This design comes from an exercise in tuning for small area and a short achievable clock period on the open sky130 flow, not from production work.
Where RTL was checked, it was by simulation tests only, not by an equivalence proof against the original.
The series may have gaps, and a smaller design here may also do less where the tests do not look.
No functional check of the RTL was part of runs 1 to 12, 14 and 15.
No activity file was given, so power comes from the tool's default toggle rates.

==> flow/design.v <==
module AdderPair (
  input  logic        clk,
  input  logic [15:0] ain, bin,
  input  logic        cin,
  output logic [15:0] ad16,    
  output logic        cout1,
  output logic [15:0] s,       
  output logic        cout2,
  output logic        lt       
);
  logic [8:0] lo1, hi1;        
  logic       c1, c2;          
  logic [7:0] s_hi;
  logic [7:0] lo_s, hi_s;
  logic       lo_c, hi_c;
  PAdd #(.W(8), .HAS_CI(1)) u_lo (.a(ain[7:0]),  .b(bin[7:0]),  .ci(cin),  .s(lo_s), .co(lo_c));
  PAdd #(.W(8), .HAS_CI(0)) u_hi (.a(ain[15:8]), .b(bin[15:8]), .ci(1'b0), .s(hi_s), .co(hi_c));
  always_ff @(posedge clk) begin
    lo1 <= {lo_c, lo_s};
    hi1 <= {hi_c, hi_s};
    c1  <= lo1[8];
    c2  <= c1;
    {cout1, ad16} <= {hi1 + {8'd0, lo1[8]}, lo1[7:0]};
    {cout2, s_hi} <= hi1 + {8'd0, c2};
    lt <= (c2 & ~lo1[8] & ~&hi1[7:0]) | (lo1[8] & ~c2 & &hi1[7:0]);
  end
  assign s = {s_hi, ad16[7:0]};
endmodule
module Comparator (
  output logic cp_out,
  input  logic [15:0] ain, bin
  );
  assign cp_out = ain < bin;
endmodule
module PAdd #(
  parameter int W = 16,
  parameter bit INV = 0,
  parameter bit HAS_CI = 1
  ) (
  input  logic [W-1:0] a, b,
  input  logic         ci,
  output logic [W-1:0] s,
  output logic         co
  );
  localparam int OFF = HAS_CI ? 1 : 0;   
  localparam int N = W + OFF;
  localparam int L = (N > 32) ? 6 : (N > 16) ? 5 : (N > 8) ? 4 : (N > 4) ? 3 : (N > 2) ? 2 : 1;
  logic [N*(L+1)-1:0] g, p;
  if (HAS_CI) begin : c
    assign g[0] = ci;
    assign p[0] = 1'b0;
  end
  for (genvar i = OFF; i < N; i++) begin : gp
    if (INV) begin : n
      CellNOR2 u_g (.A(a[i-OFF]), .B(b[i-OFF]), .Y(g[i]));
      CellXOR2 u_p (.A(a[i-OFF]), .B(b[i-OFF]), .X(p[i]));
    end else begin : t
      HA u_gp (.A(a[i-OFF]), .B(b[i-OFF]), .COUT(g[i]), .SUM(p[i]));
    end
  end
  for (genvar l = 0; l < L; l++) begin : lvl
    for (genvar i = 0; i < N; i++) begin : bit_
      if ((i >> l) & 1) begin : merge
        localparam int J = ((i >> l) << l) - 1;
        CellAO21 u_g (.A1(p[l*N+i]), .A2(g[l*N+J]), .B1(g[l*N+i]), .X(g[(l+1)*N+i]));
        if (((i >> (l+1)) << (l+1)) > 0) begin : pp
          CellAND2 u_p (.A(p[l*N+i]), .B(p[l*N+J]), .X(p[(l+1)*N+i]));
        end else begin : pz
          assign p[(l+1)*N+i] = 1'b0;    
        end
      end else begin : pass
        assign g[(l+1)*N+i] = g[l*N+i];
        assign p[(l+1)*N+i] = p[l*N+i];
      end
    end
  end
  for (genvar i = OFF; i < N; i++) begin : sum
    if (i == 0) begin : s0
      assign s[0] = p[0];
    end else begin : sn
      CellXOR2 u_s (.A(p[i]), .B(g[L*N+i-1]), .X(s[i-OFF]));
    end
  end
  assign co = g[L*N+N-1];
endmodule
module CellAO21 (input logic A1, A2, B1, output logic X);
  assign X = (A1 & A2) | B1;
endmodule
module CellAND2 (input logic A, B, output logic X);
  assign X = A & B;
endmodule
module CellXOR2 (input logic A, B, output logic X);
  assign X = A ^ B;
endmodule
module CellNOR2 (input logic A, B, output logic Y);
  assign Y = ~(A | B);
endmodule
module Counter (
  input  logic clk,
  input  logic rst,
  input  logic start,
  output logic [15:0] count
);
  always_ff @(posedge clk) begin
    if (rst) begin
      count <= 16'd0;
    end else if (start) begin
      count <= 16'd1;
    end else begin
      count <= count + 1;
    end
  end
endmodule
module FA (
  input  logic A, B, CIN,
  output logic COUT, SUM
);
  assign SUM  = A ^ B ^ CIN;
  assign COUT = (A & B) | (CIN & (A | B));
endmodule
module HA (
  input  logic A, B,
  output logic COUT, SUM
);
  assign SUM  = A ^ B;
  assign COUT = A & B;
endmodule
module Multiply16x16 (
  input  logic clk,
  input  logic [15:0] a,
  input  logic [15:0] b,
  output logic [31:0] p
);
logic pp0_0;
logic pp0_1;
logic pp0_2;
logic pp0_3;
logic pp0_4;
logic pp0_5;
logic pp0_6;
logic pp0_7;
logic pp0_8;
logic pp0_9;
logic pp0_10;
logic pp0_11;
logic pp0_12;
logic pp0_13;
logic pp0_14;
logic pp0_15;
logic pp1_0;
logic pp1_1;
logic pp1_2;
logic pp1_3;
logic pp1_4;
logic pp1_5;
logic pp1_6;
logic pp1_7;
logic pp1_8;
logic pp1_9;
logic pp1_10;
logic pp1_11;
logic pp1_12;
logic pp1_13;
logic pp1_14;
logic pp1_15;
logic pp2_0;
logic pp2_1;
logic pp2_2;
logic pp2_3;
logic pp2_4;
logic pp2_5;
logic pp2_6;
logic pp2_7;
logic pp2_8;
logic pp2_9;
logic pp2_10;
logic pp2_11;
logic pp2_12;
logic pp2_13;
logic pp2_14;
logic pp2_15;
logic pp3_0;
logic pp3_1;
logic pp3_2;
logic pp3_3;
logic pp3_4;
logic pp3_5;
logic pp3_6;
logic pp3_7;
logic pp3_8;
logic pp3_9;
logic pp3_10;
logic pp3_11;
logic pp3_12;
logic pp3_13;
logic pp3_14;
logic pp3_15;
logic pp4_0;
logic pp4_1;
logic pp4_2;
logic pp4_3;
logic pp4_4;
logic pp4_5;
logic pp4_6;
logic pp4_7;
logic pp4_8;
logic pp4_9;
logic pp4_10;
logic pp4_11;
logic pp4_12;
logic pp4_13;
logic pp4_14;
logic pp4_15;
logic pp5_0;
logic pp5_1;
logic pp5_2;
logic pp5_3;
logic pp5_4;
logic pp5_5;
logic pp5_6;
logic pp5_7;
logic pp5_8;
logic pp5_9;
logic pp5_10;
logic pp5_11;
logic pp5_12;
logic pp5_13;
logic pp5_14;
logic pp5_15;
logic pp6_0;
logic pp6_1;
logic pp6_2;
logic pp6_3;
logic pp6_4;
logic pp6_5;
logic pp6_6;
logic pp6_7;
logic pp6_8;
logic pp6_9;
logic pp6_10;
logic pp6_11;
logic pp6_12;
logic pp6_13;
logic pp6_14;
logic pp6_15;
logic pp7_0;
logic pp7_1;
logic pp7_2;
logic pp7_3;
logic pp7_4;
logic pp7_5;
logic pp7_6;
logic pp7_7;
logic pp7_8;
logic pp7_9;
logic pp7_10;
logic pp7_11;
logic pp7_12;
logic pp7_13;
logic pp7_14;
logic pp7_15;
logic pp8_0;
logic pp8_1;
logic pp8_2;
logic pp8_3;
logic pp8_4;
logic pp8_5;
logic pp8_6;
logic pp8_7;
logic pp8_8;
logic pp8_9;
logic pp8_10;
logic pp8_11;
logic pp8_12;
logic pp8_13;
logic pp8_14;
logic pp8_15;
logic pp9_0;
logic pp9_1;
logic pp9_2;
logic pp9_3;
logic pp9_4;
logic pp9_5;
logic pp9_6;
logic pp9_7;
logic pp9_8;
logic pp9_9;
logic pp9_10;
logic pp9_11;
logic pp9_12;
logic pp9_13;
logic pp9_14;
logic pp9_15;
logic pp10_0;
logic pp10_1;
logic pp10_2;
logic pp10_3;
logic pp10_4;
logic pp10_5;
logic pp10_6;
logic pp10_7;
logic pp10_8;
logic pp10_9;
logic pp10_10;
logic pp10_11;
logic pp10_12;
logic pp10_13;
logic pp10_14;
logic pp10_15;
logic pp11_0;
logic pp11_1;
logic pp11_2;
logic pp11_3;
logic pp11_4;
logic pp11_5;
logic pp11_6;
logic pp11_7;
logic pp11_8;
logic pp11_9;
logic pp11_10;
logic pp11_11;
logic pp11_12;
logic pp11_13;
logic pp11_14;
logic pp11_15;
logic pp12_0;
logic pp12_1;
logic pp12_2;
logic pp12_3;
logic pp12_4;
logic pp12_5;
logic pp12_6;
logic pp12_7;
logic pp12_8;
logic pp12_9;
logic pp12_10;
logic pp12_11;
logic pp12_12;
logic pp12_13;
logic pp12_14;
logic pp12_15;
logic pp13_0;
logic pp13_1;
logic pp13_2;
logic pp13_3;
logic pp13_4;
logic pp13_5;
logic pp13_6;
logic pp13_7;
logic pp13_8;
logic pp13_9;
logic pp13_10;
logic pp13_11;
logic pp13_12;
logic pp13_13;
logic pp13_14;
logic pp13_15;
logic pp14_0;
logic pp14_1;
logic pp14_2;
logic pp14_3;
logic pp14_4;
logic pp14_5;
logic pp14_6;
logic pp14_7;
logic pp14_8;
logic pp14_9;
logic pp14_10;
logic pp14_11;
logic pp14_12;
logic pp14_13;
logic pp14_14;
logic pp14_15;
logic pp15_0;
logic pp15_1;
logic pp15_2;
logic pp15_3;
logic pp15_4;
logic pp15_5;
logic pp15_6;
logic pp15_7;
logic pp15_8;
logic pp15_9;
logic pp15_10;
logic pp15_11;
logic pp15_12;
logic pp15_13;
logic pp15_14;
logic pp15_15;
logic t1;
logic t2;
logic t3;
logic t4;
logic t5;
logic t6;
logic t7;
logic t8;
logic t9;
logic t10;
logic t11;
logic t12;
logic t13;
logic t14;
logic t15;
logic t16;
logic t17;
logic t18;
logic t19;
logic t20;
logic t21;
logic t22;
logic t23;
logic t24;
logic t25;
logic t26;
logic t27;
logic t28;
logic t29;
logic t30;
logic t31;
logic t32;
logic t33;
logic t34;
logic t35;
logic t36;
logic t37;
logic t38;
logic t39;
logic t40;
logic t41;
logic t42;
logic t43;
logic t44;
logic t45;
logic t46;
logic t47;
logic t48;
logic t49;
logic t50;
logic t51;
logic t52;
logic t53;
logic t54;
logic t55;
logic t56;
logic t57;
logic t58;
logic t59;
logic t60;
logic t61;
logic t62;
logic t63;
logic t64;
logic t65;
logic t66;
logic t67;
logic t68;
logic t69;
logic t70;
logic t71;
logic t72;
logic t73;
logic t74;
logic t75;
logic t76;
logic t77;
logic t78;
logic t79;
logic t80;
logic t81;
logic t82;
logic t83;
logic t84;
logic t85;
logic t86;
logic t87;
logic t88;
logic t89;
logic t90;
logic t91;
logic t92;
logic t93;
logic t94;
logic t95;
logic t96;
logic t97;
logic t98;
logic t99;
logic t100;
logic t101;
logic t102;
logic t103;
logic t104;
logic t105;
logic t106;
logic t107;
logic t108;
logic t109;
logic t110;
logic t111;
logic t112;
logic t113;
logic t114;
logic t115;
logic t116;
logic t117;
logic t118;
logic t119;
logic t120;
logic t121;
logic t122;
logic t123;
logic t124;
logic t125;
logic t126;
logic t127;
logic t128;
logic t129;
logic t130;
logic t131;
logic t132;
logic t133;
logic t134;
logic t135;
logic t136;
logic t137;
logic t138;
logic t139;
logic t140;
logic t141;
logic t142;
logic t143;
logic t144;
logic t145;
logic t146;
logic t147;
logic t148;
logic t149;
logic t150;
logic t151;
logic t152;
logic t153;
logic t154;
logic t155;
logic t156;
logic t157;
logic t158;
logic t159;
logic t160;
logic t161;
logic t162;
logic t163;
logic t164;
logic t165;
logic t166;
logic t167;
logic t168;
logic t169;
logic t170;
logic t171;
logic t172;
logic t173;
logic t174;
logic t175;
logic t176;
logic t177;
logic t178;
logic t179;
logic t180;
logic t181;
logic t182;
logic t183;
logic t184;
logic t185;
logic t186;
logic t187;
logic t188;
logic t189;
logic t190;
logic t191;
logic t192;
logic t193;
logic t194;
logic t195;
logic t196;
logic t197;
logic t198;
logic t199;
logic t200;
logic t201;
logic t202;
logic t203;
logic t204;
logic t205;
logic t206;
logic t207;
logic t208;
logic t209;
logic t210;
logic t211;
logic t212;
logic t213;
logic t214;
logic t215;
logic t216;
logic t217;
logic t218;
logic t219;
logic t220;
logic t221;
logic t222;
logic t223;
logic t224;
logic t225;
logic t226;
logic t227;
logic t228;
logic t229;
logic t230;
logic t231;
logic t232;
logic t233;
logic t234;
logic t235;
logic t236;
logic t237;
logic t238;
logic t239;
logic t240;
logic t241;
logic t242;
logic t243;
logic t244;
logic t245;
logic t246;
logic t247;
logic t248;
logic t249;
logic t250;
logic t251;
logic t252;
logic t253;
logic t254;
logic t255;
logic t256;
logic t257;
logic t258;
logic t259;
logic t260;
logic t261;
logic t262;
logic t263;
logic t264;
logic t265;
logic t266;
logic t267;
logic t268;
logic t269;
logic t270;
logic t271;
logic t272;
logic t273;
logic t274;
logic t275;
logic t276;
logic t277;
logic t278;
logic t279;
logic t280;
logic t281;
logic t282;
logic t283;
logic t284;
logic t285;
logic t286;
logic t287;
logic t288;
logic t289;
logic t290;
logic t291;
logic t292;
logic t293;
logic t294;
logic t295;
logic t296;
logic t297;
logic t298;
logic t299;
logic t300;
logic t301;
logic t302;
logic t303;
logic t304;
logic t305;
logic t306;
logic t307;
logic t308;
logic t309;
logic t310;
logic t311;
logic t312;
logic t313;
logic t314;
logic t315;
logic t316;
logic t317;
logic t318;
logic t319;
logic t320;
logic t321;
logic t322;
logic t323;
logic t324;
logic t325;
logic t326;
logic t327;
logic t328;
logic t329;
logic t330;
logic t331;
logic t332;
logic t333;
logic t334;
logic t335;
logic t336;
logic t337;
logic t338;
logic t339;
logic t340;
logic t341;
logic t342;
logic t343;
logic t344;
logic t345;
logic t346;
logic t347;
logic t348;
logic t349;
logic t350;
logic t351;
logic t352;
logic t353;
logic t354;
logic t355;
logic t356;
logic t357;
logic t358;
logic t359;
logic t360;
logic t361;
logic t362;
logic t363;
logic t364;
logic t365;
logic t366;
logic t367;
logic t368;
logic t369;
logic t370;
logic t371;
logic t372;
logic t373;
logic t374;
logic t375;
logic t376;
logic t377;
logic t378;
logic t379;
logic t380;
logic t381;
logic t382;
logic t383;
logic t384;
logic t385;
logic t386;
logic t387;
logic t388;
logic t389;
logic t390;
logic t391;
logic t392;
logic t393;
logic t394;
logic t395;
logic t396;
logic t397;
logic t398;
logic t399;
logic t400;
logic t401;
logic t402;
logic t403;
logic t404;
logic t405;
logic t406;
logic t407;
logic t408;
logic t409;
logic t410;
logic t411;
logic t412;
logic t413;
logic t414;
logic t415;
logic t416;
logic t417;
logic t418;
logic t419;
logic t420;
logic t421;
logic t422;
logic t423;
logic t424;
logic t425;
logic t426;
logic t427;
logic t428;
logic t429;
logic t430;
logic t431;
logic t432;
logic t433;
logic t434;
assign pp0_0 = ~(a[0] & b[0]);
assign pp0_1 = ~(a[0] & b[1]);
assign pp0_2 = ~(a[0] & b[2]);
assign pp0_3 = ~(a[0] & b[3]);
assign pp0_4 = ~(a[0] & b[4]);
assign pp0_5 = ~(a[0] & b[5]);
assign pp0_6 = ~(a[0] & b[6]);
assign pp0_7 = ~(a[0] & b[7]);
assign pp0_8 = ~(a[0] & b[8]);
assign pp0_9 = ~(a[0] & b[9]);
assign pp0_10 = ~(a[0] & b[10]);
assign pp0_11 = ~(a[0] & b[11]);
assign pp0_12 = ~(a[0] & b[12]);
assign pp0_13 = ~(a[0] & b[13]);
assign pp0_14 = ~(a[0] & b[14]);
assign pp0_15 = ~(a[0] & b[15]);
assign pp1_0 = ~(a[1] & b[0]);
assign pp1_1 = ~(a[1] & b[1]);
assign pp1_2 = ~(a[1] & b[2]);
assign pp1_3 = ~(a[1] & b[3]);
assign pp1_4 = ~(a[1] & b[4]);
assign pp1_5 = ~(a[1] & b[5]);
assign pp1_6 = ~(a[1] & b[6]);
assign pp1_7 = ~(a[1] & b[7]);
assign pp1_8 = ~(a[1] & b[8]);
assign pp1_9 = ~(a[1] & b[9]);
assign pp1_10 = ~(a[1] & b[10]);
assign pp1_11 = ~(a[1] & b[11]);
assign pp1_12 = ~(a[1] & b[12]);
assign pp1_13 = ~(a[1] & b[13]);
assign pp1_14 = ~(a[1] & b[14]);
assign pp1_15 = ~(a[1] & b[15]);
assign pp2_0 = ~(a[2] & b[0]);
assign pp2_1 = ~(a[2] & b[1]);
assign pp2_2 = ~(a[2] & b[2]);
assign pp2_3 = ~(a[2] & b[3]);
assign pp2_4 = ~(a[2] & b[4]);
assign pp2_5 = ~(a[2] & b[5]);
assign pp2_6 = ~(a[2] & b[6]);
assign pp2_7 = ~(a[2] & b[7]);
assign pp2_8 = ~(a[2] & b[8]);
assign pp2_9 = ~(a[2] & b[9]);
assign pp2_10 = ~(a[2] & b[10]);
assign pp2_11 = ~(a[2] & b[11]);
assign pp2_12 = ~(a[2] & b[12]);
assign pp2_13 = ~(a[2] & b[13]);
assign pp2_14 = ~(a[2] & b[14]);
assign pp2_15 = ~(a[2] & b[15]);
assign pp3_0 = ~(a[3] & b[0]);
assign pp3_1 = ~(a[3] & b[1]);
assign pp3_2 = ~(a[3] & b[2]);
assign pp3_3 = ~(a[3] & b[3]);
assign pp3_4 = ~(a[3] & b[4]);
assign pp3_5 = ~(a[3] & b[5]);
assign pp3_6 = ~(a[3] & b[6]);
assign pp3_7 = ~(a[3] & b[7]);
assign pp3_8 = ~(a[3] & b[8]);
assign pp3_9 = ~(a[3] & b[9]);
assign pp3_10 = ~(a[3] & b[10]);
assign pp3_11 = ~(a[3] & b[11]);
assign pp3_12 = ~(a[3] & b[12]);
assign pp3_13 = ~(a[3] & b[13]);
assign pp3_14 = ~(a[3] & b[14]);
assign pp3_15 = ~(a[3] & b[15]);
assign pp4_0 = ~(a[4] & b[0]);
assign pp4_1 = ~(a[4] & b[1]);
assign pp4_2 = ~(a[4] & b[2]);
assign pp4_3 = ~(a[4] & b[3]);
assign pp4_4 = ~(a[4] & b[4]);
assign pp4_5 = ~(a[4] & b[5]);
assign pp4_6 = ~(a[4] & b[6]);
assign pp4_7 = ~(a[4] & b[7]);
assign pp4_8 = ~(a[4] & b[8]);
assign pp4_9 = ~(a[4] & b[9]);
assign pp4_10 = ~(a[4] & b[10]);
assign pp4_11 = ~(a[4] & b[11]);
assign pp4_12 = ~(a[4] & b[12]);
assign pp4_13 = ~(a[4] & b[13]);
assign pp4_14 = ~(a[4] & b[14]);
assign pp4_15 = ~(a[4] & b[15]);
assign pp5_0 = ~(a[5] & b[0]);
assign pp5_1 = ~(a[5] & b[1]);
assign pp5_2 = ~(a[5] & b[2]);
assign pp5_3 = ~(a[5] & b[3]);
assign pp5_4 = ~(a[5] & b[4]);
assign pp5_5 = ~(a[5] & b[5]);
assign pp5_6 = ~(a[5] & b[6]);
assign pp5_7 = ~(a[5] & b[7]);
assign pp5_8 = ~(a[5] & b[8]);
assign pp5_9 = ~(a[5] & b[9]);
assign pp5_10 = ~(a[5] & b[10]);
assign pp5_11 = ~(a[5] & b[11]);
assign pp5_12 = ~(a[5] & b[12]);
assign pp5_13 = ~(a[5] & b[13]);
assign pp5_14 = ~(a[5] & b[14]);
assign pp5_15 = ~(a[5] & b[15]);
assign pp6_0 = ~(a[6] & b[0]);
assign pp6_1 = ~(a[6] & b[1]);
assign pp6_2 = ~(a[6] & b[2]);
assign pp6_3 = ~(a[6] & b[3]);
assign pp6_4 = ~(a[6] & b[4]);
assign pp6_5 = ~(a[6] & b[5]);
assign pp6_6 = ~(a[6] & b[6]);
assign pp6_7 = ~(a[6] & b[7]);
assign pp6_8 = ~(a[6] & b[8]);
assign pp6_9 = ~(a[6] & b[9]);
assign pp6_10 = ~(a[6] & b[10]);
assign pp6_11 = ~(a[6] & b[11]);
assign pp6_12 = ~(a[6] & b[12]);
assign pp6_13 = ~(a[6] & b[13]);
assign pp6_14 = ~(a[6] & b[14]);
assign pp6_15 = ~(a[6] & b[15]);
assign pp7_0 = ~(a[7] & b[0]);
assign pp7_1 = ~(a[7] & b[1]);
assign pp7_2 = ~(a[7] & b[2]);
assign pp7_3 = ~(a[7] & b[3]);
assign pp7_4 = ~(a[7] & b[4]);
assign pp7_5 = ~(a[7] & b[5]);
assign pp7_6 = ~(a[7] & b[6]);
assign pp7_7 = ~(a[7] & b[7]);
assign pp7_8 = ~(a[7] & b[8]);
assign pp7_9 = ~(a[7] & b[9]);
assign pp7_10 = ~(a[7] & b[10]);
assign pp7_11 = ~(a[7] & b[11]);
assign pp7_12 = ~(a[7] & b[12]);
assign pp7_13 = ~(a[7] & b[13]);
assign pp7_14 = ~(a[7] & b[14]);
assign pp7_15 = ~(a[7] & b[15]);
assign pp8_0 = ~(a[8] & b[0]);
assign pp8_1 = ~(a[8] & b[1]);
assign pp8_2 = ~(a[8] & b[2]);
assign pp8_3 = ~(a[8] & b[3]);
assign pp8_4 = ~(a[8] & b[4]);
assign pp8_5 = ~(a[8] & b[5]);
assign pp8_6 = ~(a[8] & b[6]);
assign pp8_7 = ~(a[8] & b[7]);
assign pp8_8 = ~(a[8] & b[8]);
assign pp8_9 = ~(a[8] & b[9]);
assign pp8_10 = ~(a[8] & b[10]);
assign pp8_11 = ~(a[8] & b[11]);
assign pp8_12 = ~(a[8] & b[12]);
assign pp8_13 = ~(a[8] & b[13]);
assign pp8_14 = ~(a[8] & b[14]);
assign pp8_15 = ~(a[8] & b[15]);
assign pp9_0 = ~(a[9] & b[0]);
assign pp9_1 = ~(a[9] & b[1]);
assign pp9_2 = ~(a[9] & b[2]);
assign pp9_3 = ~(a[9] & b[3]);
assign pp9_4 = ~(a[9] & b[4]);
assign pp9_5 = ~(a[9] & b[5]);
assign pp9_6 = ~(a[9] & b[6]);
assign pp9_7 = ~(a[9] & b[7]);
assign pp9_8 = ~(a[9] & b[8]);
assign pp9_9 = ~(a[9] & b[9]);
assign pp9_10 = ~(a[9] & b[10]);
assign pp9_11 = ~(a[9] & b[11]);
assign pp9_12 = ~(a[9] & b[12]);
assign pp9_13 = ~(a[9] & b[13]);
assign pp9_14 = ~(a[9] & b[14]);
assign pp9_15 = ~(a[9] & b[15]);
assign pp10_0 = ~(a[10] & b[0]);
assign pp10_1 = ~(a[10] & b[1]);
assign pp10_2 = ~(a[10] & b[2]);
assign pp10_3 = ~(a[10] & b[3]);
assign pp10_4 = ~(a[10] & b[4]);
assign pp10_5 = ~(a[10] & b[5]);
assign pp10_6 = ~(a[10] & b[6]);
assign pp10_7 = ~(a[10] & b[7]);
assign pp10_8 = ~(a[10] & b[8]);
assign pp10_9 = ~(a[10] & b[9]);
assign pp10_10 = ~(a[10] & b[10]);
assign pp10_11 = ~(a[10] & b[11]);
assign pp10_12 = ~(a[10] & b[12]);
assign pp10_13 = ~(a[10] & b[13]);
assign pp10_14 = ~(a[10] & b[14]);
assign pp10_15 = ~(a[10] & b[15]);
assign pp11_0 = ~(a[11] & b[0]);
assign pp11_1 = ~(a[11] & b[1]);
assign pp11_2 = ~(a[11] & b[2]);
assign pp11_3 = ~(a[11] & b[3]);
assign pp11_4 = ~(a[11] & b[4]);
assign pp11_5 = ~(a[11] & b[5]);
assign pp11_6 = ~(a[11] & b[6]);
assign pp11_7 = ~(a[11] & b[7]);
assign pp11_8 = ~(a[11] & b[8]);
assign pp11_9 = ~(a[11] & b[9]);
assign pp11_10 = ~(a[11] & b[10]);
assign pp11_11 = ~(a[11] & b[11]);
assign pp11_12 = ~(a[11] & b[12]);
assign pp11_13 = ~(a[11] & b[13]);
assign pp11_14 = ~(a[11] & b[14]);
assign pp11_15 = ~(a[11] & b[15]);
assign pp12_0 = ~(a[12] & b[0]);
assign pp12_1 = ~(a[12] & b[1]);
assign pp12_2 = ~(a[12] & b[2]);
assign pp12_3 = ~(a[12] & b[3]);
assign pp12_4 = ~(a[12] & b[4]);
assign pp12_5 = ~(a[12] & b[5]);
assign pp12_6 = ~(a[12] & b[6]);
assign pp12_7 = ~(a[12] & b[7]);
assign pp12_8 = ~(a[12] & b[8]);
assign pp12_9 = ~(a[12] & b[9]);
assign pp12_10 = ~(a[12] & b[10]);
assign pp12_11 = ~(a[12] & b[11]);
assign pp12_12 = ~(a[12] & b[12]);
assign pp12_13 = ~(a[12] & b[13]);
assign pp12_14 = ~(a[12] & b[14]);
assign pp12_15 = ~(a[12] & b[15]);
assign pp13_0 = ~(a[13] & b[0]);
assign pp13_1 = ~(a[13] & b[1]);
assign pp13_2 = ~(a[13] & b[2]);
assign pp13_3 = ~(a[13] & b[3]);
assign pp13_4 = ~(a[13] & b[4]);
assign pp13_5 = ~(a[13] & b[5]);
assign pp13_6 = ~(a[13] & b[6]);
assign pp13_7 = ~(a[13] & b[7]);
assign pp13_8 = ~(a[13] & b[8]);
assign pp13_9 = ~(a[13] & b[9]);
assign pp13_10 = ~(a[13] & b[10]);
assign pp13_11 = ~(a[13] & b[11]);
assign pp13_12 = ~(a[13] & b[12]);
assign pp13_13 = ~(a[13] & b[13]);
assign pp13_14 = ~(a[13] & b[14]);
assign pp13_15 = ~(a[13] & b[15]);
assign pp14_0 = ~(a[14] & b[0]);
assign pp14_1 = ~(a[14] & b[1]);
assign pp14_2 = ~(a[14] & b[2]);
assign pp14_3 = ~(a[14] & b[3]);
assign pp14_4 = ~(a[14] & b[4]);
assign pp14_5 = ~(a[14] & b[5]);
assign pp14_6 = ~(a[14] & b[6]);
assign pp14_7 = ~(a[14] & b[7]);
assign pp14_8 = ~(a[14] & b[8]);
assign pp14_9 = ~(a[14] & b[9]);
assign pp14_10 = ~(a[14] & b[10]);
assign pp14_11 = ~(a[14] & b[11]);
assign pp14_12 = ~(a[14] & b[12]);
assign pp14_13 = ~(a[14] & b[13]);
assign pp14_14 = ~(a[14] & b[14]);
assign pp14_15 = ~(a[14] & b[15]);
assign pp15_0 = ~(a[15] & b[0]);
assign pp15_1 = ~(a[15] & b[1]);
assign pp15_2 = ~(a[15] & b[2]);
assign pp15_3 = ~(a[15] & b[3]);
assign pp15_4 = ~(a[15] & b[4]);
assign pp15_5 = ~(a[15] & b[5]);
assign pp15_6 = ~(a[15] & b[6]);
assign pp15_7 = ~(a[15] & b[7]);
assign pp15_8 = ~(a[15] & b[8]);
assign pp15_9 = ~(a[15] & b[9]);
assign pp15_10 = ~(a[15] & b[10]);
assign pp15_11 = ~(a[15] & b[11]);
assign pp15_12 = ~(a[15] & b[12]);
assign pp15_13 = ~(a[15] & b[13]);
assign pp15_14 = ~(a[15] & b[14]);
assign pp15_15 = ~(a[15] & b[15]);
assign t1 = ~(pp0_1 ^ pp1_0);
assign t2 = pp0_1 | pp1_0;
FA fa1 (.A(pp0_2), .B(pp1_1), .CIN(pp2_0), .COUT(t4), .SUM(t3));
assign t5 = ~(t2 ^ t3);
assign t6 = t2 | t3;
FA fa2 (.A(pp0_3), .B(pp1_2), .CIN(pp2_1), .COUT(t8), .SUM(t7));
FA fa3 (.A(pp3_0), .B(t4), .CIN(t7), .COUT(t10), .SUM(t9));
assign t11 = ~(t6 ^ t9);
assign t12 = t6 | t9;
FA fa4 (.A(pp0_4), .B(pp1_3), .CIN(pp2_2), .COUT(t14), .SUM(t13));
FA fa5 (.A(pp3_1), .B(pp4_0), .CIN(t8), .COUT(t16), .SUM(t15));
FA fa6 (.A(t13), .B(t15), .CIN(t10), .COUT(t18), .SUM(t17));
assign t19 = ~(t12 ^ t17);
assign t20 = t12 | t17;
FA fa7 (.A(pp0_5), .B(pp1_4), .CIN(pp2_3), .COUT(t22), .SUM(t21));
FA fa8 (.A(pp3_2), .B(pp4_1), .CIN(pp5_0), .COUT(t24), .SUM(t23));
FA fa9 (.A(t14), .B(t21), .CIN(t23), .COUT(t26), .SUM(t25));
FA fa10 (.A(t16), .B(t25), .CIN(t18), .COUT(t28), .SUM(t27));
assign t29 = ~(t20 ^ t27);
assign t30 = t20 | t27;
FA fa11 (.A(pp0_6), .B(pp1_5), .CIN(pp2_4), .COUT(t32), .SUM(t31));
FA fa12 (.A(pp3_3), .B(pp4_2), .CIN(pp5_1), .COUT(t34), .SUM(t33));
FA fa13 (.A(pp6_0), .B(t22), .CIN(t24), .COUT(t36), .SUM(t35));
FA fa14 (.A(t31), .B(t33), .CIN(t35), .COUT(t38), .SUM(t37));
FA fa15 (.A(t26), .B(t37), .CIN(t28), .COUT(t40), .SUM(t39));
assign t41 = ~(t30 ^ t39);
assign t42 = t30 | t39;
FA fa16 (.A(pp0_7), .B(pp1_6), .CIN(pp2_5), .COUT(t44), .SUM(t43));
FA fa17 (.A(pp3_4), .B(pp4_3), .CIN(pp5_2), .COUT(t46), .SUM(t45));
FA fa18 (.A(pp6_1), .B(pp7_0), .CIN(t32), .COUT(t48), .SUM(t47));
FA fa19 (.A(t34), .B(t43), .CIN(t45), .COUT(t50), .SUM(t49));
FA fa20 (.A(t36), .B(t47), .CIN(t49), .COUT(t52), .SUM(t51));
FA fa21 (.A(t38), .B(t51), .CIN(t40), .COUT(t54), .SUM(t53));
assign t55 = ~(t42 ^ t53);
assign t56 = t42 | t53;
FA fa22 (.A(pp0_8), .B(pp1_7), .CIN(pp2_6), .COUT(t58), .SUM(t57));
FA fa23 (.A(pp3_5), .B(pp4_4), .CIN(pp5_3), .COUT(t60), .SUM(t59));
FA fa24 (.A(pp6_2), .B(pp7_1), .CIN(pp8_0), .COUT(t62), .SUM(t61));
FA fa25 (.A(t44), .B(t46), .CIN(t57), .COUT(t64), .SUM(t63));
FA fa26 (.A(t59), .B(t61), .CIN(t48), .COUT(t66), .SUM(t65));
FA fa27 (.A(t50), .B(t63), .CIN(t65), .COUT(t68), .SUM(t67));
FA fa28 (.A(t52), .B(t67), .CIN(t54), .COUT(t70), .SUM(t69));
FA fa29 (.A(pp0_9), .B(pp1_8), .CIN(pp2_7), .COUT(t72), .SUM(t71));
FA fa30 (.A(pp3_6), .B(pp4_5), .CIN(pp5_4), .COUT(t74), .SUM(t73));
FA fa31 (.A(pp6_3), .B(pp7_2), .CIN(pp8_1), .COUT(t76), .SUM(t75));
FA fa32 (.A(pp9_0), .B(t58), .CIN(t60), .COUT(t78), .SUM(t77));
FA fa33 (.A(t62), .B(t71), .CIN(t73), .COUT(t80), .SUM(t79));
FA fa34 (.A(t75), .B(t77), .CIN(t64), .COUT(t82), .SUM(t81));
FA fa35 (.A(t79), .B(t66), .CIN(t81), .COUT(t84), .SUM(t83));
assign t85 = ~(t68 ^ t83);
assign t86 = t68 | t83;
FA fa36 (.A(pp0_10), .B(pp10_0), .CIN(pp1_9), .COUT(t88), .SUM(t87));
FA fa37 (.A(pp2_8), .B(pp3_7), .CIN(pp4_6), .COUT(t90), .SUM(t89));
FA fa38 (.A(pp5_5), .B(pp6_4), .CIN(pp7_3), .COUT(t92), .SUM(t91));
FA fa39 (.A(pp8_2), .B(pp9_1), .CIN(t72), .COUT(t94), .SUM(t93));
FA fa40 (.A(t74), .B(t76), .CIN(t87), .COUT(t96), .SUM(t95));
FA fa41 (.A(t89), .B(t91), .CIN(t78), .COUT(t98), .SUM(t97));
FA fa42 (.A(t93), .B(t80), .CIN(t95), .COUT(t100), .SUM(t99));
FA fa43 (.A(t82), .B(t97), .CIN(t99), .COUT(t102), .SUM(t101));
assign t103 = ~(t84 ^ t101);
assign t104 = t84 | t101;
FA fa44 (.A(pp0_11), .B(pp10_1), .CIN(pp11_0), .COUT(t106), .SUM(t105));
FA fa45 (.A(pp1_10), .B(pp2_9), .CIN(pp3_8), .COUT(t108), .SUM(t107));
FA fa46 (.A(pp4_7), .B(pp5_6), .CIN(pp6_5), .COUT(t110), .SUM(t109));
FA fa47 (.A(pp7_4), .B(pp8_3), .CIN(pp9_2), .COUT(t112), .SUM(t111));
FA fa48 (.A(t88), .B(t90), .CIN(t92), .COUT(t114), .SUM(t113));
FA fa49 (.A(t105), .B(t107), .CIN(t109), .COUT(t116), .SUM(t115));
FA fa50 (.A(t111), .B(t94), .CIN(t113), .COUT(t118), .SUM(t117));
FA fa51 (.A(t96), .B(t115), .CIN(t98), .COUT(t120), .SUM(t119));
FA fa52 (.A(t117), .B(t100), .CIN(t119), .COUT(t122), .SUM(t121));
assign t123 = ~(t102 ^ t121);
assign t124 = t102 | t121;
FA fa53 (.A(pp0_12), .B(pp10_2), .CIN(pp11_1), .COUT(t126), .SUM(t125));
FA fa54 (.A(pp12_0), .B(pp1_11), .CIN(pp2_10), .COUT(t128), .SUM(t127));
FA fa55 (.A(pp3_9), .B(pp4_8), .CIN(pp5_7), .COUT(t130), .SUM(t129));
FA fa56 (.A(pp6_6), .B(pp7_5), .CIN(pp8_4), .COUT(t132), .SUM(t131));
FA fa57 (.A(pp9_3), .B(t106), .CIN(t108), .COUT(t134), .SUM(t133));
FA fa58 (.A(t110), .B(t112), .CIN(t125), .COUT(t136), .SUM(t135));
FA fa59 (.A(t127), .B(t129), .CIN(t131), .COUT(t138), .SUM(t137));
FA fa60 (.A(t114), .B(t133), .CIN(t116), .COUT(t140), .SUM(t139));
FA fa61 (.A(t135), .B(t137), .CIN(t118), .COUT(t142), .SUM(t141));
FA fa62 (.A(t139), .B(t120), .CIN(t141), .COUT(t144), .SUM(t143));
assign t145 = ~(t122 ^ t143);
assign t146 = t122 | t143;
FA fa63 (.A(pp0_13), .B(pp10_3), .CIN(pp11_2), .COUT(t148), .SUM(t147));
FA fa64 (.A(pp12_1), .B(pp13_0), .CIN(pp1_12), .COUT(t150), .SUM(t149));
FA fa65 (.A(pp2_11), .B(pp3_10), .CIN(pp4_9), .COUT(t152), .SUM(t151));
FA fa66 (.A(pp5_8), .B(pp6_7), .CIN(pp7_6), .COUT(t154), .SUM(t153));
FA fa67 (.A(pp8_5), .B(pp9_4), .CIN(t126), .COUT(t156), .SUM(t155));
FA fa68 (.A(t128), .B(t130), .CIN(t132), .COUT(t158), .SUM(t157));
FA fa69 (.A(t147), .B(t149), .CIN(t151), .COUT(t160), .SUM(t159));
FA fa70 (.A(t153), .B(t134), .CIN(t155), .COUT(t162), .SUM(t161));
FA fa71 (.A(t157), .B(t136), .CIN(t138), .COUT(t164), .SUM(t163));
FA fa72 (.A(t159), .B(t140), .CIN(t161), .COUT(t166), .SUM(t165));
FA fa73 (.A(t163), .B(t142), .CIN(t165), .COUT(t168), .SUM(t167));
assign t169 = ~(t144 ^ t167);
assign t170 = t144 | t167;
FA fa74 (.A(pp0_14), .B(pp10_4), .CIN(pp11_3), .COUT(t172), .SUM(t171));
FA fa75 (.A(pp12_2), .B(pp13_1), .CIN(pp14_0), .COUT(t174), .SUM(t173));
FA fa76 (.A(pp1_13), .B(pp2_12), .CIN(pp3_11), .COUT(t176), .SUM(t175));
FA fa77 (.A(pp4_10), .B(pp5_9), .CIN(pp6_8), .COUT(t178), .SUM(t177));
FA fa78 (.A(pp7_7), .B(pp8_6), .CIN(pp9_5), .COUT(t180), .SUM(t179));
FA fa79 (.A(t148), .B(t150), .CIN(t152), .COUT(t182), .SUM(t181));
FA fa80 (.A(t154), .B(t171), .CIN(t173), .COUT(t184), .SUM(t183));
FA fa81 (.A(t175), .B(t177), .CIN(t179), .COUT(t186), .SUM(t185));
FA fa82 (.A(t156), .B(t158), .CIN(t181), .COUT(t188), .SUM(t187));
FA fa83 (.A(t160), .B(t183), .CIN(t185), .COUT(t190), .SUM(t189));
FA fa84 (.A(t162), .B(t164), .CIN(t187), .COUT(t192), .SUM(t191));
FA fa85 (.A(t189), .B(t166), .CIN(t191), .COUT(t194), .SUM(t193));
assign t195 = ~(t168 ^ t193);
assign t196 = t168 | t193;
FA fa86 (.A(pp0_15), .B(pp10_5), .CIN(pp11_4), .COUT(t198), .SUM(t197));
FA fa87 (.A(pp12_3), .B(pp13_2), .CIN(pp14_1), .COUT(t200), .SUM(t199));
FA fa88 (.A(pp15_0), .B(pp1_14), .CIN(pp2_13), .COUT(t202), .SUM(t201));
FA fa89 (.A(pp3_12), .B(pp4_11), .CIN(pp5_10), .COUT(t204), .SUM(t203));
FA fa90 (.A(pp6_9), .B(pp7_8), .CIN(pp8_7), .COUT(t206), .SUM(t205));
FA fa91 (.A(pp9_6), .B(t172), .CIN(t174), .COUT(t208), .SUM(t207));
FA fa92 (.A(t176), .B(t178), .CIN(t180), .COUT(t210), .SUM(t209));
FA fa93 (.A(t197), .B(t199), .CIN(t201), .COUT(t212), .SUM(t211));
FA fa94 (.A(t203), .B(t205), .CIN(t182), .COUT(t214), .SUM(t213));
FA fa95 (.A(t207), .B(t209), .CIN(t184), .COUT(t216), .SUM(t215));
FA fa96 (.A(t186), .B(t211), .CIN(t188), .COUT(t218), .SUM(t217));
FA fa97 (.A(t213), .B(t190), .CIN(t215), .COUT(t220), .SUM(t219));
FA fa98 (.A(t192), .B(t217), .CIN(t219), .COUT(t222), .SUM(t221));
assign t223 = ~(t194 ^ t221);
assign t224 = t194 | t221;
FA fa99 (.A(pp10_6), .B(pp11_5), .CIN(pp12_4), .COUT(t226), .SUM(t225));
FA fa100 (.A(pp13_3), .B(pp14_2), .CIN(pp15_1), .COUT(t228), .SUM(t227));
FA fa101 (.A(pp1_15), .B(pp2_14), .CIN(pp3_13), .COUT(t230), .SUM(t229));
FA fa102 (.A(pp4_12), .B(pp5_11), .CIN(pp6_10), .COUT(t232), .SUM(t231));
FA fa103 (.A(pp7_9), .B(pp8_8), .CIN(pp9_7), .COUT(t234), .SUM(t233));
FA fa104 (.A(t198), .B(t200), .CIN(t202), .COUT(t236), .SUM(t235));
FA fa105 (.A(t204), .B(t206), .CIN(t225), .COUT(t238), .SUM(t237));
FA fa106 (.A(t227), .B(t229), .CIN(t231), .COUT(t240), .SUM(t239));
FA fa107 (.A(t233), .B(t208), .CIN(t210), .COUT(t242), .SUM(t241));
FA fa108 (.A(t235), .B(t212), .CIN(t237), .COUT(t244), .SUM(t243));
FA fa109 (.A(t239), .B(t214), .CIN(t216), .COUT(t246), .SUM(t245));
FA fa110 (.A(t241), .B(t243), .CIN(t218), .COUT(t248), .SUM(t247));
FA fa111 (.A(t220), .B(t245), .CIN(t247), .COUT(t250), .SUM(t249));
assign t251 = ~(t222 ^ t224);
assign t252 = t222 | t224;
FA fa112 (.A(pp10_7), .B(pp11_6), .CIN(pp12_5), .COUT(t254), .SUM(t253));
FA fa113 (.A(pp13_4), .B(pp14_3), .CIN(pp15_2), .COUT(t256), .SUM(t255));
FA fa114 (.A(pp2_15), .B(pp3_14), .CIN(pp4_13), .COUT(t258), .SUM(t257));
FA fa115 (.A(pp5_12), .B(pp6_11), .CIN(pp7_10), .COUT(t260), .SUM(t259));
FA fa116 (.A(pp8_9), .B(pp9_8), .CIN(t226), .COUT(t262), .SUM(t261));
FA fa117 (.A(t228), .B(t230), .CIN(t232), .COUT(t264), .SUM(t263));
FA fa118 (.A(t234), .B(t253), .CIN(t255), .COUT(t266), .SUM(t265));
FA fa119 (.A(t257), .B(t259), .CIN(t236), .COUT(t268), .SUM(t267));
FA fa120 (.A(t261), .B(t263), .CIN(t238), .COUT(t270), .SUM(t269));
FA fa121 (.A(t240), .B(t265), .CIN(t242), .COUT(t272), .SUM(t271));
FA fa122 (.A(t267), .B(t244), .CIN(t269), .COUT(t274), .SUM(t273));
FA fa123 (.A(t246), .B(t271), .CIN(t273), .COUT(t276), .SUM(t275));
FA fa124 (.A(t248), .B(t275), .CIN(t250), .COUT(t278), .SUM(t277));
FA fa125 (.A(pp10_8), .B(pp11_7), .CIN(pp12_6), .COUT(t280), .SUM(t279));
FA fa126 (.A(pp13_5), .B(pp14_4), .CIN(pp15_3), .COUT(t282), .SUM(t281));
FA fa127 (.A(pp3_15), .B(pp4_14), .CIN(pp5_13), .COUT(t284), .SUM(t283));
FA fa128 (.A(pp6_12), .B(pp7_11), .CIN(pp8_10), .COUT(t286), .SUM(t285));
FA fa129 (.A(pp9_9), .B(t254), .CIN(t256), .COUT(t288), .SUM(t287));
FA fa130 (.A(t258), .B(t260), .CIN(t279), .COUT(t290), .SUM(t289));
FA fa131 (.A(t281), .B(t283), .CIN(t285), .COUT(t292), .SUM(t291));
FA fa132 (.A(t262), .B(t264), .CIN(t287), .COUT(t294), .SUM(t293));
FA fa133 (.A(t266), .B(t289), .CIN(t291), .COUT(t296), .SUM(t295));
FA fa134 (.A(t268), .B(t270), .CIN(t293), .COUT(t298), .SUM(t297));
FA fa135 (.A(t295), .B(t272), .CIN(t274), .COUT(t300), .SUM(t299));
FA fa136 (.A(t297), .B(t276), .CIN(t299), .COUT(t302), .SUM(t301));
FA fa137 (.A(pp10_9), .B(pp11_8), .CIN(pp12_7), .COUT(t304), .SUM(t303));
FA fa138 (.A(pp13_6), .B(pp14_5), .CIN(pp15_4), .COUT(t306), .SUM(t305));
FA fa139 (.A(pp4_15), .B(pp5_14), .CIN(pp6_13), .COUT(t308), .SUM(t307));
FA fa140 (.A(pp7_12), .B(pp8_11), .CIN(pp9_10), .COUT(t310), .SUM(t309));
FA fa141 (.A(t280), .B(t282), .CIN(t284), .COUT(t312), .SUM(t311));
FA fa142 (.A(t286), .B(t303), .CIN(t305), .COUT(t314), .SUM(t313));
FA fa143 (.A(t307), .B(t309), .CIN(t288), .COUT(t316), .SUM(t315));
FA fa144 (.A(t311), .B(t290), .CIN(t292), .COUT(t318), .SUM(t317));
FA fa145 (.A(t313), .B(t294), .CIN(t315), .COUT(t320), .SUM(t319));
FA fa146 (.A(t296), .B(t317), .CIN(t298), .COUT(t322), .SUM(t321));
FA fa147 (.A(t319), .B(t300), .CIN(t321), .COUT(t324), .SUM(t323));
FA fa148 (.A(pp10_10), .B(pp11_9), .CIN(pp12_8), .COUT(t326), .SUM(t325));
FA fa149 (.A(pp13_7), .B(pp14_6), .CIN(pp15_5), .COUT(t328), .SUM(t327));
FA fa150 (.A(pp5_15), .B(pp6_14), .CIN(pp7_13), .COUT(t330), .SUM(t329));
FA fa151 (.A(pp8_12), .B(pp9_11), .CIN(t304), .COUT(t332), .SUM(t331));
FA fa152 (.A(t306), .B(t308), .CIN(t310), .COUT(t334), .SUM(t333));
FA fa153 (.A(t325), .B(t327), .CIN(t329), .COUT(t336), .SUM(t335));
FA fa154 (.A(t312), .B(t331), .CIN(t333), .COUT(t338), .SUM(t337));
FA fa155 (.A(t314), .B(t335), .CIN(t316), .COUT(t340), .SUM(t339));
FA fa156 (.A(t318), .B(t337), .CIN(t320), .COUT(t342), .SUM(t341));
FA fa157 (.A(t339), .B(t322), .CIN(t341), .COUT(t344), .SUM(t343));
FA fa158 (.A(pp10_11), .B(pp11_10), .CIN(pp12_9), .COUT(t346), .SUM(t345));
FA fa159 (.A(pp13_8), .B(pp14_7), .CIN(pp15_6), .COUT(t348), .SUM(t347));
FA fa160 (.A(pp6_15), .B(pp7_14), .CIN(pp8_13), .COUT(t350), .SUM(t349));
FA fa161 (.A(pp9_12), .B(t326), .CIN(t328), .COUT(t352), .SUM(t351));
FA fa162 (.A(t330), .B(t345), .CIN(t347), .COUT(t354), .SUM(t353));
FA fa163 (.A(t349), .B(t332), .CIN(t334), .COUT(t356), .SUM(t355));
FA fa164 (.A(t351), .B(t336), .CIN(t353), .COUT(t358), .SUM(t357));
FA fa165 (.A(t338), .B(t355), .CIN(t357), .COUT(t360), .SUM(t359));
FA fa166 (.A(t340), .B(t359), .CIN(t342), .COUT(t362), .SUM(t361));
FA fa167 (.A(pp10_12), .B(pp11_11), .CIN(pp12_10), .COUT(t364), .SUM(t363));
FA fa168 (.A(pp13_9), .B(pp14_8), .CIN(pp15_7), .COUT(t366), .SUM(t365));
FA fa169 (.A(pp7_15), .B(pp8_14), .CIN(pp9_13), .COUT(t368), .SUM(t367));
FA fa170 (.A(t346), .B(t348), .CIN(t350), .COUT(t370), .SUM(t369));
FA fa171 (.A(t363), .B(t365), .CIN(t367), .COUT(t372), .SUM(t371));
FA fa172 (.A(t352), .B(t369), .CIN(t354), .COUT(t374), .SUM(t373));
FA fa173 (.A(t371), .B(t356), .CIN(t358), .COUT(t376), .SUM(t375));
FA fa174 (.A(t373), .B(t360), .CIN(t375), .COUT(t378), .SUM(t377));
FA fa175 (.A(pp10_13), .B(pp11_12), .CIN(pp12_11), .COUT(t380), .SUM(t379));
FA fa176 (.A(pp13_10), .B(pp14_9), .CIN(pp15_8), .COUT(t382), .SUM(t381));
FA fa177 (.A(pp8_15), .B(pp9_14), .CIN(t364), .COUT(t384), .SUM(t383));
FA fa178 (.A(t366), .B(t368), .CIN(t379), .COUT(t386), .SUM(t385));
FA fa179 (.A(t381), .B(t370), .CIN(t383), .COUT(t388), .SUM(t387));
FA fa180 (.A(t372), .B(t385), .CIN(t374), .COUT(t390), .SUM(t389));
FA fa181 (.A(t387), .B(t376), .CIN(t389), .COUT(t392), .SUM(t391));
FA fa182 (.A(pp10_14), .B(pp11_13), .CIN(pp12_12), .COUT(t394), .SUM(t393));
FA fa183 (.A(pp13_11), .B(pp14_10), .CIN(pp15_9), .COUT(t396), .SUM(t395));
FA fa184 (.A(pp9_15), .B(t380), .CIN(t382), .COUT(t398), .SUM(t397));
FA fa185 (.A(t393), .B(t395), .CIN(t384), .COUT(t400), .SUM(t399));
FA fa186 (.A(t397), .B(t386), .CIN(t388), .COUT(t402), .SUM(t401));
FA fa187 (.A(t399), .B(t390), .CIN(t401), .COUT(t404), .SUM(t403));
FA fa188 (.A(pp10_15), .B(pp11_14), .CIN(pp12_13), .COUT(t406), .SUM(t405));
FA fa189 (.A(pp13_12), .B(pp14_11), .CIN(pp15_10), .COUT(t408), .SUM(t407));
FA fa190 (.A(t394), .B(t396), .CIN(t405), .COUT(t410), .SUM(t409));
FA fa191 (.A(t407), .B(t398), .CIN(t409), .COUT(t412), .SUM(t411));
FA fa192 (.A(t400), .B(t411), .CIN(t402), .COUT(t414), .SUM(t413));
FA fa193 (.A(pp11_15), .B(pp12_14), .CIN(pp13_13), .COUT(t416), .SUM(t415));
FA fa194 (.A(pp14_12), .B(pp15_11), .CIN(t406), .COUT(t418), .SUM(t417));
FA fa195 (.A(t408), .B(t415), .CIN(t417), .COUT(t420), .SUM(t419));
FA fa196 (.A(t410), .B(t419), .CIN(t412), .COUT(t422), .SUM(t421));
FA fa197 (.A(pp12_15), .B(pp13_14), .CIN(pp14_13), .COUT(t424), .SUM(t423));
FA fa198 (.A(pp15_12), .B(t416), .CIN(t423), .COUT(t426), .SUM(t425));
FA fa199 (.A(t418), .B(t425), .CIN(t420), .COUT(t428), .SUM(t427));
FA fa200 (.A(pp13_15), .B(pp14_14), .CIN(pp15_13), .COUT(t430), .SUM(t429));
FA fa201 (.A(t424), .B(t429), .CIN(t426), .COUT(t432), .SUM(t431));
FA fa202 (.A(pp14_15), .B(pp15_14), .CIN(t430), .COUT(t434), .SUM(t433));
logic q0_0;
logic q0_1;
logic q0_2;
logic q0_3;
logic q0_4;
logic q0_5;
logic q0_6;
logic q0_7;
logic q0_8;
logic q0_9;
logic q0_10;
logic q0_11;
logic q0_12;
logic q0_13;
logic q0_14;
logic q0_15;
logic q0_16;
logic q0_17;
logic q0_18;
logic q0_19;
logic q0_20;
logic q0_21;
logic q0_22;
logic q0_23;
logic q0_24;
logic q0_25;
logic q0_26;
logic q0_27;
logic q0_28;
logic q0_29;
logic q0_30;
logic q1_8;
logic q1_9;
logic q1_10;
logic q1_11;
logic q1_12;
logic q1_13;
logic q1_14;
logic q1_15;
logic q1_16;
logic q1_17;
logic q1_18;
logic q1_19;
logic q1_20;
logic q1_21;
logic q1_22;
logic q1_23;
logic q1_24;
logic q1_25;
logic q1_26;
logic q1_27;
logic q1_28;
logic q1_29;
logic q1_30;
always_ff @(posedge clk) begin
  q0_0 <= pp0_0;
  q0_1 <= t1;
  q0_2 <= t5;
  q0_3 <= t11;
  q0_4 <= t19;
  q0_5 <= t29;
  q0_6 <= t41;
  q0_7 <= t55;
  q0_8 <= t56;
  q1_8 <= t69;
  q0_9 <= t70;
  q1_9 <= t85;
  q0_10 <= t86;
  q1_10 <= t103;
  q0_11 <= t104;
  q1_11 <= t123;
  q0_12 <= t124;
  q1_12 <= t145;
  q0_13 <= t146;
  q1_13 <= t169;
  q0_14 <= t170;
  q1_14 <= t195;
  q0_15 <= t196;
  q1_15 <= t223;
  q0_16 <= t249;
  q1_16 <= t251;
  q0_17 <= t252;
  q1_17 <= t277;
  q0_18 <= t278;
  q1_18 <= t301;
  q0_19 <= t302;
  q1_19 <= t323;
  q0_20 <= t324;
  q1_20 <= t343;
  q0_21 <= t344;
  q1_21 <= t361;
  q0_22 <= t362;
  q1_22 <= t377;
  q0_23 <= t378;
  q1_23 <= t391;
  q0_24 <= t392;
  q1_24 <= t403;
  q0_25 <= t404;
  q1_25 <= t413;
  q0_26 <= t414;
  q1_26 <= t421;
  q0_27 <= t422;
  q1_27 <= t427;
  q0_28 <= t428;
  q1_28 <= t431;
  q0_29 <= t432;
  q1_29 <= t433;
  q0_30 <= pp15_15;
  q1_30 <= t434;
end
logic v1;
logic v2;
logic v3;
logic v4;
logic v5;
logic v6;
logic v7;
logic v8;
logic v9;
logic v10;
logic v11;
logic v12;
logic v13;
logic v14;
logic v15;
logic v16;
logic v17;
logic v18;
logic v19;
logic v20;
logic v21;
logic v22;
logic v23;
logic v24;
logic v25;
logic v26;
logic v27;
logic v28;
logic v29;
logic v30;
logic v31;
logic v32;
logic v33;
logic v34;
logic v35;
logic v36;
logic v37;
logic v38;
logic v39;
logic v40;
logic v41;
logic v42;
logic v43;
logic v44;
logic v45;
logic v46;
logic v47;
logic v48;
logic v49;
logic v50;
logic v51;
logic v52;
logic v53;
logic v54;
logic v55;
logic v56;
logic v57;
logic v58;
logic v59;
logic v60;
logic v61;
logic v62;
logic v63;
logic v64;
logic v65;
logic v66;
logic v67;
logic v68;
logic v69;
logic v70;
logic v71;
logic v72;
logic v73;
logic v74;
logic v75;
logic v76;
logic v77;
logic v78;
logic v79;
logic v80;
logic v81;
logic v82;
logic v83;
logic v84;
logic v85;
logic v86;
logic v87;
logic v88;
logic v89;
logic v90;
logic v91;
logic v92;
logic v93;
logic v94;
logic v95;
logic v96;
logic v97;
logic v98;
logic v99;
logic v100;
logic v101;
logic v102;
logic v103;
logic v104;
logic v105;
logic v106;
logic v107;
logic v108;
logic v109;
logic v110;
logic v111;
logic v112;
logic v113;
logic v114;
logic v115;
logic v116;
logic v117;
logic v118;
logic v119;
logic v120;
logic v121;
logic v122;
logic v123;
logic v124;
logic v125;
logic v126;
logic v127;
logic v128;
logic v129;
logic v130;
logic v131;
logic v132;
logic v133;
logic v134;
logic v135;
logic v136;
logic v137;
logic v138;
logic v139;
logic v140;
logic v141;
logic v142;
logic v143;
logic v144;
logic v145;
logic v146;
logic v147;
logic v148;
logic v149;
logic v150;
logic v151;
logic v152;
logic v153;
logic v154;
logic v155;
logic v156;
logic v157;
logic v158;
logic v159;
logic v160;
logic v161;
logic v162;
logic v163;
logic v164;
logic v165;
logic v166;
logic v167;
logic v168;
logic v169;
logic v170;
logic v171;
logic v172;
logic v173;
logic v174;
logic v175;
logic v176;
logic v177;
logic v178;
logic v179;
logic v180;
logic v181;
logic v182;
logic v183;
logic v184;
logic v185;
logic v186;
logic v187;
logic v188;
logic v189;
logic v190;
logic v191;
logic v192;
logic v193;
logic v194;
logic v195;
logic v196;
logic v197;
logic v198;
logic v199;
logic v200;
logic v201;
logic v202;
logic v203;
logic v204;
logic v205;
logic v206;
logic v207;
logic v208;
logic v209;
logic v210;
logic v211;
logic v212;
logic v213;
logic v214;
logic v215;
logic v216;
logic v217;
logic v218;
logic v219;
logic v220;
logic v221;
logic v222;
logic v223;
logic v224;
logic v225;
logic v226;
logic v227;
logic v228;
logic v229;
logic v230;
logic v231;
assign v1 = ~q0_0;
assign v2 = ~q0_1;
assign v3 = ~q0_2;
assign v4 = ~q0_3;
assign v5 = ~q0_4;
assign v6 = ~q0_5;
assign v7 = ~q0_6;
assign v8 = ~q0_7;
CellNOR2 cv9 (.A(q0_8), .B(q1_8), .Y(v9));
CellXOR2 cv10 (.A(q0_8), .B(q1_8), .X(v10));
CellNOR2 cv11 (.A(q0_9), .B(q1_9), .Y(v11));
CellXOR2 cv12 (.A(q0_9), .B(q1_9), .X(v12));
CellNOR2 cv13 (.A(q0_10), .B(q1_10), .Y(v13));
CellXOR2 cv14 (.A(q0_10), .B(q1_10), .X(v14));
CellNOR2 cv15 (.A(q0_11), .B(q1_11), .Y(v15));
CellXOR2 cv16 (.A(q0_11), .B(q1_11), .X(v16));
CellNOR2 cv17 (.A(q0_12), .B(q1_12), .Y(v17));
CellXOR2 cv18 (.A(q0_12), .B(q1_12), .X(v18));
CellNOR2 cv19 (.A(q0_13), .B(q1_13), .Y(v19));
CellXOR2 cv20 (.A(q0_13), .B(q1_13), .X(v20));
CellNOR2 cv21 (.A(q0_14), .B(q1_14), .Y(v21));
CellXOR2 cv22 (.A(q0_14), .B(q1_14), .X(v22));
CellNOR2 cv23 (.A(q0_15), .B(q1_15), .Y(v23));
CellXOR2 cv24 (.A(q0_15), .B(q1_15), .X(v24));
CellNOR2 cv25 (.A(q0_16), .B(q1_16), .Y(v25));
CellXOR2 cv26 (.A(q0_16), .B(q1_16), .X(v26));
CellNOR2 cv27 (.A(q0_17), .B(q1_17), .Y(v27));
CellXOR2 cv28 (.A(q0_17), .B(q1_17), .X(v28));
CellNOR2 cv29 (.A(q0_18), .B(q1_18), .Y(v29));
CellXOR2 cv30 (.A(q0_18), .B(q1_18), .X(v30));
CellNOR2 cv31 (.A(q0_19), .B(q1_19), .Y(v31));
CellXOR2 cv32 (.A(q0_19), .B(q1_19), .X(v32));
CellNOR2 cv33 (.A(q0_20), .B(q1_20), .Y(v33));
CellXOR2 cv34 (.A(q0_20), .B(q1_20), .X(v34));
CellNOR2 cv35 (.A(q0_21), .B(q1_21), .Y(v35));
CellXOR2 cv36 (.A(q0_21), .B(q1_21), .X(v36));
CellNOR2 cv37 (.A(q0_22), .B(q1_22), .Y(v37));
CellXOR2 cv38 (.A(q0_22), .B(q1_22), .X(v38));
CellNOR2 cv39 (.A(q0_23), .B(q1_23), .Y(v39));
CellXOR2 cv40 (.A(q0_23), .B(q1_23), .X(v40));
CellNOR2 cv41 (.A(q0_24), .B(q1_24), .Y(v41));
CellXOR2 cv42 (.A(q0_24), .B(q1_24), .X(v42));
CellNOR2 cv43 (.A(q0_25), .B(q1_25), .Y(v43));
CellXOR2 cv44 (.A(q0_25), .B(q1_25), .X(v44));
CellNOR2 cv45 (.A(q0_26), .B(q1_26), .Y(v45));
CellXOR2 cv46 (.A(q0_26), .B(q1_26), .X(v46));
CellNOR2 cv47 (.A(q0_27), .B(q1_27), .Y(v47));
CellXOR2 cv48 (.A(q0_27), .B(q1_27), .X(v48));
CellNOR2 cv49 (.A(q0_28), .B(q1_28), .Y(v49));
CellXOR2 cv50 (.A(q0_28), .B(q1_28), .X(v50));
CellNOR2 cv51 (.A(q0_29), .B(q1_29), .Y(v51));
CellXOR2 cv52 (.A(q0_29), .B(q1_29), .X(v52));
CellNOR2 cv53 (.A(q0_30), .B(q1_30), .Y(v53));
CellXOR2 cv54 (.A(q0_30), .B(q1_30), .X(v54));
CellAND2 cv55 (.A(v4), .B(v3), .X(v55));
CellAND2 cv56 (.A(v6), .B(v5), .X(v56));
CellAND2 cv57 (.A(v8), .B(v7), .X(v57));
CellAND2 cv58 (.A(v12), .B(v9), .X(v58));
CellAO21 cv59 (.A1(v12), .A2(v9), .B1(v11), .X(v59));
CellAND2 cv60 (.A(v12), .B(v10), .X(v60));
CellAND2 cv61 (.A(v16), .B(v13), .X(v61));
CellAO21 cv62 (.A1(v16), .A2(v13), .B1(v15), .X(v62));
CellAND2 cv63 (.A(v16), .B(v14), .X(v63));
CellAND2 cv64 (.A(v20), .B(v17), .X(v64));
CellAO21 cv65 (.A1(v20), .A2(v17), .B1(v19), .X(v65));
CellAND2 cv66 (.A(v20), .B(v18), .X(v66));
CellAND2 cv67 (.A(v24), .B(v21), .X(v67));
CellAO21 cv68 (.A1(v24), .A2(v21), .B1(v23), .X(v68));
CellAND2 cv69 (.A(v24), .B(v22), .X(v69));
CellAND2 cv70 (.A(v28), .B(v25), .X(v70));
CellAO21 cv71 (.A1(v28), .A2(v25), .B1(v27), .X(v71));
CellAND2 cv72 (.A(v28), .B(v26), .X(v72));
CellAND2 cv73 (.A(v32), .B(v29), .X(v73));
CellAO21 cv74 (.A1(v32), .A2(v29), .B1(v31), .X(v74));
CellAND2 cv75 (.A(v32), .B(v30), .X(v75));
CellAND2 cv76 (.A(v36), .B(v33), .X(v76));
CellAO21 cv77 (.A1(v36), .A2(v33), .B1(v35), .X(v77));
CellAND2 cv78 (.A(v36), .B(v34), .X(v78));
CellAND2 cv79 (.A(v40), .B(v37), .X(v79));
CellAO21 cv80 (.A1(v40), .A2(v37), .B1(v39), .X(v80));
CellAND2 cv81 (.A(v40), .B(v38), .X(v81));
CellAND2 cv82 (.A(v44), .B(v41), .X(v82));
CellAO21 cv83 (.A1(v44), .A2(v41), .B1(v43), .X(v83));
CellAND2 cv84 (.A(v44), .B(v42), .X(v84));
CellAND2 cv85 (.A(v48), .B(v45), .X(v85));
CellAO21 cv86 (.A1(v48), .A2(v45), .B1(v47), .X(v86));
CellAND2 cv87 (.A(v48), .B(v46), .X(v87));
CellAND2 cv88 (.A(v52), .B(v49), .X(v88));
CellAO21 cv89 (.A1(v52), .A2(v49), .B1(v51), .X(v89));
CellAND2 cv90 (.A(v52), .B(v50), .X(v90));
CellAND2 cv91 (.A(v7), .B(v56), .X(v91));
CellAND2 cv92 (.A(v57), .B(v56), .X(v92));
CellAND2 cv93 (.A(v14), .B(v59), .X(v93));
CellAO21 cv94 (.A1(v14), .A2(v59), .B1(v13), .X(v94));
CellAND2 cv95 (.A(v14), .B(v60), .X(v95));
CellAND2 cv96 (.A(v63), .B(v59), .X(v96));
CellAO21 cv97 (.A1(v63), .A2(v59), .B1(v62), .X(v97));
CellAND2 cv98 (.A(v63), .B(v60), .X(v98));
CellAND2 cv99 (.A(v22), .B(v65), .X(v99));
CellAO21 cv100 (.A1(v22), .A2(v65), .B1(v21), .X(v100));
CellAND2 cv101 (.A(v22), .B(v66), .X(v101));
CellAND2 cv102 (.A(v69), .B(v65), .X(v102));
CellAO21 cv103 (.A1(v69), .A2(v65), .B1(v68), .X(v103));
CellAND2 cv104 (.A(v69), .B(v66), .X(v104));
CellAND2 cv105 (.A(v30), .B(v71), .X(v105));
CellAO21 cv106 (.A1(v30), .A2(v71), .B1(v29), .X(v106));
CellAND2 cv107 (.A(v30), .B(v72), .X(v107));
CellAND2 cv108 (.A(v75), .B(v71), .X(v108));
CellAO21 cv109 (.A1(v75), .A2(v71), .B1(v74), .X(v109));
CellAND2 cv110 (.A(v75), .B(v72), .X(v110));
CellAND2 cv111 (.A(v38), .B(v77), .X(v111));
CellAO21 cv112 (.A1(v38), .A2(v77), .B1(v37), .X(v112));
CellAND2 cv113 (.A(v38), .B(v78), .X(v113));
CellAND2 cv114 (.A(v81), .B(v77), .X(v114));
CellAO21 cv115 (.A1(v81), .A2(v77), .B1(v80), .X(v115));
CellAND2 cv116 (.A(v81), .B(v78), .X(v116));
CellAND2 cv117 (.A(v46), .B(v83), .X(v117));
CellAO21 cv118 (.A1(v46), .A2(v83), .B1(v45), .X(v118));
CellAND2 cv119 (.A(v46), .B(v84), .X(v119));
CellAND2 cv120 (.A(v87), .B(v83), .X(v120));
CellAO21 cv121 (.A1(v87), .A2(v83), .B1(v86), .X(v121));
CellAND2 cv122 (.A(v87), .B(v84), .X(v122));
CellAND2 cv123 (.A(v54), .B(v89), .X(v123));
CellAO21 cv124 (.A1(v54), .A2(v89), .B1(v53), .X(v124));
CellAND2 cv125 (.A(v54), .B(v90), .X(v125));
CellAND2 cv126 (.A(v18), .B(v97), .X(v126));
CellAO21 cv127 (.A1(v18), .A2(v97), .B1(v17), .X(v127));
CellAND2 cv128 (.A(v18), .B(v98), .X(v128));
CellAND2 cv129 (.A(v66), .B(v97), .X(v129));
CellAO21 cv130 (.A1(v66), .A2(v97), .B1(v65), .X(v130));
CellAND2 cv131 (.A(v66), .B(v98), .X(v131));
CellAND2 cv132 (.A(v101), .B(v97), .X(v132));
CellAO21 cv133 (.A1(v101), .A2(v97), .B1(v100), .X(v133));
CellAND2 cv134 (.A(v101), .B(v98), .X(v134));
CellAND2 cv135 (.A(v104), .B(v97), .X(v135));
CellAO21 cv136 (.A1(v104), .A2(v97), .B1(v103), .X(v136));
CellAND2 cv137 (.A(v104), .B(v98), .X(v137));
CellAND2 cv138 (.A(v34), .B(v109), .X(v138));
CellAO21 cv139 (.A1(v34), .A2(v109), .B1(v33), .X(v139));
CellAND2 cv140 (.A(v34), .B(v110), .X(v140));
CellAND2 cv141 (.A(v78), .B(v109), .X(v141));
CellAO21 cv142 (.A1(v78), .A2(v109), .B1(v77), .X(v142));
CellAND2 cv143 (.A(v78), .B(v110), .X(v143));
CellAND2 cv144 (.A(v113), .B(v109), .X(v144));
CellAO21 cv145 (.A1(v113), .A2(v109), .B1(v112), .X(v145));
CellAND2 cv146 (.A(v113), .B(v110), .X(v146));
CellAND2 cv147 (.A(v116), .B(v109), .X(v147));
CellAO21 cv148 (.A1(v116), .A2(v109), .B1(v115), .X(v148));
CellAND2 cv149 (.A(v116), .B(v110), .X(v149));
CellAND2 cv150 (.A(v50), .B(v121), .X(v150));
CellAO21 cv151 (.A1(v50), .A2(v121), .B1(v49), .X(v151));
CellAND2 cv152 (.A(v50), .B(v122), .X(v152));
CellAND2 cv153 (.A(v90), .B(v121), .X(v153));
CellAO21 cv154 (.A1(v90), .A2(v121), .B1(v89), .X(v154));
CellAND2 cv155 (.A(v90), .B(v122), .X(v155));
CellAND2 cv156 (.A(v125), .B(v121), .X(v156));
CellAO21 cv157 (.A1(v125), .A2(v121), .B1(v124), .X(v157));
CellAND2 cv158 (.A(v125), .B(v122), .X(v158));
CellAND2 cv159 (.A(v42), .B(v148), .X(v159));
CellAO21 cv160 (.A1(v42), .A2(v148), .B1(v41), .X(v160));
CellAND2 cv161 (.A(v42), .B(v149), .X(v161));
CellAND2 cv162 (.A(v84), .B(v148), .X(v162));
CellAO21 cv163 (.A1(v84), .A2(v148), .B1(v83), .X(v163));
CellAND2 cv164 (.A(v84), .B(v149), .X(v164));
CellAND2 cv165 (.A(v119), .B(v148), .X(v165));
CellAO21 cv166 (.A1(v119), .A2(v148), .B1(v118), .X(v166));
CellAND2 cv167 (.A(v119), .B(v149), .X(v167));
CellAND2 cv168 (.A(v122), .B(v148), .X(v168));
CellAO21 cv169 (.A1(v122), .A2(v148), .B1(v121), .X(v169));
CellAND2 cv170 (.A(v122), .B(v149), .X(v170));
CellAND2 cv171 (.A(v152), .B(v148), .X(v171));
CellAO21 cv172 (.A1(v152), .A2(v148), .B1(v151), .X(v172));
CellAND2 cv173 (.A(v152), .B(v149), .X(v173));
CellAND2 cv174 (.A(v155), .B(v148), .X(v174));
CellAO21 cv175 (.A1(v155), .A2(v148), .B1(v154), .X(v175));
CellAND2 cv176 (.A(v155), .B(v149), .X(v176));
CellAND2 cv177 (.A(v158), .B(v148), .X(v177));
CellAO21 cv178 (.A1(v158), .A2(v148), .B1(v157), .X(v178));
CellAND2 cv179 (.A(v158), .B(v149), .X(v179));
CellAND2 cv180 (.A(v26), .B(v136), .X(v180));
CellAO21 cv181 (.A1(v26), .A2(v136), .B1(v25), .X(v181));
CellAND2 cv182 (.A(v72), .B(v136), .X(v182));
CellAO21 cv183 (.A1(v72), .A2(v136), .B1(v71), .X(v183));
CellAND2 cv184 (.A(v107), .B(v136), .X(v184));
CellAO21 cv185 (.A1(v107), .A2(v136), .B1(v106), .X(v185));
CellAND2 cv186 (.A(v110), .B(v136), .X(v186));
CellAO21 cv187 (.A1(v110), .A2(v136), .B1(v109), .X(v187));
CellAND2 cv188 (.A(v140), .B(v136), .X(v188));
CellAO21 cv189 (.A1(v140), .A2(v136), .B1(v139), .X(v189));
CellAND2 cv190 (.A(v143), .B(v136), .X(v190));
CellAO21 cv191 (.A1(v143), .A2(v136), .B1(v142), .X(v191));
CellAND2 cv192 (.A(v146), .B(v136), .X(v192));
CellAO21 cv193 (.A1(v146), .A2(v136), .B1(v145), .X(v193));
CellAND2 cv194 (.A(v149), .B(v136), .X(v194));
CellAO21 cv195 (.A1(v149), .A2(v136), .B1(v148), .X(v195));
CellAND2 cv196 (.A(v161), .B(v136), .X(v196));
CellAO21 cv197 (.A1(v161), .A2(v136), .B1(v160), .X(v197));
CellAND2 cv198 (.A(v164), .B(v136), .X(v198));
CellAO21 cv199 (.A1(v164), .A2(v136), .B1(v163), .X(v199));
CellAND2 cv200 (.A(v167), .B(v136), .X(v200));
CellAO21 cv201 (.A1(v167), .A2(v136), .B1(v166), .X(v201));
CellAND2 cv202 (.A(v170), .B(v136), .X(v202));
CellAO21 cv203 (.A1(v170), .A2(v136), .B1(v169), .X(v203));
CellAND2 cv204 (.A(v173), .B(v136), .X(v204));
CellAO21 cv205 (.A1(v173), .A2(v136), .B1(v172), .X(v205));
CellAND2 cv206 (.A(v176), .B(v136), .X(v206));
CellAO21 cv207 (.A1(v176), .A2(v136), .B1(v175), .X(v207));
CellAND2 cv208 (.A(v179), .B(v136), .X(v208));
CellAO21 cv209 (.A1(v179), .A2(v136), .B1(v178), .X(v209));
CellXOR2 cv210 (.A(v12), .B(v9), .X(v210));
CellXOR2 cv211 (.A(v14), .B(v59), .X(v211));
CellXOR2 cv212 (.A(v16), .B(v94), .X(v212));
CellXOR2 cv213 (.A(v18), .B(v97), .X(v213));
CellXOR2 cv214 (.A(v20), .B(v127), .X(v214));
CellXOR2 cv215 (.A(v22), .B(v130), .X(v215));
CellXOR2 cv216 (.A(v24), .B(v133), .X(v216));
CellXOR2 cv217 (.A(v26), .B(v136), .X(v217));
CellXOR2 cv218 (.A(v28), .B(v181), .X(v218));
CellXOR2 cv219 (.A(v30), .B(v183), .X(v219));
CellXOR2 cv220 (.A(v32), .B(v185), .X(v220));
CellXOR2 cv221 (.A(v34), .B(v187), .X(v221));
CellXOR2 cv222 (.A(v36), .B(v189), .X(v222));
CellXOR2 cv223 (.A(v38), .B(v191), .X(v223));
CellXOR2 cv224 (.A(v40), .B(v193), .X(v224));
CellXOR2 cv225 (.A(v42), .B(v195), .X(v225));
CellXOR2 cv226 (.A(v44), .B(v197), .X(v226));
CellXOR2 cv227 (.A(v46), .B(v199), .X(v227));
CellXOR2 cv228 (.A(v48), .B(v201), .X(v228));
CellXOR2 cv229 (.A(v50), .B(v203), .X(v229));
CellXOR2 cv230 (.A(v52), .B(v205), .X(v230));
CellXOR2 cv231 (.A(v54), .B(v207), .X(v231));
assign p[0] = v1;
assign p[1] = v2;
assign p[2] = v3;
assign p[3] = v4;
assign p[4] = v5;
assign p[5] = v6;
assign p[6] = v7;
assign p[7] = v8;
assign p[8] = v10;
assign p[9] = v210;
assign p[10] = v211;
assign p[11] = v212;
assign p[12] = v213;
assign p[13] = v214;
assign p[14] = v215;
assign p[15] = v216;
assign p[16] = v217;
assign p[17] = v218;
assign p[18] = v219;
assign p[19] = v220;
assign p[20] = v221;
assign p[21] = v222;
assign p[22] = v223;
assign p[23] = v224;
assign p[24] = v225;
assign p[25] = v226;
assign p[26] = v227;
assign p[27] = v228;
assign p[28] = v229;
assign p[29] = v230;
assign p[30] = v231;
assign p[31] = v209;
endmodule
module Multiply8x8 (
  input  logic clk,
  input  logic [7:0] a,
  input  logic [7:0] b,
  output logic [15:0] p
);
logic pp0_0;
logic pp0_1;
logic pp0_2;
logic pp0_3;
logic pp0_4;
logic pp0_5;
logic pp0_6;
logic pp0_7;
logic pp1_0;
logic pp1_1;
logic pp1_2;
logic pp1_3;
logic pp1_4;
logic pp1_5;
logic pp1_6;
logic pp1_7;
logic pp2_0;
logic pp2_1;
logic pp2_2;
logic pp2_3;
logic pp2_4;
logic pp2_5;
logic pp2_6;
logic pp2_7;
logic pp3_0;
logic pp3_1;
logic pp3_2;
logic pp3_3;
logic pp3_4;
logic pp3_5;
logic pp3_6;
logic pp3_7;
logic pp4_0;
logic pp4_1;
logic pp4_2;
logic pp4_3;
logic pp4_4;
logic pp4_5;
logic pp4_6;
logic pp4_7;
logic pp5_0;
logic pp5_1;
logic pp5_2;
logic pp5_3;
logic pp5_4;
logic pp5_5;
logic pp5_6;
logic pp5_7;
logic pp6_0;
logic pp6_1;
logic pp6_2;
logic pp6_3;
logic pp6_4;
logic pp6_5;
logic pp6_6;
logic pp6_7;
logic pp7_0;
logic pp7_1;
logic pp7_2;
logic pp7_3;
logic pp7_4;
logic pp7_5;
logic pp7_6;
logic pp7_7;
logic t1;
logic t2;
logic t3;
logic t4;
logic t5;
logic t6;
logic t7;
logic t8;
logic t9;
logic t10;
logic t11;
logic t12;
logic t13;
logic t14;
logic t15;
logic t16;
logic t17;
logic t18;
logic t19;
logic t20;
logic t21;
logic t22;
logic t23;
logic t24;
logic t25;
logic t26;
logic t27;
logic t28;
logic t29;
logic t30;
logic t31;
logic t32;
logic t33;
logic t34;
logic t35;
logic t36;
logic t37;
logic t38;
logic t39;
logic t40;
logic t41;
logic t42;
logic t43;
logic t44;
logic t45;
logic t46;
logic t47;
logic t48;
logic t49;
logic t50;
logic t51;
logic t52;
logic t53;
logic t54;
logic t55;
logic t56;
logic t57;
logic t58;
logic t59;
logic t60;
logic t61;
logic t62;
logic t63;
logic t64;
logic t65;
logic t66;
logic t67;
logic t68;
logic t69;
logic t70;
logic t71;
logic t72;
logic t73;
logic t74;
logic t75;
logic t76;
logic t77;
logic t78;
logic t79;
logic t80;
logic t81;
logic t82;
logic t83;
logic t84;
logic t85;
logic t86;
logic t87;
logic t88;
logic t89;
logic t90;
logic t91;
logic t92;
logic t93;
logic t94;
assign pp0_0 = ~(a[0] & b[0]);
assign pp0_1 = ~(a[0] & b[1]);
assign pp0_2 = ~(a[0] & b[2]);
assign pp0_3 = ~(a[0] & b[3]);
assign pp0_4 = ~(a[0] & b[4]);
assign pp0_5 = ~(a[0] & b[5]);
assign pp0_6 = ~(a[0] & b[6]);
assign pp0_7 = ~(a[0] & b[7]);
assign pp1_0 = ~(a[1] & b[0]);
assign pp1_1 = ~(a[1] & b[1]);
assign pp1_2 = ~(a[1] & b[2]);
assign pp1_3 = ~(a[1] & b[3]);
assign pp1_4 = ~(a[1] & b[4]);
assign pp1_5 = ~(a[1] & b[5]);
assign pp1_6 = ~(a[1] & b[6]);
assign pp1_7 = ~(a[1] & b[7]);
assign pp2_0 = ~(a[2] & b[0]);
assign pp2_1 = ~(a[2] & b[1]);
assign pp2_2 = ~(a[2] & b[2]);
assign pp2_3 = ~(a[2] & b[3]);
assign pp2_4 = ~(a[2] & b[4]);
assign pp2_5 = ~(a[2] & b[5]);
assign pp2_6 = ~(a[2] & b[6]);
assign pp2_7 = ~(a[2] & b[7]);
assign pp3_0 = ~(a[3] & b[0]);
assign pp3_1 = ~(a[3] & b[1]);
assign pp3_2 = ~(a[3] & b[2]);
assign pp3_3 = ~(a[3] & b[3]);
assign pp3_4 = ~(a[3] & b[4]);
assign pp3_5 = ~(a[3] & b[5]);
assign pp3_6 = ~(a[3] & b[6]);
assign pp3_7 = ~(a[3] & b[7]);
assign pp4_0 = ~(a[4] & b[0]);
assign pp4_1 = ~(a[4] & b[1]);
assign pp4_2 = ~(a[4] & b[2]);
assign pp4_3 = ~(a[4] & b[3]);
assign pp4_4 = ~(a[4] & b[4]);
assign pp4_5 = ~(a[4] & b[5]);
assign pp4_6 = ~(a[4] & b[6]);
assign pp4_7 = ~(a[4] & b[7]);
assign pp5_0 = ~(a[5] & b[0]);
assign pp5_1 = ~(a[5] & b[1]);
assign pp5_2 = ~(a[5] & b[2]);
assign pp5_3 = ~(a[5] & b[3]);
assign pp5_4 = ~(a[5] & b[4]);
assign pp5_5 = ~(a[5] & b[5]);
assign pp5_6 = ~(a[5] & b[6]);
assign pp5_7 = ~(a[5] & b[7]);
assign pp6_0 = ~(a[6] & b[0]);
assign pp6_1 = ~(a[6] & b[1]);
assign pp6_2 = ~(a[6] & b[2]);
assign pp6_3 = ~(a[6] & b[3]);
assign pp6_4 = ~(a[6] & b[4]);
assign pp6_5 = ~(a[6] & b[5]);
assign pp6_6 = ~(a[6] & b[6]);
assign pp6_7 = ~(a[6] & b[7]);
assign pp7_0 = ~(a[7] & b[0]);
assign pp7_1 = ~(a[7] & b[1]);
assign pp7_2 = ~(a[7] & b[2]);
assign pp7_3 = ~(a[7] & b[3]);
assign pp7_4 = ~(a[7] & b[4]);
assign pp7_5 = ~(a[7] & b[5]);
assign pp7_6 = ~(a[7] & b[6]);
assign pp7_7 = ~(a[7] & b[7]);
assign t1 = ~(pp0_1 ^ pp1_0);
assign t2 = pp0_1 | pp1_0;
FA fa203 (.A(pp0_2), .B(pp1_1), .CIN(pp2_0), .COUT(t4), .SUM(t3));
assign t5 = ~(t2 ^ t3);
assign t6 = t2 | t3;
FA fa204 (.A(pp0_3), .B(pp1_2), .CIN(pp2_1), .COUT(t8), .SUM(t7));
FA fa205 (.A(pp3_0), .B(t4), .CIN(t7), .COUT(t10), .SUM(t9));
assign t11 = ~(t6 ^ t9);
assign t12 = t6 | t9;
FA fa206 (.A(pp0_4), .B(pp1_3), .CIN(pp2_2), .COUT(t14), .SUM(t13));
FA fa207 (.A(pp3_1), .B(pp4_0), .CIN(t8), .COUT(t16), .SUM(t15));
FA fa208 (.A(t13), .B(t15), .CIN(t10), .COUT(t18), .SUM(t17));
assign t19 = ~(t12 ^ t17);
assign t20 = t12 | t17;
FA fa209 (.A(pp0_5), .B(pp1_4), .CIN(pp2_3), .COUT(t22), .SUM(t21));
FA fa210 (.A(pp3_2), .B(pp4_1), .CIN(pp5_0), .COUT(t24), .SUM(t23));
FA fa211 (.A(t14), .B(t21), .CIN(t23), .COUT(t26), .SUM(t25));
FA fa212 (.A(t16), .B(t25), .CIN(t18), .COUT(t28), .SUM(t27));
assign t29 = ~(t20 ^ t27);
assign t30 = t20 | t27;
FA fa213 (.A(pp0_6), .B(pp1_5), .CIN(pp2_4), .COUT(t32), .SUM(t31));
FA fa214 (.A(pp3_3), .B(pp4_2), .CIN(pp5_1), .COUT(t34), .SUM(t33));
FA fa215 (.A(pp6_0), .B(t22), .CIN(t24), .COUT(t36), .SUM(t35));
FA fa216 (.A(t31), .B(t33), .CIN(t35), .COUT(t38), .SUM(t37));
FA fa217 (.A(t26), .B(t37), .CIN(t28), .COUT(t40), .SUM(t39));
FA fa218 (.A(pp0_7), .B(pp1_6), .CIN(pp2_5), .COUT(t42), .SUM(t41));
FA fa219 (.A(pp3_4), .B(pp4_3), .CIN(pp5_2), .COUT(t44), .SUM(t43));
FA fa220 (.A(pp6_1), .B(pp7_0), .CIN(t32), .COUT(t46), .SUM(t45));
FA fa221 (.A(t34), .B(t41), .CIN(t43), .COUT(t48), .SUM(t47));
FA fa222 (.A(t36), .B(t45), .CIN(t47), .COUT(t50), .SUM(t49));
assign t51 = ~(t38 ^ t49);
assign t52 = t38 | t49;
FA fa223 (.A(pp1_7), .B(pp2_6), .CIN(pp3_5), .COUT(t54), .SUM(t53));
FA fa224 (.A(pp4_4), .B(pp5_3), .CIN(pp6_2), .COUT(t56), .SUM(t55));
FA fa225 (.A(pp7_1), .B(t42), .CIN(t44), .COUT(t58), .SUM(t57));
FA fa226 (.A(t53), .B(t55), .CIN(t46), .COUT(t60), .SUM(t59));
FA fa227 (.A(t57), .B(t48), .CIN(t59), .COUT(t62), .SUM(t61));
assign t63 = ~(t50 ^ t52);
assign t64 = t50 | t52;
FA fa228 (.A(pp2_7), .B(pp3_6), .CIN(pp4_5), .COUT(t66), .SUM(t65));
FA fa229 (.A(pp5_4), .B(pp6_3), .CIN(pp7_2), .COUT(t68), .SUM(t67));
FA fa230 (.A(t54), .B(t56), .CIN(t65), .COUT(t70), .SUM(t69));
FA fa231 (.A(t67), .B(t58), .CIN(t69), .COUT(t72), .SUM(t71));
FA fa232 (.A(t60), .B(t71), .CIN(t62), .COUT(t74), .SUM(t73));
FA fa233 (.A(pp3_7), .B(pp4_6), .CIN(pp5_5), .COUT(t76), .SUM(t75));
FA fa234 (.A(pp6_4), .B(pp7_3), .CIN(t66), .COUT(t78), .SUM(t77));
FA fa235 (.A(t68), .B(t75), .CIN(t77), .COUT(t80), .SUM(t79));
FA fa236 (.A(t70), .B(t79), .CIN(t72), .COUT(t82), .SUM(t81));
FA fa237 (.A(pp4_7), .B(pp5_6), .CIN(pp6_5), .COUT(t84), .SUM(t83));
FA fa238 (.A(pp7_4), .B(t76), .CIN(t83), .COUT(t86), .SUM(t85));
FA fa239 (.A(t78), .B(t85), .CIN(t80), .COUT(t88), .SUM(t87));
FA fa240 (.A(pp5_7), .B(pp6_6), .CIN(pp7_5), .COUT(t90), .SUM(t89));
FA fa241 (.A(t84), .B(t89), .CIN(t86), .COUT(t92), .SUM(t91));
FA fa242 (.A(pp6_7), .B(pp7_6), .CIN(t90), .COUT(t94), .SUM(t93));
logic q0_0;
logic q0_1;
logic q0_2;
logic q0_3;
logic q0_4;
logic q0_5;
logic q0_6;
logic q0_7;
logic q0_8;
logic q0_9;
logic q0_10;
logic q0_11;
logic q0_12;
logic q0_13;
logic q0_14;
logic q1_6;
logic q1_7;
logic q1_8;
logic q1_9;
logic q1_10;
logic q1_11;
logic q1_12;
logic q1_13;
logic q1_14;
always_ff @(posedge clk) begin
  q0_0 <= pp0_0;
  q0_1 <= t1;
  q0_2 <= t5;
  q0_3 <= t11;
  q0_4 <= t19;
  q0_5 <= t29;
  q0_6 <= t30;
  q1_6 <= t39;
  q0_7 <= t40;
  q1_7 <= t51;
  q0_8 <= t61;
  q1_8 <= t63;
  q0_9 <= t64;
  q1_9 <= t73;
  q0_10 <= t74;
  q1_10 <= t81;
  q0_11 <= t82;
  q1_11 <= t87;
  q0_12 <= t88;
  q1_12 <= t91;
  q0_13 <= t92;
  q1_13 <= t93;
  q0_14 <= pp7_7;
  q1_14 <= t94;
end
logic v1;
logic v2;
logic v3;
logic v4;
logic v5;
logic v6;
logic v7;
logic v8;
logic v9;
logic v10;
logic v11;
logic v12;
logic v13;
logic v14;
logic v15;
logic v16;
logic v17;
logic v18;
logic v19;
logic v20;
logic v21;
logic v22;
logic v23;
logic v24;
logic v25;
logic v26;
logic v27;
logic v28;
logic v29;
logic v30;
logic v31;
logic v32;
logic v33;
logic v34;
logic v35;
logic v36;
logic v37;
logic v38;
logic v39;
logic v40;
logic v41;
logic v42;
logic v43;
logic v44;
logic v45;
logic v46;
logic v47;
logic v48;
logic v49;
logic v50;
logic v51;
logic v52;
logic v53;
logic v54;
logic v55;
logic v56;
logic v57;
logic v58;
logic v59;
logic v60;
logic v61;
logic v62;
logic v63;
logic v64;
logic v65;
logic v66;
logic v67;
logic v68;
logic v69;
logic v70;
logic v71;
logic v72;
logic v73;
logic v74;
logic v75;
logic v76;
logic v77;
logic v78;
logic v79;
logic v80;
assign v1 = ~q0_0;
assign v2 = ~q0_1;
assign v3 = ~q0_2;
assign v4 = ~q0_3;
assign v5 = ~q0_4;
assign v6 = ~q0_5;
CellNOR2 cv7 (.A(q0_6), .B(q1_6), .Y(v7));
CellXOR2 cv8 (.A(q0_6), .B(q1_6), .X(v8));
CellNOR2 cv9 (.A(q0_7), .B(q1_7), .Y(v9));
CellXOR2 cv10 (.A(q0_7), .B(q1_7), .X(v10));
CellNOR2 cv11 (.A(q0_8), .B(q1_8), .Y(v11));
CellXOR2 cv12 (.A(q0_8), .B(q1_8), .X(v12));
CellNOR2 cv13 (.A(q0_9), .B(q1_9), .Y(v13));
CellXOR2 cv14 (.A(q0_9), .B(q1_9), .X(v14));
CellNOR2 cv15 (.A(q0_10), .B(q1_10), .Y(v15));
CellXOR2 cv16 (.A(q0_10), .B(q1_10), .X(v16));
CellNOR2 cv17 (.A(q0_11), .B(q1_11), .Y(v17));
CellXOR2 cv18 (.A(q0_11), .B(q1_11), .X(v18));
CellNOR2 cv19 (.A(q0_12), .B(q1_12), .Y(v19));
CellXOR2 cv20 (.A(q0_12), .B(q1_12), .X(v20));
CellNOR2 cv21 (.A(q0_13), .B(q1_13), .Y(v21));
CellXOR2 cv22 (.A(q0_13), .B(q1_13), .X(v22));
CellNOR2 cv23 (.A(q0_14), .B(q1_14), .Y(v23));
CellXOR2 cv24 (.A(q0_14), .B(q1_14), .X(v24));
CellAND2 cv25 (.A(v4), .B(v3), .X(v25));
CellAND2 cv26 (.A(v6), .B(v5), .X(v26));
CellAND2 cv27 (.A(v10), .B(v7), .X(v27));
CellAO21 cv28 (.A1(v10), .A2(v7), .B1(v9), .X(v28));
CellAND2 cv29 (.A(v10), .B(v8), .X(v29));
CellAND2 cv30 (.A(v14), .B(v11), .X(v30));
CellAO21 cv31 (.A1(v14), .A2(v11), .B1(v13), .X(v31));
CellAND2 cv32 (.A(v14), .B(v12), .X(v32));
CellAND2 cv33 (.A(v18), .B(v15), .X(v33));
CellAO21 cv34 (.A1(v18), .A2(v15), .B1(v17), .X(v34));
CellAND2 cv35 (.A(v18), .B(v16), .X(v35));
CellAND2 cv36 (.A(v22), .B(v19), .X(v36));
CellAO21 cv37 (.A1(v22), .A2(v19), .B1(v21), .X(v37));
CellAND2 cv38 (.A(v22), .B(v20), .X(v38));
CellAND2 cv39 (.A(v8), .B(v26), .X(v39));
CellAND2 cv40 (.A(v29), .B(v26), .X(v40));
CellAND2 cv41 (.A(v16), .B(v31), .X(v41));
CellAO21 cv42 (.A1(v16), .A2(v31), .B1(v15), .X(v42));
CellAND2 cv43 (.A(v16), .B(v32), .X(v43));
CellAND2 cv44 (.A(v35), .B(v31), .X(v44));
CellAO21 cv45 (.A1(v35), .A2(v31), .B1(v34), .X(v45));
CellAND2 cv46 (.A(v35), .B(v32), .X(v46));
CellAND2 cv47 (.A(v24), .B(v37), .X(v47));
CellAO21 cv48 (.A1(v24), .A2(v37), .B1(v23), .X(v48));
CellAND2 cv49 (.A(v24), .B(v38), .X(v49));
CellAND2 cv50 (.A(v20), .B(v45), .X(v50));
CellAO21 cv51 (.A1(v20), .A2(v45), .B1(v19), .X(v51));
CellAND2 cv52 (.A(v20), .B(v46), .X(v52));
CellAND2 cv53 (.A(v38), .B(v45), .X(v53));
CellAO21 cv54 (.A1(v38), .A2(v45), .B1(v37), .X(v54));
CellAND2 cv55 (.A(v38), .B(v46), .X(v55));
CellAND2 cv56 (.A(v49), .B(v45), .X(v56));
CellAO21 cv57 (.A1(v49), .A2(v45), .B1(v48), .X(v57));
CellAND2 cv58 (.A(v49), .B(v46), .X(v58));
CellAND2 cv59 (.A(v12), .B(v28), .X(v59));
CellAO21 cv60 (.A1(v12), .A2(v28), .B1(v11), .X(v60));
CellAND2 cv61 (.A(v32), .B(v28), .X(v61));
CellAO21 cv62 (.A1(v32), .A2(v28), .B1(v31), .X(v62));
CellAND2 cv63 (.A(v43), .B(v28), .X(v63));
CellAO21 cv64 (.A1(v43), .A2(v28), .B1(v42), .X(v64));
CellAND2 cv65 (.A(v46), .B(v28), .X(v65));
CellAO21 cv66 (.A1(v46), .A2(v28), .B1(v45), .X(v66));
CellAND2 cv67 (.A(v52), .B(v28), .X(v67));
CellAO21 cv68 (.A1(v52), .A2(v28), .B1(v51), .X(v68));
CellAND2 cv69 (.A(v55), .B(v28), .X(v69));
CellAO21 cv70 (.A1(v55), .A2(v28), .B1(v54), .X(v70));
CellAND2 cv71 (.A(v58), .B(v28), .X(v71));
CellAO21 cv72 (.A1(v58), .A2(v28), .B1(v57), .X(v72));
CellXOR2 cv73 (.A(v10), .B(v7), .X(v73));
CellXOR2 cv74 (.A(v12), .B(v28), .X(v74));
CellXOR2 cv75 (.A(v14), .B(v60), .X(v75));
CellXOR2 cv76 (.A(v16), .B(v62), .X(v76));
CellXOR2 cv77 (.A(v18), .B(v64), .X(v77));
CellXOR2 cv78 (.A(v20), .B(v66), .X(v78));
CellXOR2 cv79 (.A(v22), .B(v68), .X(v79));
CellXOR2 cv80 (.A(v24), .B(v70), .X(v80));
assign p[0] = v1;
assign p[1] = v2;
assign p[2] = v3;
assign p[3] = v4;
assign p[4] = v5;
assign p[5] = v6;
assign p[6] = v8;
assign p[7] = v73;
assign p[8] = v74;
assign p[9] = v75;
assign p[10] = v76;
assign p[11] = v77;
assign p[12] = v78;
assign p[13] = v79;
assign p[14] = v80;
assign p[15] = v72;
endmodule
module Tree8x8 (
  input  logic [7:0] a,
  input  logic [7:0] b,
  output logic [15:0] x, y
);
logic pp0_0;
logic pp0_1;
logic pp0_2;
logic pp0_3;
logic pp0_4;
logic pp0_5;
logic pp0_6;
logic pp0_7;
logic pp1_0;
logic pp1_1;
logic pp1_2;
logic pp1_3;
logic pp1_4;
logic pp1_5;
logic pp1_6;
logic pp1_7;
logic pp2_0;
logic pp2_1;
logic pp2_2;
logic pp2_3;
logic pp2_4;
logic pp2_5;
logic pp2_6;
logic pp2_7;
logic pp3_0;
logic pp3_1;
logic pp3_2;
logic pp3_3;
logic pp3_4;
logic pp3_5;
logic pp3_6;
logic pp3_7;
logic pp4_0;
logic pp4_1;
logic pp4_2;
logic pp4_3;
logic pp4_4;
logic pp4_5;
logic pp4_6;
logic pp4_7;
logic pp5_0;
logic pp5_1;
logic pp5_2;
logic pp5_3;
logic pp5_4;
logic pp5_5;
logic pp5_6;
logic pp5_7;
logic pp6_0;
logic pp6_1;
logic pp6_2;
logic pp6_3;
logic pp6_4;
logic pp6_5;
logic pp6_6;
logic pp6_7;
logic pp7_0;
logic pp7_1;
logic pp7_2;
logic pp7_3;
logic pp7_4;
logic pp7_5;
logic pp7_6;
logic pp7_7;
logic t1;
logic t2;
logic t3;
logic t4;
logic t5;
logic t6;
logic t7;
logic t8;
logic t9;
logic t10;
logic t11;
logic t12;
logic t13;
logic t14;
logic t15;
logic t16;
logic t17;
logic t18;
logic t19;
logic t20;
logic t21;
logic t22;
logic t23;
logic t24;
logic t25;
logic t26;
logic t27;
logic t28;
logic t29;
logic t30;
logic t31;
logic t32;
logic t33;
logic t34;
logic t35;
logic t36;
logic t37;
logic t38;
logic t39;
logic t40;
logic t41;
logic t42;
logic t43;
logic t44;
logic t45;
logic t46;
logic t47;
logic t48;
logic t49;
logic t50;
logic t51;
logic t52;
logic t53;
logic t54;
logic t55;
logic t56;
logic t57;
logic t58;
logic t59;
logic t60;
logic t61;
logic t62;
logic t63;
logic t64;
logic t65;
logic t66;
logic t67;
logic t68;
logic t69;
logic t70;
logic t71;
logic t72;
logic t73;
logic t74;
logic t75;
logic t76;
logic t77;
logic t78;
logic t79;
logic t80;
logic t81;
logic t82;
logic t83;
logic t84;
assign pp0_0 = ~(a[0] & b[0]);
assign pp0_1 = ~(a[0] & b[1]);
assign pp0_2 = ~(a[0] & b[2]);
assign pp0_3 = ~(a[0] & b[3]);
assign pp0_4 = ~(a[0] & b[4]);
assign pp0_5 = ~(a[0] & b[5]);
assign pp0_6 = ~(a[0] & b[6]);
assign pp0_7 = ~(a[0] & b[7]);
assign pp1_0 = ~(a[1] & b[0]);
assign pp1_1 = ~(a[1] & b[1]);
assign pp1_2 = ~(a[1] & b[2]);
assign pp1_3 = ~(a[1] & b[3]);
assign pp1_4 = ~(a[1] & b[4]);
assign pp1_5 = ~(a[1] & b[5]);
assign pp1_6 = ~(a[1] & b[6]);
assign pp1_7 = ~(a[1] & b[7]);
assign pp2_0 = ~(a[2] & b[0]);
assign pp2_1 = ~(a[2] & b[1]);
assign pp2_2 = ~(a[2] & b[2]);
assign pp2_3 = ~(a[2] & b[3]);
assign pp2_4 = ~(a[2] & b[4]);
assign pp2_5 = ~(a[2] & b[5]);
assign pp2_6 = ~(a[2] & b[6]);
assign pp2_7 = ~(a[2] & b[7]);
assign pp3_0 = ~(a[3] & b[0]);
assign pp3_1 = ~(a[3] & b[1]);
assign pp3_2 = ~(a[3] & b[2]);
assign pp3_3 = ~(a[3] & b[3]);
assign pp3_4 = ~(a[3] & b[4]);
assign pp3_5 = ~(a[3] & b[5]);
assign pp3_6 = ~(a[3] & b[6]);
assign pp3_7 = ~(a[3] & b[7]);
assign pp4_0 = ~(a[4] & b[0]);
assign pp4_1 = ~(a[4] & b[1]);
assign pp4_2 = ~(a[4] & b[2]);
assign pp4_3 = ~(a[4] & b[3]);
assign pp4_4 = ~(a[4] & b[4]);
assign pp4_5 = ~(a[4] & b[5]);
assign pp4_6 = ~(a[4] & b[6]);
assign pp4_7 = ~(a[4] & b[7]);
assign pp5_0 = ~(a[5] & b[0]);
assign pp5_1 = ~(a[5] & b[1]);
assign pp5_2 = ~(a[5] & b[2]);
assign pp5_3 = ~(a[5] & b[3]);
assign pp5_4 = ~(a[5] & b[4]);
assign pp5_5 = ~(a[5] & b[5]);
assign pp5_6 = ~(a[5] & b[6]);
assign pp5_7 = ~(a[5] & b[7]);
assign pp6_0 = ~(a[6] & b[0]);
assign pp6_1 = ~(a[6] & b[1]);
assign pp6_2 = ~(a[6] & b[2]);
assign pp6_3 = ~(a[6] & b[3]);
assign pp6_4 = ~(a[6] & b[4]);
assign pp6_5 = ~(a[6] & b[5]);
assign pp6_6 = ~(a[6] & b[6]);
assign pp6_7 = ~(a[6] & b[7]);
assign pp7_0 = ~(a[7] & b[0]);
assign pp7_1 = ~(a[7] & b[1]);
assign pp7_2 = ~(a[7] & b[2]);
assign pp7_3 = ~(a[7] & b[3]);
assign pp7_4 = ~(a[7] & b[4]);
assign pp7_5 = ~(a[7] & b[5]);
assign pp7_6 = ~(a[7] & b[6]);
assign pp7_7 = ~(a[7] & b[7]);
assign t1 = ~(pp0_2 ^ pp1_1);
assign t2 = pp0_2 | pp1_1;
FA fa243 (.A(pp0_3), .B(pp1_2), .CIN(pp2_1), .COUT(t4), .SUM(t3));
assign t5 = ~(pp3_0 ^ t2);
assign t6 = pp3_0 | t2;
FA fa244 (.A(pp0_4), .B(pp1_3), .CIN(pp2_2), .COUT(t8), .SUM(t7));
FA fa245 (.A(pp3_1), .B(pp4_0), .CIN(t4), .COUT(t10), .SUM(t9));
assign t11 = ~(t6 ^ t7);
assign t12 = t6 | t7;
FA fa246 (.A(pp0_5), .B(pp1_4), .CIN(pp2_3), .COUT(t14), .SUM(t13));
FA fa247 (.A(pp3_2), .B(pp4_1), .CIN(pp5_0), .COUT(t16), .SUM(t15));
FA fa248 (.A(t8), .B(t13), .CIN(t15), .COUT(t18), .SUM(t17));
assign t19 = ~(t12 ^ t10);
assign t20 = t12 | t10;
FA fa249 (.A(pp0_6), .B(pp1_5), .CIN(pp2_4), .COUT(t22), .SUM(t21));
FA fa250 (.A(pp3_3), .B(pp4_2), .CIN(pp5_1), .COUT(t24), .SUM(t23));
FA fa251 (.A(pp6_0), .B(t14), .CIN(t16), .COUT(t26), .SUM(t25));
FA fa252 (.A(t21), .B(t23), .CIN(t25), .COUT(t28), .SUM(t27));
assign t29 = ~(t18 ^ t20);
assign t30 = t18 | t20;
FA fa253 (.A(pp0_7), .B(pp1_6), .CIN(pp2_5), .COUT(t32), .SUM(t31));
FA fa254 (.A(pp3_4), .B(pp4_3), .CIN(pp5_2), .COUT(t34), .SUM(t33));
FA fa255 (.A(pp6_1), .B(pp7_0), .CIN(t22), .COUT(t36), .SUM(t35));
FA fa256 (.A(t24), .B(t31), .CIN(t33), .COUT(t38), .SUM(t37));
FA fa257 (.A(t26), .B(t35), .CIN(t37), .COUT(t40), .SUM(t39));
assign t41 = ~(t28 ^ t30);
assign t42 = t28 | t30;
FA fa258 (.A(pp1_7), .B(pp2_6), .CIN(pp3_5), .COUT(t44), .SUM(t43));
FA fa259 (.A(pp4_4), .B(pp5_3), .CIN(pp6_2), .COUT(t46), .SUM(t45));
FA fa260 (.A(pp7_1), .B(t32), .CIN(t34), .COUT(t48), .SUM(t47));
FA fa261 (.A(t43), .B(t45), .CIN(t36), .COUT(t50), .SUM(t49));
FA fa262 (.A(t47), .B(t38), .CIN(t49), .COUT(t52), .SUM(t51));
assign t53 = ~(t40 ^ t42);
assign t54 = t40 | t42;
FA fa263 (.A(pp2_7), .B(pp3_6), .CIN(pp4_5), .COUT(t56), .SUM(t55));
FA fa264 (.A(pp5_4), .B(pp6_3), .CIN(pp7_2), .COUT(t58), .SUM(t57));
FA fa265 (.A(t44), .B(t46), .CIN(t55), .COUT(t60), .SUM(t59));
FA fa266 (.A(t57), .B(t48), .CIN(t59), .COUT(t62), .SUM(t61));
FA fa267 (.A(t50), .B(t61), .CIN(t52), .COUT(t64), .SUM(t63));
FA fa268 (.A(pp3_7), .B(pp4_6), .CIN(pp5_5), .COUT(t66), .SUM(t65));
FA fa269 (.A(pp6_4), .B(pp7_3), .CIN(t56), .COUT(t68), .SUM(t67));
FA fa270 (.A(t58), .B(t65), .CIN(t67), .COUT(t70), .SUM(t69));
FA fa271 (.A(t60), .B(t69), .CIN(t62), .COUT(t72), .SUM(t71));
FA fa272 (.A(pp4_7), .B(pp5_6), .CIN(pp6_5), .COUT(t74), .SUM(t73));
FA fa273 (.A(pp7_4), .B(t66), .CIN(t73), .COUT(t76), .SUM(t75));
FA fa274 (.A(t68), .B(t75), .CIN(t70), .COUT(t78), .SUM(t77));
FA fa275 (.A(pp5_7), .B(pp6_6), .CIN(pp7_5), .COUT(t80), .SUM(t79));
FA fa276 (.A(t74), .B(t79), .CIN(t76), .COUT(t82), .SUM(t81));
FA fa277 (.A(pp6_7), .B(pp7_6), .CIN(t80), .COUT(t84), .SUM(t83));
assign x[0] = ~pp0_0;
assign y[0] = 1'b0;
assign x[1] = ~pp0_1;
assign y[1] = ~pp1_0;
assign x[2] = ~pp2_0;
assign y[2] = ~t1;
assign x[3] = ~t3;
assign y[3] = ~t5;
assign x[4] = ~t9;
assign y[4] = ~t11;
assign x[5] = ~t17;
assign y[5] = ~t19;
assign x[6] = ~t27;
assign y[6] = ~t29;
assign x[7] = ~t39;
assign y[7] = ~t41;
assign x[8] = ~t51;
assign y[8] = ~t53;
assign x[9] = ~t54;
assign y[9] = ~t63;
assign x[10] = ~t64;
assign y[10] = ~t71;
assign x[11] = ~t72;
assign y[11] = ~t77;
assign x[12] = ~t78;
assign y[12] = ~t81;
assign x[13] = ~t82;
assign y[13] = ~t83;
assign x[14] = ~pp7_7;
assign y[14] = ~t84;
assign x[15] = 1'b0;
assign y[15] = 1'b0;
endmodule
module  MuxMod (
   output logic [15:0] Y_IN,
   input  logic [ 1:0] MUX_CNT,
   input  logic [15:0] D, F, R, UPC
   );
   always_comb begin
    case(MUX_CNT)
      2'b00 : Y_IN = D;
      2'b01 : Y_IN = R;
      2'b10 : Y_IN = F;
      2'b11 : Y_IN = UPC;
    endcase
   end
endmodule
module PathSegment (
  input  logic [15:0] R1, R2, R3, R4,
  input  logic S2, S1, clk,
  input  logic OP,
  output logic [15:0] REGOUT
);
logic [15:0] ADATA, BDATA;
logic [15:0] px, py, sa, sb, sum;
always_ff @(posedge clk) begin
  if (!S2)      ADATA <= R3;
  else if (!S1) ADATA <= R1;
  if (S2)       BDATA <= R4;
  else if (S1)  BDATA <= R2;
end
Tree8x8 u_tree (.a(ADATA[7:0]), .b(BDATA[7:0]), .x(px), .y(py));
assign sa = OP ? px : ADATA;
assign sb = OP ? py : BDATA;
PAdd #(.W(16), .HAS_CI(0)) u_add (.a(sa), .b(sb), .ci(1'b0), .s(sum), .co());
always_ff @(posedge clk) begin
  REGOUT <= sum;
end
endmodule
module ChipLevel (
   input  logic [15:0] data16_a, data16_b, data16_c, data16_d,
   input  logic [7:0] din_a, din_b,
   input  logic [1:0] sel,
   input  logic clk, cin, rst, start,
   input  logic s1, s2, op,
   output logic [15:0] mux_out, regout,
   output logic [31:0] m32_out,
   output logic cout1, cout2, comp_out1, comp_out2
);
logic [15:0] ad16_sout, ad8_sout, m16_out, cnt;
AdderPair u1 (.clk(clk), .ain(data16_a), .bin(data16_b), .cin(cin),
              .ad16(ad16_sout), .cout1(cout1), .s(ad8_sout), .cout2(cout2),
              .lt(comp_out2));
Counter u13 (.count(cnt), .start(start), .clk(clk), .rst(rst));
Comparator u12 (.ain(ad8_sout), .bin(cnt), .cp_out(comp_out1));
Multiply8x8 u4 (.a(din_a), .b(din_b), .p(m16_out), .clk(clk));
Multiply16x16 u5 (.a(data16_a), .b(data16_b), .p(m32_out), .clk(clk));
MuxMod  u6 (.Y_IN(mux_out), .MUX_CNT(sel), .D(ad16_sout), .R(ad8_sout),
            .F(m16_out), .UPC(cnt));
PathSegment u7 (.R1(data16_a), .R2(data16_b), .R3(data16_c), .R4(data16_d),
                .S2(s2), .S1(s1), .OP(op), .REGOUT(regout), .clk(clk));
endmodule
==> flow/flow/run.sh <==
#!/bin/bash
# Layout flow: the standard one, except that synthesis keeps the design's FA
# modules as the library's full-adder cell (flow/synth_fa.tcl) and leaves the
# remaining logic to ABC without re-extracting adders from it.  The
# registers must come out exactly as in the standard synthesis (same names
# and cell types); if they do not, the standard synthesis is used instead.
set -uo pipefail
R=orfs/results/$FLOW_PLATFORM/ChipLevel/base

bash standard.sh synth > std_synth.log 2>&1 || exit 1
cp $R/1_2_yosys.v std_1_2_yosys.v

# 2. the synthesis with full-adder cells, in a work folder of its own
MK=$(sed -n 's/^make -C \S* \(.*\) "\${@:-finish}"$/\1/p' standard.sh | sed 's|WORK_HOME=\S*||; s|SYNTH_SCRIPT=\S*||')
read -ra MKARGS <<< "$MK"
make -C "$FLOW_HOME" "${MKARGS[@]}" WORK_HOME="$PWD/orfs_fa" SYNTH_SCRIPT="$PWD/flow/synth_fa.tcl" \
  "SYNTH_KEEP_MODULES=FA HA CellAO21 CellAND2 CellXOR2 CellNOR2" "ADDER_MAP_FILE=" synth > fa_synth.log 2>&1
ok=$?
if [[ $ok -eq 0 ]] && python3 flow/same_regs.py std_1_2_yosys.v orfs_fa/results/$FLOW_PLATFORM/ChipLevel/base/1_2_yosys.v > regs_check.log 2>&1; then
  echo "using the full-adder synthesis" > synth_choice.log
  cp orfs_fa/results/$FLOW_PLATFORM/ChipLevel/base/1_2_yosys.v $R/1_2_yosys.v
  rm -f $R/1_synth.odb $R/1_synth.sdc
else
  echo "using the standard synthesis (fa synth exit $ok)" > synth_choice.log
fi

# 3. the rest of the standard flow, with the ORFS settings in flow/make_args.txt
EXTRA=()
if [[ -f flow/make_args.txt ]]; then
  while read -r line; do [[ -n "$line" && "$line" != \#* ]] && EXTRA+=("${line//@FLOW@/$PWD/flow}"); done < flow/make_args.txt
fi
bash standard.sh finish "${EXTRA[@]}" > std_finish.log 2>&1
==> flow/flow/make_args.txt <==
BUFFER_PORTS_ARGS=-buffer_cell sky130_fd_sc_hd__buf_1
POST_GLOBAL_PLACE_TCL=@FLOW@/post_gpl.tcl
DONT_USE_CELLS=sky130_fd_sc_hd__probe_p_8 sky130_fd_sc_hd__probec_p_8 sky130_fd_sc_hd__lpflow_bleeder_1 sky130_fd_sc_hd__lpflow_clkbufkapwr_1 sky130_fd_sc_hd__lpflow_clkbufkapwr_16 sky130_fd_sc_hd__lpflow_clkbufkapwr_2 sky130_fd_sc_hd__lpflow_clkbufkapwr_4 sky130_fd_sc_hd__lpflow_clkbufkapwr_8 sky130_fd_sc_hd__lpflow_clkinvkapwr_1 sky130_fd_sc_hd__lpflow_clkinvkapwr_16 sky130_fd_sc_hd__lpflow_clkinvkapwr_2 sky130_fd_sc_hd__lpflow_clkinvkapwr_4 sky130_fd_sc_hd__lpflow_clkinvkapwr_8 sky130_fd_sc_hd__lpflow_decapkapwr_12 sky130_fd_sc_hd__lpflow_decapkapwr_3 sky130_fd_sc_hd__lpflow_decapkapwr_4 sky130_fd_sc_hd__lpflow_decapkapwr_6 sky130_fd_sc_hd__lpflow_decapkapwr_8 sky130_fd_sc_hd__lpflow_inputiso0n_1 sky130_fd_sc_hd__lpflow_inputiso0p_1 sky130_fd_sc_hd__lpflow_inputiso1n_1 sky130_fd_sc_hd__lpflow_inputiso1p_1 sky130_fd_sc_hd__lpflow_inputisolatch_1 sky130_fd_sc_hd__lpflow_isobufsrc_1 sky130_fd_sc_hd__lpflow_isobufsrc_16 sky130_fd_sc_hd__lpflow_isobufsrc_2 sky130_fd_sc_hd__lpflow_isobufsrc_4 sky130_fd_sc_hd__lpflow_isobufsrc_8 sky130_fd_sc_hd__lpflow_isobufsrckapwr_16 sky130_fd_sc_hd__lpflow_lsbuf_lh_hl_isowell_tap_1 sky130_fd_sc_hd__lpflow_lsbuf_lh_hl_isowell_tap_2 sky130_fd_sc_hd__lpflow_lsbuf_lh_hl_isowell_tap_4 sky130_fd_sc_hd__lpflow_lsbuf_lh_isowell_4 sky130_fd_sc_hd__lpflow_lsbuf_lh_isowell_tap_1 sky130_fd_sc_hd__lpflow_lsbuf_lh_isowell_tap_2 sky130_fd_sc_hd__lpflow_lsbuf_lh_isowell_tap_4  sky130_fd_sc_hd__clkdlybuf4s15_1 sky130_fd_sc_hd__clkdlybuf4s15_2 sky130_fd_sc_hd__clkdlybuf4s18_1 sky130_fd_sc_hd__clkdlybuf4s18_2 sky130_fd_sc_hd__clkdlybuf4s25_1 sky130_fd_sc_hd__clkdlybuf4s25_2 sky130_fd_sc_hd__clkdlybuf4s50_1 sky130_fd_sc_hd__clkdlybuf4s50_2
==> flow/flow/post_gpl.tcl <==
# The standard port buffering gives every port a buf_1 (BUFFER_PORTS_ARGS);
# input ports fan out to many cells, so their buffers become buf_4.
foreach inst [get_cells input*] {
  if {[get_property $inst ref_name] eq "sky130_fd_sc_hd__buf_1"} {
    replace_cell $inst sky130_fd_sc_hd__buf_4
  }
}
==> flow/flow/same_regs.py <==
"""Exit 0 if two netlists have the same flip-flops (instance names and cell types)."""
import re, sys

def regs(path):
    txt = open(path).read()
    return sorted(re.findall(r'(sky130_fd_sc_hd__(?:df|edf|sdf|dl)\w*)\s+(\S+)\s*\(', txt))

a, b = regs(sys.argv[1]), regs(sys.argv[2])
print(len(a), "registers in the standard synthesis,", len(b), "in the other")
if a != b or not a:
    print("differ:", sorted(set(a) ^ set(b))[:20])
    sys.exit(1)
print("same")
==> flow/flow/synth_fa.tcl <==
# synth_recipe.tcl with one change: the small gate modules of the design (FA,
# HA and the Cell* gates), kept as hierarchy through SYNTH_KEEP_MODULES,
# become the library's matching cells instead of being flattened and
# re-synthesized, so the adders keep the structure the RTL gives them.
proc synth {args} { yosys synth -nofsm -noshare {*}$args }
source $::env(SCRIPTS_DIR)/synth.tcl
foreach {m c} {
  FA       sky130_fd_sc_hd__fa_1
  HA       sky130_fd_sc_hd__ha_1
  CellAO21 sky130_fd_sc_hd__a21o_1
  CellAND2 sky130_fd_sc_hd__and2_1
  CellXOR2 sky130_fd_sc_hd__xor2_1
  CellNOR2 sky130_fd_sc_hd__nor2_1
} {
  if {[lsearch -exact $::env(SYNTH_KEEP_MODULES) $m] >= 0} {
    chtype -set $c t:$m
    delete $m
  }
}
# left out here: clear keep_hierarchy, flatten, clean up, hide names made inside functions
tee -o $::env(REPORTS_DIR)/synth_stat_fa.txt stat {*}$lib_args
# left out here: write 1_2_yosys.v
==> flow/standard.sh <==
#!/bin/bash
# synth_recipe.tcl (not shown) runs the flow's synth.tcl, then flattens the netlist and writes it again
# the make line also repeats each setting of config.mk as NAME=value (left out here)
make -C /OpenROAD-flow-scripts/flow DESIGN_CONFIG=/design/flow/config.mk WORK_HOME=/design/flow/orfs CLKGATE_MAP_FILE= SYNTH_SCRIPT=/design/flow/synth_recipe.tcl "${@:-finish}"
==> flow/config.mk <==
export PLATFORM = sky130hd
export DESIGN_NAME = ChipLevel
export DESIGN_NICKNAME = ChipLevel
export VERILOG_FILES = /design/flow/design.v
export SDC_FILE = /design/flow/constraint.sdc
export NUM_CORES = 4
export LEC_CHECK = 0
export CAP_MARGIN = 20
export CORE_MARGIN = 2
export CORE_UTILIZATION = 60
export SETUP_SLACK_MARGIN = 3.3
export SLEW_MARGIN = 20
==> flow/constraint.sdc <==
create_clock -name core_clock -period 8.0 [get_ports {clk}]
set_input_delay 1.6000 -clock core_clock [delete_from_list [all_inputs] [get_ports {clk}]]
set_output_delay 1.6000 -clock core_clock [all_outputs]
set_load 0.01 [all_outputs]
==> run_1/layout.png <==
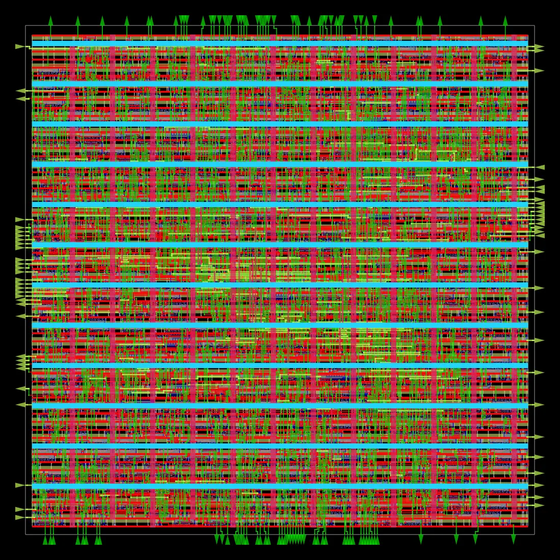
die area: 29600 µm²
Die Ht: 172 µm
non-filler cells, final: 2122

==> run_1/wires.png <==
Drawn at 4 px/µm. Only two layers are drawn.
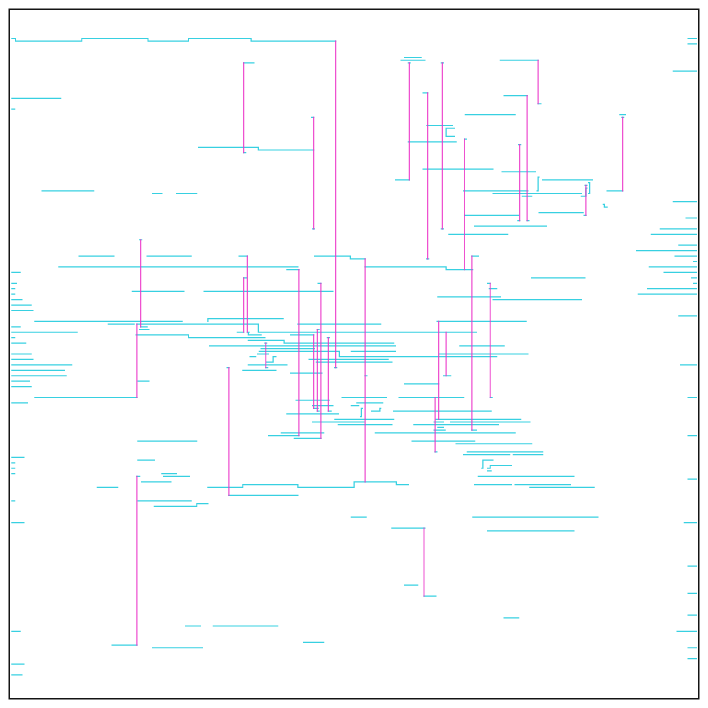
color	layer	wire length
magenta	metal 4	848 µm
cyan	metal 3	2090 µm

==> run_1/io_placement.png <==
Drawn at 3 px/µm. Pins as bars across the die edge, other pins in gray.
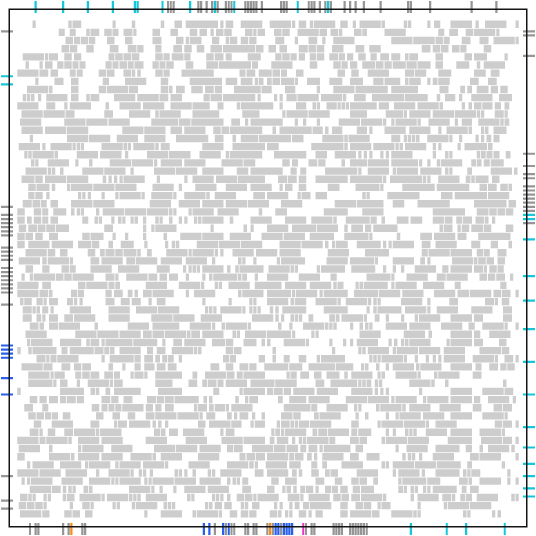
color	port	pins	direction	edge
cyan	`m32_out`	32	output	14 east, 12 north, 4 south, 2 west
blue	`mux_out`	16	output	10 south, 6 west
magenta	`rst`	1	input	south
orange	`sel`	2	input	south
all pins by edge	49 south, 48 north, 31 west, 29 east
quantity of I/O buffers inserted on ports: 156
Die Width: 172 µm

## run 1: stage by stage
stage                     cell area, µm²  util (%)  instances  hold WS [ps]
after floorplan                    17700         -       1675           310
after global placement             17500      63.0       2090           310
after detailed placement           17800      64.1       2090           313
after CTS                          18400      66.4       2122           331
after global routing               18500      66.4       2122           331
final                              18500      66.4       2122           328
## run 1: worst reg2reg max path: stages (launching register included)
cell	delay, ps
edfxtp_1	600
nand2_1	140
fa_1	460
fa_1	400
fa_1	490
fa_1	410
fa_1	510
mux2i_1	80
ha_1	360
a21o_1	200
a21o_1	220
a21o_1	190
a21o_1	160
xor2_1	140
## run 1: power breakdown
group / switching (W) / internal [W] / total [W]
Combinational: 0.00154 / 0.00133 / 0.00287
Clock: 0.000453 / 0.000436 / 0.000888
Sequential: 0.000164 / 0.00126 / 0.00143
## run 1: registers in the layout, indices dropped and copies added (netlist names), 8 cells and up
name / count
u1.hi1: 9
u1.ad16: 16
u7.ADATA: 16
u7.REGOUT: 16
u7.BDATA: 16
u13.count: 16
u1.lo1: 9
u1.s_hi: 8
==> summary.md, run 1 <==
| Metric | Value |
|---|---|
| Worst EP required | `around 8300 ps` |
| CP most frequent cell | `fa_1` |
| Met3 wire length | `2090 µm` |
| Clk latency of the worst-skew pair | `450 ps` |
| MaxCap Viol Count | `0` |
| Reg2Reg Launch Point | `u7.BDATA[6]` |
| First-pass GRT wire length | `between 60000 and 70000 µm` |
| Final WL | `between 30000 and 40000 µm` |
| CP Buf/Inv Count | `2` |
| Tap cells | `around 380` |
| NonClk Buf Share | `~5.7%` |
| F_max | `217 MHz` |
| Top cell category | `multi-input combinational cells` |
| Total power | `0.00518 W` |
| CP cell instances | `buf_4, buf_1, nand2_1, fa_1, fa_1, fa_1, fa_1, fa_1` |
| Row Count | `61` |
| Kind of cell adding the most delay to the critical path | `adder cells` |
| Maximum vdd drop | `0.139 mV` |
| Core Region | `around 28000 µm²` |
| Final setup violating endpoints | `0` |
| FF-to-FF path depth | `13` |
| Wire length on met2 | `between 15000 and 20000 µm` |
| Final worst path period need | `4610 ps` |
| Leading cell type in the layout, fill and taps excluded | `nand2_1` |
| Fin. Hold Viols | `0` |
| Worst-path fanout max | `10` |
| Flop2flop setup slack | `between 3000 and 4000 ps` |
| Top Ports | `157` |
| Fin crit share | `between 50% and 60%` |
| DR top layer | `met4` |
| Avg Inst Size Synth | `~10 µm²` |
| GRT met3 Usage | `under 10%` |
| Routed vias | `11.9k` |
| Status | `complete, no violations` |
| FILL cells | `2309` |
| Launch point of the worst path | `data16_a[10]` |
| Startpoint Class | `input port` |
| GR peak layer | `met2` |
| Worst Setup End Kind | `flip-flop` |
| GR Layer Usage met2 | `49.6%` |
| Sequential cell count | `189` |
| Layout cells sized above 1 | `13.8%` |
| Setup tns final | `0 ps` |
| Hold Path Class | `flip-flop to flip-flop` |
| Setup Buffers After CTS | `0` |
| Post-place setup slack | `2840 ps` |
==> run 2: changes to the inputs <==
--- a/flow/config.mk
+++ b/flow/config.mk
@@ -10,3 +10,3 @@
 export CORE_UTILIZATION = 60
-export SETUP_SLACK_MARGIN = 3.3
+export SETUP_SLACK_MARGIN = 3.6
 export SLEW_MARGIN = 20
==> run_2/power_grid.png <==
Drawn at 3 px/µm. Pins as bars on the die edge. Tap cells in gray.
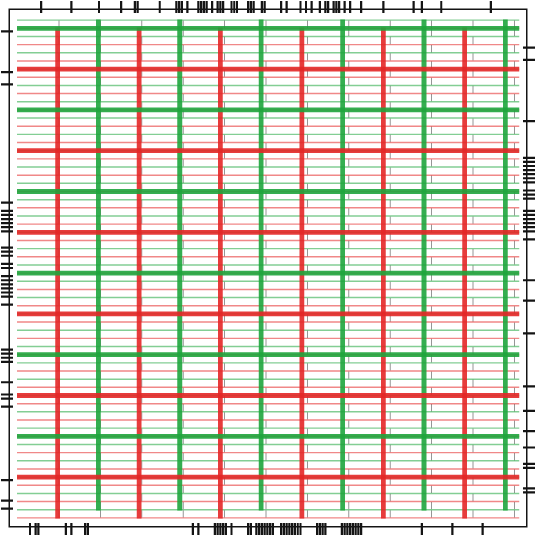
color	net
green	VDD
red	VSS
met5 straps	12
rows	61
signal pins	157

==> run_2/wires.png <==
Drawn at 4 px/µm. Only two layers are drawn.
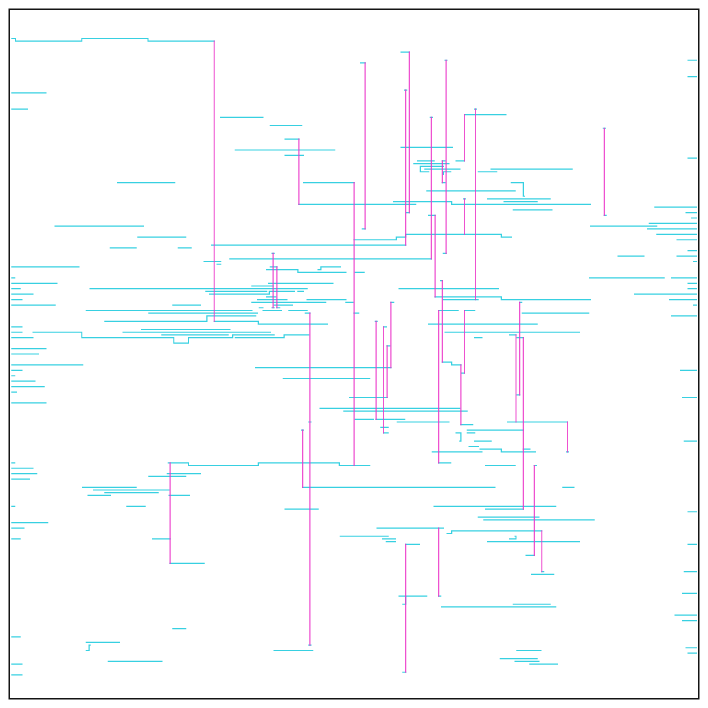
color	layer	wire length
cyan	metal 3	2320 µm
magenta	metal 4	969 µm
Wirelength per Cell: 18.3 µm
GRT Util Overall: 28.1%

==> run 2 against run 1 <==
  * Critical endpoint is now u5.q1_17
  * Synthesized cell count stayed put
  * Clock skew is essentially flat
  * Critical path depth did not move
  * Setup slack improved by 210 ps
  * First-iteration DRC count rose by 2.2%
  * Fmax grew 4.8%
  * Die area unchanged
  * Global-route usage increased by 0.070 points
  * Via count shrank 0.19%
==> summary.md, run 2 <==
| Metric | Value |
|---|---|
| Setup tns final | `0 ps` |
| Die area | `between 20000 and 30000 µm²` |
| Final WL | `between 30000 and 40000 µm` |
| Status | `complete, no violations` |
| Maximum vdd drop | `0.143 mV` |
| Fin crit share | `55.0%` |
| Met3 wire length | `between 2000 and 2500 µm` |
| Post-place instance area | `between 15000 and 20000 µm²` |
| GR Layer Usage met2 | `about half` |
| Pint | `just over 0.003 W` |
| CP cell instances | `buf_8, nand2_1, fa_2, fa_1, fa_1, fa_1, fa_1, fa_2` |
| Fin. Hold Viols | `0` |
| Worst-path fanout max | `15` |
| Clock power share | `between 10% and 20%` |
| Row Count | `61` |
| Startpoint Class | `input port` |
| Die Width | `172 µm` |
| Avg Inst Size Synth | `10.1 µm²` |
| FILL cells | `2293` |
| Clock net power | `around 0.0009 W` |
| GRT met3 Usage | `5.40%` |
| Placed cell count | `roughly 2.1k` |
| Hold Path Class | `flip-flop to flip-flop` |
| DR top layer | `met4` |
| Clk latency of the worst-skew pair | `about 450 ps` |
| Core Region | `27800 µm²` |
| Flop+latch power | `~0.0014 W` |
| Largest power group | `combinational cells` |
| CP Buf/Inv Count | `1` |
| Layout cells sized above 1 | `16.7%` |
| Seq pwr share | `between 20 and 30%` |
| Worst Setup End Kind | `flip-flop` |
| Fin area | `18800 µm²` |
| Final setup violating endpoints | `0` |
| Comb power frac | `a little under three fifths` |
| Wire length on met2 | `~20000 µm` |
| Die Ht | `~170 µm` |
| F_max | `227 MHz` |
| Total CTS buffers | `17` |
| GR peak layer | `met2` |
| CP most frequent cell | `fa_1` |
| First-pass GRT wire length | `around 64000 µm` |
| Top Ports | `approximately 160` |
| Non-filler cells, final | `approximately 2.1k` |
| Initial Util | `around 60%` |
| MaxCap Viol Count | `0` |
| Antenna-violating nets left | `0` |
| Kind of cell adding the most delay to the critical path | `adder cells` |
| Net Switching | `between 0.002 and 0.0025 W` |
| Final worst path period need | `~4400 ps` |
| Post-place setup slack | `between 2000 and 3000 ps` |
| Worst EP required | `about 8300 ps` |
[run 2: stage by stage]
stage                     hold WS, ps  utilization [%]  total power (W)
after floorplan                   310                -          0.00395
after global placement            311             63.4          0.00431
after detailed placement          314             64.5          0.00439
after CTS                         329             67.3          0.00531
after global routing              337             67.8          0.00577
final                             330             67.8          0.00527
[run 2: final timing paths]
| check | start | end | slack (ps) | cells after the start |
|---|---|---|---|---|
| setup / recovery | data16_a[4] | u5.q1_17 | 3600 | 8 |
| hold / removal | u1.lo1[4] | u1.ad16[4] | 330 | 0 |
| setup reg to reg | u7.BDATA[7] | u7.REGOUT[15] | 3780 | 12 |
| hold reg to reg | u1.lo1[4] | u1.ad16[4] | 330 | 0 |
[run 2: final cells by class]
cell class / count / area (µm²) / area share [%]
clock buffers: 17 / 425 / 2.26
clock inverters: 15 / 199 / 1.06
inverters: 37 / 139 / 0.737
repair buffers: 206 / 1320 / 7.00
multi-input cells: 1299 / 12200 / 64.7
well taps: 378 / 473 / 2.51
flip-flops and latches: 189 / 4100 / 21.8
[run 2: repair_timing]
action / in CTS / in global routing
gates resized for setup: 48 / 27
pin swaps: 0 / 2
endpoints found under the setup margin: 40 / 33
setup buffers: 0 / 17
==> run 3: changes to the inputs <==
--- a/flow/config.mk
+++ b/flow/config.mk
@@ -10,3 +10,3 @@
 export CORE_UTILIZATION = 60
-export SETUP_SLACK_MARGIN = 3.6
+export SETUP_SLACK_MARGIN = 3.9
 export SLEW_MARGIN = 20
==> run_3/io_placement.png <==
Drawn at 3 px/µm. Pins as bars across the die edge, other pins in gray.
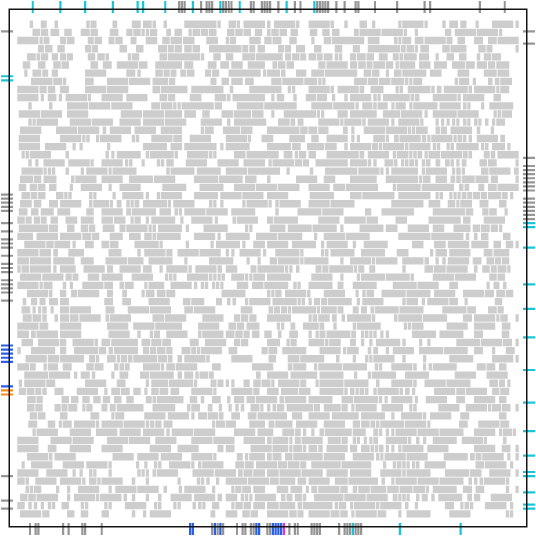
color	port	pins	direction	edge
blue	`mux_out`	16	output	10 south, 6 west
cyan	`m32_out`	32	output	15 east, 12 north, 3 south, 2 west
orange	`sel`	2	input	west
magenta	`rst`	1	input	south
all pins by edge	47 north, 46 south, 33 west, 31 east

==> run_3/routing.png <==
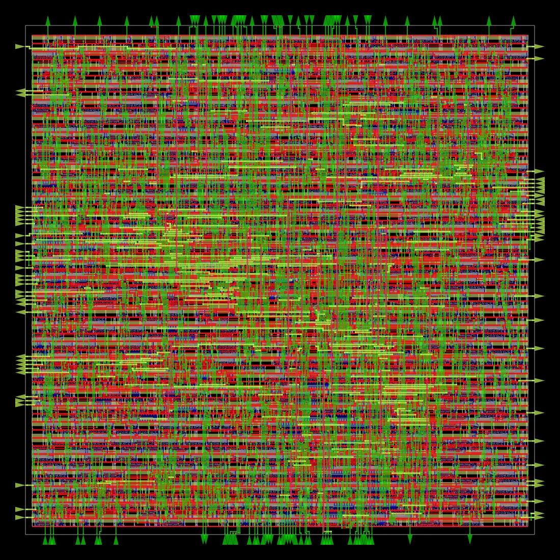
GRT Util Overall: 29.6%
Met1 Wirelength: 16800 µm
routed vias: 12.5k

==> run 3 against run 2 <==
  * Still clean
  * Sequential power about the same
  * Sequential share of layout area down 1.5 points
  * Register-to-register slack improved by 120 ps
  * Final cell count grew 4.8%
  * Total power up 5.7%
  * Via count up 5.2%
  * Clock power is 2.5% higher
==> summary.md, run 3 <==
| Metric | Value |
|---|---|
| Status | `complete, no violations` |
| Total power | `around 0.0056 W` |
| Post-place instance area | `18000 µm²` |
| Quantity of I/O buffers inserted on ports | `between 150 and 200` |
| Layout cells sized above 1 | `between 20% and 30%` |
| CP Buf/Inv Count | `2` |
| FF/Latch Area | `about 4100 µm²` |
| First-pass GRT wire length | `roughly 66000 µm` |
| Total CTS buffers | `17` |
| Final WL | `~42000 µm` |
| Pint | `~0.0033 W` |
| Clock net power | `0.000918 W` |
| Clk latency of the worst-skew pair | `roughly 460 ps` |
| Placed cell count | `2092` |
| Final worst path period need | `4390 ps` |
| CP most frequent cell | `fa_2` |
| Multi-input gate area | `between 10000 and 15000 µm²` |
| Comb pwr | `about 0.0032 W` |
| Comb power frac | `between 50% and 60%` |
| Worst EP required | `between 8000 and 9000 ps` |
| Layout Utilization | `72.8%` |
| Setup tns final | `0 ps` |
| MaxCap Viol Count | `0` |
| Largest power group | `combinational cells` |
| CP cell instances | `buf_6, buf_12, nand2_2, fa_2, fa_1, fa_2, fa_2, fa_1, fa_2, fa_2` |
| Startpoint Class | `input port` |
| Top Ports | `~160` |
| Hold Path Class | `flip-flop to flip-flop` |
| Worst-path fanout max | `8` |
| Fin. Hold Viols | `0` |
| Leading cell type in the layout, fill and taps excluded | `nand2_1` |
| Sw frac | `41.2%` |
| Row Count | `61` |
| Kind of cell adding the most delay to the critical path | `adder cells` |
| Worst Setup End Kind | `flip-flop` |
| Non-filler cells, final | `~2.2k` |
| Clock power share | `between 10% and 20%` |
| FILL cells | `2078` |
| Maximum vdd drop | `~0.15 mV` |
| Fin crit share | `a little over half` |
| Die Ht | `about 170 µm` |
==> run 3: area by class of cell <==
| class | instances | area share [%] |
|---|---|---|
| clock buffer | 17 | 2.10 |
| clock inverter | 15 | 1.05 |
| inverter | 37 | 0.687 |
| multi-input combinational | 1299 | 61.9 |
| sequential | 189 | 20.3 |
| tap | 378 | 2.34 |
| timing repair buffer | 308 | 11.6 |
==> run 3: repair_timing <==
| action | 4_1_cts | 5_1_grt |
|---|---|---|
| cloned | 1 | 0 |
| pin swaps | 46 | 49 |
| resized for setup | 202 | 98 |
| endpoints found under the setup margin | 70 | 57 |
| setup buffers | 61 | 57 |
==> run 3: routing by layer <==
layer	track usage [%]	part of all wire (%)	vias to the layer above
met5	0	0	-
met4	10.2	2.7	0
met3	5.45	6.6	80
met2	51.2	50	451
met1	37.7	40	6287
li1	-	-	5641
==> run 3: final timing paths <==
| path | start | end | slack, ps | cells past startpoint |
|---|---|---|---|---|
| hold / removal | u1.lo1[0] | u1.ad16[0] | 330 | 0 |
| hold reg to reg | u1.lo1[0] | u1.ad16[0] | 330 | 0 |
| setup reg to reg | u7.BDATA[6] | u7.REGOUT[9] | 3900 | 18 |
| setup / recovery | data16_a[10] | u5.q1_17 | 3610 | 10 |
## Run 4: large edit since run 3, in outline
flow/design.v: 2783 -> 3139 lines; modules unchanged: 9
  AdderPair: edited, 28 -> 28 lines
  Multiply16x16: edited, 1789 -> 1763 lines
  Multiply8x8: edited, 509 -> 499 lines
  Add8c: new, 106 lines
  Add8: new, 99 lines
  Add16: new, 231 lines
  CellAOI21: new, 3 lines
  CellOAI21: new, 3 lines
  CellNAND2: new, 3 lines
  CellXNOR2: new, 3 lines
  PathSegment: edited, 22 -> 23 lines
  removed: PAdd, CellAO21, CellAND2
==> module CellAOI21 as of run 4 <==
module CellAOI21 (input logic A1, A2, B1, output logic Y);
  assign Y = ~((A1 & A2) | B1);
endmodule
==> module AdderPair as of run 4 <==
module AdderPair (
  input  logic        clk,
  input  logic [15:0] ain, bin,
  input  logic        cin,
  output logic [15:0] ad16,    
  output logic        cout1,
  output logic [15:0] s,       
  output logic        cout2,
  output logic        lt       
);
  logic [8:0] lo1, hi1;        
  logic       c1, c2;          
  logic [7:0] s_hi;
  logic [7:0] lo_s, hi_s;
  logic       lo_c, hi_c;
  Add8c u_lo (.a(ain[7:0]),  .b(bin[7:0]),  .ci(cin), .s(lo_s), .co(lo_c));
  Add8  u_hi (.a(ain[15:8]), .b(bin[15:8]), .s(hi_s), .co(hi_c));
  always_ff @(posedge clk) begin
    lo1 <= {lo_c, lo_s};
    hi1 <= {hi_c, hi_s};
    c1  <= lo1[8];
    c2  <= c1;
    {cout1, ad16} <= {hi1 + {8'd0, lo1[8]}, lo1[7:0]};
    {cout2, s_hi} <= hi1 + {8'd0, c2};
    lt <= (c2 & ~lo1[8] & ~&hi1[7:0]) | (lo1[8] & ~c2 & &hi1[7:0]);
  end
  assign s = {s_hi, ad16[7:0]};
endmodule
==> module CellNAND2 as of run 4 <==
module CellNAND2 (input logic A, B, output logic Y);
  assign Y = ~(A & B);
endmodule
==> module Add16 as of run 4 <==
module Add16 (
  input  logic [15:0] a, b,
  output logic [15:0] s,
  output logic co
);
logic v1;
logic v2;
logic v3;
logic v4;
logic v5;
logic v6;
logic v7;
logic v8;
logic v9;
logic v10;
logic v11;
logic v12;
logic v13;
logic v14;
logic v15;
logic v16;
logic v17;
logic v18;
logic v19;
logic v20;
logic v21;
logic v22;
logic v23;
logic v24;
logic v25;
logic v26;
logic v27;
logic v28;
logic v29;
logic v30;
logic v31;
logic v32;
logic v33;
logic v34;
logic v35;
logic v36;
logic v37;
logic v38;
logic v39;
logic v40;
logic v41;
logic v42;
logic v43;
logic v44;
logic v45;
logic v46;
logic v47;
logic v48;
logic v49;
logic v50;
logic v51;
logic v52;
logic v53;
logic v54;
logic v55;
logic v56;
logic v57;
logic v58;
logic v59;
logic v60;
logic v61;
logic v62;
logic v63;
logic v64;
logic v65;
logic v66;
logic v67;
logic v68;
logic v69;
logic v70;
logic v71;
logic v72;
logic v73;
logic v74;
logic v75;
logic v76;
logic v77;
logic v78;
logic v79;
logic v80;
logic v81;
logic v82;
logic v83;
logic v84;
logic v85;
logic v86;
logic v87;
logic v88;
logic v89;
logic v90;
logic v91;
logic v92;
logic v93;
logic v94;
logic v95;
logic v96;
logic v97;
logic v98;
logic v99;
logic v100;
logic v101;
logic v102;
logic v103;
logic v104;
logic v105;
logic v106;
logic v107;
logic v108;
logic v109;
logic v110;
logic v111;
logic v112;
HA cv1 (.A(a[0]), .B(b[0]), .COUT(v1), .SUM(v2));
HA cv3 (.A(a[1]), .B(b[1]), .COUT(v3), .SUM(v4));
HA cv5 (.A(a[2]), .B(b[2]), .COUT(v5), .SUM(v6));
HA cv7 (.A(a[3]), .B(b[3]), .COUT(v7), .SUM(v8));
HA cv9 (.A(a[4]), .B(b[4]), .COUT(v9), .SUM(v10));
HA cv11 (.A(a[5]), .B(b[5]), .COUT(v11), .SUM(v12));
HA cv13 (.A(a[6]), .B(b[6]), .COUT(v13), .SUM(v14));
HA cv15 (.A(a[7]), .B(b[7]), .COUT(v15), .SUM(v16));
HA cv17 (.A(a[8]), .B(b[8]), .COUT(v17), .SUM(v18));
HA cv19 (.A(a[9]), .B(b[9]), .COUT(v19), .SUM(v20));
HA cv21 (.A(a[10]), .B(b[10]), .COUT(v21), .SUM(v22));
HA cv23 (.A(a[11]), .B(b[11]), .COUT(v23), .SUM(v24));
HA cv25 (.A(a[12]), .B(b[12]), .COUT(v25), .SUM(v26));
HA cv27 (.A(a[13]), .B(b[13]), .COUT(v27), .SUM(v28));
HA cv29 (.A(a[14]), .B(b[14]), .COUT(v29), .SUM(v30));
HA cv31 (.A(a[15]), .B(b[15]), .COUT(v31), .SUM(v32));
CellAOI21 cv33 (.A1(v4), .A2(v1), .B1(v3), .Y(v33));
CellAOI21 cv34 (.A1(v8), .A2(v5), .B1(v7), .Y(v34));
CellNAND2 cv35 (.A(v8), .B(v6), .Y(v35));
CellAOI21 cv36 (.A1(v12), .A2(v9), .B1(v11), .Y(v36));
CellNAND2 cv37 (.A(v12), .B(v10), .Y(v37));
CellAOI21 cv38 (.A1(v16), .A2(v13), .B1(v15), .Y(v38));
CellNAND2 cv39 (.A(v16), .B(v14), .Y(v39));
CellAOI21 cv40 (.A1(v20), .A2(v17), .B1(v19), .Y(v40));
CellNAND2 cv41 (.A(v20), .B(v18), .Y(v41));
CellAOI21 cv42 (.A1(v24), .A2(v21), .B1(v23), .Y(v42));
CellNAND2 cv43 (.A(v24), .B(v22), .Y(v43));
CellAOI21 cv44 (.A1(v28), .A2(v25), .B1(v27), .Y(v44));
CellNAND2 cv45 (.A(v28), .B(v26), .Y(v45));
CellAOI21 cv46 (.A1(v32), .A2(v29), .B1(v31), .Y(v46));
CellNAND2 cv47 (.A(v32), .B(v30), .Y(v47));
assign v48 = ~v33;
CellAOI21 cv49 (.A1(v6), .A2(v48), .B1(v5), .Y(v49));
CellOAI21 cv50 (.A1(v35), .A2(v33), .B1(v34), .Y(v50));
assign v51 = ~v36;
CellAOI21 cv52 (.A1(v14), .A2(v51), .B1(v13), .Y(v52));
assign v53 = ~v14;
CellNOR2 cv54 (.A(v53), .B(v37), .Y(v54));
CellOAI21 cv55 (.A1(v39), .A2(v36), .B1(v38), .Y(v55));
CellNOR2 cv56 (.A(v39), .B(v37), .Y(v56));
assign v57 = ~v40;
CellAOI21 cv58 (.A1(v22), .A2(v57), .B1(v21), .Y(v58));
assign v59 = ~v22;
CellNOR2 cv60 (.A(v59), .B(v41), .Y(v60));
CellOAI21 cv61 (.A1(v43), .A2(v40), .B1(v42), .Y(v61));
CellNOR2 cv62 (.A(v43), .B(v41), .Y(v62));
assign v63 = ~v44;
CellAOI21 cv64 (.A1(v30), .A2(v63), .B1(v29), .Y(v64));
assign v65 = ~v30;
CellNOR2 cv66 (.A(v65), .B(v45), .Y(v66));
CellOAI21 cv67 (.A1(v47), .A2(v44), .B1(v46), .Y(v67));
CellNOR2 cv68 (.A(v47), .B(v45), .Y(v68));
CellAOI21 cv69 (.A1(v10), .A2(v50), .B1(v9), .Y(v69));
assign v70 = ~v50;
CellOAI21 cv71 (.A1(v37), .A2(v70), .B1(v36), .Y(v71));
assign v72 = ~v52;
CellAOI21 cv73 (.A1(v54), .A2(v50), .B1(v72), .Y(v73));
CellAOI21 cv74 (.A1(v56), .A2(v50), .B1(v55), .Y(v74));
CellAOI21 cv75 (.A1(v26), .A2(v61), .B1(v25), .Y(v75));
CellNAND2 cv76 (.A(v26), .B(v62), .Y(v76));
assign v77 = ~v61;
CellOAI21 cv78 (.A1(v45), .A2(v77), .B1(v44), .Y(v78));
assign v79 = ~v62;
CellNOR2 cv80 (.A(v45), .B(v79), .Y(v80));
assign v81 = ~v64;
CellAOI21 cv82 (.A1(v66), .A2(v61), .B1(v81), .Y(v82));
CellNAND2 cv83 (.A(v66), .B(v62), .Y(v83));
CellAOI21 cv84 (.A1(v68), .A2(v61), .B1(v67), .Y(v84));
CellNAND2 cv85 (.A(v68), .B(v62), .Y(v85));
assign v86 = ~v74;
CellAOI21 cv87 (.A1(v18), .A2(v86), .B1(v17), .Y(v87));
CellOAI21 cv88 (.A1(v41), .A2(v74), .B1(v40), .Y(v88));
assign v89 = ~v60;
CellOAI21 cv90 (.A1(v89), .A2(v74), .B1(v58), .Y(v90));
assign v91 = ~v74;
CellAOI21 cv92 (.A1(v62), .A2(v91), .B1(v61), .Y(v92));
CellOAI21 cv93 (.A1(v76), .A2(v74), .B1(v75), .Y(v93));
assign v94 = ~v74;
CellAOI21 cv95 (.A1(v80), .A2(v94), .B1(v78), .Y(v95));
CellOAI21 cv96 (.A1(v83), .A2(v74), .B1(v82), .Y(v96));
CellOAI21 cv97 (.A1(v85), .A2(v74), .B1(v84), .Y(v97));
CellXOR2 cv98 (.A(v4), .B(v1), .X(v98));
CellXNOR2 cv99 (.A(v6), .B(v33), .Y(v99));
CellXNOR2 cv100 (.A(v8), .B(v49), .Y(v100));
CellXOR2 cv101 (.A(v10), .B(v50), .X(v101));
CellXNOR2 cv102 (.A(v12), .B(v69), .Y(v102));
CellXOR2 cv103 (.A(v14), .B(v71), .X(v103));
CellXNOR2 cv104 (.A(v16), .B(v73), .Y(v104));
CellXNOR2 cv105 (.A(v18), .B(v74), .Y(v105));
CellXNOR2 cv106 (.A(v20), .B(v87), .Y(v106));
CellXOR2 cv107 (.A(v22), .B(v88), .X(v107));
CellXOR2 cv108 (.A(v24), .B(v90), .X(v108));
CellXNOR2 cv109 (.A(v26), .B(v92), .Y(v109));
CellXOR2 cv110 (.A(v28), .B(v93), .X(v110));
CellXNOR2 cv111 (.A(v30), .B(v95), .Y(v111));
CellXOR2 cv112 (.A(v32), .B(v96), .X(v112));
assign s[0] = v2;
assign s[1] = v98;
assign s[2] = v99;
assign s[3] = v100;
assign s[4] = v101;
assign s[5] = v102;
assign s[6] = v103;
assign s[7] = v104;
assign s[8] = v105;
assign s[9] = v106;
assign s[10] = v107;
assign s[11] = v108;
assign s[12] = v109;
assign s[13] = v110;
assign s[14] = v111;
assign s[15] = v112;
assign co = v97;
endmodule
==> module Add8 as of run 4 <==
module Add8 (
  input  logic [7:0] a, b,
  output logic [7:0] s,
  output logic co
);
logic v1;
logic v2;
logic v3;
logic v4;
logic v5;
logic v6;
logic v7;
logic v8;
logic v9;
logic v10;
logic v11;
logic v12;
logic v13;
logic v14;
logic v15;
logic v16;
logic v17;
logic v18;
logic v19;
logic v20;
logic v21;
logic v22;
logic v23;
logic v24;
logic v25;
logic v26;
logic v27;
logic v28;
logic v29;
logic v30;
logic v31;
logic v32;
logic v33;
logic v34;
logic v35;
logic v36;
logic v37;
logic v38;
logic v39;
logic v40;
logic v41;
logic v42;
logic v43;
logic v44;
logic v45;
logic v46;
HA cv1 (.A(a[0]), .B(b[0]), .COUT(v1), .SUM(v2));
HA cv3 (.A(a[1]), .B(b[1]), .COUT(v3), .SUM(v4));
HA cv5 (.A(a[2]), .B(b[2]), .COUT(v5), .SUM(v6));
HA cv7 (.A(a[3]), .B(b[3]), .COUT(v7), .SUM(v8));
HA cv9 (.A(a[4]), .B(b[4]), .COUT(v9), .SUM(v10));
HA cv11 (.A(a[5]), .B(b[5]), .COUT(v11), .SUM(v12));
HA cv13 (.A(a[6]), .B(b[6]), .COUT(v13), .SUM(v14));
HA cv15 (.A(a[7]), .B(b[7]), .COUT(v15), .SUM(v16));
CellAOI21 cv17 (.A1(v4), .A2(v1), .B1(v3), .Y(v17));
CellAOI21 cv18 (.A1(v8), .A2(v5), .B1(v7), .Y(v18));
CellNAND2 cv19 (.A(v8), .B(v6), .Y(v19));
CellAOI21 cv20 (.A1(v12), .A2(v9), .B1(v11), .Y(v20));
CellNAND2 cv21 (.A(v12), .B(v10), .Y(v21));
CellAOI21 cv22 (.A1(v16), .A2(v13), .B1(v15), .Y(v22));
CellNAND2 cv23 (.A(v16), .B(v14), .Y(v23));
assign v24 = ~v17;
CellAOI21 cv25 (.A1(v6), .A2(v24), .B1(v5), .Y(v25));
CellOAI21 cv26 (.A1(v19), .A2(v17), .B1(v18), .Y(v26));
assign v27 = ~v20;
CellAOI21 cv28 (.A1(v14), .A2(v27), .B1(v13), .Y(v28));
assign v29 = ~v14;
CellNOR2 cv30 (.A(v29), .B(v21), .Y(v30));
CellOAI21 cv31 (.A1(v23), .A2(v20), .B1(v22), .Y(v31));
CellNOR2 cv32 (.A(v23), .B(v21), .Y(v32));
CellAOI21 cv33 (.A1(v10), .A2(v26), .B1(v9), .Y(v33));
assign v34 = ~v26;
CellOAI21 cv35 (.A1(v21), .A2(v34), .B1(v20), .Y(v35));
assign v36 = ~v28;
CellAOI21 cv37 (.A1(v30), .A2(v26), .B1(v36), .Y(v37));
CellAOI21 cv38 (.A1(v32), .A2(v26), .B1(v31), .Y(v38));
CellXOR2 cv39 (.A(v4), .B(v1), .X(v39));
CellXNOR2 cv40 (.A(v6), .B(v17), .Y(v40));
CellXNOR2 cv41 (.A(v8), .B(v25), .Y(v41));
CellXOR2 cv42 (.A(v10), .B(v26), .X(v42));
CellXNOR2 cv43 (.A(v12), .B(v33), .Y(v43));
CellXOR2 cv44 (.A(v14), .B(v35), .X(v44));
CellXNOR2 cv45 (.A(v16), .B(v37), .Y(v45));
assign v46 = ~v38;
assign s[0] = v2;
assign s[1] = v39;
assign s[2] = v40;
assign s[3] = v41;
assign s[4] = v42;
assign s[5] = v43;
assign s[6] = v44;
assign s[7] = v45;
assign co = v46;
endmodule
==> module CellOAI21 as of run 4 <==
module CellOAI21 (input logic A1, A2, B1, output logic Y);
  assign Y = ~((A1 | A2) & B1);
endmodule
==> module CellXNOR2 as of run 4 <==
module CellXNOR2 (input logic A, B, output logic Y);
  assign Y = ~(A ^ B);
endmodule
==> module Add8c as of run 4 <==
module Add8c (
  input  logic [7:0] a, b,
  input  logic ci,
  output logic [7:0] s,
  output logic co
);
logic v1;
logic v2;
logic v3;
logic v4;
logic v5;
logic v6;
logic v7;
logic v8;
logic v9;
logic v10;
logic v11;
logic v12;
logic v13;
logic v14;
logic v15;
logic v16;
logic v17;
logic v18;
logic v19;
logic v20;
logic v21;
logic v22;
logic v23;
logic v24;
logic v25;
logic v26;
logic v27;
logic v28;
logic v29;
logic v30;
logic v31;
logic v32;
logic v33;
logic v34;
logic v35;
logic v36;
logic v37;
logic v38;
logic v39;
logic v40;
logic v41;
logic v42;
logic v43;
logic v44;
logic v45;
logic v46;
logic v47;
logic v48;
logic v49;
HA cv1 (.A(a[0]), .B(b[0]), .COUT(v1), .SUM(v2));
HA cv3 (.A(a[1]), .B(b[1]), .COUT(v3), .SUM(v4));
HA cv5 (.A(a[2]), .B(b[2]), .COUT(v5), .SUM(v6));
HA cv7 (.A(a[3]), .B(b[3]), .COUT(v7), .SUM(v8));
HA cv9 (.A(a[4]), .B(b[4]), .COUT(v9), .SUM(v10));
HA cv11 (.A(a[5]), .B(b[5]), .COUT(v11), .SUM(v12));
HA cv13 (.A(a[6]), .B(b[6]), .COUT(v13), .SUM(v14));
HA cv15 (.A(a[7]), .B(b[7]), .COUT(v15), .SUM(v16));
CellAOI21 cv17 (.A1(v2), .A2(ci), .B1(v1), .Y(v17));
CellAOI21 cv18 (.A1(v6), .A2(v3), .B1(v5), .Y(v18));
CellNAND2 cv19 (.A(v6), .B(v4), .Y(v19));
CellAOI21 cv20 (.A1(v10), .A2(v7), .B1(v9), .Y(v20));
CellNAND2 cv21 (.A(v10), .B(v8), .Y(v21));
CellAOI21 cv22 (.A1(v14), .A2(v11), .B1(v13), .Y(v22));
CellNAND2 cv23 (.A(v14), .B(v12), .Y(v23));
assign v24 = ~v17;
CellAOI21 cv25 (.A1(v4), .A2(v24), .B1(v3), .Y(v25));
CellOAI21 cv26 (.A1(v19), .A2(v17), .B1(v18), .Y(v26));
assign v27 = ~v20;
CellAOI21 cv28 (.A1(v12), .A2(v27), .B1(v11), .Y(v28));
assign v29 = ~v12;
CellNOR2 cv30 (.A(v29), .B(v21), .Y(v30));
CellOAI21 cv31 (.A1(v23), .A2(v20), .B1(v22), .Y(v31));
CellNOR2 cv32 (.A(v23), .B(v21), .Y(v32));
CellAOI21 cv33 (.A1(v8), .A2(v26), .B1(v7), .Y(v33));
assign v34 = ~v26;
CellOAI21 cv35 (.A1(v21), .A2(v34), .B1(v20), .Y(v35));
assign v36 = ~v28;
CellAOI21 cv37 (.A1(v30), .A2(v26), .B1(v36), .Y(v37));
CellAOI21 cv38 (.A1(v32), .A2(v26), .B1(v31), .Y(v38));
assign v39 = ~v38;
CellAOI21 cv40 (.A1(v16), .A2(v39), .B1(v15), .Y(v40));
CellXOR2 cv41 (.A(v2), .B(ci), .X(v41));
CellXNOR2 cv42 (.A(v4), .B(v17), .Y(v42));
CellXNOR2 cv43 (.A(v6), .B(v25), .Y(v43));
CellXOR2 cv44 (.A(v8), .B(v26), .X(v44));
CellXNOR2 cv45 (.A(v10), .B(v33), .Y(v45));
CellXOR2 cv46 (.A(v12), .B(v35), .X(v46));
CellXNOR2 cv47 (.A(v14), .B(v37), .Y(v47));
CellXNOR2 cv48 (.A(v16), .B(v38), .Y(v48));
assign v49 = ~v40;
assign s[0] = v41;
assign s[1] = v42;
assign s[2] = v43;
assign s[3] = v44;
assign s[4] = v45;
assign s[5] = v46;
assign s[6] = v47;
assign s[7] = v48;
assign co = v49;
endmodule
==> module PathSegment as of run 4 <==
module PathSegment (
  input  logic [15:0] R1, R2, R3, R4,
  input  logic S2, S1, clk,
  input  logic OP,
  output logic [15:0] REGOUT
);
logic [15:0] ADATA, BDATA;
logic [15:0] px, py, sa, sb, ra, rb;
always_ff @(posedge clk) begin
  if (!S2)      ADATA <= R3;
  else if (!S1) ADATA <= R1;
  if (S2)       BDATA <= R4;
  else if (S1)  BDATA <= R2;
end
Tree8x8 u_tree (.a(ADATA[7:0]), .b(BDATA[7:0]), .x(px), .y(py));
assign sa = OP ? px : ADATA;
assign sb = OP ? py : BDATA;
always_ff @(posedge clk) begin
  ra <= sa;
  rb <= sb;
end
Add16 u_add (.a(ra), .b(rb), .s(REGOUT), .co());
endmodule
--- a/flow/flow/run.sh
+++ b/flow/flow/run.sh
@@ -15,5 +15,5 @@
 read -ra MKARGS <<< "$MK"
 make -C "$FLOW_HOME" "${MKARGS[@]}" WORK_HOME="$PWD/orfs_fa" SYNTH_SCRIPT="$PWD/flow/synth_fa.tcl" \
-  "SYNTH_KEEP_MODULES=FA HA CellAO21 CellAND2 CellXOR2 CellNOR2" "ADDER_MAP_FILE=" synth > fa_synth.log 2>&1
+  "SYNTH_KEEP_MODULES=FA HA CellAOI21 CellOAI21 CellNAND2 CellNOR2 CellXOR2 CellXNOR2" "ADDER_MAP_FILE=" synth > fa_synth.log 2>&1
 ok=$?
 if [[ $ok -eq 0 ]] && python3 flow/same_regs.py std_1_2_yosys.v orfs_fa/results/$FLOW_PLATFORM/ChipLevel/base/1_2_yosys.v > regs_check.log 2>&1; then
==> flow/flow/synth_fa.tcl (replaced) <==
# synth_recipe.tcl with one change: the small gate modules of the design (FA,
# HA and the Cell* gates), kept as hierarchy through SYNTH_KEEP_MODULES,
# become the library's matching cells instead of being flattened and
# re-synthesized, so the adders keep the structure the RTL gives them.
proc synth {args} { yosys synth -nofsm -noshare {*}$args }
source $::env(SCRIPTS_DIR)/synth.tcl
foreach {m c} {
  FA        sky130_fd_sc_hd__fa_1
  HA        sky130_fd_sc_hd__ha_1
  CellAOI21 sky130_fd_sc_hd__a21oi_1
  CellOAI21 sky130_fd_sc_hd__o21ai_1
  CellNAND2 sky130_fd_sc_hd__nand2_1
  CellNOR2  sky130_fd_sc_hd__nor2_1
  CellXOR2  sky130_fd_sc_hd__xor2_1
  CellXNOR2 sky130_fd_sc_hd__xnor2_1
} {
  if {[lsearch -exact $::env(SYNTH_KEEP_MODULES) $m] >= 0} {
    chtype -set $c t:$m
    delete $m
  }
}
# left out here: clear keep_hierarchy, flatten, clean up
# a gate module whose ports do not match its cell would leave nets undriven
check -assert
# left out here: hide names made inside functions
tee -o $::env(REPORTS_DIR)/synth_stat_fa.txt stat {*}$lib_args
# left out here: write 1_2_yosys.v
--- a/flow/config.mk
+++ b/flow/config.mk
@@ -9,4 +9,4 @@
 export CORE_MARGIN = 2
 export CORE_UTILIZATION = 60
-export SETUP_SLACK_MARGIN = 3.9
+export SETUP_SLACK_MARGIN = 3.6
 export SLEW_MARGIN = 20
==> run_4/routing.png <==
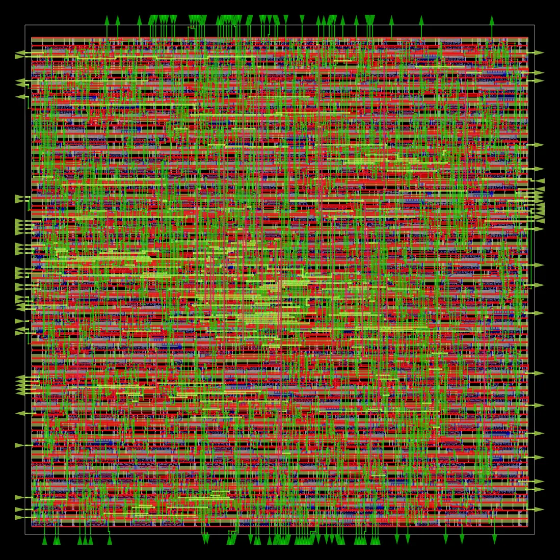
wire length on met2: 19700 µm
routed vias: 12.2k
Wirelength per Cell: 18.2 µm

==> run_4/wires.png <==
Drawn at 4 px/µm. Only two layers are drawn.
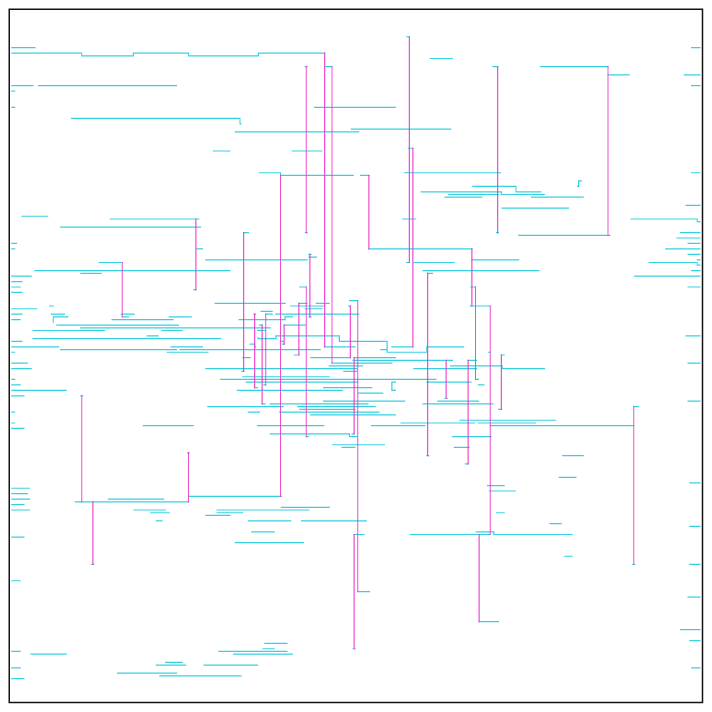
color	layer	wire length
cyan	metal 3	2410 µm
magenta	metal 4	1110 µm

==> run 4 against run 3 <==
  * Still clean on timing, DRC and antenna
  * Routed wire length fell by 3.0%
  * Combinational power fell by 6.8%
  * Setup slack improved by 31 ps
  * Highest routed layer unchanged
==> summary.md, run 4 <==
| Metric | Value |
|---|---|
| Sequential cell area share | `a little under a quarter` |
| Worst reg2reg endpoint | `u7.rb[9]` |
| Multi-input gate area | `11700 µm²` |
| Fraction of area in multi-input gates | `61.5%` |
| Hold Path Class | `flip-flop to flip-flop` |
| Status | `complete, no violations` |
| Core Region | `27900 µm²` |
| Worst EP required | `approximately 8400 ps` |
| Number of multi-input logic gates | `between 1k and 1.5k` |
| Setup tns final | `0 ps` |
| Post-place setup slack | `2760 ps` |
| Hold path depth | `0` |
| Met1 Wirelength | `between 15000 and 20000 µm` |
| GRT Util Overall | `between 20% and 30%` |
| Reg2Reg Launch Point | `u7.BDATA[6]` |
| GRT met3 Usage | `3.61%` |
| MaxCap Viol Count | `0` |
| Layout cells sized above 1 | `16.3%` |
| FF/Latch Area | `approximately 4400 µm²` |
| Fin crit share | `a little over half` |
| F_max | `approximately 230 MHz` |
| # resized after CTS | `28` |
| Startpoint Class | `input port` |
| Worst Hold Launch | `u1.lo1[3]` |
| Antenna-violating nets left | `0` |
| Total CTS buffers | `23` |
| GR peak layer | `met2` |
| Die Width | `approximately 170 µm` |
| Leading cell type in the layout, fill and taps excluded | `nand2_1` |
| Initial Util | `about 60%` |
| Post-place instance area | `18000 µm²` |
| Setup Buffers After CTS | `3` |
| Inverter count | `a little over 100` |
| Maximum vdd drop | `between 0.2 and 0.3 mV` |
| Buffers, non-clock | `~200` |
| FILL cells | `2262` |
| NonClk Buf Share | `6.89%` |
| Die Ht | `around 170 µm` |
| Clk latency of the worst-skew pair | `roughly 520 ps` |
| FF-to-FF path depth | `7` |
| Final worst path period need | `approximately 4400 ps` |
## run 4: power by group
group	internal, W	switching (W)
Combinational	0.00132	0.00168
Sequential	0.00135	0.000172
Clock	0.000629	0.000417
Total	0.00329	0.00227
## run 4: worst max-delay path, cell delays in order
cell and delay [ps]:
buf_4 200, nand2_1 100, fa_1 430, fa_1 430, fa_1 550, fa_1 450
fa_1 550, fa_2 430
## run 4: worst max path at each step
stage | startpoint | end | slack [ps] | depth (start not counted)
floorplan | data16_a[10] | u5.q1_17 | 3170 | 9
global placement | data16_a[2] | u5.q1_17 | 2450 | 9
detailed placement | data16_b[3] | u5.q1_8 | 2760 | 10
CTS | data16_b[4] | u5.q0_17 | 3600 | 9
global route | u5.q0_9 | m32_out[27] | 3600 | 10
finish | data16_b[8] | u5.q1_17 | 3640 | 8
## run 4: stage by stage
step           power (W)  cells  hold slack [ps]
2_1_floorplan    0.00412   1770              310
3_3_place_gp     0.00439   2171              311
3_5_place_dp     0.00448   2171              312
4_1_cts          0.00557   2216              327
5_1_grt          0.00606   2223              334
6_report         0.00556   2223              323
--- run 5: outline of the changes from run 4 ---
flow/design.v: 3139 -> 2224 lines; modules unchanged: 5
  AdderPair: edited, 28 -> 28 lines
  PAdd: new, 30 lines
  Multiply16x16: edited, 1763 -> 1410 lines
  Multiply8x8: edited, 499 -> 369 lines
  Tree8x8: edited, 299 -> 299 lines
  PathSegment: edited, 23 -> 22 lines
  removed: HA, Add8c, Add8, Add16, CellAOI21, CellOAI21, CellNAND2, CellNOR2, CellXOR2, CellXNOR2
==> module PathSegment as of run 5 <==
module PathSegment (
  input  logic [15:0] R1, R2, R3, R4,
  input  logic S2, S1, clk,
  input  logic OP,
  output logic [15:0] REGOUT
);
logic [15:0] ADATA, BDATA;
logic [15:0] px, py, sa, sb, sum;
always_ff @(posedge clk) begin
  if (!S2)      ADATA <= R3;
  else if (!S1) ADATA <= R1;
  if (S2)       BDATA <= R4;
  else if (S1)  BDATA <= R2;
end
Tree8x8 u_tree (.a(ADATA[7:0]), .b(BDATA[7:0]), .x(px), .y(py));
assign sa = OP ? px : ADATA;
assign sb = OP ? py : BDATA;
PAdd #(.W(16)) u_add (.a(sa), .b(sb), .ci(1'b0), .s(sum), .co());
always_ff @(posedge clk) begin
  REGOUT <= sum;
end
endmodule
==> module AdderPair as of run 5 <==
module AdderPair (
  input  logic        clk,
  input  logic [15:0] ain, bin,
  input  logic        cin,
  output logic [15:0] ad16,    
  output logic        cout1,
  output logic [15:0] s,       
  output logic        cout2,
  output logic        lt       
);
  logic [8:0] lo1, hi1;        
  logic       c1, c2;          
  logic [7:0] s_hi;
  logic [7:0] lo_s, hi_s;
  logic       lo_c, hi_c;
  PAdd #(.W(8)) u_lo (.a(ain[7:0]),  .b(bin[7:0]),  .ci(cin),  .s(lo_s), .co(lo_c));
  PAdd #(.W(8)) u_hi (.a(ain[15:8]), .b(bin[15:8]), .ci(1'b0), .s(hi_s), .co(hi_c));
  always_ff @(posedge clk) begin
    lo1 <= {lo_c, lo_s};
    hi1 <= {hi_c, hi_s};
    c1  <= lo1[8];
    c2  <= c1;
    {cout1, ad16} <= {hi1 + {8'd0, lo1[8]}, lo1[7:0]};
    {cout2, s_hi} <= hi1 + {8'd0, c2};
    lt <= (c2 & ~lo1[8] & ~&hi1[7:0]) | (lo1[8] & ~c2 & &hi1[7:0]);
  end
  assign s = {s_hi, ad16[7:0]};
endmodule
==> module Multiply8x8 as of run 5 <==
module Multiply8x8 (
  input  logic clk,
  input  logic [7:0] a,
  input  logic [7:0] b,
  output logic [15:0] p
);
logic pp0_0;
logic pp0_1;
logic pp0_2;
logic pp0_3;
logic pp0_4;
logic pp0_5;
logic pp0_6;
logic pp0_7;
logic pp1_0;
logic pp1_1;
logic pp1_2;
logic pp1_3;
logic pp1_4;
logic pp1_5;
logic pp1_6;
logic pp1_7;
logic pp2_0;
logic pp2_1;
logic pp2_2;
logic pp2_3;
logic pp2_4;
logic pp2_5;
logic pp2_6;
logic pp2_7;
logic pp3_0;
logic pp3_1;
logic pp3_2;
logic pp3_3;
logic pp3_4;
logic pp3_5;
logic pp3_6;
logic pp3_7;
logic pp4_0;
logic pp4_1;
logic pp4_2;
logic pp4_3;
logic pp4_4;
logic pp4_5;
logic pp4_6;
logic pp4_7;
logic pp5_0;
logic pp5_1;
logic pp5_2;
logic pp5_3;
logic pp5_4;
logic pp5_5;
logic pp5_6;
logic pp5_7;
logic pp6_0;
logic pp6_1;
logic pp6_2;
logic pp6_3;
logic pp6_4;
logic pp6_5;
logic pp6_6;
logic pp6_7;
logic pp7_0;
logic pp7_1;
logic pp7_2;
logic pp7_3;
logic pp7_4;
logic pp7_5;
logic pp7_6;
logic pp7_7;
logic t1;
logic t2;
logic t3;
logic t4;
logic t5;
logic t6;
logic t7;
logic t8;
logic t9;
logic t10;
logic t11;
logic t12;
logic t13;
logic t14;
logic t15;
logic t16;
logic t17;
logic t18;
logic t19;
logic t20;
logic t21;
logic t22;
logic t23;
logic t24;
logic t25;
logic t26;
logic t27;
logic t28;
logic t29;
logic t30;
logic t31;
logic t32;
logic t33;
logic t34;
logic t35;
logic t36;
logic t37;
logic t38;
logic t39;
logic t40;
logic t41;
logic t42;
logic t43;
logic t44;
logic t45;
logic t46;
logic t47;
logic t48;
logic t49;
logic t50;
logic t51;
logic t52;
logic t53;
logic t54;
logic t55;
logic t56;
logic t57;
logic t58;
logic t59;
logic t60;
logic t61;
logic t62;
logic t63;
logic t64;
logic t65;
logic t66;
logic t67;
logic t68;
logic t69;
logic t70;
logic t71;
logic t72;
logic t73;
logic t74;
logic t75;
logic t76;
logic t77;
logic t78;
logic t79;
logic t80;
logic t81;
logic t82;
logic t83;
logic t84;
logic t85;
logic t86;
logic t87;
logic t88;
logic t89;
logic t90;
logic t91;
logic t92;
logic t93;
logic t94;
assign pp0_0 = ~(a[0] & b[0]);
assign pp0_1 = ~(a[0] & b[1]);
assign pp0_2 = ~(a[0] & b[2]);
assign pp0_3 = ~(a[0] & b[3]);
assign pp0_4 = ~(a[0] & b[4]);
assign pp0_5 = ~(a[0] & b[5]);
assign pp0_6 = ~(a[0] & b[6]);
assign pp0_7 = ~(a[0] & b[7]);
assign pp1_0 = ~(a[1] & b[0]);
assign pp1_1 = ~(a[1] & b[1]);
assign pp1_2 = ~(a[1] & b[2]);
assign pp1_3 = ~(a[1] & b[3]);
assign pp1_4 = ~(a[1] & b[4]);
assign pp1_5 = ~(a[1] & b[5]);
assign pp1_6 = ~(a[1] & b[6]);
assign pp1_7 = ~(a[1] & b[7]);
assign pp2_0 = ~(a[2] & b[0]);
assign pp2_1 = ~(a[2] & b[1]);
assign pp2_2 = ~(a[2] & b[2]);
assign pp2_3 = ~(a[2] & b[3]);
assign pp2_4 = ~(a[2] & b[4]);
assign pp2_5 = ~(a[2] & b[5]);
assign pp2_6 = ~(a[2] & b[6]);
assign pp2_7 = ~(a[2] & b[7]);
assign pp3_0 = ~(a[3] & b[0]);
assign pp3_1 = ~(a[3] & b[1]);
assign pp3_2 = ~(a[3] & b[2]);
assign pp3_3 = ~(a[3] & b[3]);
assign pp3_4 = ~(a[3] & b[4]);
assign pp3_5 = ~(a[3] & b[5]);
assign pp3_6 = ~(a[3] & b[6]);
assign pp3_7 = ~(a[3] & b[7]);
assign pp4_0 = ~(a[4] & b[0]);
assign pp4_1 = ~(a[4] & b[1]);
assign pp4_2 = ~(a[4] & b[2]);
assign pp4_3 = ~(a[4] & b[3]);
assign pp4_4 = ~(a[4] & b[4]);
assign pp4_5 = ~(a[4] & b[5]);
assign pp4_6 = ~(a[4] & b[6]);
assign pp4_7 = ~(a[4] & b[7]);
assign pp5_0 = ~(a[5] & b[0]);
assign pp5_1 = ~(a[5] & b[1]);
assign pp5_2 = ~(a[5] & b[2]);
assign pp5_3 = ~(a[5] & b[3]);
assign pp5_4 = ~(a[5] & b[4]);
assign pp5_5 = ~(a[5] & b[5]);
assign pp5_6 = ~(a[5] & b[6]);
assign pp5_7 = ~(a[5] & b[7]);
assign pp6_0 = ~(a[6] & b[0]);
assign pp6_1 = ~(a[6] & b[1]);
assign pp6_2 = ~(a[6] & b[2]);
assign pp6_3 = ~(a[6] & b[3]);
assign pp6_4 = ~(a[6] & b[4]);
assign pp6_5 = ~(a[6] & b[5]);
assign pp6_6 = ~(a[6] & b[6]);
assign pp6_7 = ~(a[6] & b[7]);
assign pp7_0 = ~(a[7] & b[0]);
assign pp7_1 = ~(a[7] & b[1]);
assign pp7_2 = ~(a[7] & b[2]);
assign pp7_3 = ~(a[7] & b[3]);
assign pp7_4 = ~(a[7] & b[4]);
assign pp7_5 = ~(a[7] & b[5]);
assign pp7_6 = ~(a[7] & b[6]);
assign pp7_7 = ~(a[7] & b[7]);
assign t1 = ~(pp0_1 ^ pp1_0);
assign t2 = pp0_1 | pp1_0;
FA fa202 (.A(pp0_2), .B(pp1_1), .CIN(pp2_0), .COUT(t4), .SUM(t3));
assign t5 = ~(t2 ^ t3);
assign t6 = t2 | t3;
FA fa203 (.A(pp0_3), .B(pp1_2), .CIN(pp2_1), .COUT(t8), .SUM(t7));
FA fa204 (.A(pp3_0), .B(t4), .CIN(t7), .COUT(t10), .SUM(t9));
assign t11 = ~(t6 ^ t9);
assign t12 = t6 | t9;
FA fa205 (.A(pp0_4), .B(pp1_3), .CIN(pp2_2), .COUT(t14), .SUM(t13));
FA fa206 (.A(pp3_1), .B(pp4_0), .CIN(t8), .COUT(t16), .SUM(t15));
FA fa207 (.A(t13), .B(t15), .CIN(t10), .COUT(t18), .SUM(t17));
assign t19 = ~(t12 ^ t17);
assign t20 = t12 | t17;
FA fa208 (.A(pp0_5), .B(pp1_4), .CIN(pp2_3), .COUT(t22), .SUM(t21));
FA fa209 (.A(pp3_2), .B(pp4_1), .CIN(pp5_0), .COUT(t24), .SUM(t23));
FA fa210 (.A(t14), .B(t21), .CIN(t23), .COUT(t26), .SUM(t25));
FA fa211 (.A(t16), .B(t25), .CIN(t18), .COUT(t28), .SUM(t27));
assign t29 = ~(t20 ^ t27);
assign t30 = t20 | t27;
FA fa212 (.A(pp0_6), .B(pp1_5), .CIN(pp2_4), .COUT(t32), .SUM(t31));
FA fa213 (.A(pp3_3), .B(pp4_2), .CIN(pp5_1), .COUT(t34), .SUM(t33));
FA fa214 (.A(pp6_0), .B(t22), .CIN(t24), .COUT(t36), .SUM(t35));
FA fa215 (.A(t31), .B(t33), .CIN(t35), .COUT(t38), .SUM(t37));
FA fa216 (.A(t26), .B(t37), .CIN(t28), .COUT(t40), .SUM(t39));
FA fa217 (.A(pp0_7), .B(pp1_6), .CIN(pp2_5), .COUT(t42), .SUM(t41));
FA fa218 (.A(pp3_4), .B(pp4_3), .CIN(pp5_2), .COUT(t44), .SUM(t43));
FA fa219 (.A(pp6_1), .B(pp7_0), .CIN(t32), .COUT(t46), .SUM(t45));
FA fa220 (.A(t34), .B(t41), .CIN(t43), .COUT(t48), .SUM(t47));
FA fa221 (.A(t36), .B(t45), .CIN(t47), .COUT(t50), .SUM(t49));
assign t51 = ~(t38 ^ t49);
assign t52 = t38 | t49;
FA fa222 (.A(pp1_7), .B(pp2_6), .CIN(pp3_5), .COUT(t54), .SUM(t53));
FA fa223 (.A(pp4_4), .B(pp5_3), .CIN(pp6_2), .COUT(t56), .SUM(t55));
FA fa224 (.A(pp7_1), .B(t42), .CIN(t44), .COUT(t58), .SUM(t57));
FA fa225 (.A(t53), .B(t55), .CIN(t46), .COUT(t60), .SUM(t59));
FA fa226 (.A(t57), .B(t48), .CIN(t59), .COUT(t62), .SUM(t61));
assign t63 = ~(t50 ^ t52);
assign t64 = t50 | t52;
FA fa227 (.A(pp2_7), .B(pp3_6), .CIN(pp4_5), .COUT(t66), .SUM(t65));
FA fa228 (.A(pp5_4), .B(pp6_3), .CIN(pp7_2), .COUT(t68), .SUM(t67));
FA fa229 (.A(t54), .B(t56), .CIN(t65), .COUT(t70), .SUM(t69));
FA fa230 (.A(t67), .B(t58), .CIN(t69), .COUT(t72), .SUM(t71));
FA fa231 (.A(t60), .B(t71), .CIN(t62), .COUT(t74), .SUM(t73));
FA fa232 (.A(pp3_7), .B(pp4_6), .CIN(pp5_5), .COUT(t76), .SUM(t75));
FA fa233 (.A(pp6_4), .B(pp7_3), .CIN(t66), .COUT(t78), .SUM(t77));
FA fa234 (.A(t68), .B(t75), .CIN(t77), .COUT(t80), .SUM(t79));
FA fa235 (.A(t70), .B(t79), .CIN(t72), .COUT(t82), .SUM(t81));
FA fa236 (.A(pp4_7), .B(pp5_6), .CIN(pp6_5), .COUT(t84), .SUM(t83));
FA fa237 (.A(pp7_4), .B(t76), .CIN(t83), .COUT(t86), .SUM(t85));
FA fa238 (.A(t78), .B(t85), .CIN(t80), .COUT(t88), .SUM(t87));
FA fa239 (.A(pp5_7), .B(pp6_6), .CIN(pp7_5), .COUT(t90), .SUM(t89));
FA fa240 (.A(t84), .B(t89), .CIN(t86), .COUT(t92), .SUM(t91));
FA fa241 (.A(pp6_7), .B(pp7_6), .CIN(t90), .COUT(t94), .SUM(t93));
logic q0_0;
logic q0_1;
logic q0_2;
logic q0_3;
logic q0_4;
logic q0_5;
logic q0_6;
logic q0_7;
logic q0_8;
logic q0_9;
logic q0_10;
logic q0_11;
logic q0_12;
logic q0_13;
logic q0_14;
logic q1_6;
logic q1_7;
logic q1_8;
logic q1_9;
logic q1_10;
logic q1_11;
logic q1_12;
logic q1_13;
logic q1_14;
always_ff @(posedge clk) begin
  q0_0 <= pp0_0;
  q0_1 <= t1;
  q0_2 <= t5;
  q0_3 <= t11;
  q0_4 <= t19;
  q0_5 <= t29;
  q0_6 <= t30;
  q1_6 <= t39;
  q0_7 <= t40;
  q1_7 <= t51;
  q0_8 <= t61;
  q1_8 <= t63;
  q0_9 <= t64;
  q1_9 <= t73;
  q0_10 <= t74;
  q1_10 <= t81;
  q0_11 <= t82;
  q1_11 <= t87;
  q0_12 <= t88;
  q1_12 <= t91;
  q0_13 <= t92;
  q1_13 <= t93;
  q0_14 <= pp7_7;
  q1_14 <= t94;
end
logic [15:0] x, y;
assign x[0] = ~q0_0;
assign y[0] = 1'b0;
assign x[1] = ~q0_1;
assign y[1] = 1'b0;
assign x[2] = ~q0_2;
assign y[2] = 1'b0;
assign x[3] = ~q0_3;
assign y[3] = 1'b0;
assign x[4] = ~q0_4;
assign y[4] = 1'b0;
assign x[5] = ~q0_5;
assign y[5] = 1'b0;
assign x[6] = ~q0_6;
assign y[6] = ~q1_6;
assign x[7] = ~q0_7;
assign y[7] = ~q1_7;
assign x[8] = ~q0_8;
assign y[8] = ~q1_8;
assign x[9] = ~q0_9;
assign y[9] = ~q1_9;
assign x[10] = ~q0_10;
assign y[10] = ~q1_10;
assign x[11] = ~q0_11;
assign y[11] = ~q1_11;
assign x[12] = ~q0_12;
assign y[12] = ~q1_12;
assign x[13] = ~q0_13;
assign y[13] = ~q1_13;
assign x[14] = ~q0_14;
assign y[14] = ~q1_14;
assign x[15] = 1'b0;
assign y[15] = 1'b0;
logic [15:0] sum;
PAdd #(.W(16)) u_add (.a(x), .b(y), .ci(1'b0), .s(sum), .co());
assign p = sum[15:0];
endmodule
==> module PAdd as of run 5 <==
module PAdd #(
  parameter int W = 16
  ) (
  input  logic [W-1:0] a, b,
  input  logic         ci,
  output logic [W-1:0] s,
  output logic         co
  );
  localparam int N = W + 1;           
  localparam int L = $clog2(N);
  logic [N*(L+1)-1:0] g, p;
  assign g[N-1:0] = {a & b, ci};
  assign p[N-1:0] = {a ^ b, 1'b0};
  for (genvar l = 0; l < L; l++) begin : lvl
    for (genvar i = 0; i < N; i++) begin : bit_
      if ((i >> l) & 1) begin : merge
        localparam int J = ((i >> l) << l) - 1;
        assign g[(l+1)*N+i] = g[l*N+i] | (p[l*N+i] & g[l*N+J]);
        assign p[(l+1)*N+i] = p[l*N+i] & p[l*N+J];
      end else begin : pass
        assign g[(l+1)*N+i] = g[l*N+i];
        assign p[(l+1)*N+i] = p[l*N+i];
      end
    end
  end
  for (genvar i = 1; i < N; i++) begin : sum
    assign s[i-1] = p[i] ^ g[L*N+i-1];
  end
  assign co = g[L*N+N-1];
endmodule
--- a/flow/flow/run.sh
+++ b/flow/flow/run.sh
@@ -13,7 +13,6 @@
 # 2. the synthesis with full-adder cells, in a work folder of its own
 MK=$(sed -n 's/^make -C \S* \(.*\) "\${@:-finish}"$/\1/p' standard.sh | sed 's|WORK_HOME=\S*||; s|SYNTH_SCRIPT=\S*||')
-read -ra MKARGS <<< "$MK"
-make -C "$FLOW_HOME" "${MKARGS[@]}" WORK_HOME="$PWD/orfs_fa" SYNTH_SCRIPT="$PWD/flow/synth_fa.tcl" \
-  "SYNTH_KEEP_MODULES=FA HA CellAOI21 CellOAI21 CellNAND2 CellNOR2 CellXOR2 CellXNOR2" "ADDER_MAP_FILE=" synth > fa_synth.log 2>&1
+eval make -C "$FLOW_HOME" $MK WORK_HOME="$PWD/orfs_fa" SYNTH_SCRIPT="$PWD/flow/synth_fa.tcl" \
+  "SYNTH_KEEP_MODULES=FA" "ADDER_MAP_FILE=" synth > fa_synth.log 2>&1
 ok=$?
 if [[ $ok -eq 0 ]] && python3 flow/same_regs.py std_1_2_yosys.v orfs_fa/results/$FLOW_PLATFORM/ChipLevel/base/1_2_yosys.v > regs_check.log 2>&1; then
@@ -25,8 +24,4 @@
 fi
 
-# 3. the rest of the standard flow, with the ORFS settings in flow/make_args.txt
-EXTRA=()
-if [[ -f flow/make_args.txt ]]; then
-  while read -r line; do [[ -n "$line" && "$line" != \#* ]] && EXTRA+=("${line//@FLOW@/$PWD/flow}"); done < flow/make_args.txt
-fi
-bash standard.sh finish "${EXTRA[@]}" > std_finish.log 2>&1
+# 3. the rest of the standard flow
+bash standard.sh finish > std_finish.log 2>&1
==> flow/flow/synth_fa.tcl (replaced) <==
# synth_recipe.tcl with one change: the FA (and HA) modules, kept as hierarchy
# through SYNTH_KEEP_MODULES, become the library's full (and half) adder
# cells instead of being flattened and re-extracted.
proc synth {args} { yosys synth -nofsm -noshare {*}$args }
source $::env(SCRIPTS_DIR)/synth.tcl
foreach {m c} {FA sky130_fd_sc_hd__fa_1 HA sky130_fd_sc_hd__ha_1} {
  if {[lsearch -exact $::env(SYNTH_KEEP_MODULES) $m] >= 0} {
    chtype -set $c t:$m
    delete $m
  }
}
# left out here: clear keep_hierarchy, flatten, clean up, hide names made inside functions
tee -o $::env(REPORTS_DIR)/synth_stat_fa.txt stat {*}$lib_args
# left out here: write 1_2_yosys.v
--- a/flow/config.mk
+++ b/flow/config.mk
@@ -9,4 +9,4 @@
 export CORE_MARGIN = 2
 export CORE_UTILIZATION = 60
-export SETUP_SLACK_MARGIN = 3.6
+export SETUP_SLACK_MARGIN = 4.0
 export SLEW_MARGIN = 20
removed: flow/flow/make_args.txt
removed: flow/flow/post_gpl.tcl
==> run_5/wires.png <==
Drawn at 4 px/µm. Only two layers are drawn.
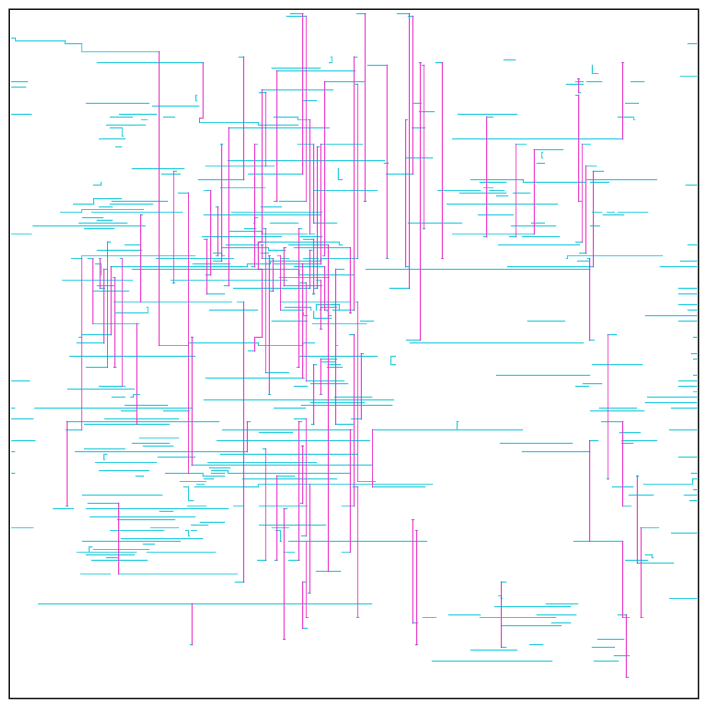
color	layer	wire length
cyan	metal 3	3830 µm
magenta	metal 4	2870 µm

==> run_5/detail.png <==
Region (116, 116) to (141, 141) µm. Cells in gray, sequential cells in the stronger gray; small squares are vias.
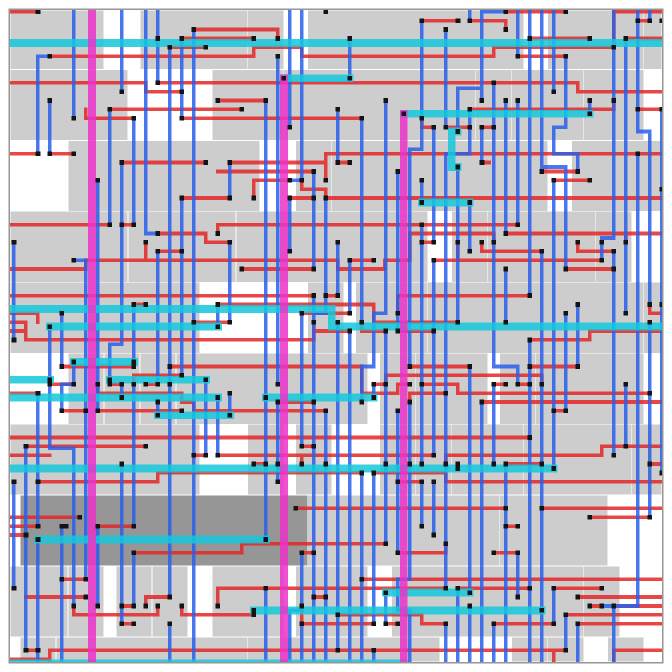
color	layer
magenta	metal 4
cyan	metal 3
red	metal 1
blue	metal 2
cells with their middle in the window	49
netlist names of flops here include	`u7.ADATA` (1)
most frequent	nand2_1 (19), fa_1 (10), buf_4 (7)
sequential cells in the window	1

==> run 5 against run 4 <==
  * Register-to-register slack worse by 1200 ps
  * Combinational power increased by 86%
  * Hold slack gained 3.4 ps
  * Still clean on timing, DRC and antenna
  * Die area decreased by 1.2%
==> summary.md, run 5 <==
| Metric | Value |
|---|---|
| Status | `complete, no violations` |
| Final setup violating endpoints | `0` |
| Hold slack | `326 ps` |
| Seq pwr share | `a little under a fifth` |
| Fin crit share | `70.8%` |
| Routed vias | `approximately 14k` |
| Final clock-cell share | `around 4.3%` |
| GRT met3 Usage | `between 5 and 6%` |
| Antenna-violating nets left | `0` |
| Number of multi-input logic gates | `1302` |
| Startpoint Class | `flip-flop` |
| Multi-input gate area | `around 13000 µm²` |
| First-pass GRT wire length | `approximately 75000 µm` |
| Met1 Resource Use GR | `a little over two fifths` |
| FF/Latch Area | `4630 µm²` |
| Layout Utilization | `roughly 81%` |
| Fraction of area in multi-input gates | `a little under three fifths` |
| CP most frequent cell | `maj3_2` |
| FILL cells | `between 1.5k and 2k` |
| Fin area | `around 22000 µm²` |
| Net Switching | `roughly 0.0034 W` |
| Quantity of I/O buffers inserted on ports | `156` |
| Final worst path period need | `between 5000 and 6000 ps` |
| Initial Util | `between 60% and 70%` |
| Row Count | `about 60` |
| Clock net power | `0.00132 W` |
| CP Buf/Inv Count | `4` |
| Setup Buffers After CTS | `141` |
| Hold Path Class | `flip-flop to flip-flop` |
| Die Ht | `172 µm` |
| Kind of cell adding the most delay to the critical path | `adder cells` |
| Post-place instance area | `between 15000 and 20000 µm²` |
| F_max | `~180 MHz` |
| GR peak layer | `met2` |
| Tap cells | `about 380` |
| Comb pwr | `approximately 0.0056 W` |
| MaxCap Viol Count | `0` |
| Clock buffer count | `30` |
| Clock power share | `between 10% and 20%` |
| Leading cell type in the layout, fill and taps excluded | `nand2_1` |
| Sequential cell area share | `a little over 20%` |
| # resized after CTS | `between 400 and 500` |
| GRT Util Overall | `between 30% and 40%` |
| Wirelength per Cell | `~22 µm` |
| Sw frac | `between 40 and 50%` |
| Inverter count | `29` |
| Buffers, non-clock | `approximately 370` |
| Worst EP required | `~6400 ps` |
| Avg Inst Size Synth | `around 10 µm²` |
| Comb power frac | `about two thirds` |
| Setup tns final | `0 ps` |
-- run 5: cell types whose count changed in the layout (fill, tap and decap cells not counted), sizes merged, moves of 28 or more --
cell           previous run  this run
a21oi                    94        30
buf                     188       264
clkdlybuf4s50             0        70
ha                       32         0
inv                     104        31
maj3                      2        47
nor2                     88        60
xnor2                    75       127
-- run 5: per-layer routing --
layer  share of wire (%)  vias to the layer above
met3                 7.5                      216
met5                   0                        -
met2                  50                      716
met4                 5.6                        0
met1                  37                     6894
li1                    -                     5906
-- run 5: final timing paths --
path,startpoint,end,slack (ps),depth (start not counted)
max reg2reg,u7.ADATA[4],u7.REGOUT[14],3730,16
min,u1.c1,u1.c2,330,0
min reg2reg,u1.c1,u1.c2,330,0
max,u5.q2_15,m32_out[25],2330,14
-- run 5: per-stage QoR --
| step | power [W] | std cells | worst slack [ps] |
|---|---|---|---|
| floorplan | 0.00453 | 1669 | 3350 |
| global placement | 0.00604 | 2106 | 2530 |
| detailed placement | 0.00610 | 2106 | 2450 |
| CTS | 0.00796 | 2302 | 2430 |
| global route | 0.00890 | 2347 | 2230 |
| finish | 0.00849 | 2348 | 2330 |
==> run 6: changes to the inputs <==
--- a/flow/design.v
+++ b/flow/design.v
@@ -15,4 +15,4 @@
   logic       lo_c, hi_c;
-  PAdd #(.W(8)) u_lo (.a(ain[7:0]),  .b(bin[7:0]),  .ci(cin),  .s(lo_s), .co(lo_c));
-  PAdd #(.W(8)) u_hi (.a(ain[15:8]), .b(bin[15:8]), .ci(1'b0), .s(hi_s), .co(hi_c));
+  PAdd #(.W(8), .HAS_CI(1)) u_lo (.a(ain[7:0]),  .b(bin[7:0]),  .ci(cin),  .s(lo_s), .co(lo_c));
+  PAdd #(.W(8), .HAS_CI(0)) u_hi (.a(ain[15:8]), .b(bin[15:8]), .ci(1'b0), .s(hi_s), .co(hi_c));
   always_ff @(posedge clk) begin
@@ -35,3 +35,5 @@
 module PAdd #(
-  parameter int W = 16
+  parameter int W = 16,
+  parameter bit INV = 0,
+  parameter bit HAS_CI = 1
   ) (
@@ -42,7 +44,18 @@
   );
-  localparam int N = W + 1;           
+  localparam int OFF = HAS_CI ? 1 : 0;   
+  localparam int N = W + OFF;
   localparam int L = $clog2(N);
   logic [N*(L+1)-1:0] g, p;
-  assign g[N-1:0] = {a & b, ci};
-  assign p[N-1:0] = {a ^ b, 1'b0};
+  if (HAS_CI) begin : c
+    assign g[0] = ci;
+    assign p[0] = 1'b0;
+  end
+  for (genvar i = OFF; i < N; i++) begin : gp
+    if (INV) begin : n
+      CellNOR2 u_g (.A(a[i-OFF]), .B(b[i-OFF]), .Y(g[i]));
+      CellXOR2 u_p (.A(a[i-OFF]), .B(b[i-OFF]), .X(p[i]));
+    end else begin : t
+      HA u_gp (.A(a[i-OFF]), .B(b[i-OFF]), .COUT(g[i]), .SUM(p[i]));
+    end
+  end
   for (genvar l = 0; l < L; l++) begin : lvl
@@ -51,4 +64,8 @@
         localparam int J = ((i >> l) << l) - 1;
-        assign g[(l+1)*N+i] = g[l*N+i] | (p[l*N+i] & g[l*N+J]);
-        assign p[(l+1)*N+i] = p[l*N+i] & p[l*N+J];
+        CellAO21 u_g (.A1(p[l*N+i]), .A2(g[l*N+J]), .B1(g[l*N+i]), .X(g[(l+1)*N+i]));
+        if (((i >> (l+1)) << (l+1)) > 0) begin : pp
+          CellAND2 u_p (.A(p[l*N+i]), .B(p[l*N+J]), .X(p[(l+1)*N+i]));
+        end else begin : pz
+          assign p[(l+1)*N+i] = 1'b0;    
+        end
       end else begin : pass
@@ -59,4 +76,8 @@
   end
-  for (genvar i = 1; i < N; i++) begin : sum
-    assign s[i-1] = p[i] ^ g[L*N+i-1];
+  for (genvar i = OFF; i < N; i++) begin : sum
+    if (i == 0) begin : s0
+      assign s[0] = p[0];
+    end else begin : sn
+      CellXOR2 u_s (.A(p[i]), .B(g[L*N+i-1]), .X(s[i-OFF]));
+    end
   end
@@ -64,2 +85,14 @@
 endmodule
+module CellAO21 (input logic A1, A2, B1, output logic X);
+  assign X = (A1 & A2) | B1;
+endmodule
+module CellAND2 (input logic A, B, output logic X);
+  assign X = A & B;
+endmodule
+module CellXOR2 (input logic A, B, output logic X);
+  assign X = A ^ B;
+endmodule
+module CellNOR2 (input logic A, B, output logic Y);
+  assign Y = ~(A | B);
+endmodule
 module Counter (
@@ -87,2 +120,9 @@
 endmodule
+module HA (
+  input  logic A, B,
+  output logic COUT, SUM
+);
+  assign SUM  = A ^ B;
+  assign COUT = A & B;
+endmodule
 module Multiply16x16 (
@@ -1429,68 +1469,68 @@
 logic [31:0] x, y;
-assign x[0] = ~q0_0;
-assign y[0] = 1'b0;
-assign x[1] = ~q0_1;
-assign y[1] = 1'b0;
-assign x[2] = ~q0_2;
-assign y[2] = 1'b0;
-assign x[3] = ~q0_3;
-assign y[3] = 1'b0;
-assign x[4] = ~q0_4;
-assign y[4] = 1'b0;
-assign x[5] = ~q0_5;
-assign y[5] = 1'b0;
-assign x[6] = ~u1;
-assign y[6] = 1'b0;
-assign x[7] = ~u2;
-assign y[7] = ~u3;
-assign x[8] = ~u4;
-assign y[8] = ~u5;
-assign x[9] = ~u6;
-assign y[9] = ~u7;
-assign x[10] = ~u8;
-assign y[10] = ~u9;
-assign x[11] = ~u10;
-assign y[11] = ~u11;
-assign x[12] = ~u12;
-assign y[12] = ~u13;
-assign x[13] = ~u14;
-assign y[13] = ~u15;
-assign x[14] = ~u16;
-assign y[14] = ~u17;
-assign x[15] = ~u18;
-assign y[15] = ~u19;
-assign x[16] = ~u20;
-assign y[16] = ~u21;
-assign x[17] = ~u22;
-assign y[17] = ~u23;
-assign x[18] = ~u24;
-assign y[18] = ~u25;
-assign x[19] = ~u26;
-assign y[19] = ~u27;
-assign x[20] = ~u28;
-assign y[20] = ~u29;
-assign x[21] = ~u30;
-assign y[21] = ~u31;
-assign x[22] = ~u32;
-assign y[22] = ~u33;
-assign x[23] = ~u34;
-assign y[23] = ~u35;
-assign x[24] = ~u36;
-assign y[24] = ~u37;
-assign x[25] = ~u38;
-assign y[25] = ~u39;
-assign x[26] = ~u40;
-assign y[26] = ~u41;
-assign x[27] = ~u42;
-assign y[27] = ~u43;
-assign x[28] = ~u44;
-assign y[28] = ~u45;
-assign x[29] = ~u46;
-assign y[29] = ~u47;
-assign x[30] = ~u48;
-assign y[30] = ~q0_30;
-assign x[31] = 1'b0;
-assign y[31] = 1'b0;
+assign x[0] = q0_0;
+assign y[0] = 1'b1;
+assign x[1] = q0_1;
+assign y[1] = 1'b1;
+assign x[2] = q0_2;
+assign y[2] = 1'b1;
+assign x[3] = q0_3;
+assign y[3] = 1'b1;
+assign x[4] = q0_4;
+assign y[4] = 1'b1;
+assign x[5] = q0_5;
+assign y[5] = 1'b1;
+assign x[6] = u1;
+assign y[6] = 1'b1;
+assign x[7] = u2;
+assign y[7] = u3;
+assign x[8] = u4;
+assign y[8] = u5;
+assign x[9] = u6;
+assign y[9] = u7;
+assign x[10] = u8;
+assign y[10] = u9;
+assign x[11] = u10;
+assign y[11] = u11;
+assign x[12] = u12;
+assign y[12] = u13;
+assign x[13] = u14;
+assign y[13] = u15;
+assign x[14] = u16;
+assign y[14] = u17;
+assign x[15] = u18;
+assign y[15] = u19;
+assign x[16] = u20;
+assign y[16] = u21;
+assign x[17] = u22;
+assign y[17] = u23;
+assign x[18] = u24;
+assign y[18] = u25;
+assign x[19] = u26;
+assign y[19] = u27;
+assign x[20] = u28;
+assign y[20] = u29;
+assign x[21] = u30;
+assign y[21] = u31;
+assign x[22] = u32;
+assign y[22] = u33;
+assign x[23] = u34;
+assign y[23] = u35;
+assign x[24] = u36;
+assign y[24] = u37;
+assign x[25] = u38;
+assign y[25] = u39;
+assign x[26] = u40;
+assign y[26] = u41;
+assign x[27] = u42;
+assign y[27] = u43;
+assign x[28] = u44;
+assign y[28] = u45;
+assign x[29] = u46;
+assign y[29] = u47;
+assign x[30] = u48;
+assign y[30] = q0_30;
+assign x[31] = 1'b1;
+assign y[31] = 1'b1;
 logic [31:0] sum;
-PAdd #(.W(32)) u_add (.a(x), .b(y), .ci(1'b0), .s(sum), .co());
+PAdd #(.W(32), .INV(1), .HAS_CI(0)) u_add (.a(x), .b(y), .ci(1'b0), .s(sum), .co());
 assign p = sum[31:0];
@@ -1830,36 +1870,36 @@
 logic [15:0] x, y;
-assign x[0] = ~q0_0;
-assign y[0] = 1'b0;
-assign x[1] = ~q0_1;
-assign y[1] = 1'b0;
-assign x[2] = ~q0_2;
-assign y[2] = 1'b0;
-assign x[3] = ~q0_3;
-assign y[3] = 1'b0;
-assign x[4] = ~q0_4;
-assign y[4] = 1'b0;
-assign x[5] = ~q0_5;
-assign y[5] = 1'b0;
-assign x[6] = ~q0_6;
-assign y[6] = ~q1_6;
-assign x[7] = ~q0_7;
-assign y[7] = ~q1_7;
-assign x[8] = ~q0_8;
-assign y[8] = ~q1_8;
-assign x[9] = ~q0_9;
-assign y[9] = ~q1_9;
-assign x[10] = ~q0_10;
-assign y[10] = ~q1_10;
-assign x[11] = ~q0_11;
-assign y[11] = ~q1_11;
-assign x[12] = ~q0_12;
-assign y[12] = ~q1_12;
-assign x[13] = ~q0_13;
-assign y[13] = ~q1_13;
-assign x[14] = ~q0_14;
-assign y[14] = ~q1_14;
-assign x[15] = 1'b0;
-assign y[15] = 1'b0;
+assign x[0] = q0_0;
+assign y[0] = 1'b1;
+assign x[1] = q0_1;
+assign y[1] = 1'b1;
+assign x[2] = q0_2;
+assign y[2] = 1'b1;
+assign x[3] = q0_3;
+assign y[3] = 1'b1;
+assign x[4] = q0_4;
+assign y[4] = 1'b1;
+assign x[5] = q0_5;
+assign y[5] = 1'b1;
+assign x[6] = q0_6;
+assign y[6] = q1_6;
+assign x[7] = q0_7;
+assign y[7] = q1_7;
+assign x[8] = q0_8;
+assign y[8] = q1_8;
+assign x[9] = q0_9;
+assign y[9] = q1_9;
+assign x[10] = q0_10;
+assign y[10] = q1_10;
+assign x[11] = q0_11;
+assign y[11] = q1_11;
+assign x[12] = q0_12;
+assign y[12] = q1_12;
+assign x[13] = q0_13;
+assign y[13] = q1_13;
+assign x[14] = q0_14;
+assign y[14] = q1_14;
+assign x[15] = 1'b1;
+assign y[15] = 1'b1;
 logic [15:0] sum;
-PAdd #(.W(16)) u_add (.a(x), .b(y), .ci(1'b0), .s(sum), .co());
+PAdd #(.W(16), .INV(1), .HAS_CI(0)) u_add (.a(x), .b(y), .ci(1'b0), .s(sum), .co());
 assign p = sum[15:0];
@@ -2196,3 +2236,3 @@
 assign sb = OP ? py : BDATA;
-PAdd #(.W(16)) u_add (.a(sa), .b(sb), .ci(1'b0), .s(sum), .co());
+PAdd #(.W(16), .HAS_CI(0)) u_add (.a(sa), .b(sb), .ci(1'b0), .s(sum), .co());
 always_ff @(posedge clk) begin
--- a/flow/flow/run.sh
+++ b/flow/flow/run.sh
@@ -15,3 +15,3 @@
 eval make -C "$FLOW_HOME" $MK WORK_HOME="$PWD/orfs_fa" SYNTH_SCRIPT="$PWD/flow/synth_fa.tcl" \
-  "SYNTH_KEEP_MODULES=FA" "ADDER_MAP_FILE=" synth > fa_synth.log 2>&1
+  "SYNTH_KEEP_MODULES=FA HA CellAO21 CellAND2 CellXOR2 CellNOR2" "ADDER_MAP_FILE=" synth > fa_synth.log 2>&1
 ok=$?
@@ -25,3 +25,7 @@
 
-# 3. the rest of the standard flow
-bash standard.sh finish > std_finish.log 2>&1
+# 3. the rest of the standard flow, with the ORFS settings in flow/make_args.txt
+EXTRA=()
+if [[ -f flow/make_args.txt ]]; then
+  while read -r line; do [[ -n "$line" && "$line" != \#* ]] && EXTRA+=("$line"); done < flow/make_args.txt
+fi
+bash standard.sh finish "${EXTRA[@]}" > std_finish.log 2>&1
==> flow/flow/synth_fa.tcl (replaced) <==
# synth_recipe.tcl with one change: the small gate modules of the design (FA,
# HA and the Cell* gates), kept as hierarchy through SYNTH_KEEP_MODULES,
# become the library's matching cells instead of being flattened and
# re-synthesized, so the adders keep the structure the RTL gives them.
proc synth {args} { yosys synth -nofsm -noshare {*}$args }
source $::env(SCRIPTS_DIR)/synth.tcl
foreach {m c} {
  FA       sky130_fd_sc_hd__fa_1
  HA       sky130_fd_sc_hd__ha_1
  CellAO21 sky130_fd_sc_hd__a21o_1
  CellAND2 sky130_fd_sc_hd__and2_1
  CellXOR2 sky130_fd_sc_hd__xor2_1
  CellNOR2 sky130_fd_sc_hd__nor2_1
} {
  if {[lsearch -exact $::env(SYNTH_KEEP_MODULES) $m] >= 0} {
    chtype -set $c t:$m
    delete $m
  }
}
# left out here: clear keep_hierarchy, flatten, clean up, hide names made inside functions
tee -o $::env(REPORTS_DIR)/synth_stat_fa.txt stat {*}$lib_args
# left out here: write 1_2_yosys.v
==> run_6/wires.png <==
Drawn at 4 px/µm. Only two layers are drawn.
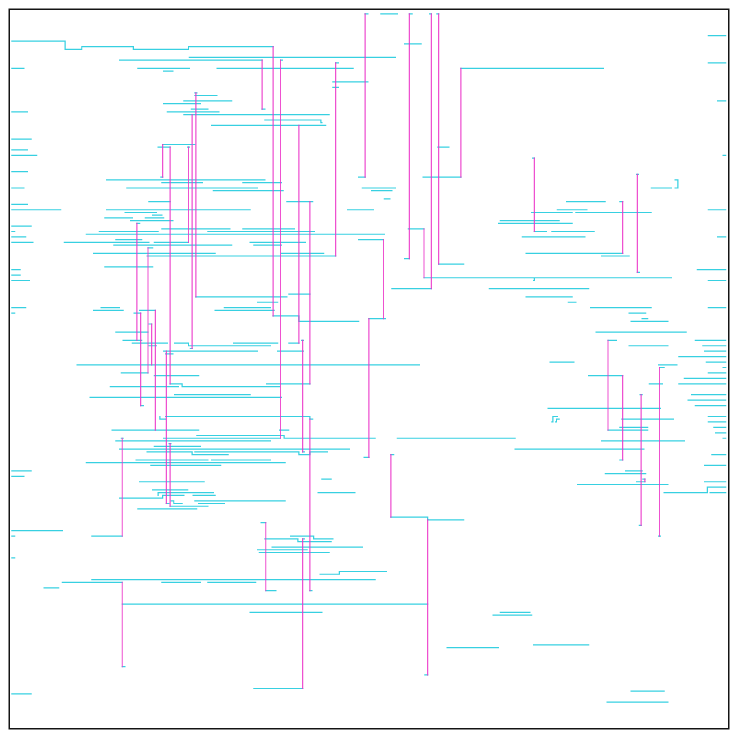
color	layer	wire length
cyan	metal 3	3150 µm
magenta	metal 4	1430 µm
final WL: 46100 µm
GRT Util Overall: 29.5%
routed vias: 12.9k

==> run_6/layout.png <==
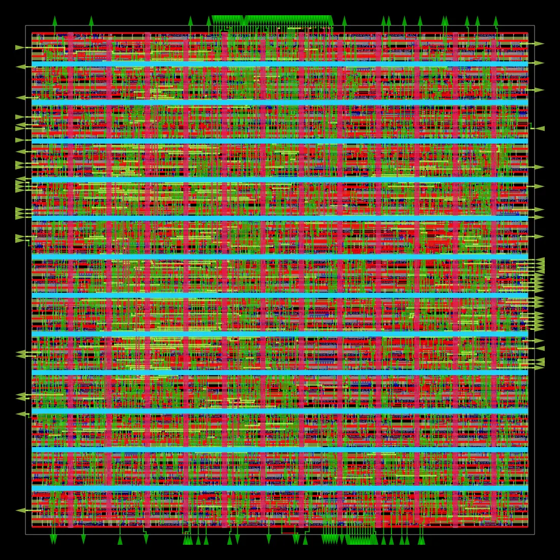
non-filler cells, final: 2433
Layout Utilization: 75.1%
fin area: 22800 µm²

==> run 6 against run 5 <==
  * Still clean on timing, DRC and antenna
  * Clock-buffer cell count stayed put
  * Via count fell by 6.3%
  * Flip-flop and latch count stayed put
  * Register-to-register slack got worse by 230 ps
  * Final cell count rose by 3.6%
  * Sequential share of layout area is 0.45 points lower
==> summary.md, run 6 <==
| Metric | Value |
|---|---|
| Quantity of I/O buffers inserted on ports | `between 150 and 200` |
| Antenna-violating nets left | `0` |
| Sequential cell count | `~210` |
| Clk latency of the worst-skew pair | `roughly 550 ps` |
| Worst Setup End Kind | `primary output` |
| GR peak layer | `met2` |
| Setup tns final | `0 ps` |
| CP Buf/Inv Count | `3` |
| Final worst path period need | `between 4000 and 5000 ps` |
| Hold Path Class | `flip-flop to flip-flop` |
| Die Width | `between 150 and 200 µm` |
| Tap cells | `396` |
| Status | `complete, no violations` |
| Initial Util | `60.7%` |
| GRT met3 Usage | `around 4.8%` |
| Number of multi-input logic gates | `about 1.2k` |
| Maximum vdd drop | `0.761 mV` |
| Placed cell count | `2276` |
| GR Layer Usage met2 | `50.4%` |
| CP most frequent cell | `o31ai_4` |
| Core Region | `around 30000 µm²` |
| CP max stage cell | `fa_1` |
| Met1 Resource Use GR | `between 30% and 40%` |
| F_max | `between 200 and 250 MHz` |
| Layout cells sized above 1 | `24.0%` |
| # resized after CTS | `461` |
| Final WS setup | `3180 ps` |
| Kind of cell adding the most delay to the critical path | `compound AO/OA/AOI/OAI gates` |
| Die area | `roughly 32000 µm²` |
| Row Count | `64` |
| Clock buffer count | `30` |
| Worst EP required | `between 6000 and 7000 ps` |
| Worst-path fanout max | `6` |
| Fin. Hold Viols | `0` |
| Final setup violating endpoints | `0` |
| Top Ports | `~160` |
| NonClk Buf Share | `11.5%` |
| Post-place instance area | `20400 µm²` |
| Inverter count | `340` |
| Buffers, non-clock | `roughly 270` |
| CP cell instances | `fa_1, inv_1, ha_4, a21oi_2, o21a_1, a2bb2oi_4, o31ai_4, buf_12, a21o_4, o31ai_4, xnor2_1, buf_2` |
| First-pass GRT wire length | `roughly 75000 µm` |
| Wirelength per Cell | `between 15 and 20 µm` |
| Startpoint Class | `flip-flop` |
| Total CTS buffers | `25` |
| Leading cell type in the layout, fill and taps excluded | `inv_1` |
| MaxCap Viol Count | `0` |
| Setup Buffers After CTS | `82` |
| Final clock-cell share | `~4.0%` |
| FILL cells | `2118` |
| Die Ht | `between 150 and 200 µm` |
## run 6: path summary, 6_finish.rpt
path | startpoint | end | slack (ps) | depth (start not counted)
max | u5.q0_13 | m32_out[30] | 3180 | 12
min | u1.lo1[2] | u1.ad16[2] | 320 | 0
max reg2reg | u7.BDATA[6] | u7.REGOUT[15] | 3500 | 16
min reg2reg | u1.lo1[2] | u1.ad16[2] | 320 | 0
## run 6: worst register-to-register path, cell delays in order (launching register included)
cell	delay, ps
edfxtp_1	480
and2_4	210
fa_1	460
fa_1	500
inv_1	50
fa_1	500
inv_2	40
fa_1	430
mux2_4	280
ha_4	240
and3_4	170
o2111a_1	120
a211oi_2	250
a21boi_2	110
a311oi_2	270
o21ba_1	190
xnor2_1	120
## run 6: metal layers
| layer | vias up | part of all wire (%) |
|---|---|---|
| li1 | 5879 | - |
| met1 | 6465 | 40 |
| met2 | 437 | 50 |
| met3 | 89 | 6.8 |
| met4 | 0 | 3.1 |
| met5 | - | 0 |
## run 6: power breakdown
group          total [W]  internal, W  switching [W]
combinational    0.00480      0.00240        0.00240
clock            0.00126     0.000782       0.000483
sequential       0.00156      0.00141       0.000153
total            0.00762      0.00458        0.00304
==> run 7: changes to the inputs <==
==> flow/flow/make_args.txt (new file) <==
RECOVER_POWER=100
==> run_7/detail.png <==
Region (122, 122) to (147, 147) µm. Cells in gray, sequential cells in the stronger gray; small squares are vias.
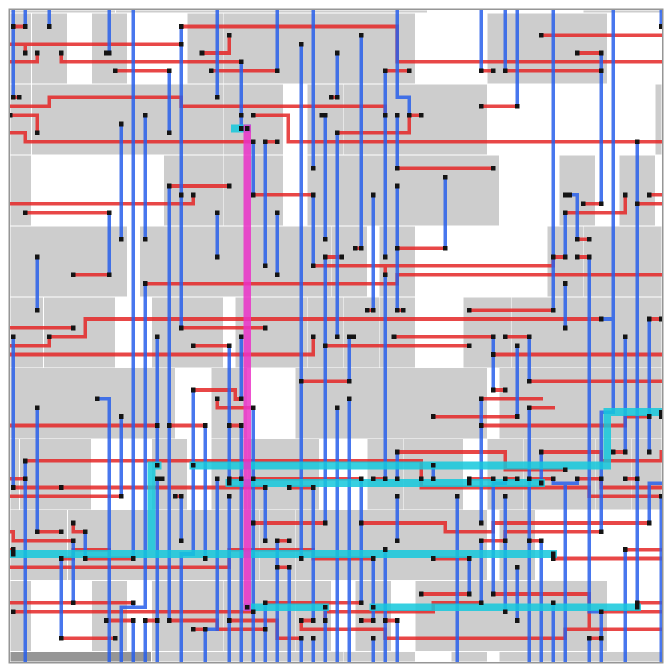

==> run_7/io_placement.png <==
Drawn at 3 px/µm. Pins as bars across the die edge, other pins in gray.
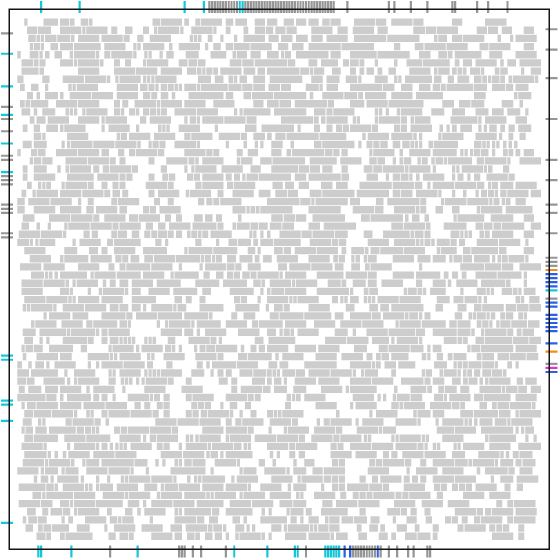
color	port	pins	direction	edge
magenta	`rst`	1	input	east
blue	`mux_out`	16	output	13 east, 3 south
cyan	`m32_out`	32	output	14 south, 11 west, 6 north, 1 east
orange	`sel`	2	input	east

==> run 7 against run 6 <==
  * Now fails the layout checks on capacitance limit, slew limit
  * Total power down 4.1%
  * First-iteration DRC count down 9.3%
  * Synthesized cell count unchanged
  * Register-to-register slack worse by 270 ps
  * Via count down 0.33%
  * Synthesized area unchanged
  * Clock-buffer cell count unchanged
  * Critical endpoint is now m32_out[20]
==> summary.md, run 7 <==
| Metric | Value |
|---|---|
| Max Slew Vio Count | `37` |
| Multi-input gate area | `~13000 µm²` |
| Total power | `between 0.007 and 0.008 W` |
| Comb power frac | `between 60% and 70%` |
| Wire length on met2 | `about 23000 µm` |
| Final setup violating endpoints | `0` |
| Buffers, non-clock | `between 200 and 300` |
| Die area | `between 30000 and 40000 µm²` |
| DR top layer | `met4` |
| GR Layer Usage met2 | `around half` |
| Inverter count | `340` |
| Net Switching | `between 0.002 and 0.003 W` |
| Clk latency of the worst-skew pair | `between 500 and 600 ps` |
| Fin area | `around 22000 µm²` |
| Top Ports | `roughly 160` |
| GR peak layer | `met2` |
| MaxCap Viol Count | `1` |
| Fin crit share | `~67%` |
| Pint | `between 0.004 and 0.005 W` |
| Antenna-violating nets left | `0` |
| Sequential cell area share | `about a fifth` |
| Worst Hold Path EP | `u1.ad16[2]` |
| Setup tns final | `0 ps` |
| Top cell category | `multi-input combinational cells` |
| Violated Checks | `capacitance limit, slew limit` |
| Clock power share | `about 17%` |
| Final WL | `46200 µm` |
| Hold Path Class | `flip-flop to flip-flop` |
| First-pass GRT wire length | `roughly 75000 µm` |
| Worst Setup End Kind | `primary output` |
| Die Ht | `~180 µm` |
| Worst EP required | `6400 ps` |
| Crit path to | `m32_out[20]` |
| FF-to-FF path depth | `16` |
| Post-place instance area | `between 20000 and 25000 µm²` |
| Largest power group | `combinational cells` |
| Flop2flop setup slack | `around 3200 ps` |
| Number of multi-input logic gates | `~1.2k` |
| Core Region | `between 30000 and 40000 µm²` |
| Worst reg2reg endpoint | `u7.REGOUT[15]` |
| Status | `finished with violations` |
| Total CTS buffers | `25` |
-- run 7: cell counts after synthesis --
No cell type changed its count.
-- run 7: what timing repair did --
action                                  CTS  global route
endpoints found under the setup margin  102            58
resized for setup                       461           129
pin swaps                                55            56
buffers inserted                         82            18
cloned                                    5             0
-- run 7: per-stage QoR --
stage | instances | util [%] | setup slack (ps) | hold slack, ps
6_report | 2433 | 73.6 | 2610 | 323
5_1_grt | 2433 | 73.6 | 2420 | 321
4_1_cts | 2409 | 73.4 | 3130 | 323
3_5_place_dp | 2276 | 67.0 | 2370 | 312
3_3_place_gp | 2276 | 67.0 | 2430 | 310
2_1_floorplan | 1799 | - | 3670 | 310
-- run 7: critical path, stage by stage (launching register included) --
cell,delay (ps)
dfxtp_2,320
fa_1,570
inv_2,60
ha_4,260
a211oi_1,60
o21bai_1,230
a21oi_1,200
o31ai_4,260
clkbuf_1,370
clkdlybuf4s25_1,340
clkbuf_1,230
nor2_1,70
dlygate4sd2_1,280
-- run 7: kinds of logic after synthesis --
kind of cell	Yosys count	synth area share (%)
xor+xnor	66	3.13
mux	61	4.07
buf+inv	428	9.35
simple gates	509	14.9
fa+ha+maj	402	39.0
flops	214	24.9
compound gates	119	4.54
==> run 8: changes to the inputs <==
--- a/flow/flow/run.sh
+++ b/flow/flow/run.sh
@@ -14,3 +14,4 @@
 MK=$(sed -n 's/^make -C \S* \(.*\) "\${@:-finish}"$/\1/p' standard.sh | sed 's|WORK_HOME=\S*||; s|SYNTH_SCRIPT=\S*||')
-eval make -C "$FLOW_HOME" $MK WORK_HOME="$PWD/orfs_fa" SYNTH_SCRIPT="$PWD/flow/synth_fa.tcl" \
+read -ra MKARGS <<< "$MK"
+make -C "$FLOW_HOME" "${MKARGS[@]}" WORK_HOME="$PWD/orfs_fa" SYNTH_SCRIPT="$PWD/flow/synth_fa.tcl" \
   "SYNTH_KEEP_MODULES=FA HA CellAO21 CellAND2 CellXOR2 CellNOR2" "ADDER_MAP_FILE=" synth > fa_synth.log 2>&1
removed: flow/flow/make_args.txt
==> run_8/routing.png <==
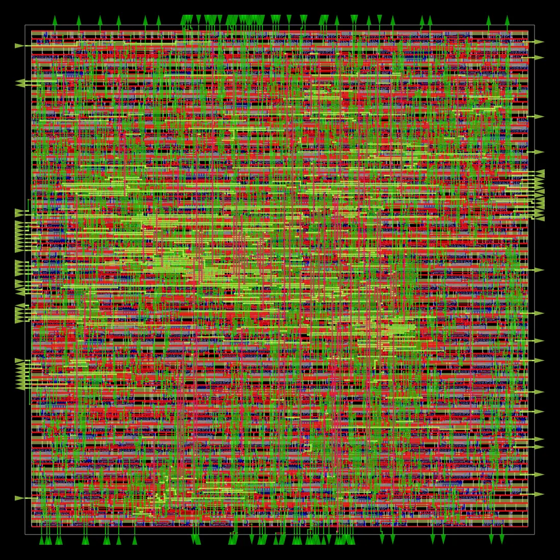
routed vias: 13.8k
wire length on met2: 23200 µm
DR top layer: met4
final WL: 48100 µm
met3 wire length: 4420 µm

==> run_8/io_placement.png <==
Drawn at 3 px/µm. Pins as bars across the die edge, other pins in gray.
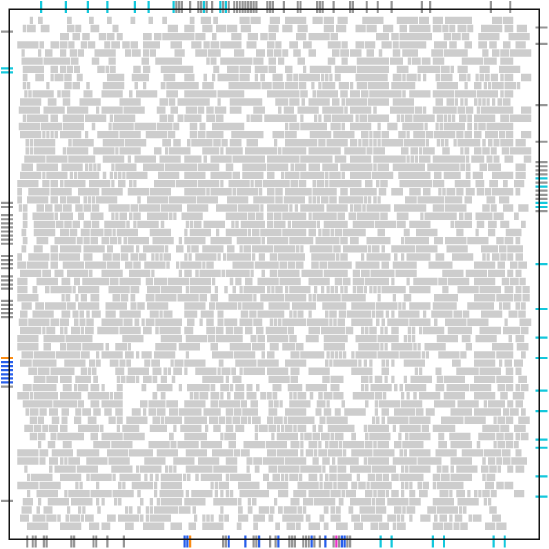
color	port	pins	direction	edge
blue	`mux_out`	16	output	10 south, 6 west
cyan	`m32_out`	32	output	14 east, 10 north, 6 south, 2 west
orange	`sel`	2	input	1 west, 1 south
magenta	`rst`	1	input	south
all pins by edge	48 north, 47 south, 35 west, 27 east

==> run 8 against run 7 <==
  * Now clean on timing, DRC and antenna
  * Non-clock buffer count rose by 89
  * Sequential share of layout area fell by 0.22 points
  * Register-to-register slack improved by 700 ps
  * Core utilization rose by 3.5 points
  * Largest cell class unchanged
==> summary.md, run 8 <==
| Metric | Value |
|---|---|
| FF/Latch Area | `about 4600 µm²` |
| Layout Utilization | `slightly below 80%` |
| Hold Path Class | `flip-flop to flip-flop` |
| Post-place setup slack | `2460 ps` |
| Top Ports | `157` |
| Layout cells sized above 1 | `between 20 and 25%` |
| MaxCap Viol Count | `0` |
| Max Slew Vio Count | `0` |
| Fin crit share | `a little under three fifths` |
| Initial Util | `around three fifths` |
| Die Ht | `between 150 and 200 µm` |
| CP cell instances | `fa_1, xor2_2, a21o_1, a21o_1, a21o_4, a21o_4, buf_12, a21o_1, xor2_1, buf_2` |
| Clk latency of the worst-skew pair | `roughly 530 ps` |
| Status | `complete, no violations` |
| Met1 Resource Use GR | `between 30% and 40%` |
| Sequential cell count | `214` |
| Final worst path period need | `roughly 4600 ps` |
| Clock buffer count | `32` |
| First-pass GRT wire length | `75800 µm` |
| Inverter count | `31` |
| CP most frequent cell | `a21o_1` |
| Startpoint Class | `flip-flop` |
| Multi-input gate area | `approximately 13000 µm²` |
| Fin. Hold Viols | `0` |
| Wirelength per Cell | `19.5 µm` |
| Met1 Wirelength | `roughly 18000 µm` |
| Core Region | `~29000 µm²` |
| Final WS setup | `around 3400 ps` |
| NonClk Buf Share | `15.0%` |
| GR Layer Usage met2 | `about 53%` |
| Tap cells | `390` |
| Final clock-cell share | `around 3.6%` |
| GR peak layer | `met2` |
| Worst-path fanout max | `4` |
| Maximum vdd drop | `about 0.22 mV` |
| Leading cell type in the layout, fill and taps excluded | `nand2_1` |
| Row Count | `63` |
| Die Width | `between 150 and 200 µm` |
| GRT met3 Usage | `~7.7%` |
| Hold slack | `324 ps` |
| Setup tns final | `0 ps` |
| Sequential cell area share | `between 20% and 30%` |
| GRT Util Overall | `approximately a third` |
| Largest stage delay on the critical path | `520 ps` |
run 8: path summary, 6_finish.rpt:
| path | from | end | cells after the start |
|---|---|---|---|
| hold reg to reg | u1.lo1[4] | u1.ad16[4] | 0 |
| hold / removal | u1.lo1[4] | u1.ad16[4] | 0 |
| setup reg to reg | u7.BDATA[6] | u7.REGOUT[14] | 13 |
| setup / recovery | u5.q0_9 | m32_out[18] | 10 |
run 8: critical path, delay by kind of cell, from the launching register on:
| family | cells | cell delay [ps] |
|---|---|---|
| AOI/OAI and AO/OA | 5 | 1030 |
| xor gates and xnor gates | 2 | 320 |
| adders and majority gates | 1 | 520 |
| buffers and inverters | 2 | 270 |
| DFF | 1 | 320 |
run 8: where the power goes:
part | internal [W] | switching (W) | total (W)
Clock | 0.000701 | 0.000452 | 0.00115
Combinational | 0.00254 | 0.00256 | 0.00510
Sequential | 0.00141 | 0.000188 | 0.00160
run 8: stage by stage:
| stage | total power (W) | instances |
|---|---|---|
| floorplan | 0.00458 | 1780 |
| global placement | 0.00613 | 2238 |
| detailed placement | 0.00623 | 2238 |
| CTS | 0.00758 | 2442 |
| global route | 0.00844 | 2459 |
| finish | 0.00786 | 2459 |
==> run 9: changes to the inputs <==
--- a/flow/config.mk
+++ b/flow/config.mk
@@ -10,3 +10,3 @@
 export CORE_UTILIZATION = 60
-export SETUP_SLACK_MARGIN = 4.0
+export SETUP_SLACK_MARGIN = 3.3
 export SLEW_MARGIN = 20
==> run_9/power_grid.png <==
Drawn at 3 px/µm. Pins as bars on the die edge. Tap cells in gray.
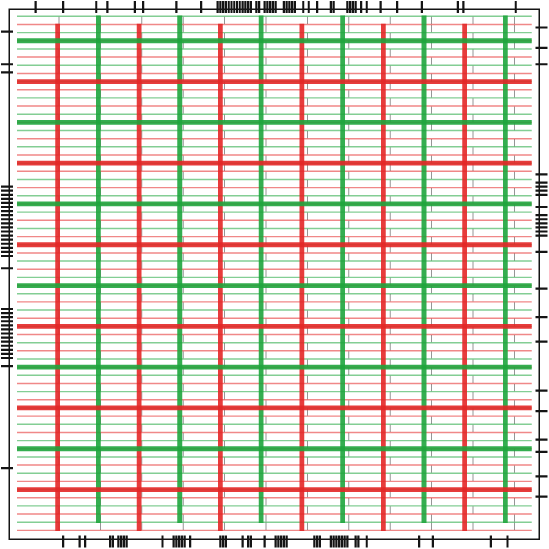
color	net
green	VDD
red	VSS
met1 rails	64
met5 straps	12
signal pins	157
tap cells	390
met4 straps	12
Die Ht: 176 µm
Core Region: 29400 µm²
maximum vdd drop: 0.246 mV
Die Width: 176 µm

==> run_9/routing.png <==
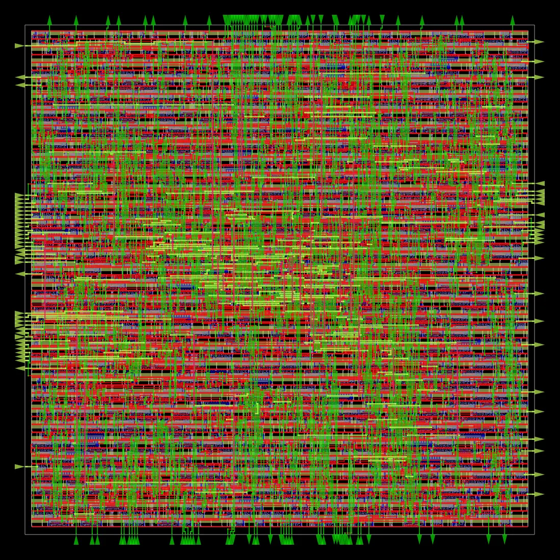
final WL: 40700 µm
met3 wire length: 2640 µm
wire length on met2: 20600 µm

==> run 9 against run 8 <==
  * Via count shrank 8.3%
  * Final area is 8.7% lower
  * Die area stayed put
  * Clock power grew about 10%
  * Still clean
  * Core utilization fell by 6.7 points
  * Combinational power down about 10%
  * Non-clock buffer count decreased by 176
  * Highest routed layer unchanged
  * Fmax fell by 1.3%
  * Flip-flop and latch count unchanged
  * Sequential power barely moved
  * Global-route usage decreased by 4.2 points
==> summary.md, run 9 <==
| Metric | Value |
|---|---|
| Setup tns final | `0 ps` |
| P_leak | `around 9.0 nW` |
| Final WS setup | `~3400 ps` |
| Avg Inst Size Synth | `between 10 and 15 µm²` |
| Clk sinks | `214` |
| Worst reg2reg endpoint | `u7.REGOUT[15]` |
| Non-filler cells, final | `around 2.3k` |
| CP cell instances | `dlygate4sd2_1, nand2_1, fa_1, fa_1, fa_1, fa_1, fa_1` |
| Post-place instance area | `~20000 µm²` |
| Kind of cell adding the most delay to the critical path | `adder cells` |
| Leading cell type in the layout, fill and taps excluded | `nand2_1` |
| Die area | `roughly 31000 µm²` |
| CP Buf/Inv Count | `1` |
| Quantity of I/O buffers inserted on ports | `about 160` |
| Fin area | `slightly above 20000 µm²` |
| Worst path depth | `7` |
| Hold slack | `between 300 and 400 ps` |
| Max Slew Vio Count | `0` |
| Row Count | `63` |
| Routed vias | `between 10k and 15k` |
| Layout Utilization | `between 70% and 80%` |
| F_max | `between 200 and 250 MHz` |
| Reg2Reg Launch Point | `u7.BDATA[6]` |
| Status | `complete, no violations` |
| Post-place setup slack | `2460 ps` |
| Flop2flop setup slack | `3670 ps` |
| Worst Hold Launch | `u1.lo1[6]` |
| First-pass GRT wire length | `around 67000 µm` |
| Wirelength per Cell | `17.8 µm` |
| FF-to-FF path depth | `13` |
| CP most frequent cell | `fa_1` |
| Hold Path Class | `flip-flop to flip-flop` |
| Largest stage delay on the critical path | `880 ps` |
| Worst EP required | `8420 ps` |
| Antenna-violating nets left | `0` |
| Worst-path fanout max | `18` |
| Total CTS buffers | `26` |
| Startpoint Class | `input port` |
| Initial Util | `~60%` |
| Final Wtd Congestion | `roughly 0.84` |
| TritonCTS clock tree | `built` |
| Final setup violating endpoints | `0` |
| Launch point of the worst path | `data16_b[4]` |
| CP max stage cell | `dlygate4sd2_1` |
| Clock buffer depth | `3` |
| MaxCap Viol Count | `0` |
| Total power | `about 0.0074 W` |
| Top Ports | `157` |
| Layout cells sized above 1 | `under 10%` |
| Fin. Hold Viols | `0` |
| Placed cell count | `~2.2k` |
| Final worst path period need | `4640 ps` |
[run 9: power breakdown]
| part | internal [W] | leakage (nW) | total (W) | switching, W |
|---|---|---|---|---|
| sequential | 0.00141 | 1.85 | 0.00160 | 0.000186 |
| clock | 0.000788 | 0.462 | 0.00127 | 0.000482 |
| combinational | 0.00231 | 6.66 | 0.00458 | 0.00227 |
| total | 0.00451 | 8.97 | 0.00745 | 0.00294 |
[run 9: final cells by class]
class	count	area (µm²)
clock buffer	37	786
multi-input combinational	1417	12800
sequential	214	4600
timing repair buffer	187	1720
inverter	31	116
tap	390	488
fill	2240	8710
clock inverter	11	159
[run 9: what timing repair did]
item | CTS | global route
hold endpoints to repair | 0 | 0
buffers inserted | 7 | 2
resized for setup | 76 | 34
endpoints found under the setup margin | 38 | 27
pin swaps | 5 | 3
[run 9: per-layer routing]
metal,wire length [µm],vias up,track usage (%)
li1,-,5783,-
met1,16500,6376,35.7
met2,20600,429,47.7
met3,2640,76,4.78
met4,922,0,6.99
met5,0,-,0
==> run 10: changes to the inputs <==
--- a/flow/config.mk
+++ b/flow/config.mk
@@ -10,3 +10,3 @@
 export CORE_UTILIZATION = 60
-export SETUP_SLACK_MARGIN = 3.3
+export SETUP_SLACK_MARGIN = 2.8
 export SLEW_MARGIN = 20
==> run_10/layout.png <==
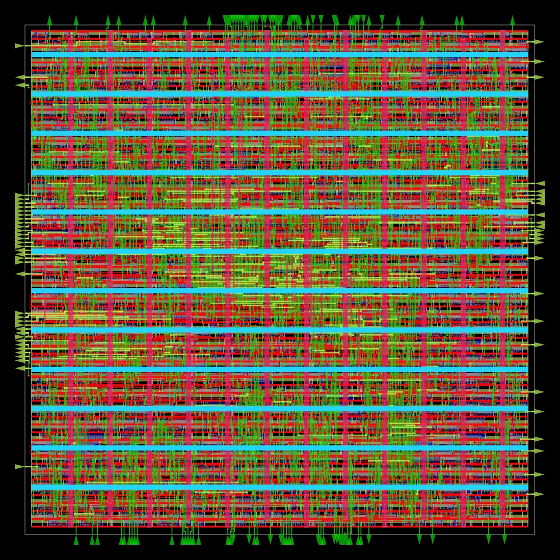
final WL: 40400 µm
non-filler cells, final: 2280
Layout Utilization: 70.2%
Top Ports: 157
Row Count: 63

==> run_10/detail.png <==
Region (120, 120) to (145, 145) µm. Cells in gray, sequential cells in the stronger gray; small squares are vias.
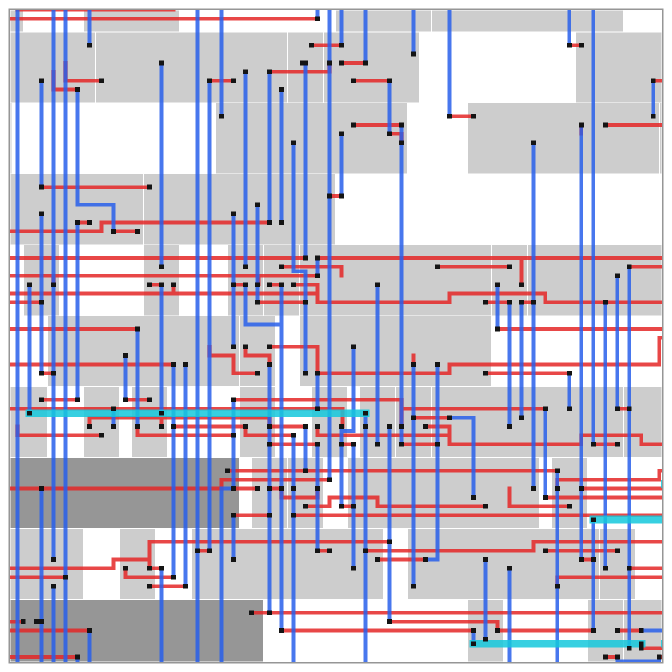
color	layer
blue	metal 2
cyan	metal 3
red	metal 1
most frequent	nand2_1 (19), fa_1 (13), edfxtp_1 (2)
cells with their middle in the window	37
netlist names of flops here include	`u7.ADATA` (2)
sequential cells in the window	2

==> run 10 against run 9 <==
  * Still clean
  * Hold slack about the same
  * Synthesized cell count unchanged
  * Routed wire length down 0.70%
  * Final cell count down 0.31%
  * Highest routed layer unchanged
==> summary.md, run 10 <==
| Metric | Value |
|---|---|
| Largest power group | `combinational cells` |
| Reg2Reg Launch Point | `u7.ADATA[0]` |
| Clk latency of the worst-skew pair | `about 550 ps` |
| MaxCap Viol Count | `0` |
| Fin crit share | `63.1%` |
| Status | `complete, no violations` |
| Final setup violating endpoints | `0` |
| Startpoint Class | `flip-flop` |
| Clock power share | `17.0%` |
| Initial Util | `between 60% and 70%` |
| Max Slew Vio Count | `0` |
| Antenna-violating nets left | `0` |
| Final clock-cell share | `4.58%` |
| Die area | `31000 µm²` |
| Launch point of the worst path | `u5.q0_8` |
| Inverter count | `31` |
| Sequential cell count | `roughly 210` |
| Comb pwr | `0.00460 W` |
| Maximum vdd drop | `around 0.25 mV` |
| FF/Latch Area | `approximately 4600 µm²` |
| First-pass GRT wire length | `between 60000 and 70000 µm` |
| Die Width | `~180 µm` |
| Fin area | `~21000 µm²` |
| Layout cells sized above 1 | `~7.3%` |
| Sequential cell area share | `22.3%` |
| Core Region | `29400 µm²` |
| Die Ht | `approximately 180 µm` |
run 10: cell types whose count changed in the layout (fill, tap and decap cells not counted), moves of 4 or more:
cell             change
buf_2               -12
buf_4                -7
clkbuf_2             -4
clkdlybuf4s50_1     +31
dlygate4sd2_1       -11
xor2_1               +8
xor2_2               -8
run 10: critical path: cells and delay by family, from the launching register on:
kind	cells	cell delay (ps)
buffers and inverters	1	580
adder cells (fa/ha/maj)	1	560
AND/OR/NAND/NOR	3	560
XOR/XNOR	2	460
AO/OA/AOI/OAI	2	420
flip-flops	1	310
run 10: through the flow:
stage	total power, W	setup WS [ps]
floorplan	0.00452	3310
detailed placement	0.00615	2460
finish	0.00747	2950
global placement	0.00609	2470
CTS	0.00747	2830
global route	0.00808	2770
run 10: routing by layer:
layer | up-vias | global-route usage [%] | share of wire [%]
li1 | 5784 | - | -
met1 | 6351 | 35.8 | 41
met2 | 452 | 47.4 | 50
met3 | 67 | 4.69 | 6.8
met4 | 0 | 6.96 | 2.1
met5 | - | 0 | 0
run 10: path summary, 6_finish.rpt:
check,to,slack [ps],depth (start not counted)
max,m32_out[17],2950,9
min,u1.ad16[2],330,0
max reg2reg,u7.REGOUT[15],3670,13
min reg2reg,u1.ad16[2],330,0
==> run 11: changes to the inputs <==
--- a/flow/config.mk
+++ b/flow/config.mk
@@ -10,3 +10,3 @@
 export CORE_UTILIZATION = 60
-export SETUP_SLACK_MARGIN = 2.8
+export SETUP_SLACK_MARGIN = 3.6
 export SLEW_MARGIN = 20
==> run_11/io_placement.png <==
Drawn at 3 px/µm. Pins as bars across the die edge, other pins in gray.
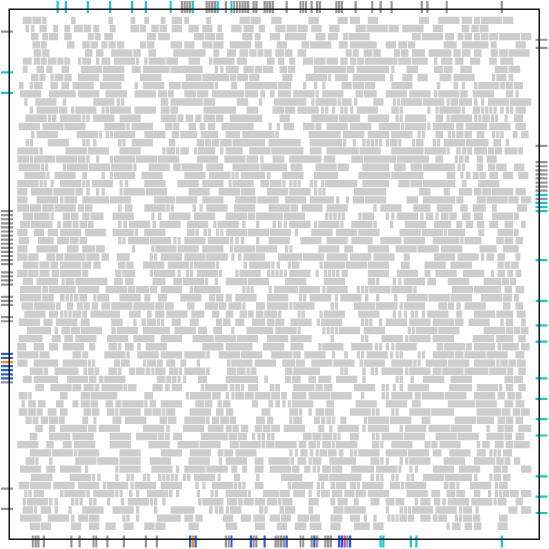
color	port	pins	direction	edge
orange	`sel`	2	input	1 west, 1 south
magenta	`rst`	1	input	south
blue	`mux_out`	16	output	10 south, 6 west
cyan	`m32_out`	32	output	15 east, 10 north, 5 south, 2 west

==> run_11/wires.png <==
Drawn at 4 px/µm. Only two layers are drawn.
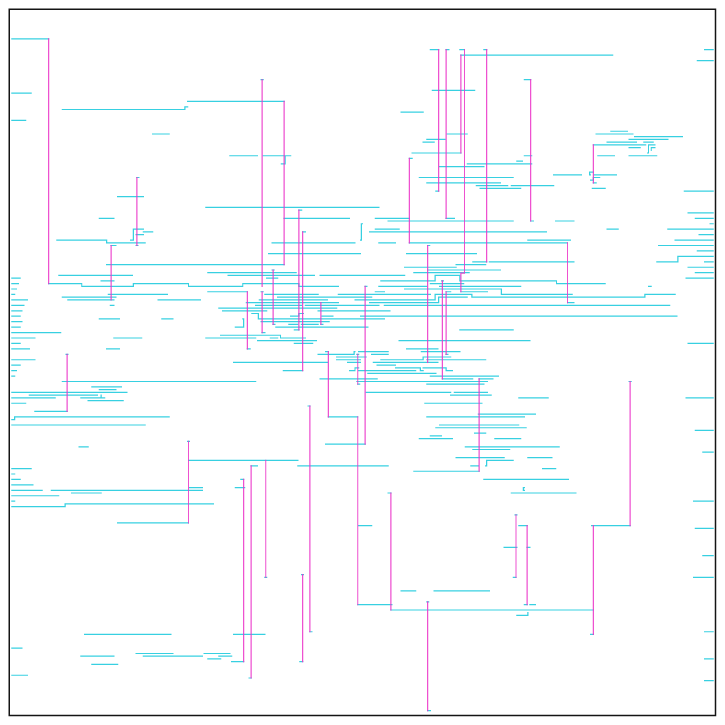
color	layer	wire length
magenta	metal 4	1190 µm
cyan	metal 3	3270 µm

==> run 11 against run 10 <==
  * Fmax grew 9.4%
  * Largest cell class unchanged
  * Sequential power about the same
  * Clock skew shrank 11 ps
  * Flip-flop and latch count did not move
  * Setup slack improved by 430 ps
  * Final cell count up 1.4%
  * Sequential share of layout area fell by 0.47 points
==> summary.md, run 11 <==
| Metric | Value |
|---|---|
| Status | `complete, no violations` |
| Met3 wire length | `~3300 µm` |
| Clk sinks | `214` |
| CP most frequent cell | `a21o_1` |
| Comb pwr | `0.00475 W` |
| CP cell instances | `fa_1, xor2_2, a21o_1, a21o_1, a21o_4, a21o_4, a21o_1, xor2_2, buf_2` |
| F_max | `between 200 and 250 MHz` |
| Maximum vdd drop | `about 0.23 mV` |
| Flop+latch power | `0.00160 W` |
| Met1 Wirelength | `around 17000 µm` |
| CP max stage cell | `fa_1` |
| Seq pwr share | `between 20% and 30%` |
| DR top layer | `met5` |
| Largest stage delay on the critical path | `roughly 530 ps` |
| Clock net power | `between 0.001 and 0.0015 W` |
| GRT met3 Usage | `around 5.6%` |
| Worst-path fanout max | `8` |
| Die Ht | `roughly 180 µm` |
| First-pass GRT wire length | `about 68000 µm` |
| Fin. Hold Viols | `0` |
| Wire length on met2 | `around 21000 µm` |
| P_leak | `approximately 9 nW` |
| Comb power frac | `a little over three fifths` |
| Wirelength per Cell | `approximately 18 µm` |
| Post-place instance area | `between 15000 and 20000 µm²` |
| Largest power group | `combinational cells` |
| Row Count | `between 60 and 70` |
| Setup tns final | `0 ps` |
| Met1 Resource Use GR | `a little over a third` |
| Post-place setup slack | `approximately 2500 ps` |
| Quantity of I/O buffers inserted on ports | `around 160` |
| Leading cell type in the layout, fill and taps excluded | `nand2_1` |
| Net Switching | `0.00309 W` |
| Final Wtd Congestion | `between 0.8 and 0.9` |
| Placed cell count | `2229` |
| Non-filler cells, final | `between 2k and 2.5k` |
| GRT Util Overall | `between 20% and 30%` |
| Final worst path period need | `about 4600 ps` |
| Die area | `about 31000 µm²` |
| Final WS setup | `about 3400 ps` |
| MaxCap Viol Count | `0` |
| Fin crit share | `between 50% and 60%` |
| Fin area | `21100 µm²` |
| Total CTS buffers | `25` |
| Clk latency of the worst-skew pair | `about 530 ps` |
| Die Width | `176 µm` |
| Startpoint Class | `flip-flop` |
| Routed vias | `between 10k and 15k` |
| Clock buffer depth | `3` |
| Pint | `between 0.004 and 0.005 W` |
| TritonCTS clock tree | `built` |
## run 11: critical path, delay by kind of cell, from the launching register on
family	cells	cell delay [ps]
buf+inv	1	160
compound gates	5	1100
flops	1	310
xor+xnor	2	380
fa+ha+maj	1	530
## run 11: timing repair
item                       in CTS  in global routing
pin swaps                      16                 25
setup buffers                   6                 31
cloned                          1                  0
gates resized for setup       182                 56
hold buffers                    0                  0
setup endpoints to repair      64                 36
## run 11: path summary, 6_finish.rpt
path / start / endpoint / slack, ps / cells after the start
setup / recovery: u5.q2_11 / m32_out[20] / 3380 / 9
hold / removal: u1.lo1[5] / u1.ad16[5] / 320 / 0
setup reg to reg: u7.ADATA[2] / u7.REGOUT[15] / 3780 / 13
hold reg to reg: u1.lo1[5] / u1.ad16[5] / 320 / 0
## run 11: stage by stage
step	total power, W	utilization [%]
CTS	0.00736	70.2
global placement	0.00610	66.7
finish	0.00754	71.8
floorplan	0.00453	-
global route	0.00812	71.8
detailed placement	0.00618	66.7
## run 11: cell type report
cell class                      instances  area [µm²]
Clock buffer                           31         699
Clock inverter                         15         174
Fill cell                            2194        8300
Inverter                               31         116
Multi-Input combinational cell       1418       12900
Sequential cell                       214        4610
Tap cell                              390         488
Timing Repair Buffer                  214        2070
==> run 12: changes to the inputs <==
==> flow/flow/make_args.txt (new file) <==
BUFFER_PORTS_ARGS=-buffer_cell sky130_fd_sc_hd__buf_1
--- a/flow/config.mk
+++ b/flow/config.mk
@@ -10,3 +10,3 @@
 export CORE_UTILIZATION = 60
-export SETUP_SLACK_MARGIN = 3.6
+export SETUP_SLACK_MARGIN = 3.3
 export SLEW_MARGIN = 20
==> run_12/io_placement.png <==
Drawn at 3 px/µm. Pins as bars across the die edge, other pins in gray.
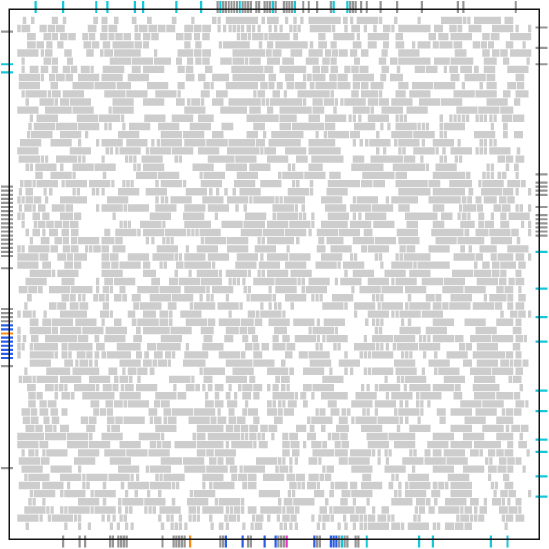
color	port	pins	direction	edge
cyan	`m32_out`	32	output	14 north, 10 east, 6 south, 2 west
orange	`sel`	2	input	1 west, 1 south
magenta	`rst`	1	input	south
blue	`mux_out`	16	output	8 south, 8 west

==> run_12/routing.png <==
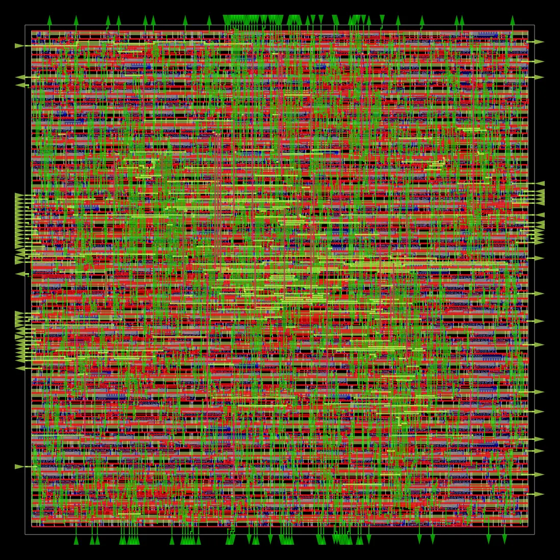
Wirelength per Cell: 17.9 µm
final WL: 40900 µm
GRT Util Overall: 27.0%
met3 wire length: 2540 µm
wire length on met2: 20500 µm

==> run 12 against run 11 <==
  * Combinational power fell by 12%
  * Non-clock buffer count fell by 25
  * Clock power rose by 11%
  * Synthesized area did not move
  * Die area did not move
  * Still clean
  * Largest cell class unchanged
==> summary.md, run 12 <==
| Metric | Value |
|---|---|
| Status | `complete, no violations` |
| Final WS setup | `between 3000 and 4000 ps` |
| TritonCTS clock tree | `built` |
| Non-filler cells, final | `2290` |
| Avg Inst Size Synth | `10.2 µm²` |
| Hold slack | `~330 ps` |
| Met1 Resource Use GR | `between 30% and 40%` |
| Clk latency of the worst-skew pair | `between 500 and 600 ps` |
| CP max stage cell | `fa_1` |
| Antenna-violating nets left | `0` |
| Kind of cell adding the most delay to the critical path | `compound AO/OA/AOI/OAI gates` |
| Total power | `a little over 0.007 W` |
| Final Wtd Congestion | `0.814` |
| GR Layer Usage met2 | `between 40% and 50%` |
| Hold path depth | `0` |
| Worst-path fanout max | `8` |
| CP cell instances | `fa_1, xor2_2, and2_1, a21o_1, a21o_4, a21o_4, a21o_1, xor2_1, buf_2` |
| Hold Path Class | `flip-flop to flip-flop` |
| GRT met3 Usage | `3.96%` |
| Setup Buffers After CTS | `0` |
| MaxCap Viol Count | `0` |
| GR peak layer | `met2` |
| Placed cell count | `about 2.2k` |
| Total CTS buffers | `26` |
| Maximum vdd drop | `0.264 mV` |
| Fin area | `roughly 20000 µm²` |
| Core Region | `between 20000 and 30000 µm²` |
| Max Slew Vio Count | `0` |
| Worst reg2reg endpoint | `u7.REGOUT[15]` |
-- run 12: worst max path at each step --
| stage | start | endpoint | slack (ps) |
|---|---|---|---|
| floorplan | data16_a[0] | u5.q2_17 | 3310 |
| global placement | data16_b[5] | u5.q2_17 | 2850 |
| detailed placement | data16_b[5] | u5.q2_17 | 2790 |
| CTS | u5.q0_9 | m32_out[17] | 3290 |
| global route | u5.q0_10 | m32_out[17] | 3250 |
| finish | u5.q0_10 | m32_out[17] | 3360 |
-- run 12: report_power, final --
part	switching (W)	internal [W]	total, W
registers	0.000178	0.00141	0.00159
clock network	0.000480	0.000845	0.00132
logic	0.00228	0.00188	0.00416
-- run 12: area by class of cell --
class | instances | area (µm²)
Clock inverter | 14 | 220
Multi-Input combinational cell | 1418 | 12800
Clock buffer | 34 | 773
Sequential cell | 214 | 4600
Fill cell | 2347 | 9520
Inverter | 31 | 116
Tap cell | 390 | 488
Timing Repair Buffer | 189 | 853
-- run 12: metal layers --
layer / part of all wire (%) / vias to the layer above
met1: 41 / 6389
met4: 2.5 / 0
met2: 50 / 375
li1: - / 5798
met5: 0 / -
met3: 6.2 / 78
==> run 13: changes to the inputs <==
--- a/flow/design.v
+++ b/flow/design.v
@@ -46,3 +46,3 @@
   localparam int N = W + OFF;
-  localparam int L = $clog2(N);
+  localparam int L = (N > 32) ? 6 : (N > 16) ? 5 : (N > 8) ? 4 : (N > 4) ? 3 : (N > 2) ? 2 : 1;
   logic [N*(L+1)-1:0] g, p;
removed: flow/flow/make_args.txt
==> run_13/io_placement.png <==
Drawn at 3 px/µm. Pins as bars across the die edge, other pins in gray.
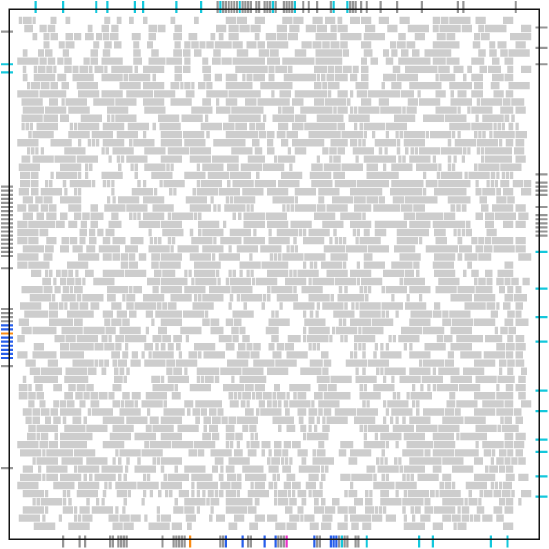
color	port	pins	direction	edge
cyan	`m32_out`	32	output	14 north, 10 east, 6 south, 2 west
magenta	`rst`	1	input	south
orange	`sel`	2	input	1 west, 1 south
blue	`mux_out`	16	output	8 south, 8 west

==> run_13/detail.png <==
Region (120, 120) to (145, 145) µm. Cells in gray, sequential cells in the stronger gray; small squares are vias.
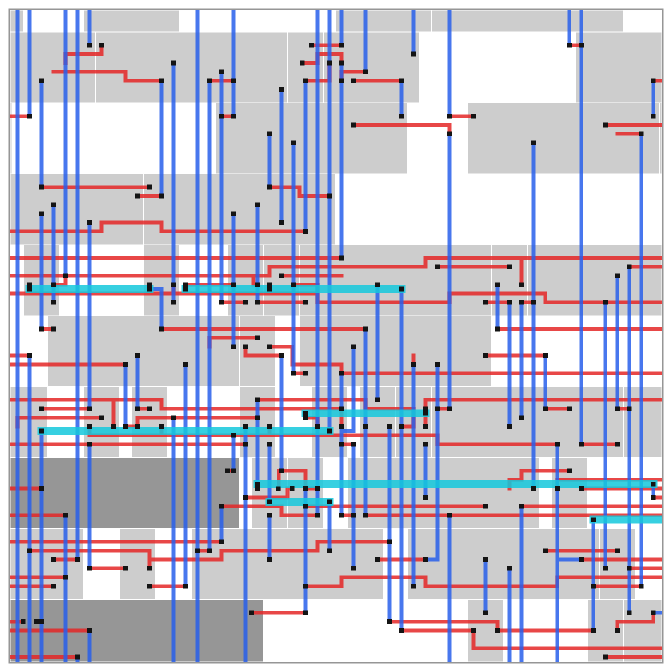

==> run 13 against run 12 <==
  * Synthesized cell count unchanged
  * First-iteration DRC count up 26%
  * Critical path type is now input port to flip-flop
  * Non-clock buffer count down 2
  * Register-to-register slack better by 60 ps
  * Global-route usage up 0.39 points
  * Sequential share of layout area down 0.91 points
  * Core utilization up 2.8 points
==> summary.md, run 13 <==
| Metric | Value |
|---|---|
| Antenna-violating nets left | `0` |
| P_leak | `between 8 and 9 nW` |
| Seq pwr share | `21.4%` |
| Initial Util | `between 60% and 70%` |
| Met1 Resource Use GR | `a little over a third` |
| Quantity of I/O buffers inserted on ports | `roughly 160` |
| First-pass GRT wire length | `roughly 67000 µm` |
| Layout Utilization | `70.4%` |
| Met1 Wirelength | `around 17000 µm` |
| MaxCap Viol Count | `0` |
| Layout cells sized above 1 | `9.17%` |
| Largest stage delay on the critical path | `between 800 and 900 ps` |
| Largest power group | `combinational cells` |
| Net Switching | `~0.003 W` |
| Comb pwr | `~0.0046 W` |
| Non-filler cells, final | `~2.3k` |
| Hold Path Class | `flip-flop to flip-flop` |
| Clock net power | `roughly 0.0013 W` |
| Sw frac | `between 30% and 40%` |
| Total power | `0.00745 W` |
| Final WL | `roughly 41000 µm` |
| Leading cell type in the layout, fill and taps excluded | `nand2_1` |
| Status | `complete, no violations` |
| F_max | `between 200 and 250 MHz` |
| Die Width | `approximately 180 µm` |
| GRT Util Overall | `between 20 and 30%` |
| Post-place instance area | `19600 µm²` |
| CP max stage cell | `dlygate4sd2_1` |
| Clk latency of the worst-skew pair | `roughly 550 ps` |
| Maximum vdd drop | `between 0.2 and 0.25 mV` |
| Hold path depth | `0` |
| Worst Setup End Kind | `flip-flop` |
| Avg Inst Size Synth | `between 10 and 15 µm²` |
| Post-place setup slack | `roughly 2500 ps` |
| Max Slew Vio Count | `0` |
| Fin area | `20700 µm²` |
| GRT met3 Usage | `under 10%` |
| Final worst path period need | `approximately 4600 ps` |
| Clk sinks | `between 200 and 250` |
| Setup tns final | `0 ps` |
| CP most frequent cell | `fa_1` |
| Worst EP required | `roughly 8400 ps` |
| Hold slack | `approximately 330 ps` |
| CP cell instances | `dlygate4sd2_1, nand2_1, fa_1, fa_1, fa_1, fa_1, fa_1` |
| Clock buffer depth | `3` |
| Comb power frac | `about three fifths` |
| Die area | `just over 30000 µm²` |
| Final setup violating endpoints | `0` |
| DR top layer | `met4` |
| Wire length on met2 | `roughly 21000 µm` |
| GR Layer Usage met2 | `47.7%` |
| Flop+latch power | `approximately 0.0016 W` |
| Worst path depth | `7` |
| Startpoint Class | `input port` |
| Row Count | `63` |
## run 13: cell count changes in the layout (fill, tap and decap cells not counted), moves of 3 or more
cell,delta
buf_1,-144
dlymetal6s2s_1,+3
buf_2,+5
dlygate4sd2_1,+12
clkdlybuf4s50_1,+123
clkbuf_1,+4
## run 13: final cells by class
cell class / count / area, µm² / share of cell area (%)
Clock buffer: 37 / 786 / 3.80
Timing Repair Buffer: 187 / 1720 / 8.30
Inverter: 31 / 116 / 0.562
Sequential cell: 214 / 4600 / 22.3
Tap cell: 390 / 488 / 2.36
Multi-Input combinational cell: 1417 / 12800 / 62.0
Clock inverter: 11 / 159 / 0.768
## run 13: path summary, 6_finish.rpt
path / from / to / slack, ps
setup / recovery: data16_b[4] / u5.q2_17 / 3360
hold / removal: u1.lo1[6] / u1.ad16[6] / 330
setup reg to reg: u7.BDATA[6] / u7.REGOUT[15] / 3670
hold reg to reg: u1.lo1[6] / u1.ad16[6] / 330
## run 13: what timing repair did
item | CTS | global route
pin swaps | 5 | 3
hold buffers | 0 | 0
endpoints found under the setup margin | 38 | 27
gates resized for setup | 76 | 34
buffers inserted | 7 | 2
## Run 14: large edit since run 13, in outline
flow/design.v: 2264 -> 2866 lines; modules unchanged: 14
  Multiply16x16: edited, 1410 -> 1872 lines
  Multiply8x8: edited, 369 -> 509 lines
==> flow/flow/make_args.txt (new file) <==
BUFFER_PORTS_ARGS=-buffer_cell sky130_fd_sc_hd__buf_1
==> run_14/wires.png <==
Drawn at 4 px/µm. Only two layers are drawn.
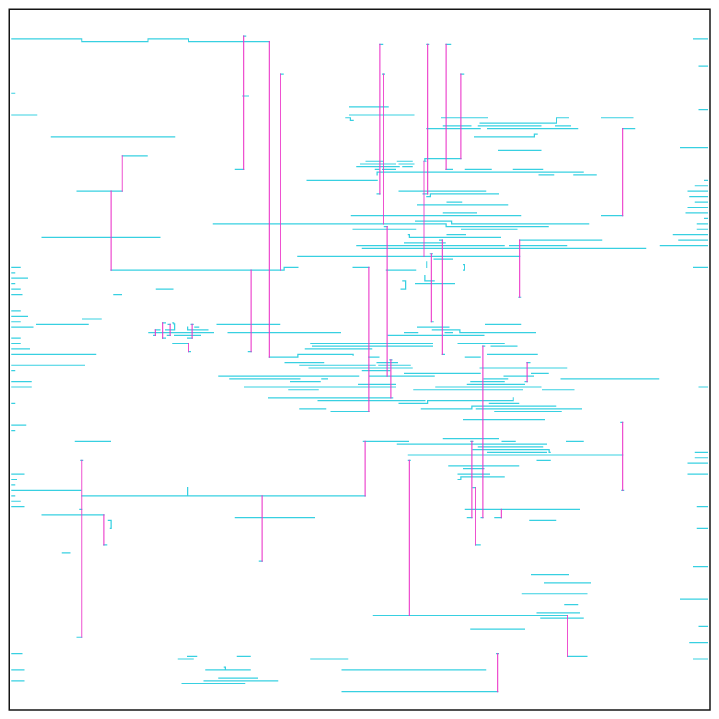
color	layer	wire length
cyan	metal 3	2870 µm
magenta	metal 4	816 µm

==> run_14/layout.png <==
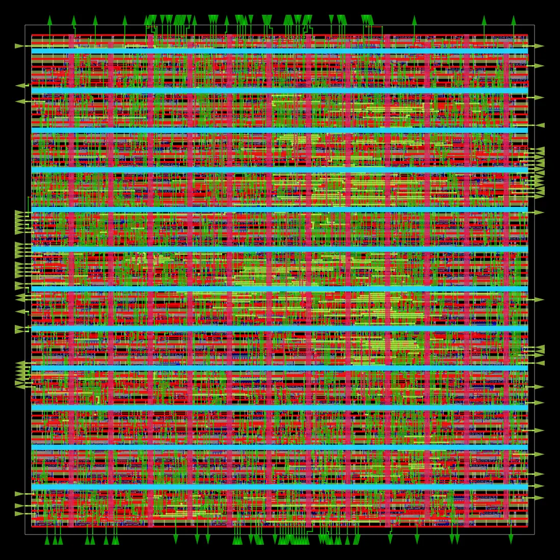
Die Width: 175 µm
Layout Utilization: 66.5%

==> run 14 against run 13 <==
  * Clock power decreased by about 10%
  * Register-to-register slack got worse by 70 ps
  * Sequential share of layout area increased by 1.9 points
  * Sequential power about the same
  * Largest power group unchanged
  * Clock skew decreased by 6.2 ps
  * Setup slack got worse by 23 ps
  * Core utilization decreased by 3.8 points
  * Die area decreased by 1.5%
  * First-iteration DRC count decreased by 9.8%
  * Flip-flop and latch count unchanged
==> summary.md, run 14 <==
| Metric | Value |
|---|---|
| Status | `complete, no violations` |
| Wire length on met2 | `around 20000 µm` |
| Net Switching | `approximately 0.0028 W` |
| MaxCap Viol Count | `0` |
| Reg2Reg Launch Point | `u7.BDATA[6]` |
| FILL cells | `approximately 2.3k` |
| Worst-path fanout max | `9` |
| Core Region | `28700 µm²` |
| Maximum vdd drop | `between 0.15 and 0.2 mV` |
| Pint | `just under 0.004 W` |
| Worst Hold Path EP | `u1.ad16[5]` |
| Final worst path period need | `about 4700 ps` |
| Clock buffer depth | `3` |
| Total CTS buffers | `25` |
| First-pass GRT wire length | `between 60000 and 70000 µm` |
| Routed vias | `around 12k` |
| Die area | `approximately 31000 µm²` |
| NonClk Buf Share | `under 10%` |
| FF-to-FF path depth | `13` |
| Quantity of I/O buffers inserted on ports | `roughly 160` |
| Final setup violating endpoints | `0` |
| Largest stage delay on the critical path | `530 ps` |
| Post-place setup slack | `between 2000 and 3000 ps` |
| Startpoint Class | `flip-flop` |
| Inverter count | `38` |
| Antenna-violating nets left | `0` |
| FF/Latch Area | `4600 µm²` |
| Non-filler cells, final | `roughly 2.2k` |
| Buffers, non-clock | `190` |
| Hold Path Class | `flip-flop to flip-flop` |
| P_leak | `8.05 nW` |
| Final clock-cell share | `between 4 and 5%` |
| Comb power frac | `between 50% and 60%` |
| CP max stage cell | `fa_1` |
| Fin area | `around 19000 µm²` |
| Multi-input gate area | `around 12000 µm²` |
| Worst Hold Launch | `u1.lo1[5]` |
| Placed cell count | `2145` |
| CP Buf/Inv Count | `2` |
| Avg Inst Size Synth | `10.2 µm²` |
| Fin. Hold Viols | `0` |
-- run 14: power by group through the flow --
stage | Combinational [W] | Clock (W) | Sequential [W]
floorplan | 0.00328 | 0 | 0.00156
global placement | 0.00364 | 0 | 0.00160
detailed placement | 0.00372 | 0 | 0.00160
CTS | 0.00384 | 0.00116 | 0.00158
global route | 0.00442 | 0.00121 | 0.00161
finish | 0.00396 | 0.00114 | 0.00158
-- run 14: worst max path at each step --
stage | depth (start not counted) | from | to | slack (ps)
floorplan | 8 | data16_a[0] | u5.q2_17 | 3310
global placement | 7 | data16_a[1] | u5.q2_17 | 2860
detailed placement | 7 | data16_a[0] | u5.q2_17 | 2790
CTS | 10 | u5.q2_9 | m32_out[18] | 3300
global route | 10 | u5.q0_11 | m32_out[26] | 3200
finish | 10 | u5.q0_9 | m32_out[29] | 3340
-- run 14: timing repair --
action | CTS | global route
pin swaps | 1 | 3
gates resized for setup | 13 | 24
setup endpoints to repair | 16 | 17
buffers inserted | 2 | 0
-- run 14: routing by layer --
metal	vias to the layer above	global-route usage [%]
met2	463	46.0
met3	80	3.92
met5	-	0
met4	0	6.81
li1	5535	-
met1	6127	36.4
==> run 15: changes to the inputs <==
==> flow/flow/make_args.txt (replaced) <==
BUFFER_PORTS_ARGS=-buffer_cell sky130_fd_sc_hd__buf_1
DONT_USE_CELLS=sky130_fd_sc_hd__probe_p_8 sky130_fd_sc_hd__probec_p_8 sky130_fd_sc_hd__lpflow_bleeder_1 sky130_fd_sc_hd__lpflow_clkbufkapwr_1 sky130_fd_sc_hd__lpflow_clkbufkapwr_16 sky130_fd_sc_hd__lpflow_clkbufkapwr_2 sky130_fd_sc_hd__lpflow_clkbufkapwr_4 sky130_fd_sc_hd__lpflow_clkbufkapwr_8 sky130_fd_sc_hd__lpflow_clkinvkapwr_1 sky130_fd_sc_hd__lpflow_clkinvkapwr_16 sky130_fd_sc_hd__lpflow_clkinvkapwr_2 sky130_fd_sc_hd__lpflow_clkinvkapwr_4 sky130_fd_sc_hd__lpflow_clkinvkapwr_8 sky130_fd_sc_hd__lpflow_decapkapwr_12 sky130_fd_sc_hd__lpflow_decapkapwr_3 sky130_fd_sc_hd__lpflow_decapkapwr_4 sky130_fd_sc_hd__lpflow_decapkapwr_6 sky130_fd_sc_hd__lpflow_decapkapwr_8 sky130_fd_sc_hd__lpflow_inputiso0n_1 sky130_fd_sc_hd__lpflow_inputiso0p_1 sky130_fd_sc_hd__lpflow_inputiso1n_1 sky130_fd_sc_hd__lpflow_inputiso1p_1 sky130_fd_sc_hd__lpflow_inputisolatch_1 sky130_fd_sc_hd__lpflow_isobufsrc_1 sky130_fd_sc_hd__lpflow_isobufsrc_16 sky130_fd_sc_hd__lpflow_isobufsrc_2 sky130_fd_sc_hd__lpflow_isobufsrc_4 sky130_fd_sc_hd__lpflow_isobufsrc_8 sky130_fd_sc_hd__lpflow_isobufsrckapwr_16 sky130_fd_sc_hd__lpflow_lsbuf_lh_hl_isowell_tap_1 sky130_fd_sc_hd__lpflow_lsbuf_lh_hl_isowell_tap_2 sky130_fd_sc_hd__lpflow_lsbuf_lh_hl_isowell_tap_4 sky130_fd_sc_hd__lpflow_lsbuf_lh_isowell_4 sky130_fd_sc_hd__lpflow_lsbuf_lh_isowell_tap_1 sky130_fd_sc_hd__lpflow_lsbuf_lh_isowell_tap_2 sky130_fd_sc_hd__lpflow_lsbuf_lh_isowell_tap_4  sky130_fd_sc_hd__clkdlybuf4s15_1 sky130_fd_sc_hd__clkdlybuf4s15_2 sky130_fd_sc_hd__clkdlybuf4s18_1 sky130_fd_sc_hd__clkdlybuf4s18_2 sky130_fd_sc_hd__clkdlybuf4s25_1 sky130_fd_sc_hd__clkdlybuf4s25_2 sky130_fd_sc_hd__clkdlybuf4s50_1 sky130_fd_sc_hd__clkdlybuf4s50_2
==> run_15/detail.png <==
Region (119, 119) to (144, 144) µm. Cells in gray, sequential cells in the stronger gray; small squares are vias.
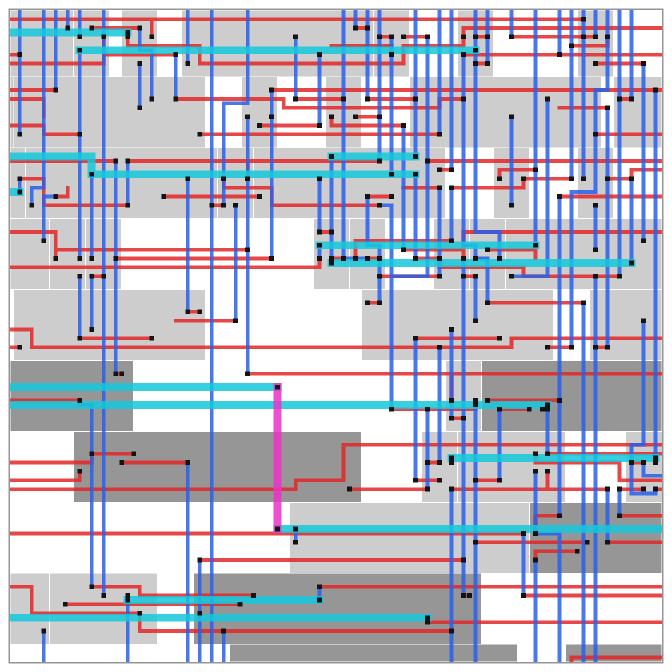
color	layer
red	metal 1
blue	metal 2
magenta	metal 4
cyan	metal 3
sequential cells in the window	3
cells with their middle in the window	33
most frequent	nand2_1 (19), fa_1 (8), edfxtp_1 (3)
netlist names of flops here include	`u7.ADATA` (2), `u7.BDATA` (1)

==> run_15/io_placement.png <==
Drawn at 3 px/µm. Pins as bars across the die edge, other pins in gray.
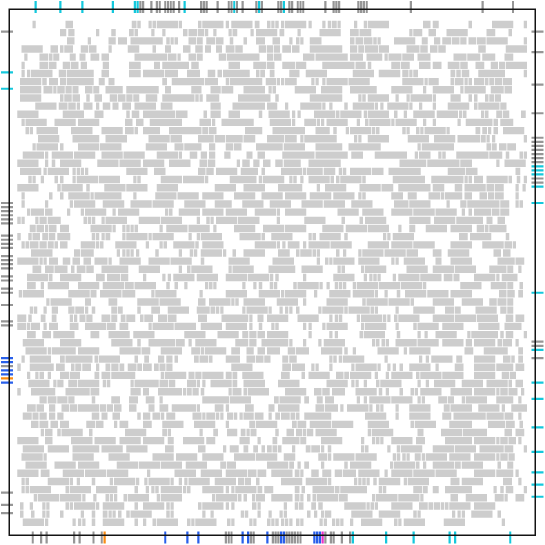
color	port	pins	direction	edge
orange	`sel`	2	input	1 west, 1 south
cyan	`m32_out`	32	output	14 east, 10 north, 6 south, 2 west
blue	`mux_out`	16	output	11 south, 5 west
magenta	`rst`	1	input	south
all pins by edge	48 north, 45 south, 34 west, 30 east

==> run 15 against run 14 <==
  * Hold slack improved by 2.1 ps
  * Clock skew decreased by 2.7 ps
  * Global-route usage increased by 0.76 points
  * Clock power about the same
  * Synthesized cell count unchanged
  * Still clean on timing, DRC and antenna
  * Clock-buffer cell count decreased by 2
  * Routed wire length increased by 3.5%
  * Final cell count increased by 0.59%
==> summary.md, run 15 <==
| Metric | Value |
|---|---|
| Status | `complete, no violations` |
| Core Region | `28700 µm²` |
| Antenna-violating nets left | `0` |
| Row Count | `62` |
| Final WL | `41100 µm` |
| Leading cell type in the layout, fill and taps excluded | `nand2_1` |
| Worst Hold Path EP | `u1.ad16[0]` |
| Final WS setup | `roughly 3400 ps` |
| Worst-path fanout max | `13` |
| Final setup violating endpoints | `0` |
| Comb pwr | `0.00415 W` |
| MaxCap Viol Count | `0` |
| Fin. Hold Viols | `0` |
| Crit path to | `u5.q2_19` |
| First-pass GRT wire length | `about 67000 µm` |
| Hold slack | `~330 ps` |
| GRT Util Overall | `27.7%` |
| Largest power group | `combinational cells` |
| Fin area | `around 19000 µm²` |
| Final worst path period need | `around 4600 ps` |
| Max Slew Vio Count | `0` |
| FILL cells | `2364` |
| Post-place setup slack | `about 2800 ps` |
| Quantity of I/O buffers inserted on ports | `about 160` |
| Clk latency of the worst-skew pair | `between 500 and 600 ps` |
| Flop2flop setup slack | `3620 ps` |
| Sw frac | `between 40 and 50%` |
| Launch point of the worst path | `data16_b[4]` |
| Pint | `0.00396 W` |
| Worst reg2reg endpoint | `u7.REGOUT[15]` |
[run 15: changes by cell type in the layout (fill, tap and decap cells not counted), sizes merged]
cell	change
diode	+1
clkinvlp	+1
clkbuf	-3
a21o	+1
clkinv	+3
buf	+10
[run 15: critical path: stages]
cell and delay, ps:
buf_1 680, buf_1 320, nand2_1 130, fa_1 460
fa_1 520, fa_1 450, fa_1 400, fa_1 440
[run 15: repair_timing]
item                       4_1_cts  5_1_grt
pin swaps                        2       13
buffers inserted                 2        8
setup endpoints to repair       31       19
cloned                           1        0
hold buffers                     0        0
resized for setup               22       36
[run 15: final cells by class]
cell class / instances / area [µm²] / share of cell area [%]
Timing Repair Buffer: 199 / 773 / 4.05
Antenna cell: 1 / 2.50 / 0.0131
Tap cell: 384 / 480 / 2.52
Clock buffer: 36 / 749 / 3.93
Sequential cell: 214 / 4610 / 24.1
Multi-Input combinational cell: 1322 / 12300 / 64.2
Inverter: 38 / 143 / 0.747
Clock inverter: 9 / 72.6 / 0.380
[run 15: metal layers]
metal  vias up  wire, µm  GRT usage [%]
li1       5566         -              -
met1      6109     17300           37.6
met2       421     19900           46.2
met3        69      3030           5.35
met4         0       911           6.84
met5         -         0              0

==> screenshots <==
Routing view.
shot_01.png
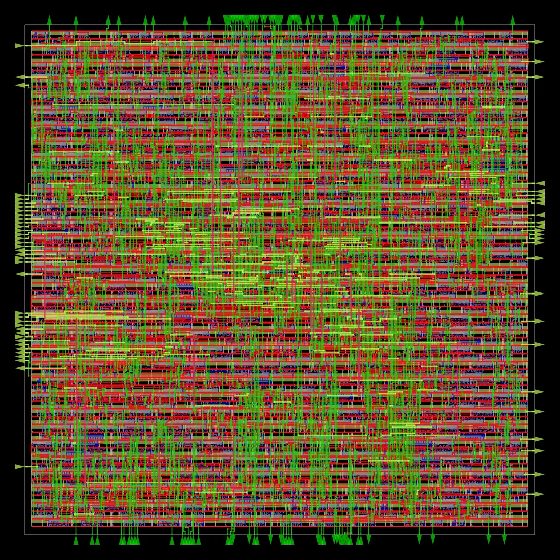
shot_02.png
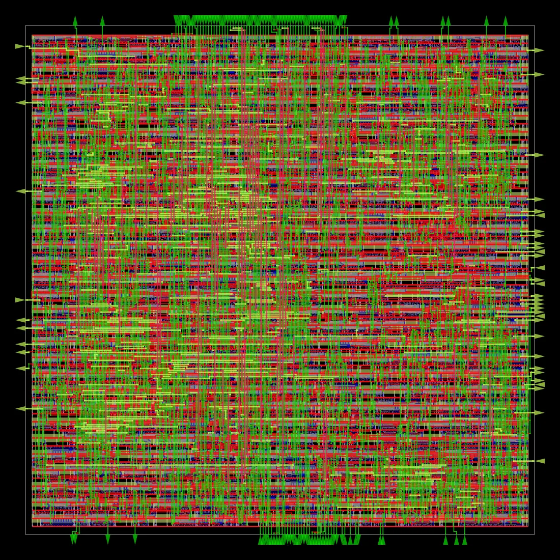
shot_03.png
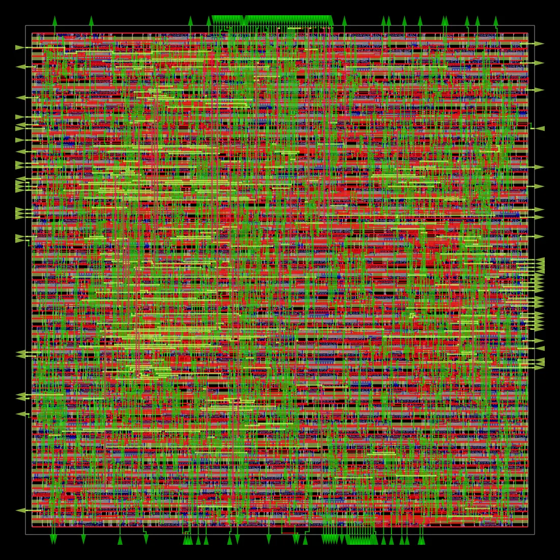
shot_04.png
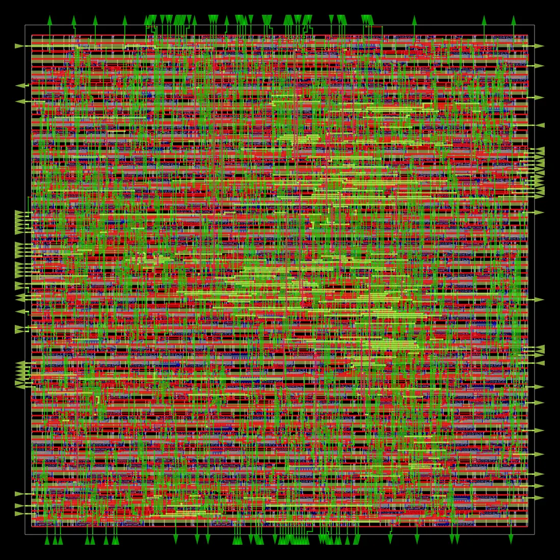
shot_04.png is run 14.
shot_01.png is run 10.
shot_03.png is run 6.
shot_02.png is run 5.


==> layout pictures side by side <==
Routing view.
(a)
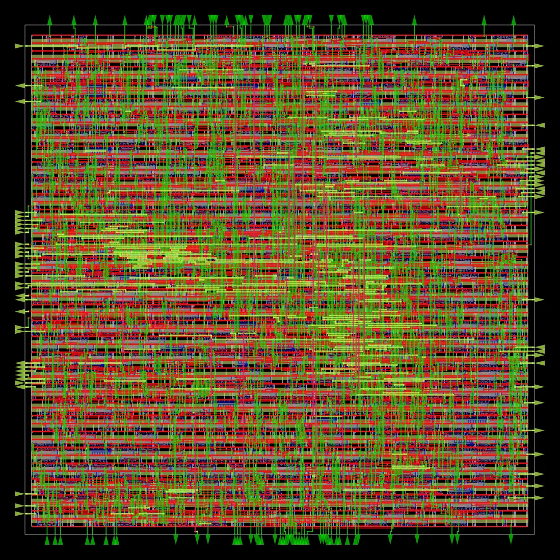
(b)
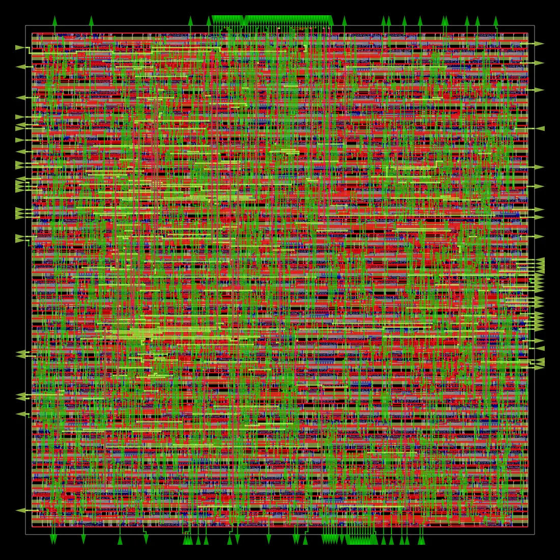
(a) comes from run 15.
(b) comes from run 7.

## afterwards: timing with drivers on the ports
The results above use ideal ports. As a check the final layouts listed here were re-extracted and re-timed, cells and wires unchanged.
Step 1 (the two cells are an assumption about what drives the block):
set clk [get_ports {clk}]
set_driving_cell -lib_cell sky130_fd_sc_hd__clkbuf_16 $clk
set_driving_cell -lib_cell sky130_fd_sc_hd__buf_2 [delete_from_list [all_inputs] $clk]
Step 2 also shifts input and output timing later by t, the mid clock arrival at the registers, as if the neighbouring blocks saw the same clock.
a / b / c = no drivers / after step 1 / after step 2; a / b = the first two.
| run | shift t [ns] | slack for setup (ns) | latest minus earliest clock arrival (ns) | worst data-port slew with drivers (ns) | cell pins on the clock port's net |
|---|---|---|---|---|---|
| run 1 | 0.497 | 3.386 / 3.404 / 2.906 | 0.015 / 0.015 | 0.05 | 1 |
| run 2 | 0.496 | 3.597 / 3.597 / 3.101 | 0.015 / 0.016 | 0.07 | 1 |
| run 3 | 0.503 | 3.606 / 3.586 / 3.083 | 0.019 / 0.018 | 0.10 | 1 |
| run 4 | 0.563 | 3.637 / 3.633 / 3.070 | 0.010 / 0.010 | 0.07 | 1 |
| run 5 | 0.599 | 2.332 / 2.280 / 2.879 | 0.012 / 0.012 | 0.17 | 1 |
| run 6 | 0.588 | 3.180 / 3.127 / 3.471 | 0.020 / 0.020 | 0.09 | 1 |
| run 7 | 0.589 | 2.611 / 2.558 / 2.633 | 0.022 / 0.022 | 0.09 | 1 |
| run 8 | 0.575 | 3.418 / 3.365 / 3.458 | 0.015 / 0.016 | 0.09 | 1 |
| run 9 | 0.588 | 3.359 / 3.356 / 2.804 | 0.020 / 0.020 | 0.07 | 1 |
| run 10 | 0.586 | 2.950 / 2.898 / 2.558 | 0.022 / 0.022 | 0.07 | 1 |
| run 11 | 0.573 | 3.383 / 3.333 / 3.039 | 0.009 / 0.009 | 0.06 | 1 |
| run 12 | 0.583 | 3.361 / 3.311 / 2.871 | 0.019 / 0.019 | 0.04 | 1 |
| run 13 | 0.588 | 3.359 / 3.356 / 2.804 | 0.020 / 0.020 | 0.07 | 1 |
| run 14 | 0.572 | 3.336 / 3.284 / 3.216 | 0.010 / 0.010 | 0.04 | 1 |
| run 15 | 0.566 | 3.372 / 3.339 / 2.829 | 0.015 / 0.014 | 0.08 | 1 |
For run 4, which loses most, drivers alone change the setup slack by -0.004 ns; drivers and shift together by -0.567 ns.
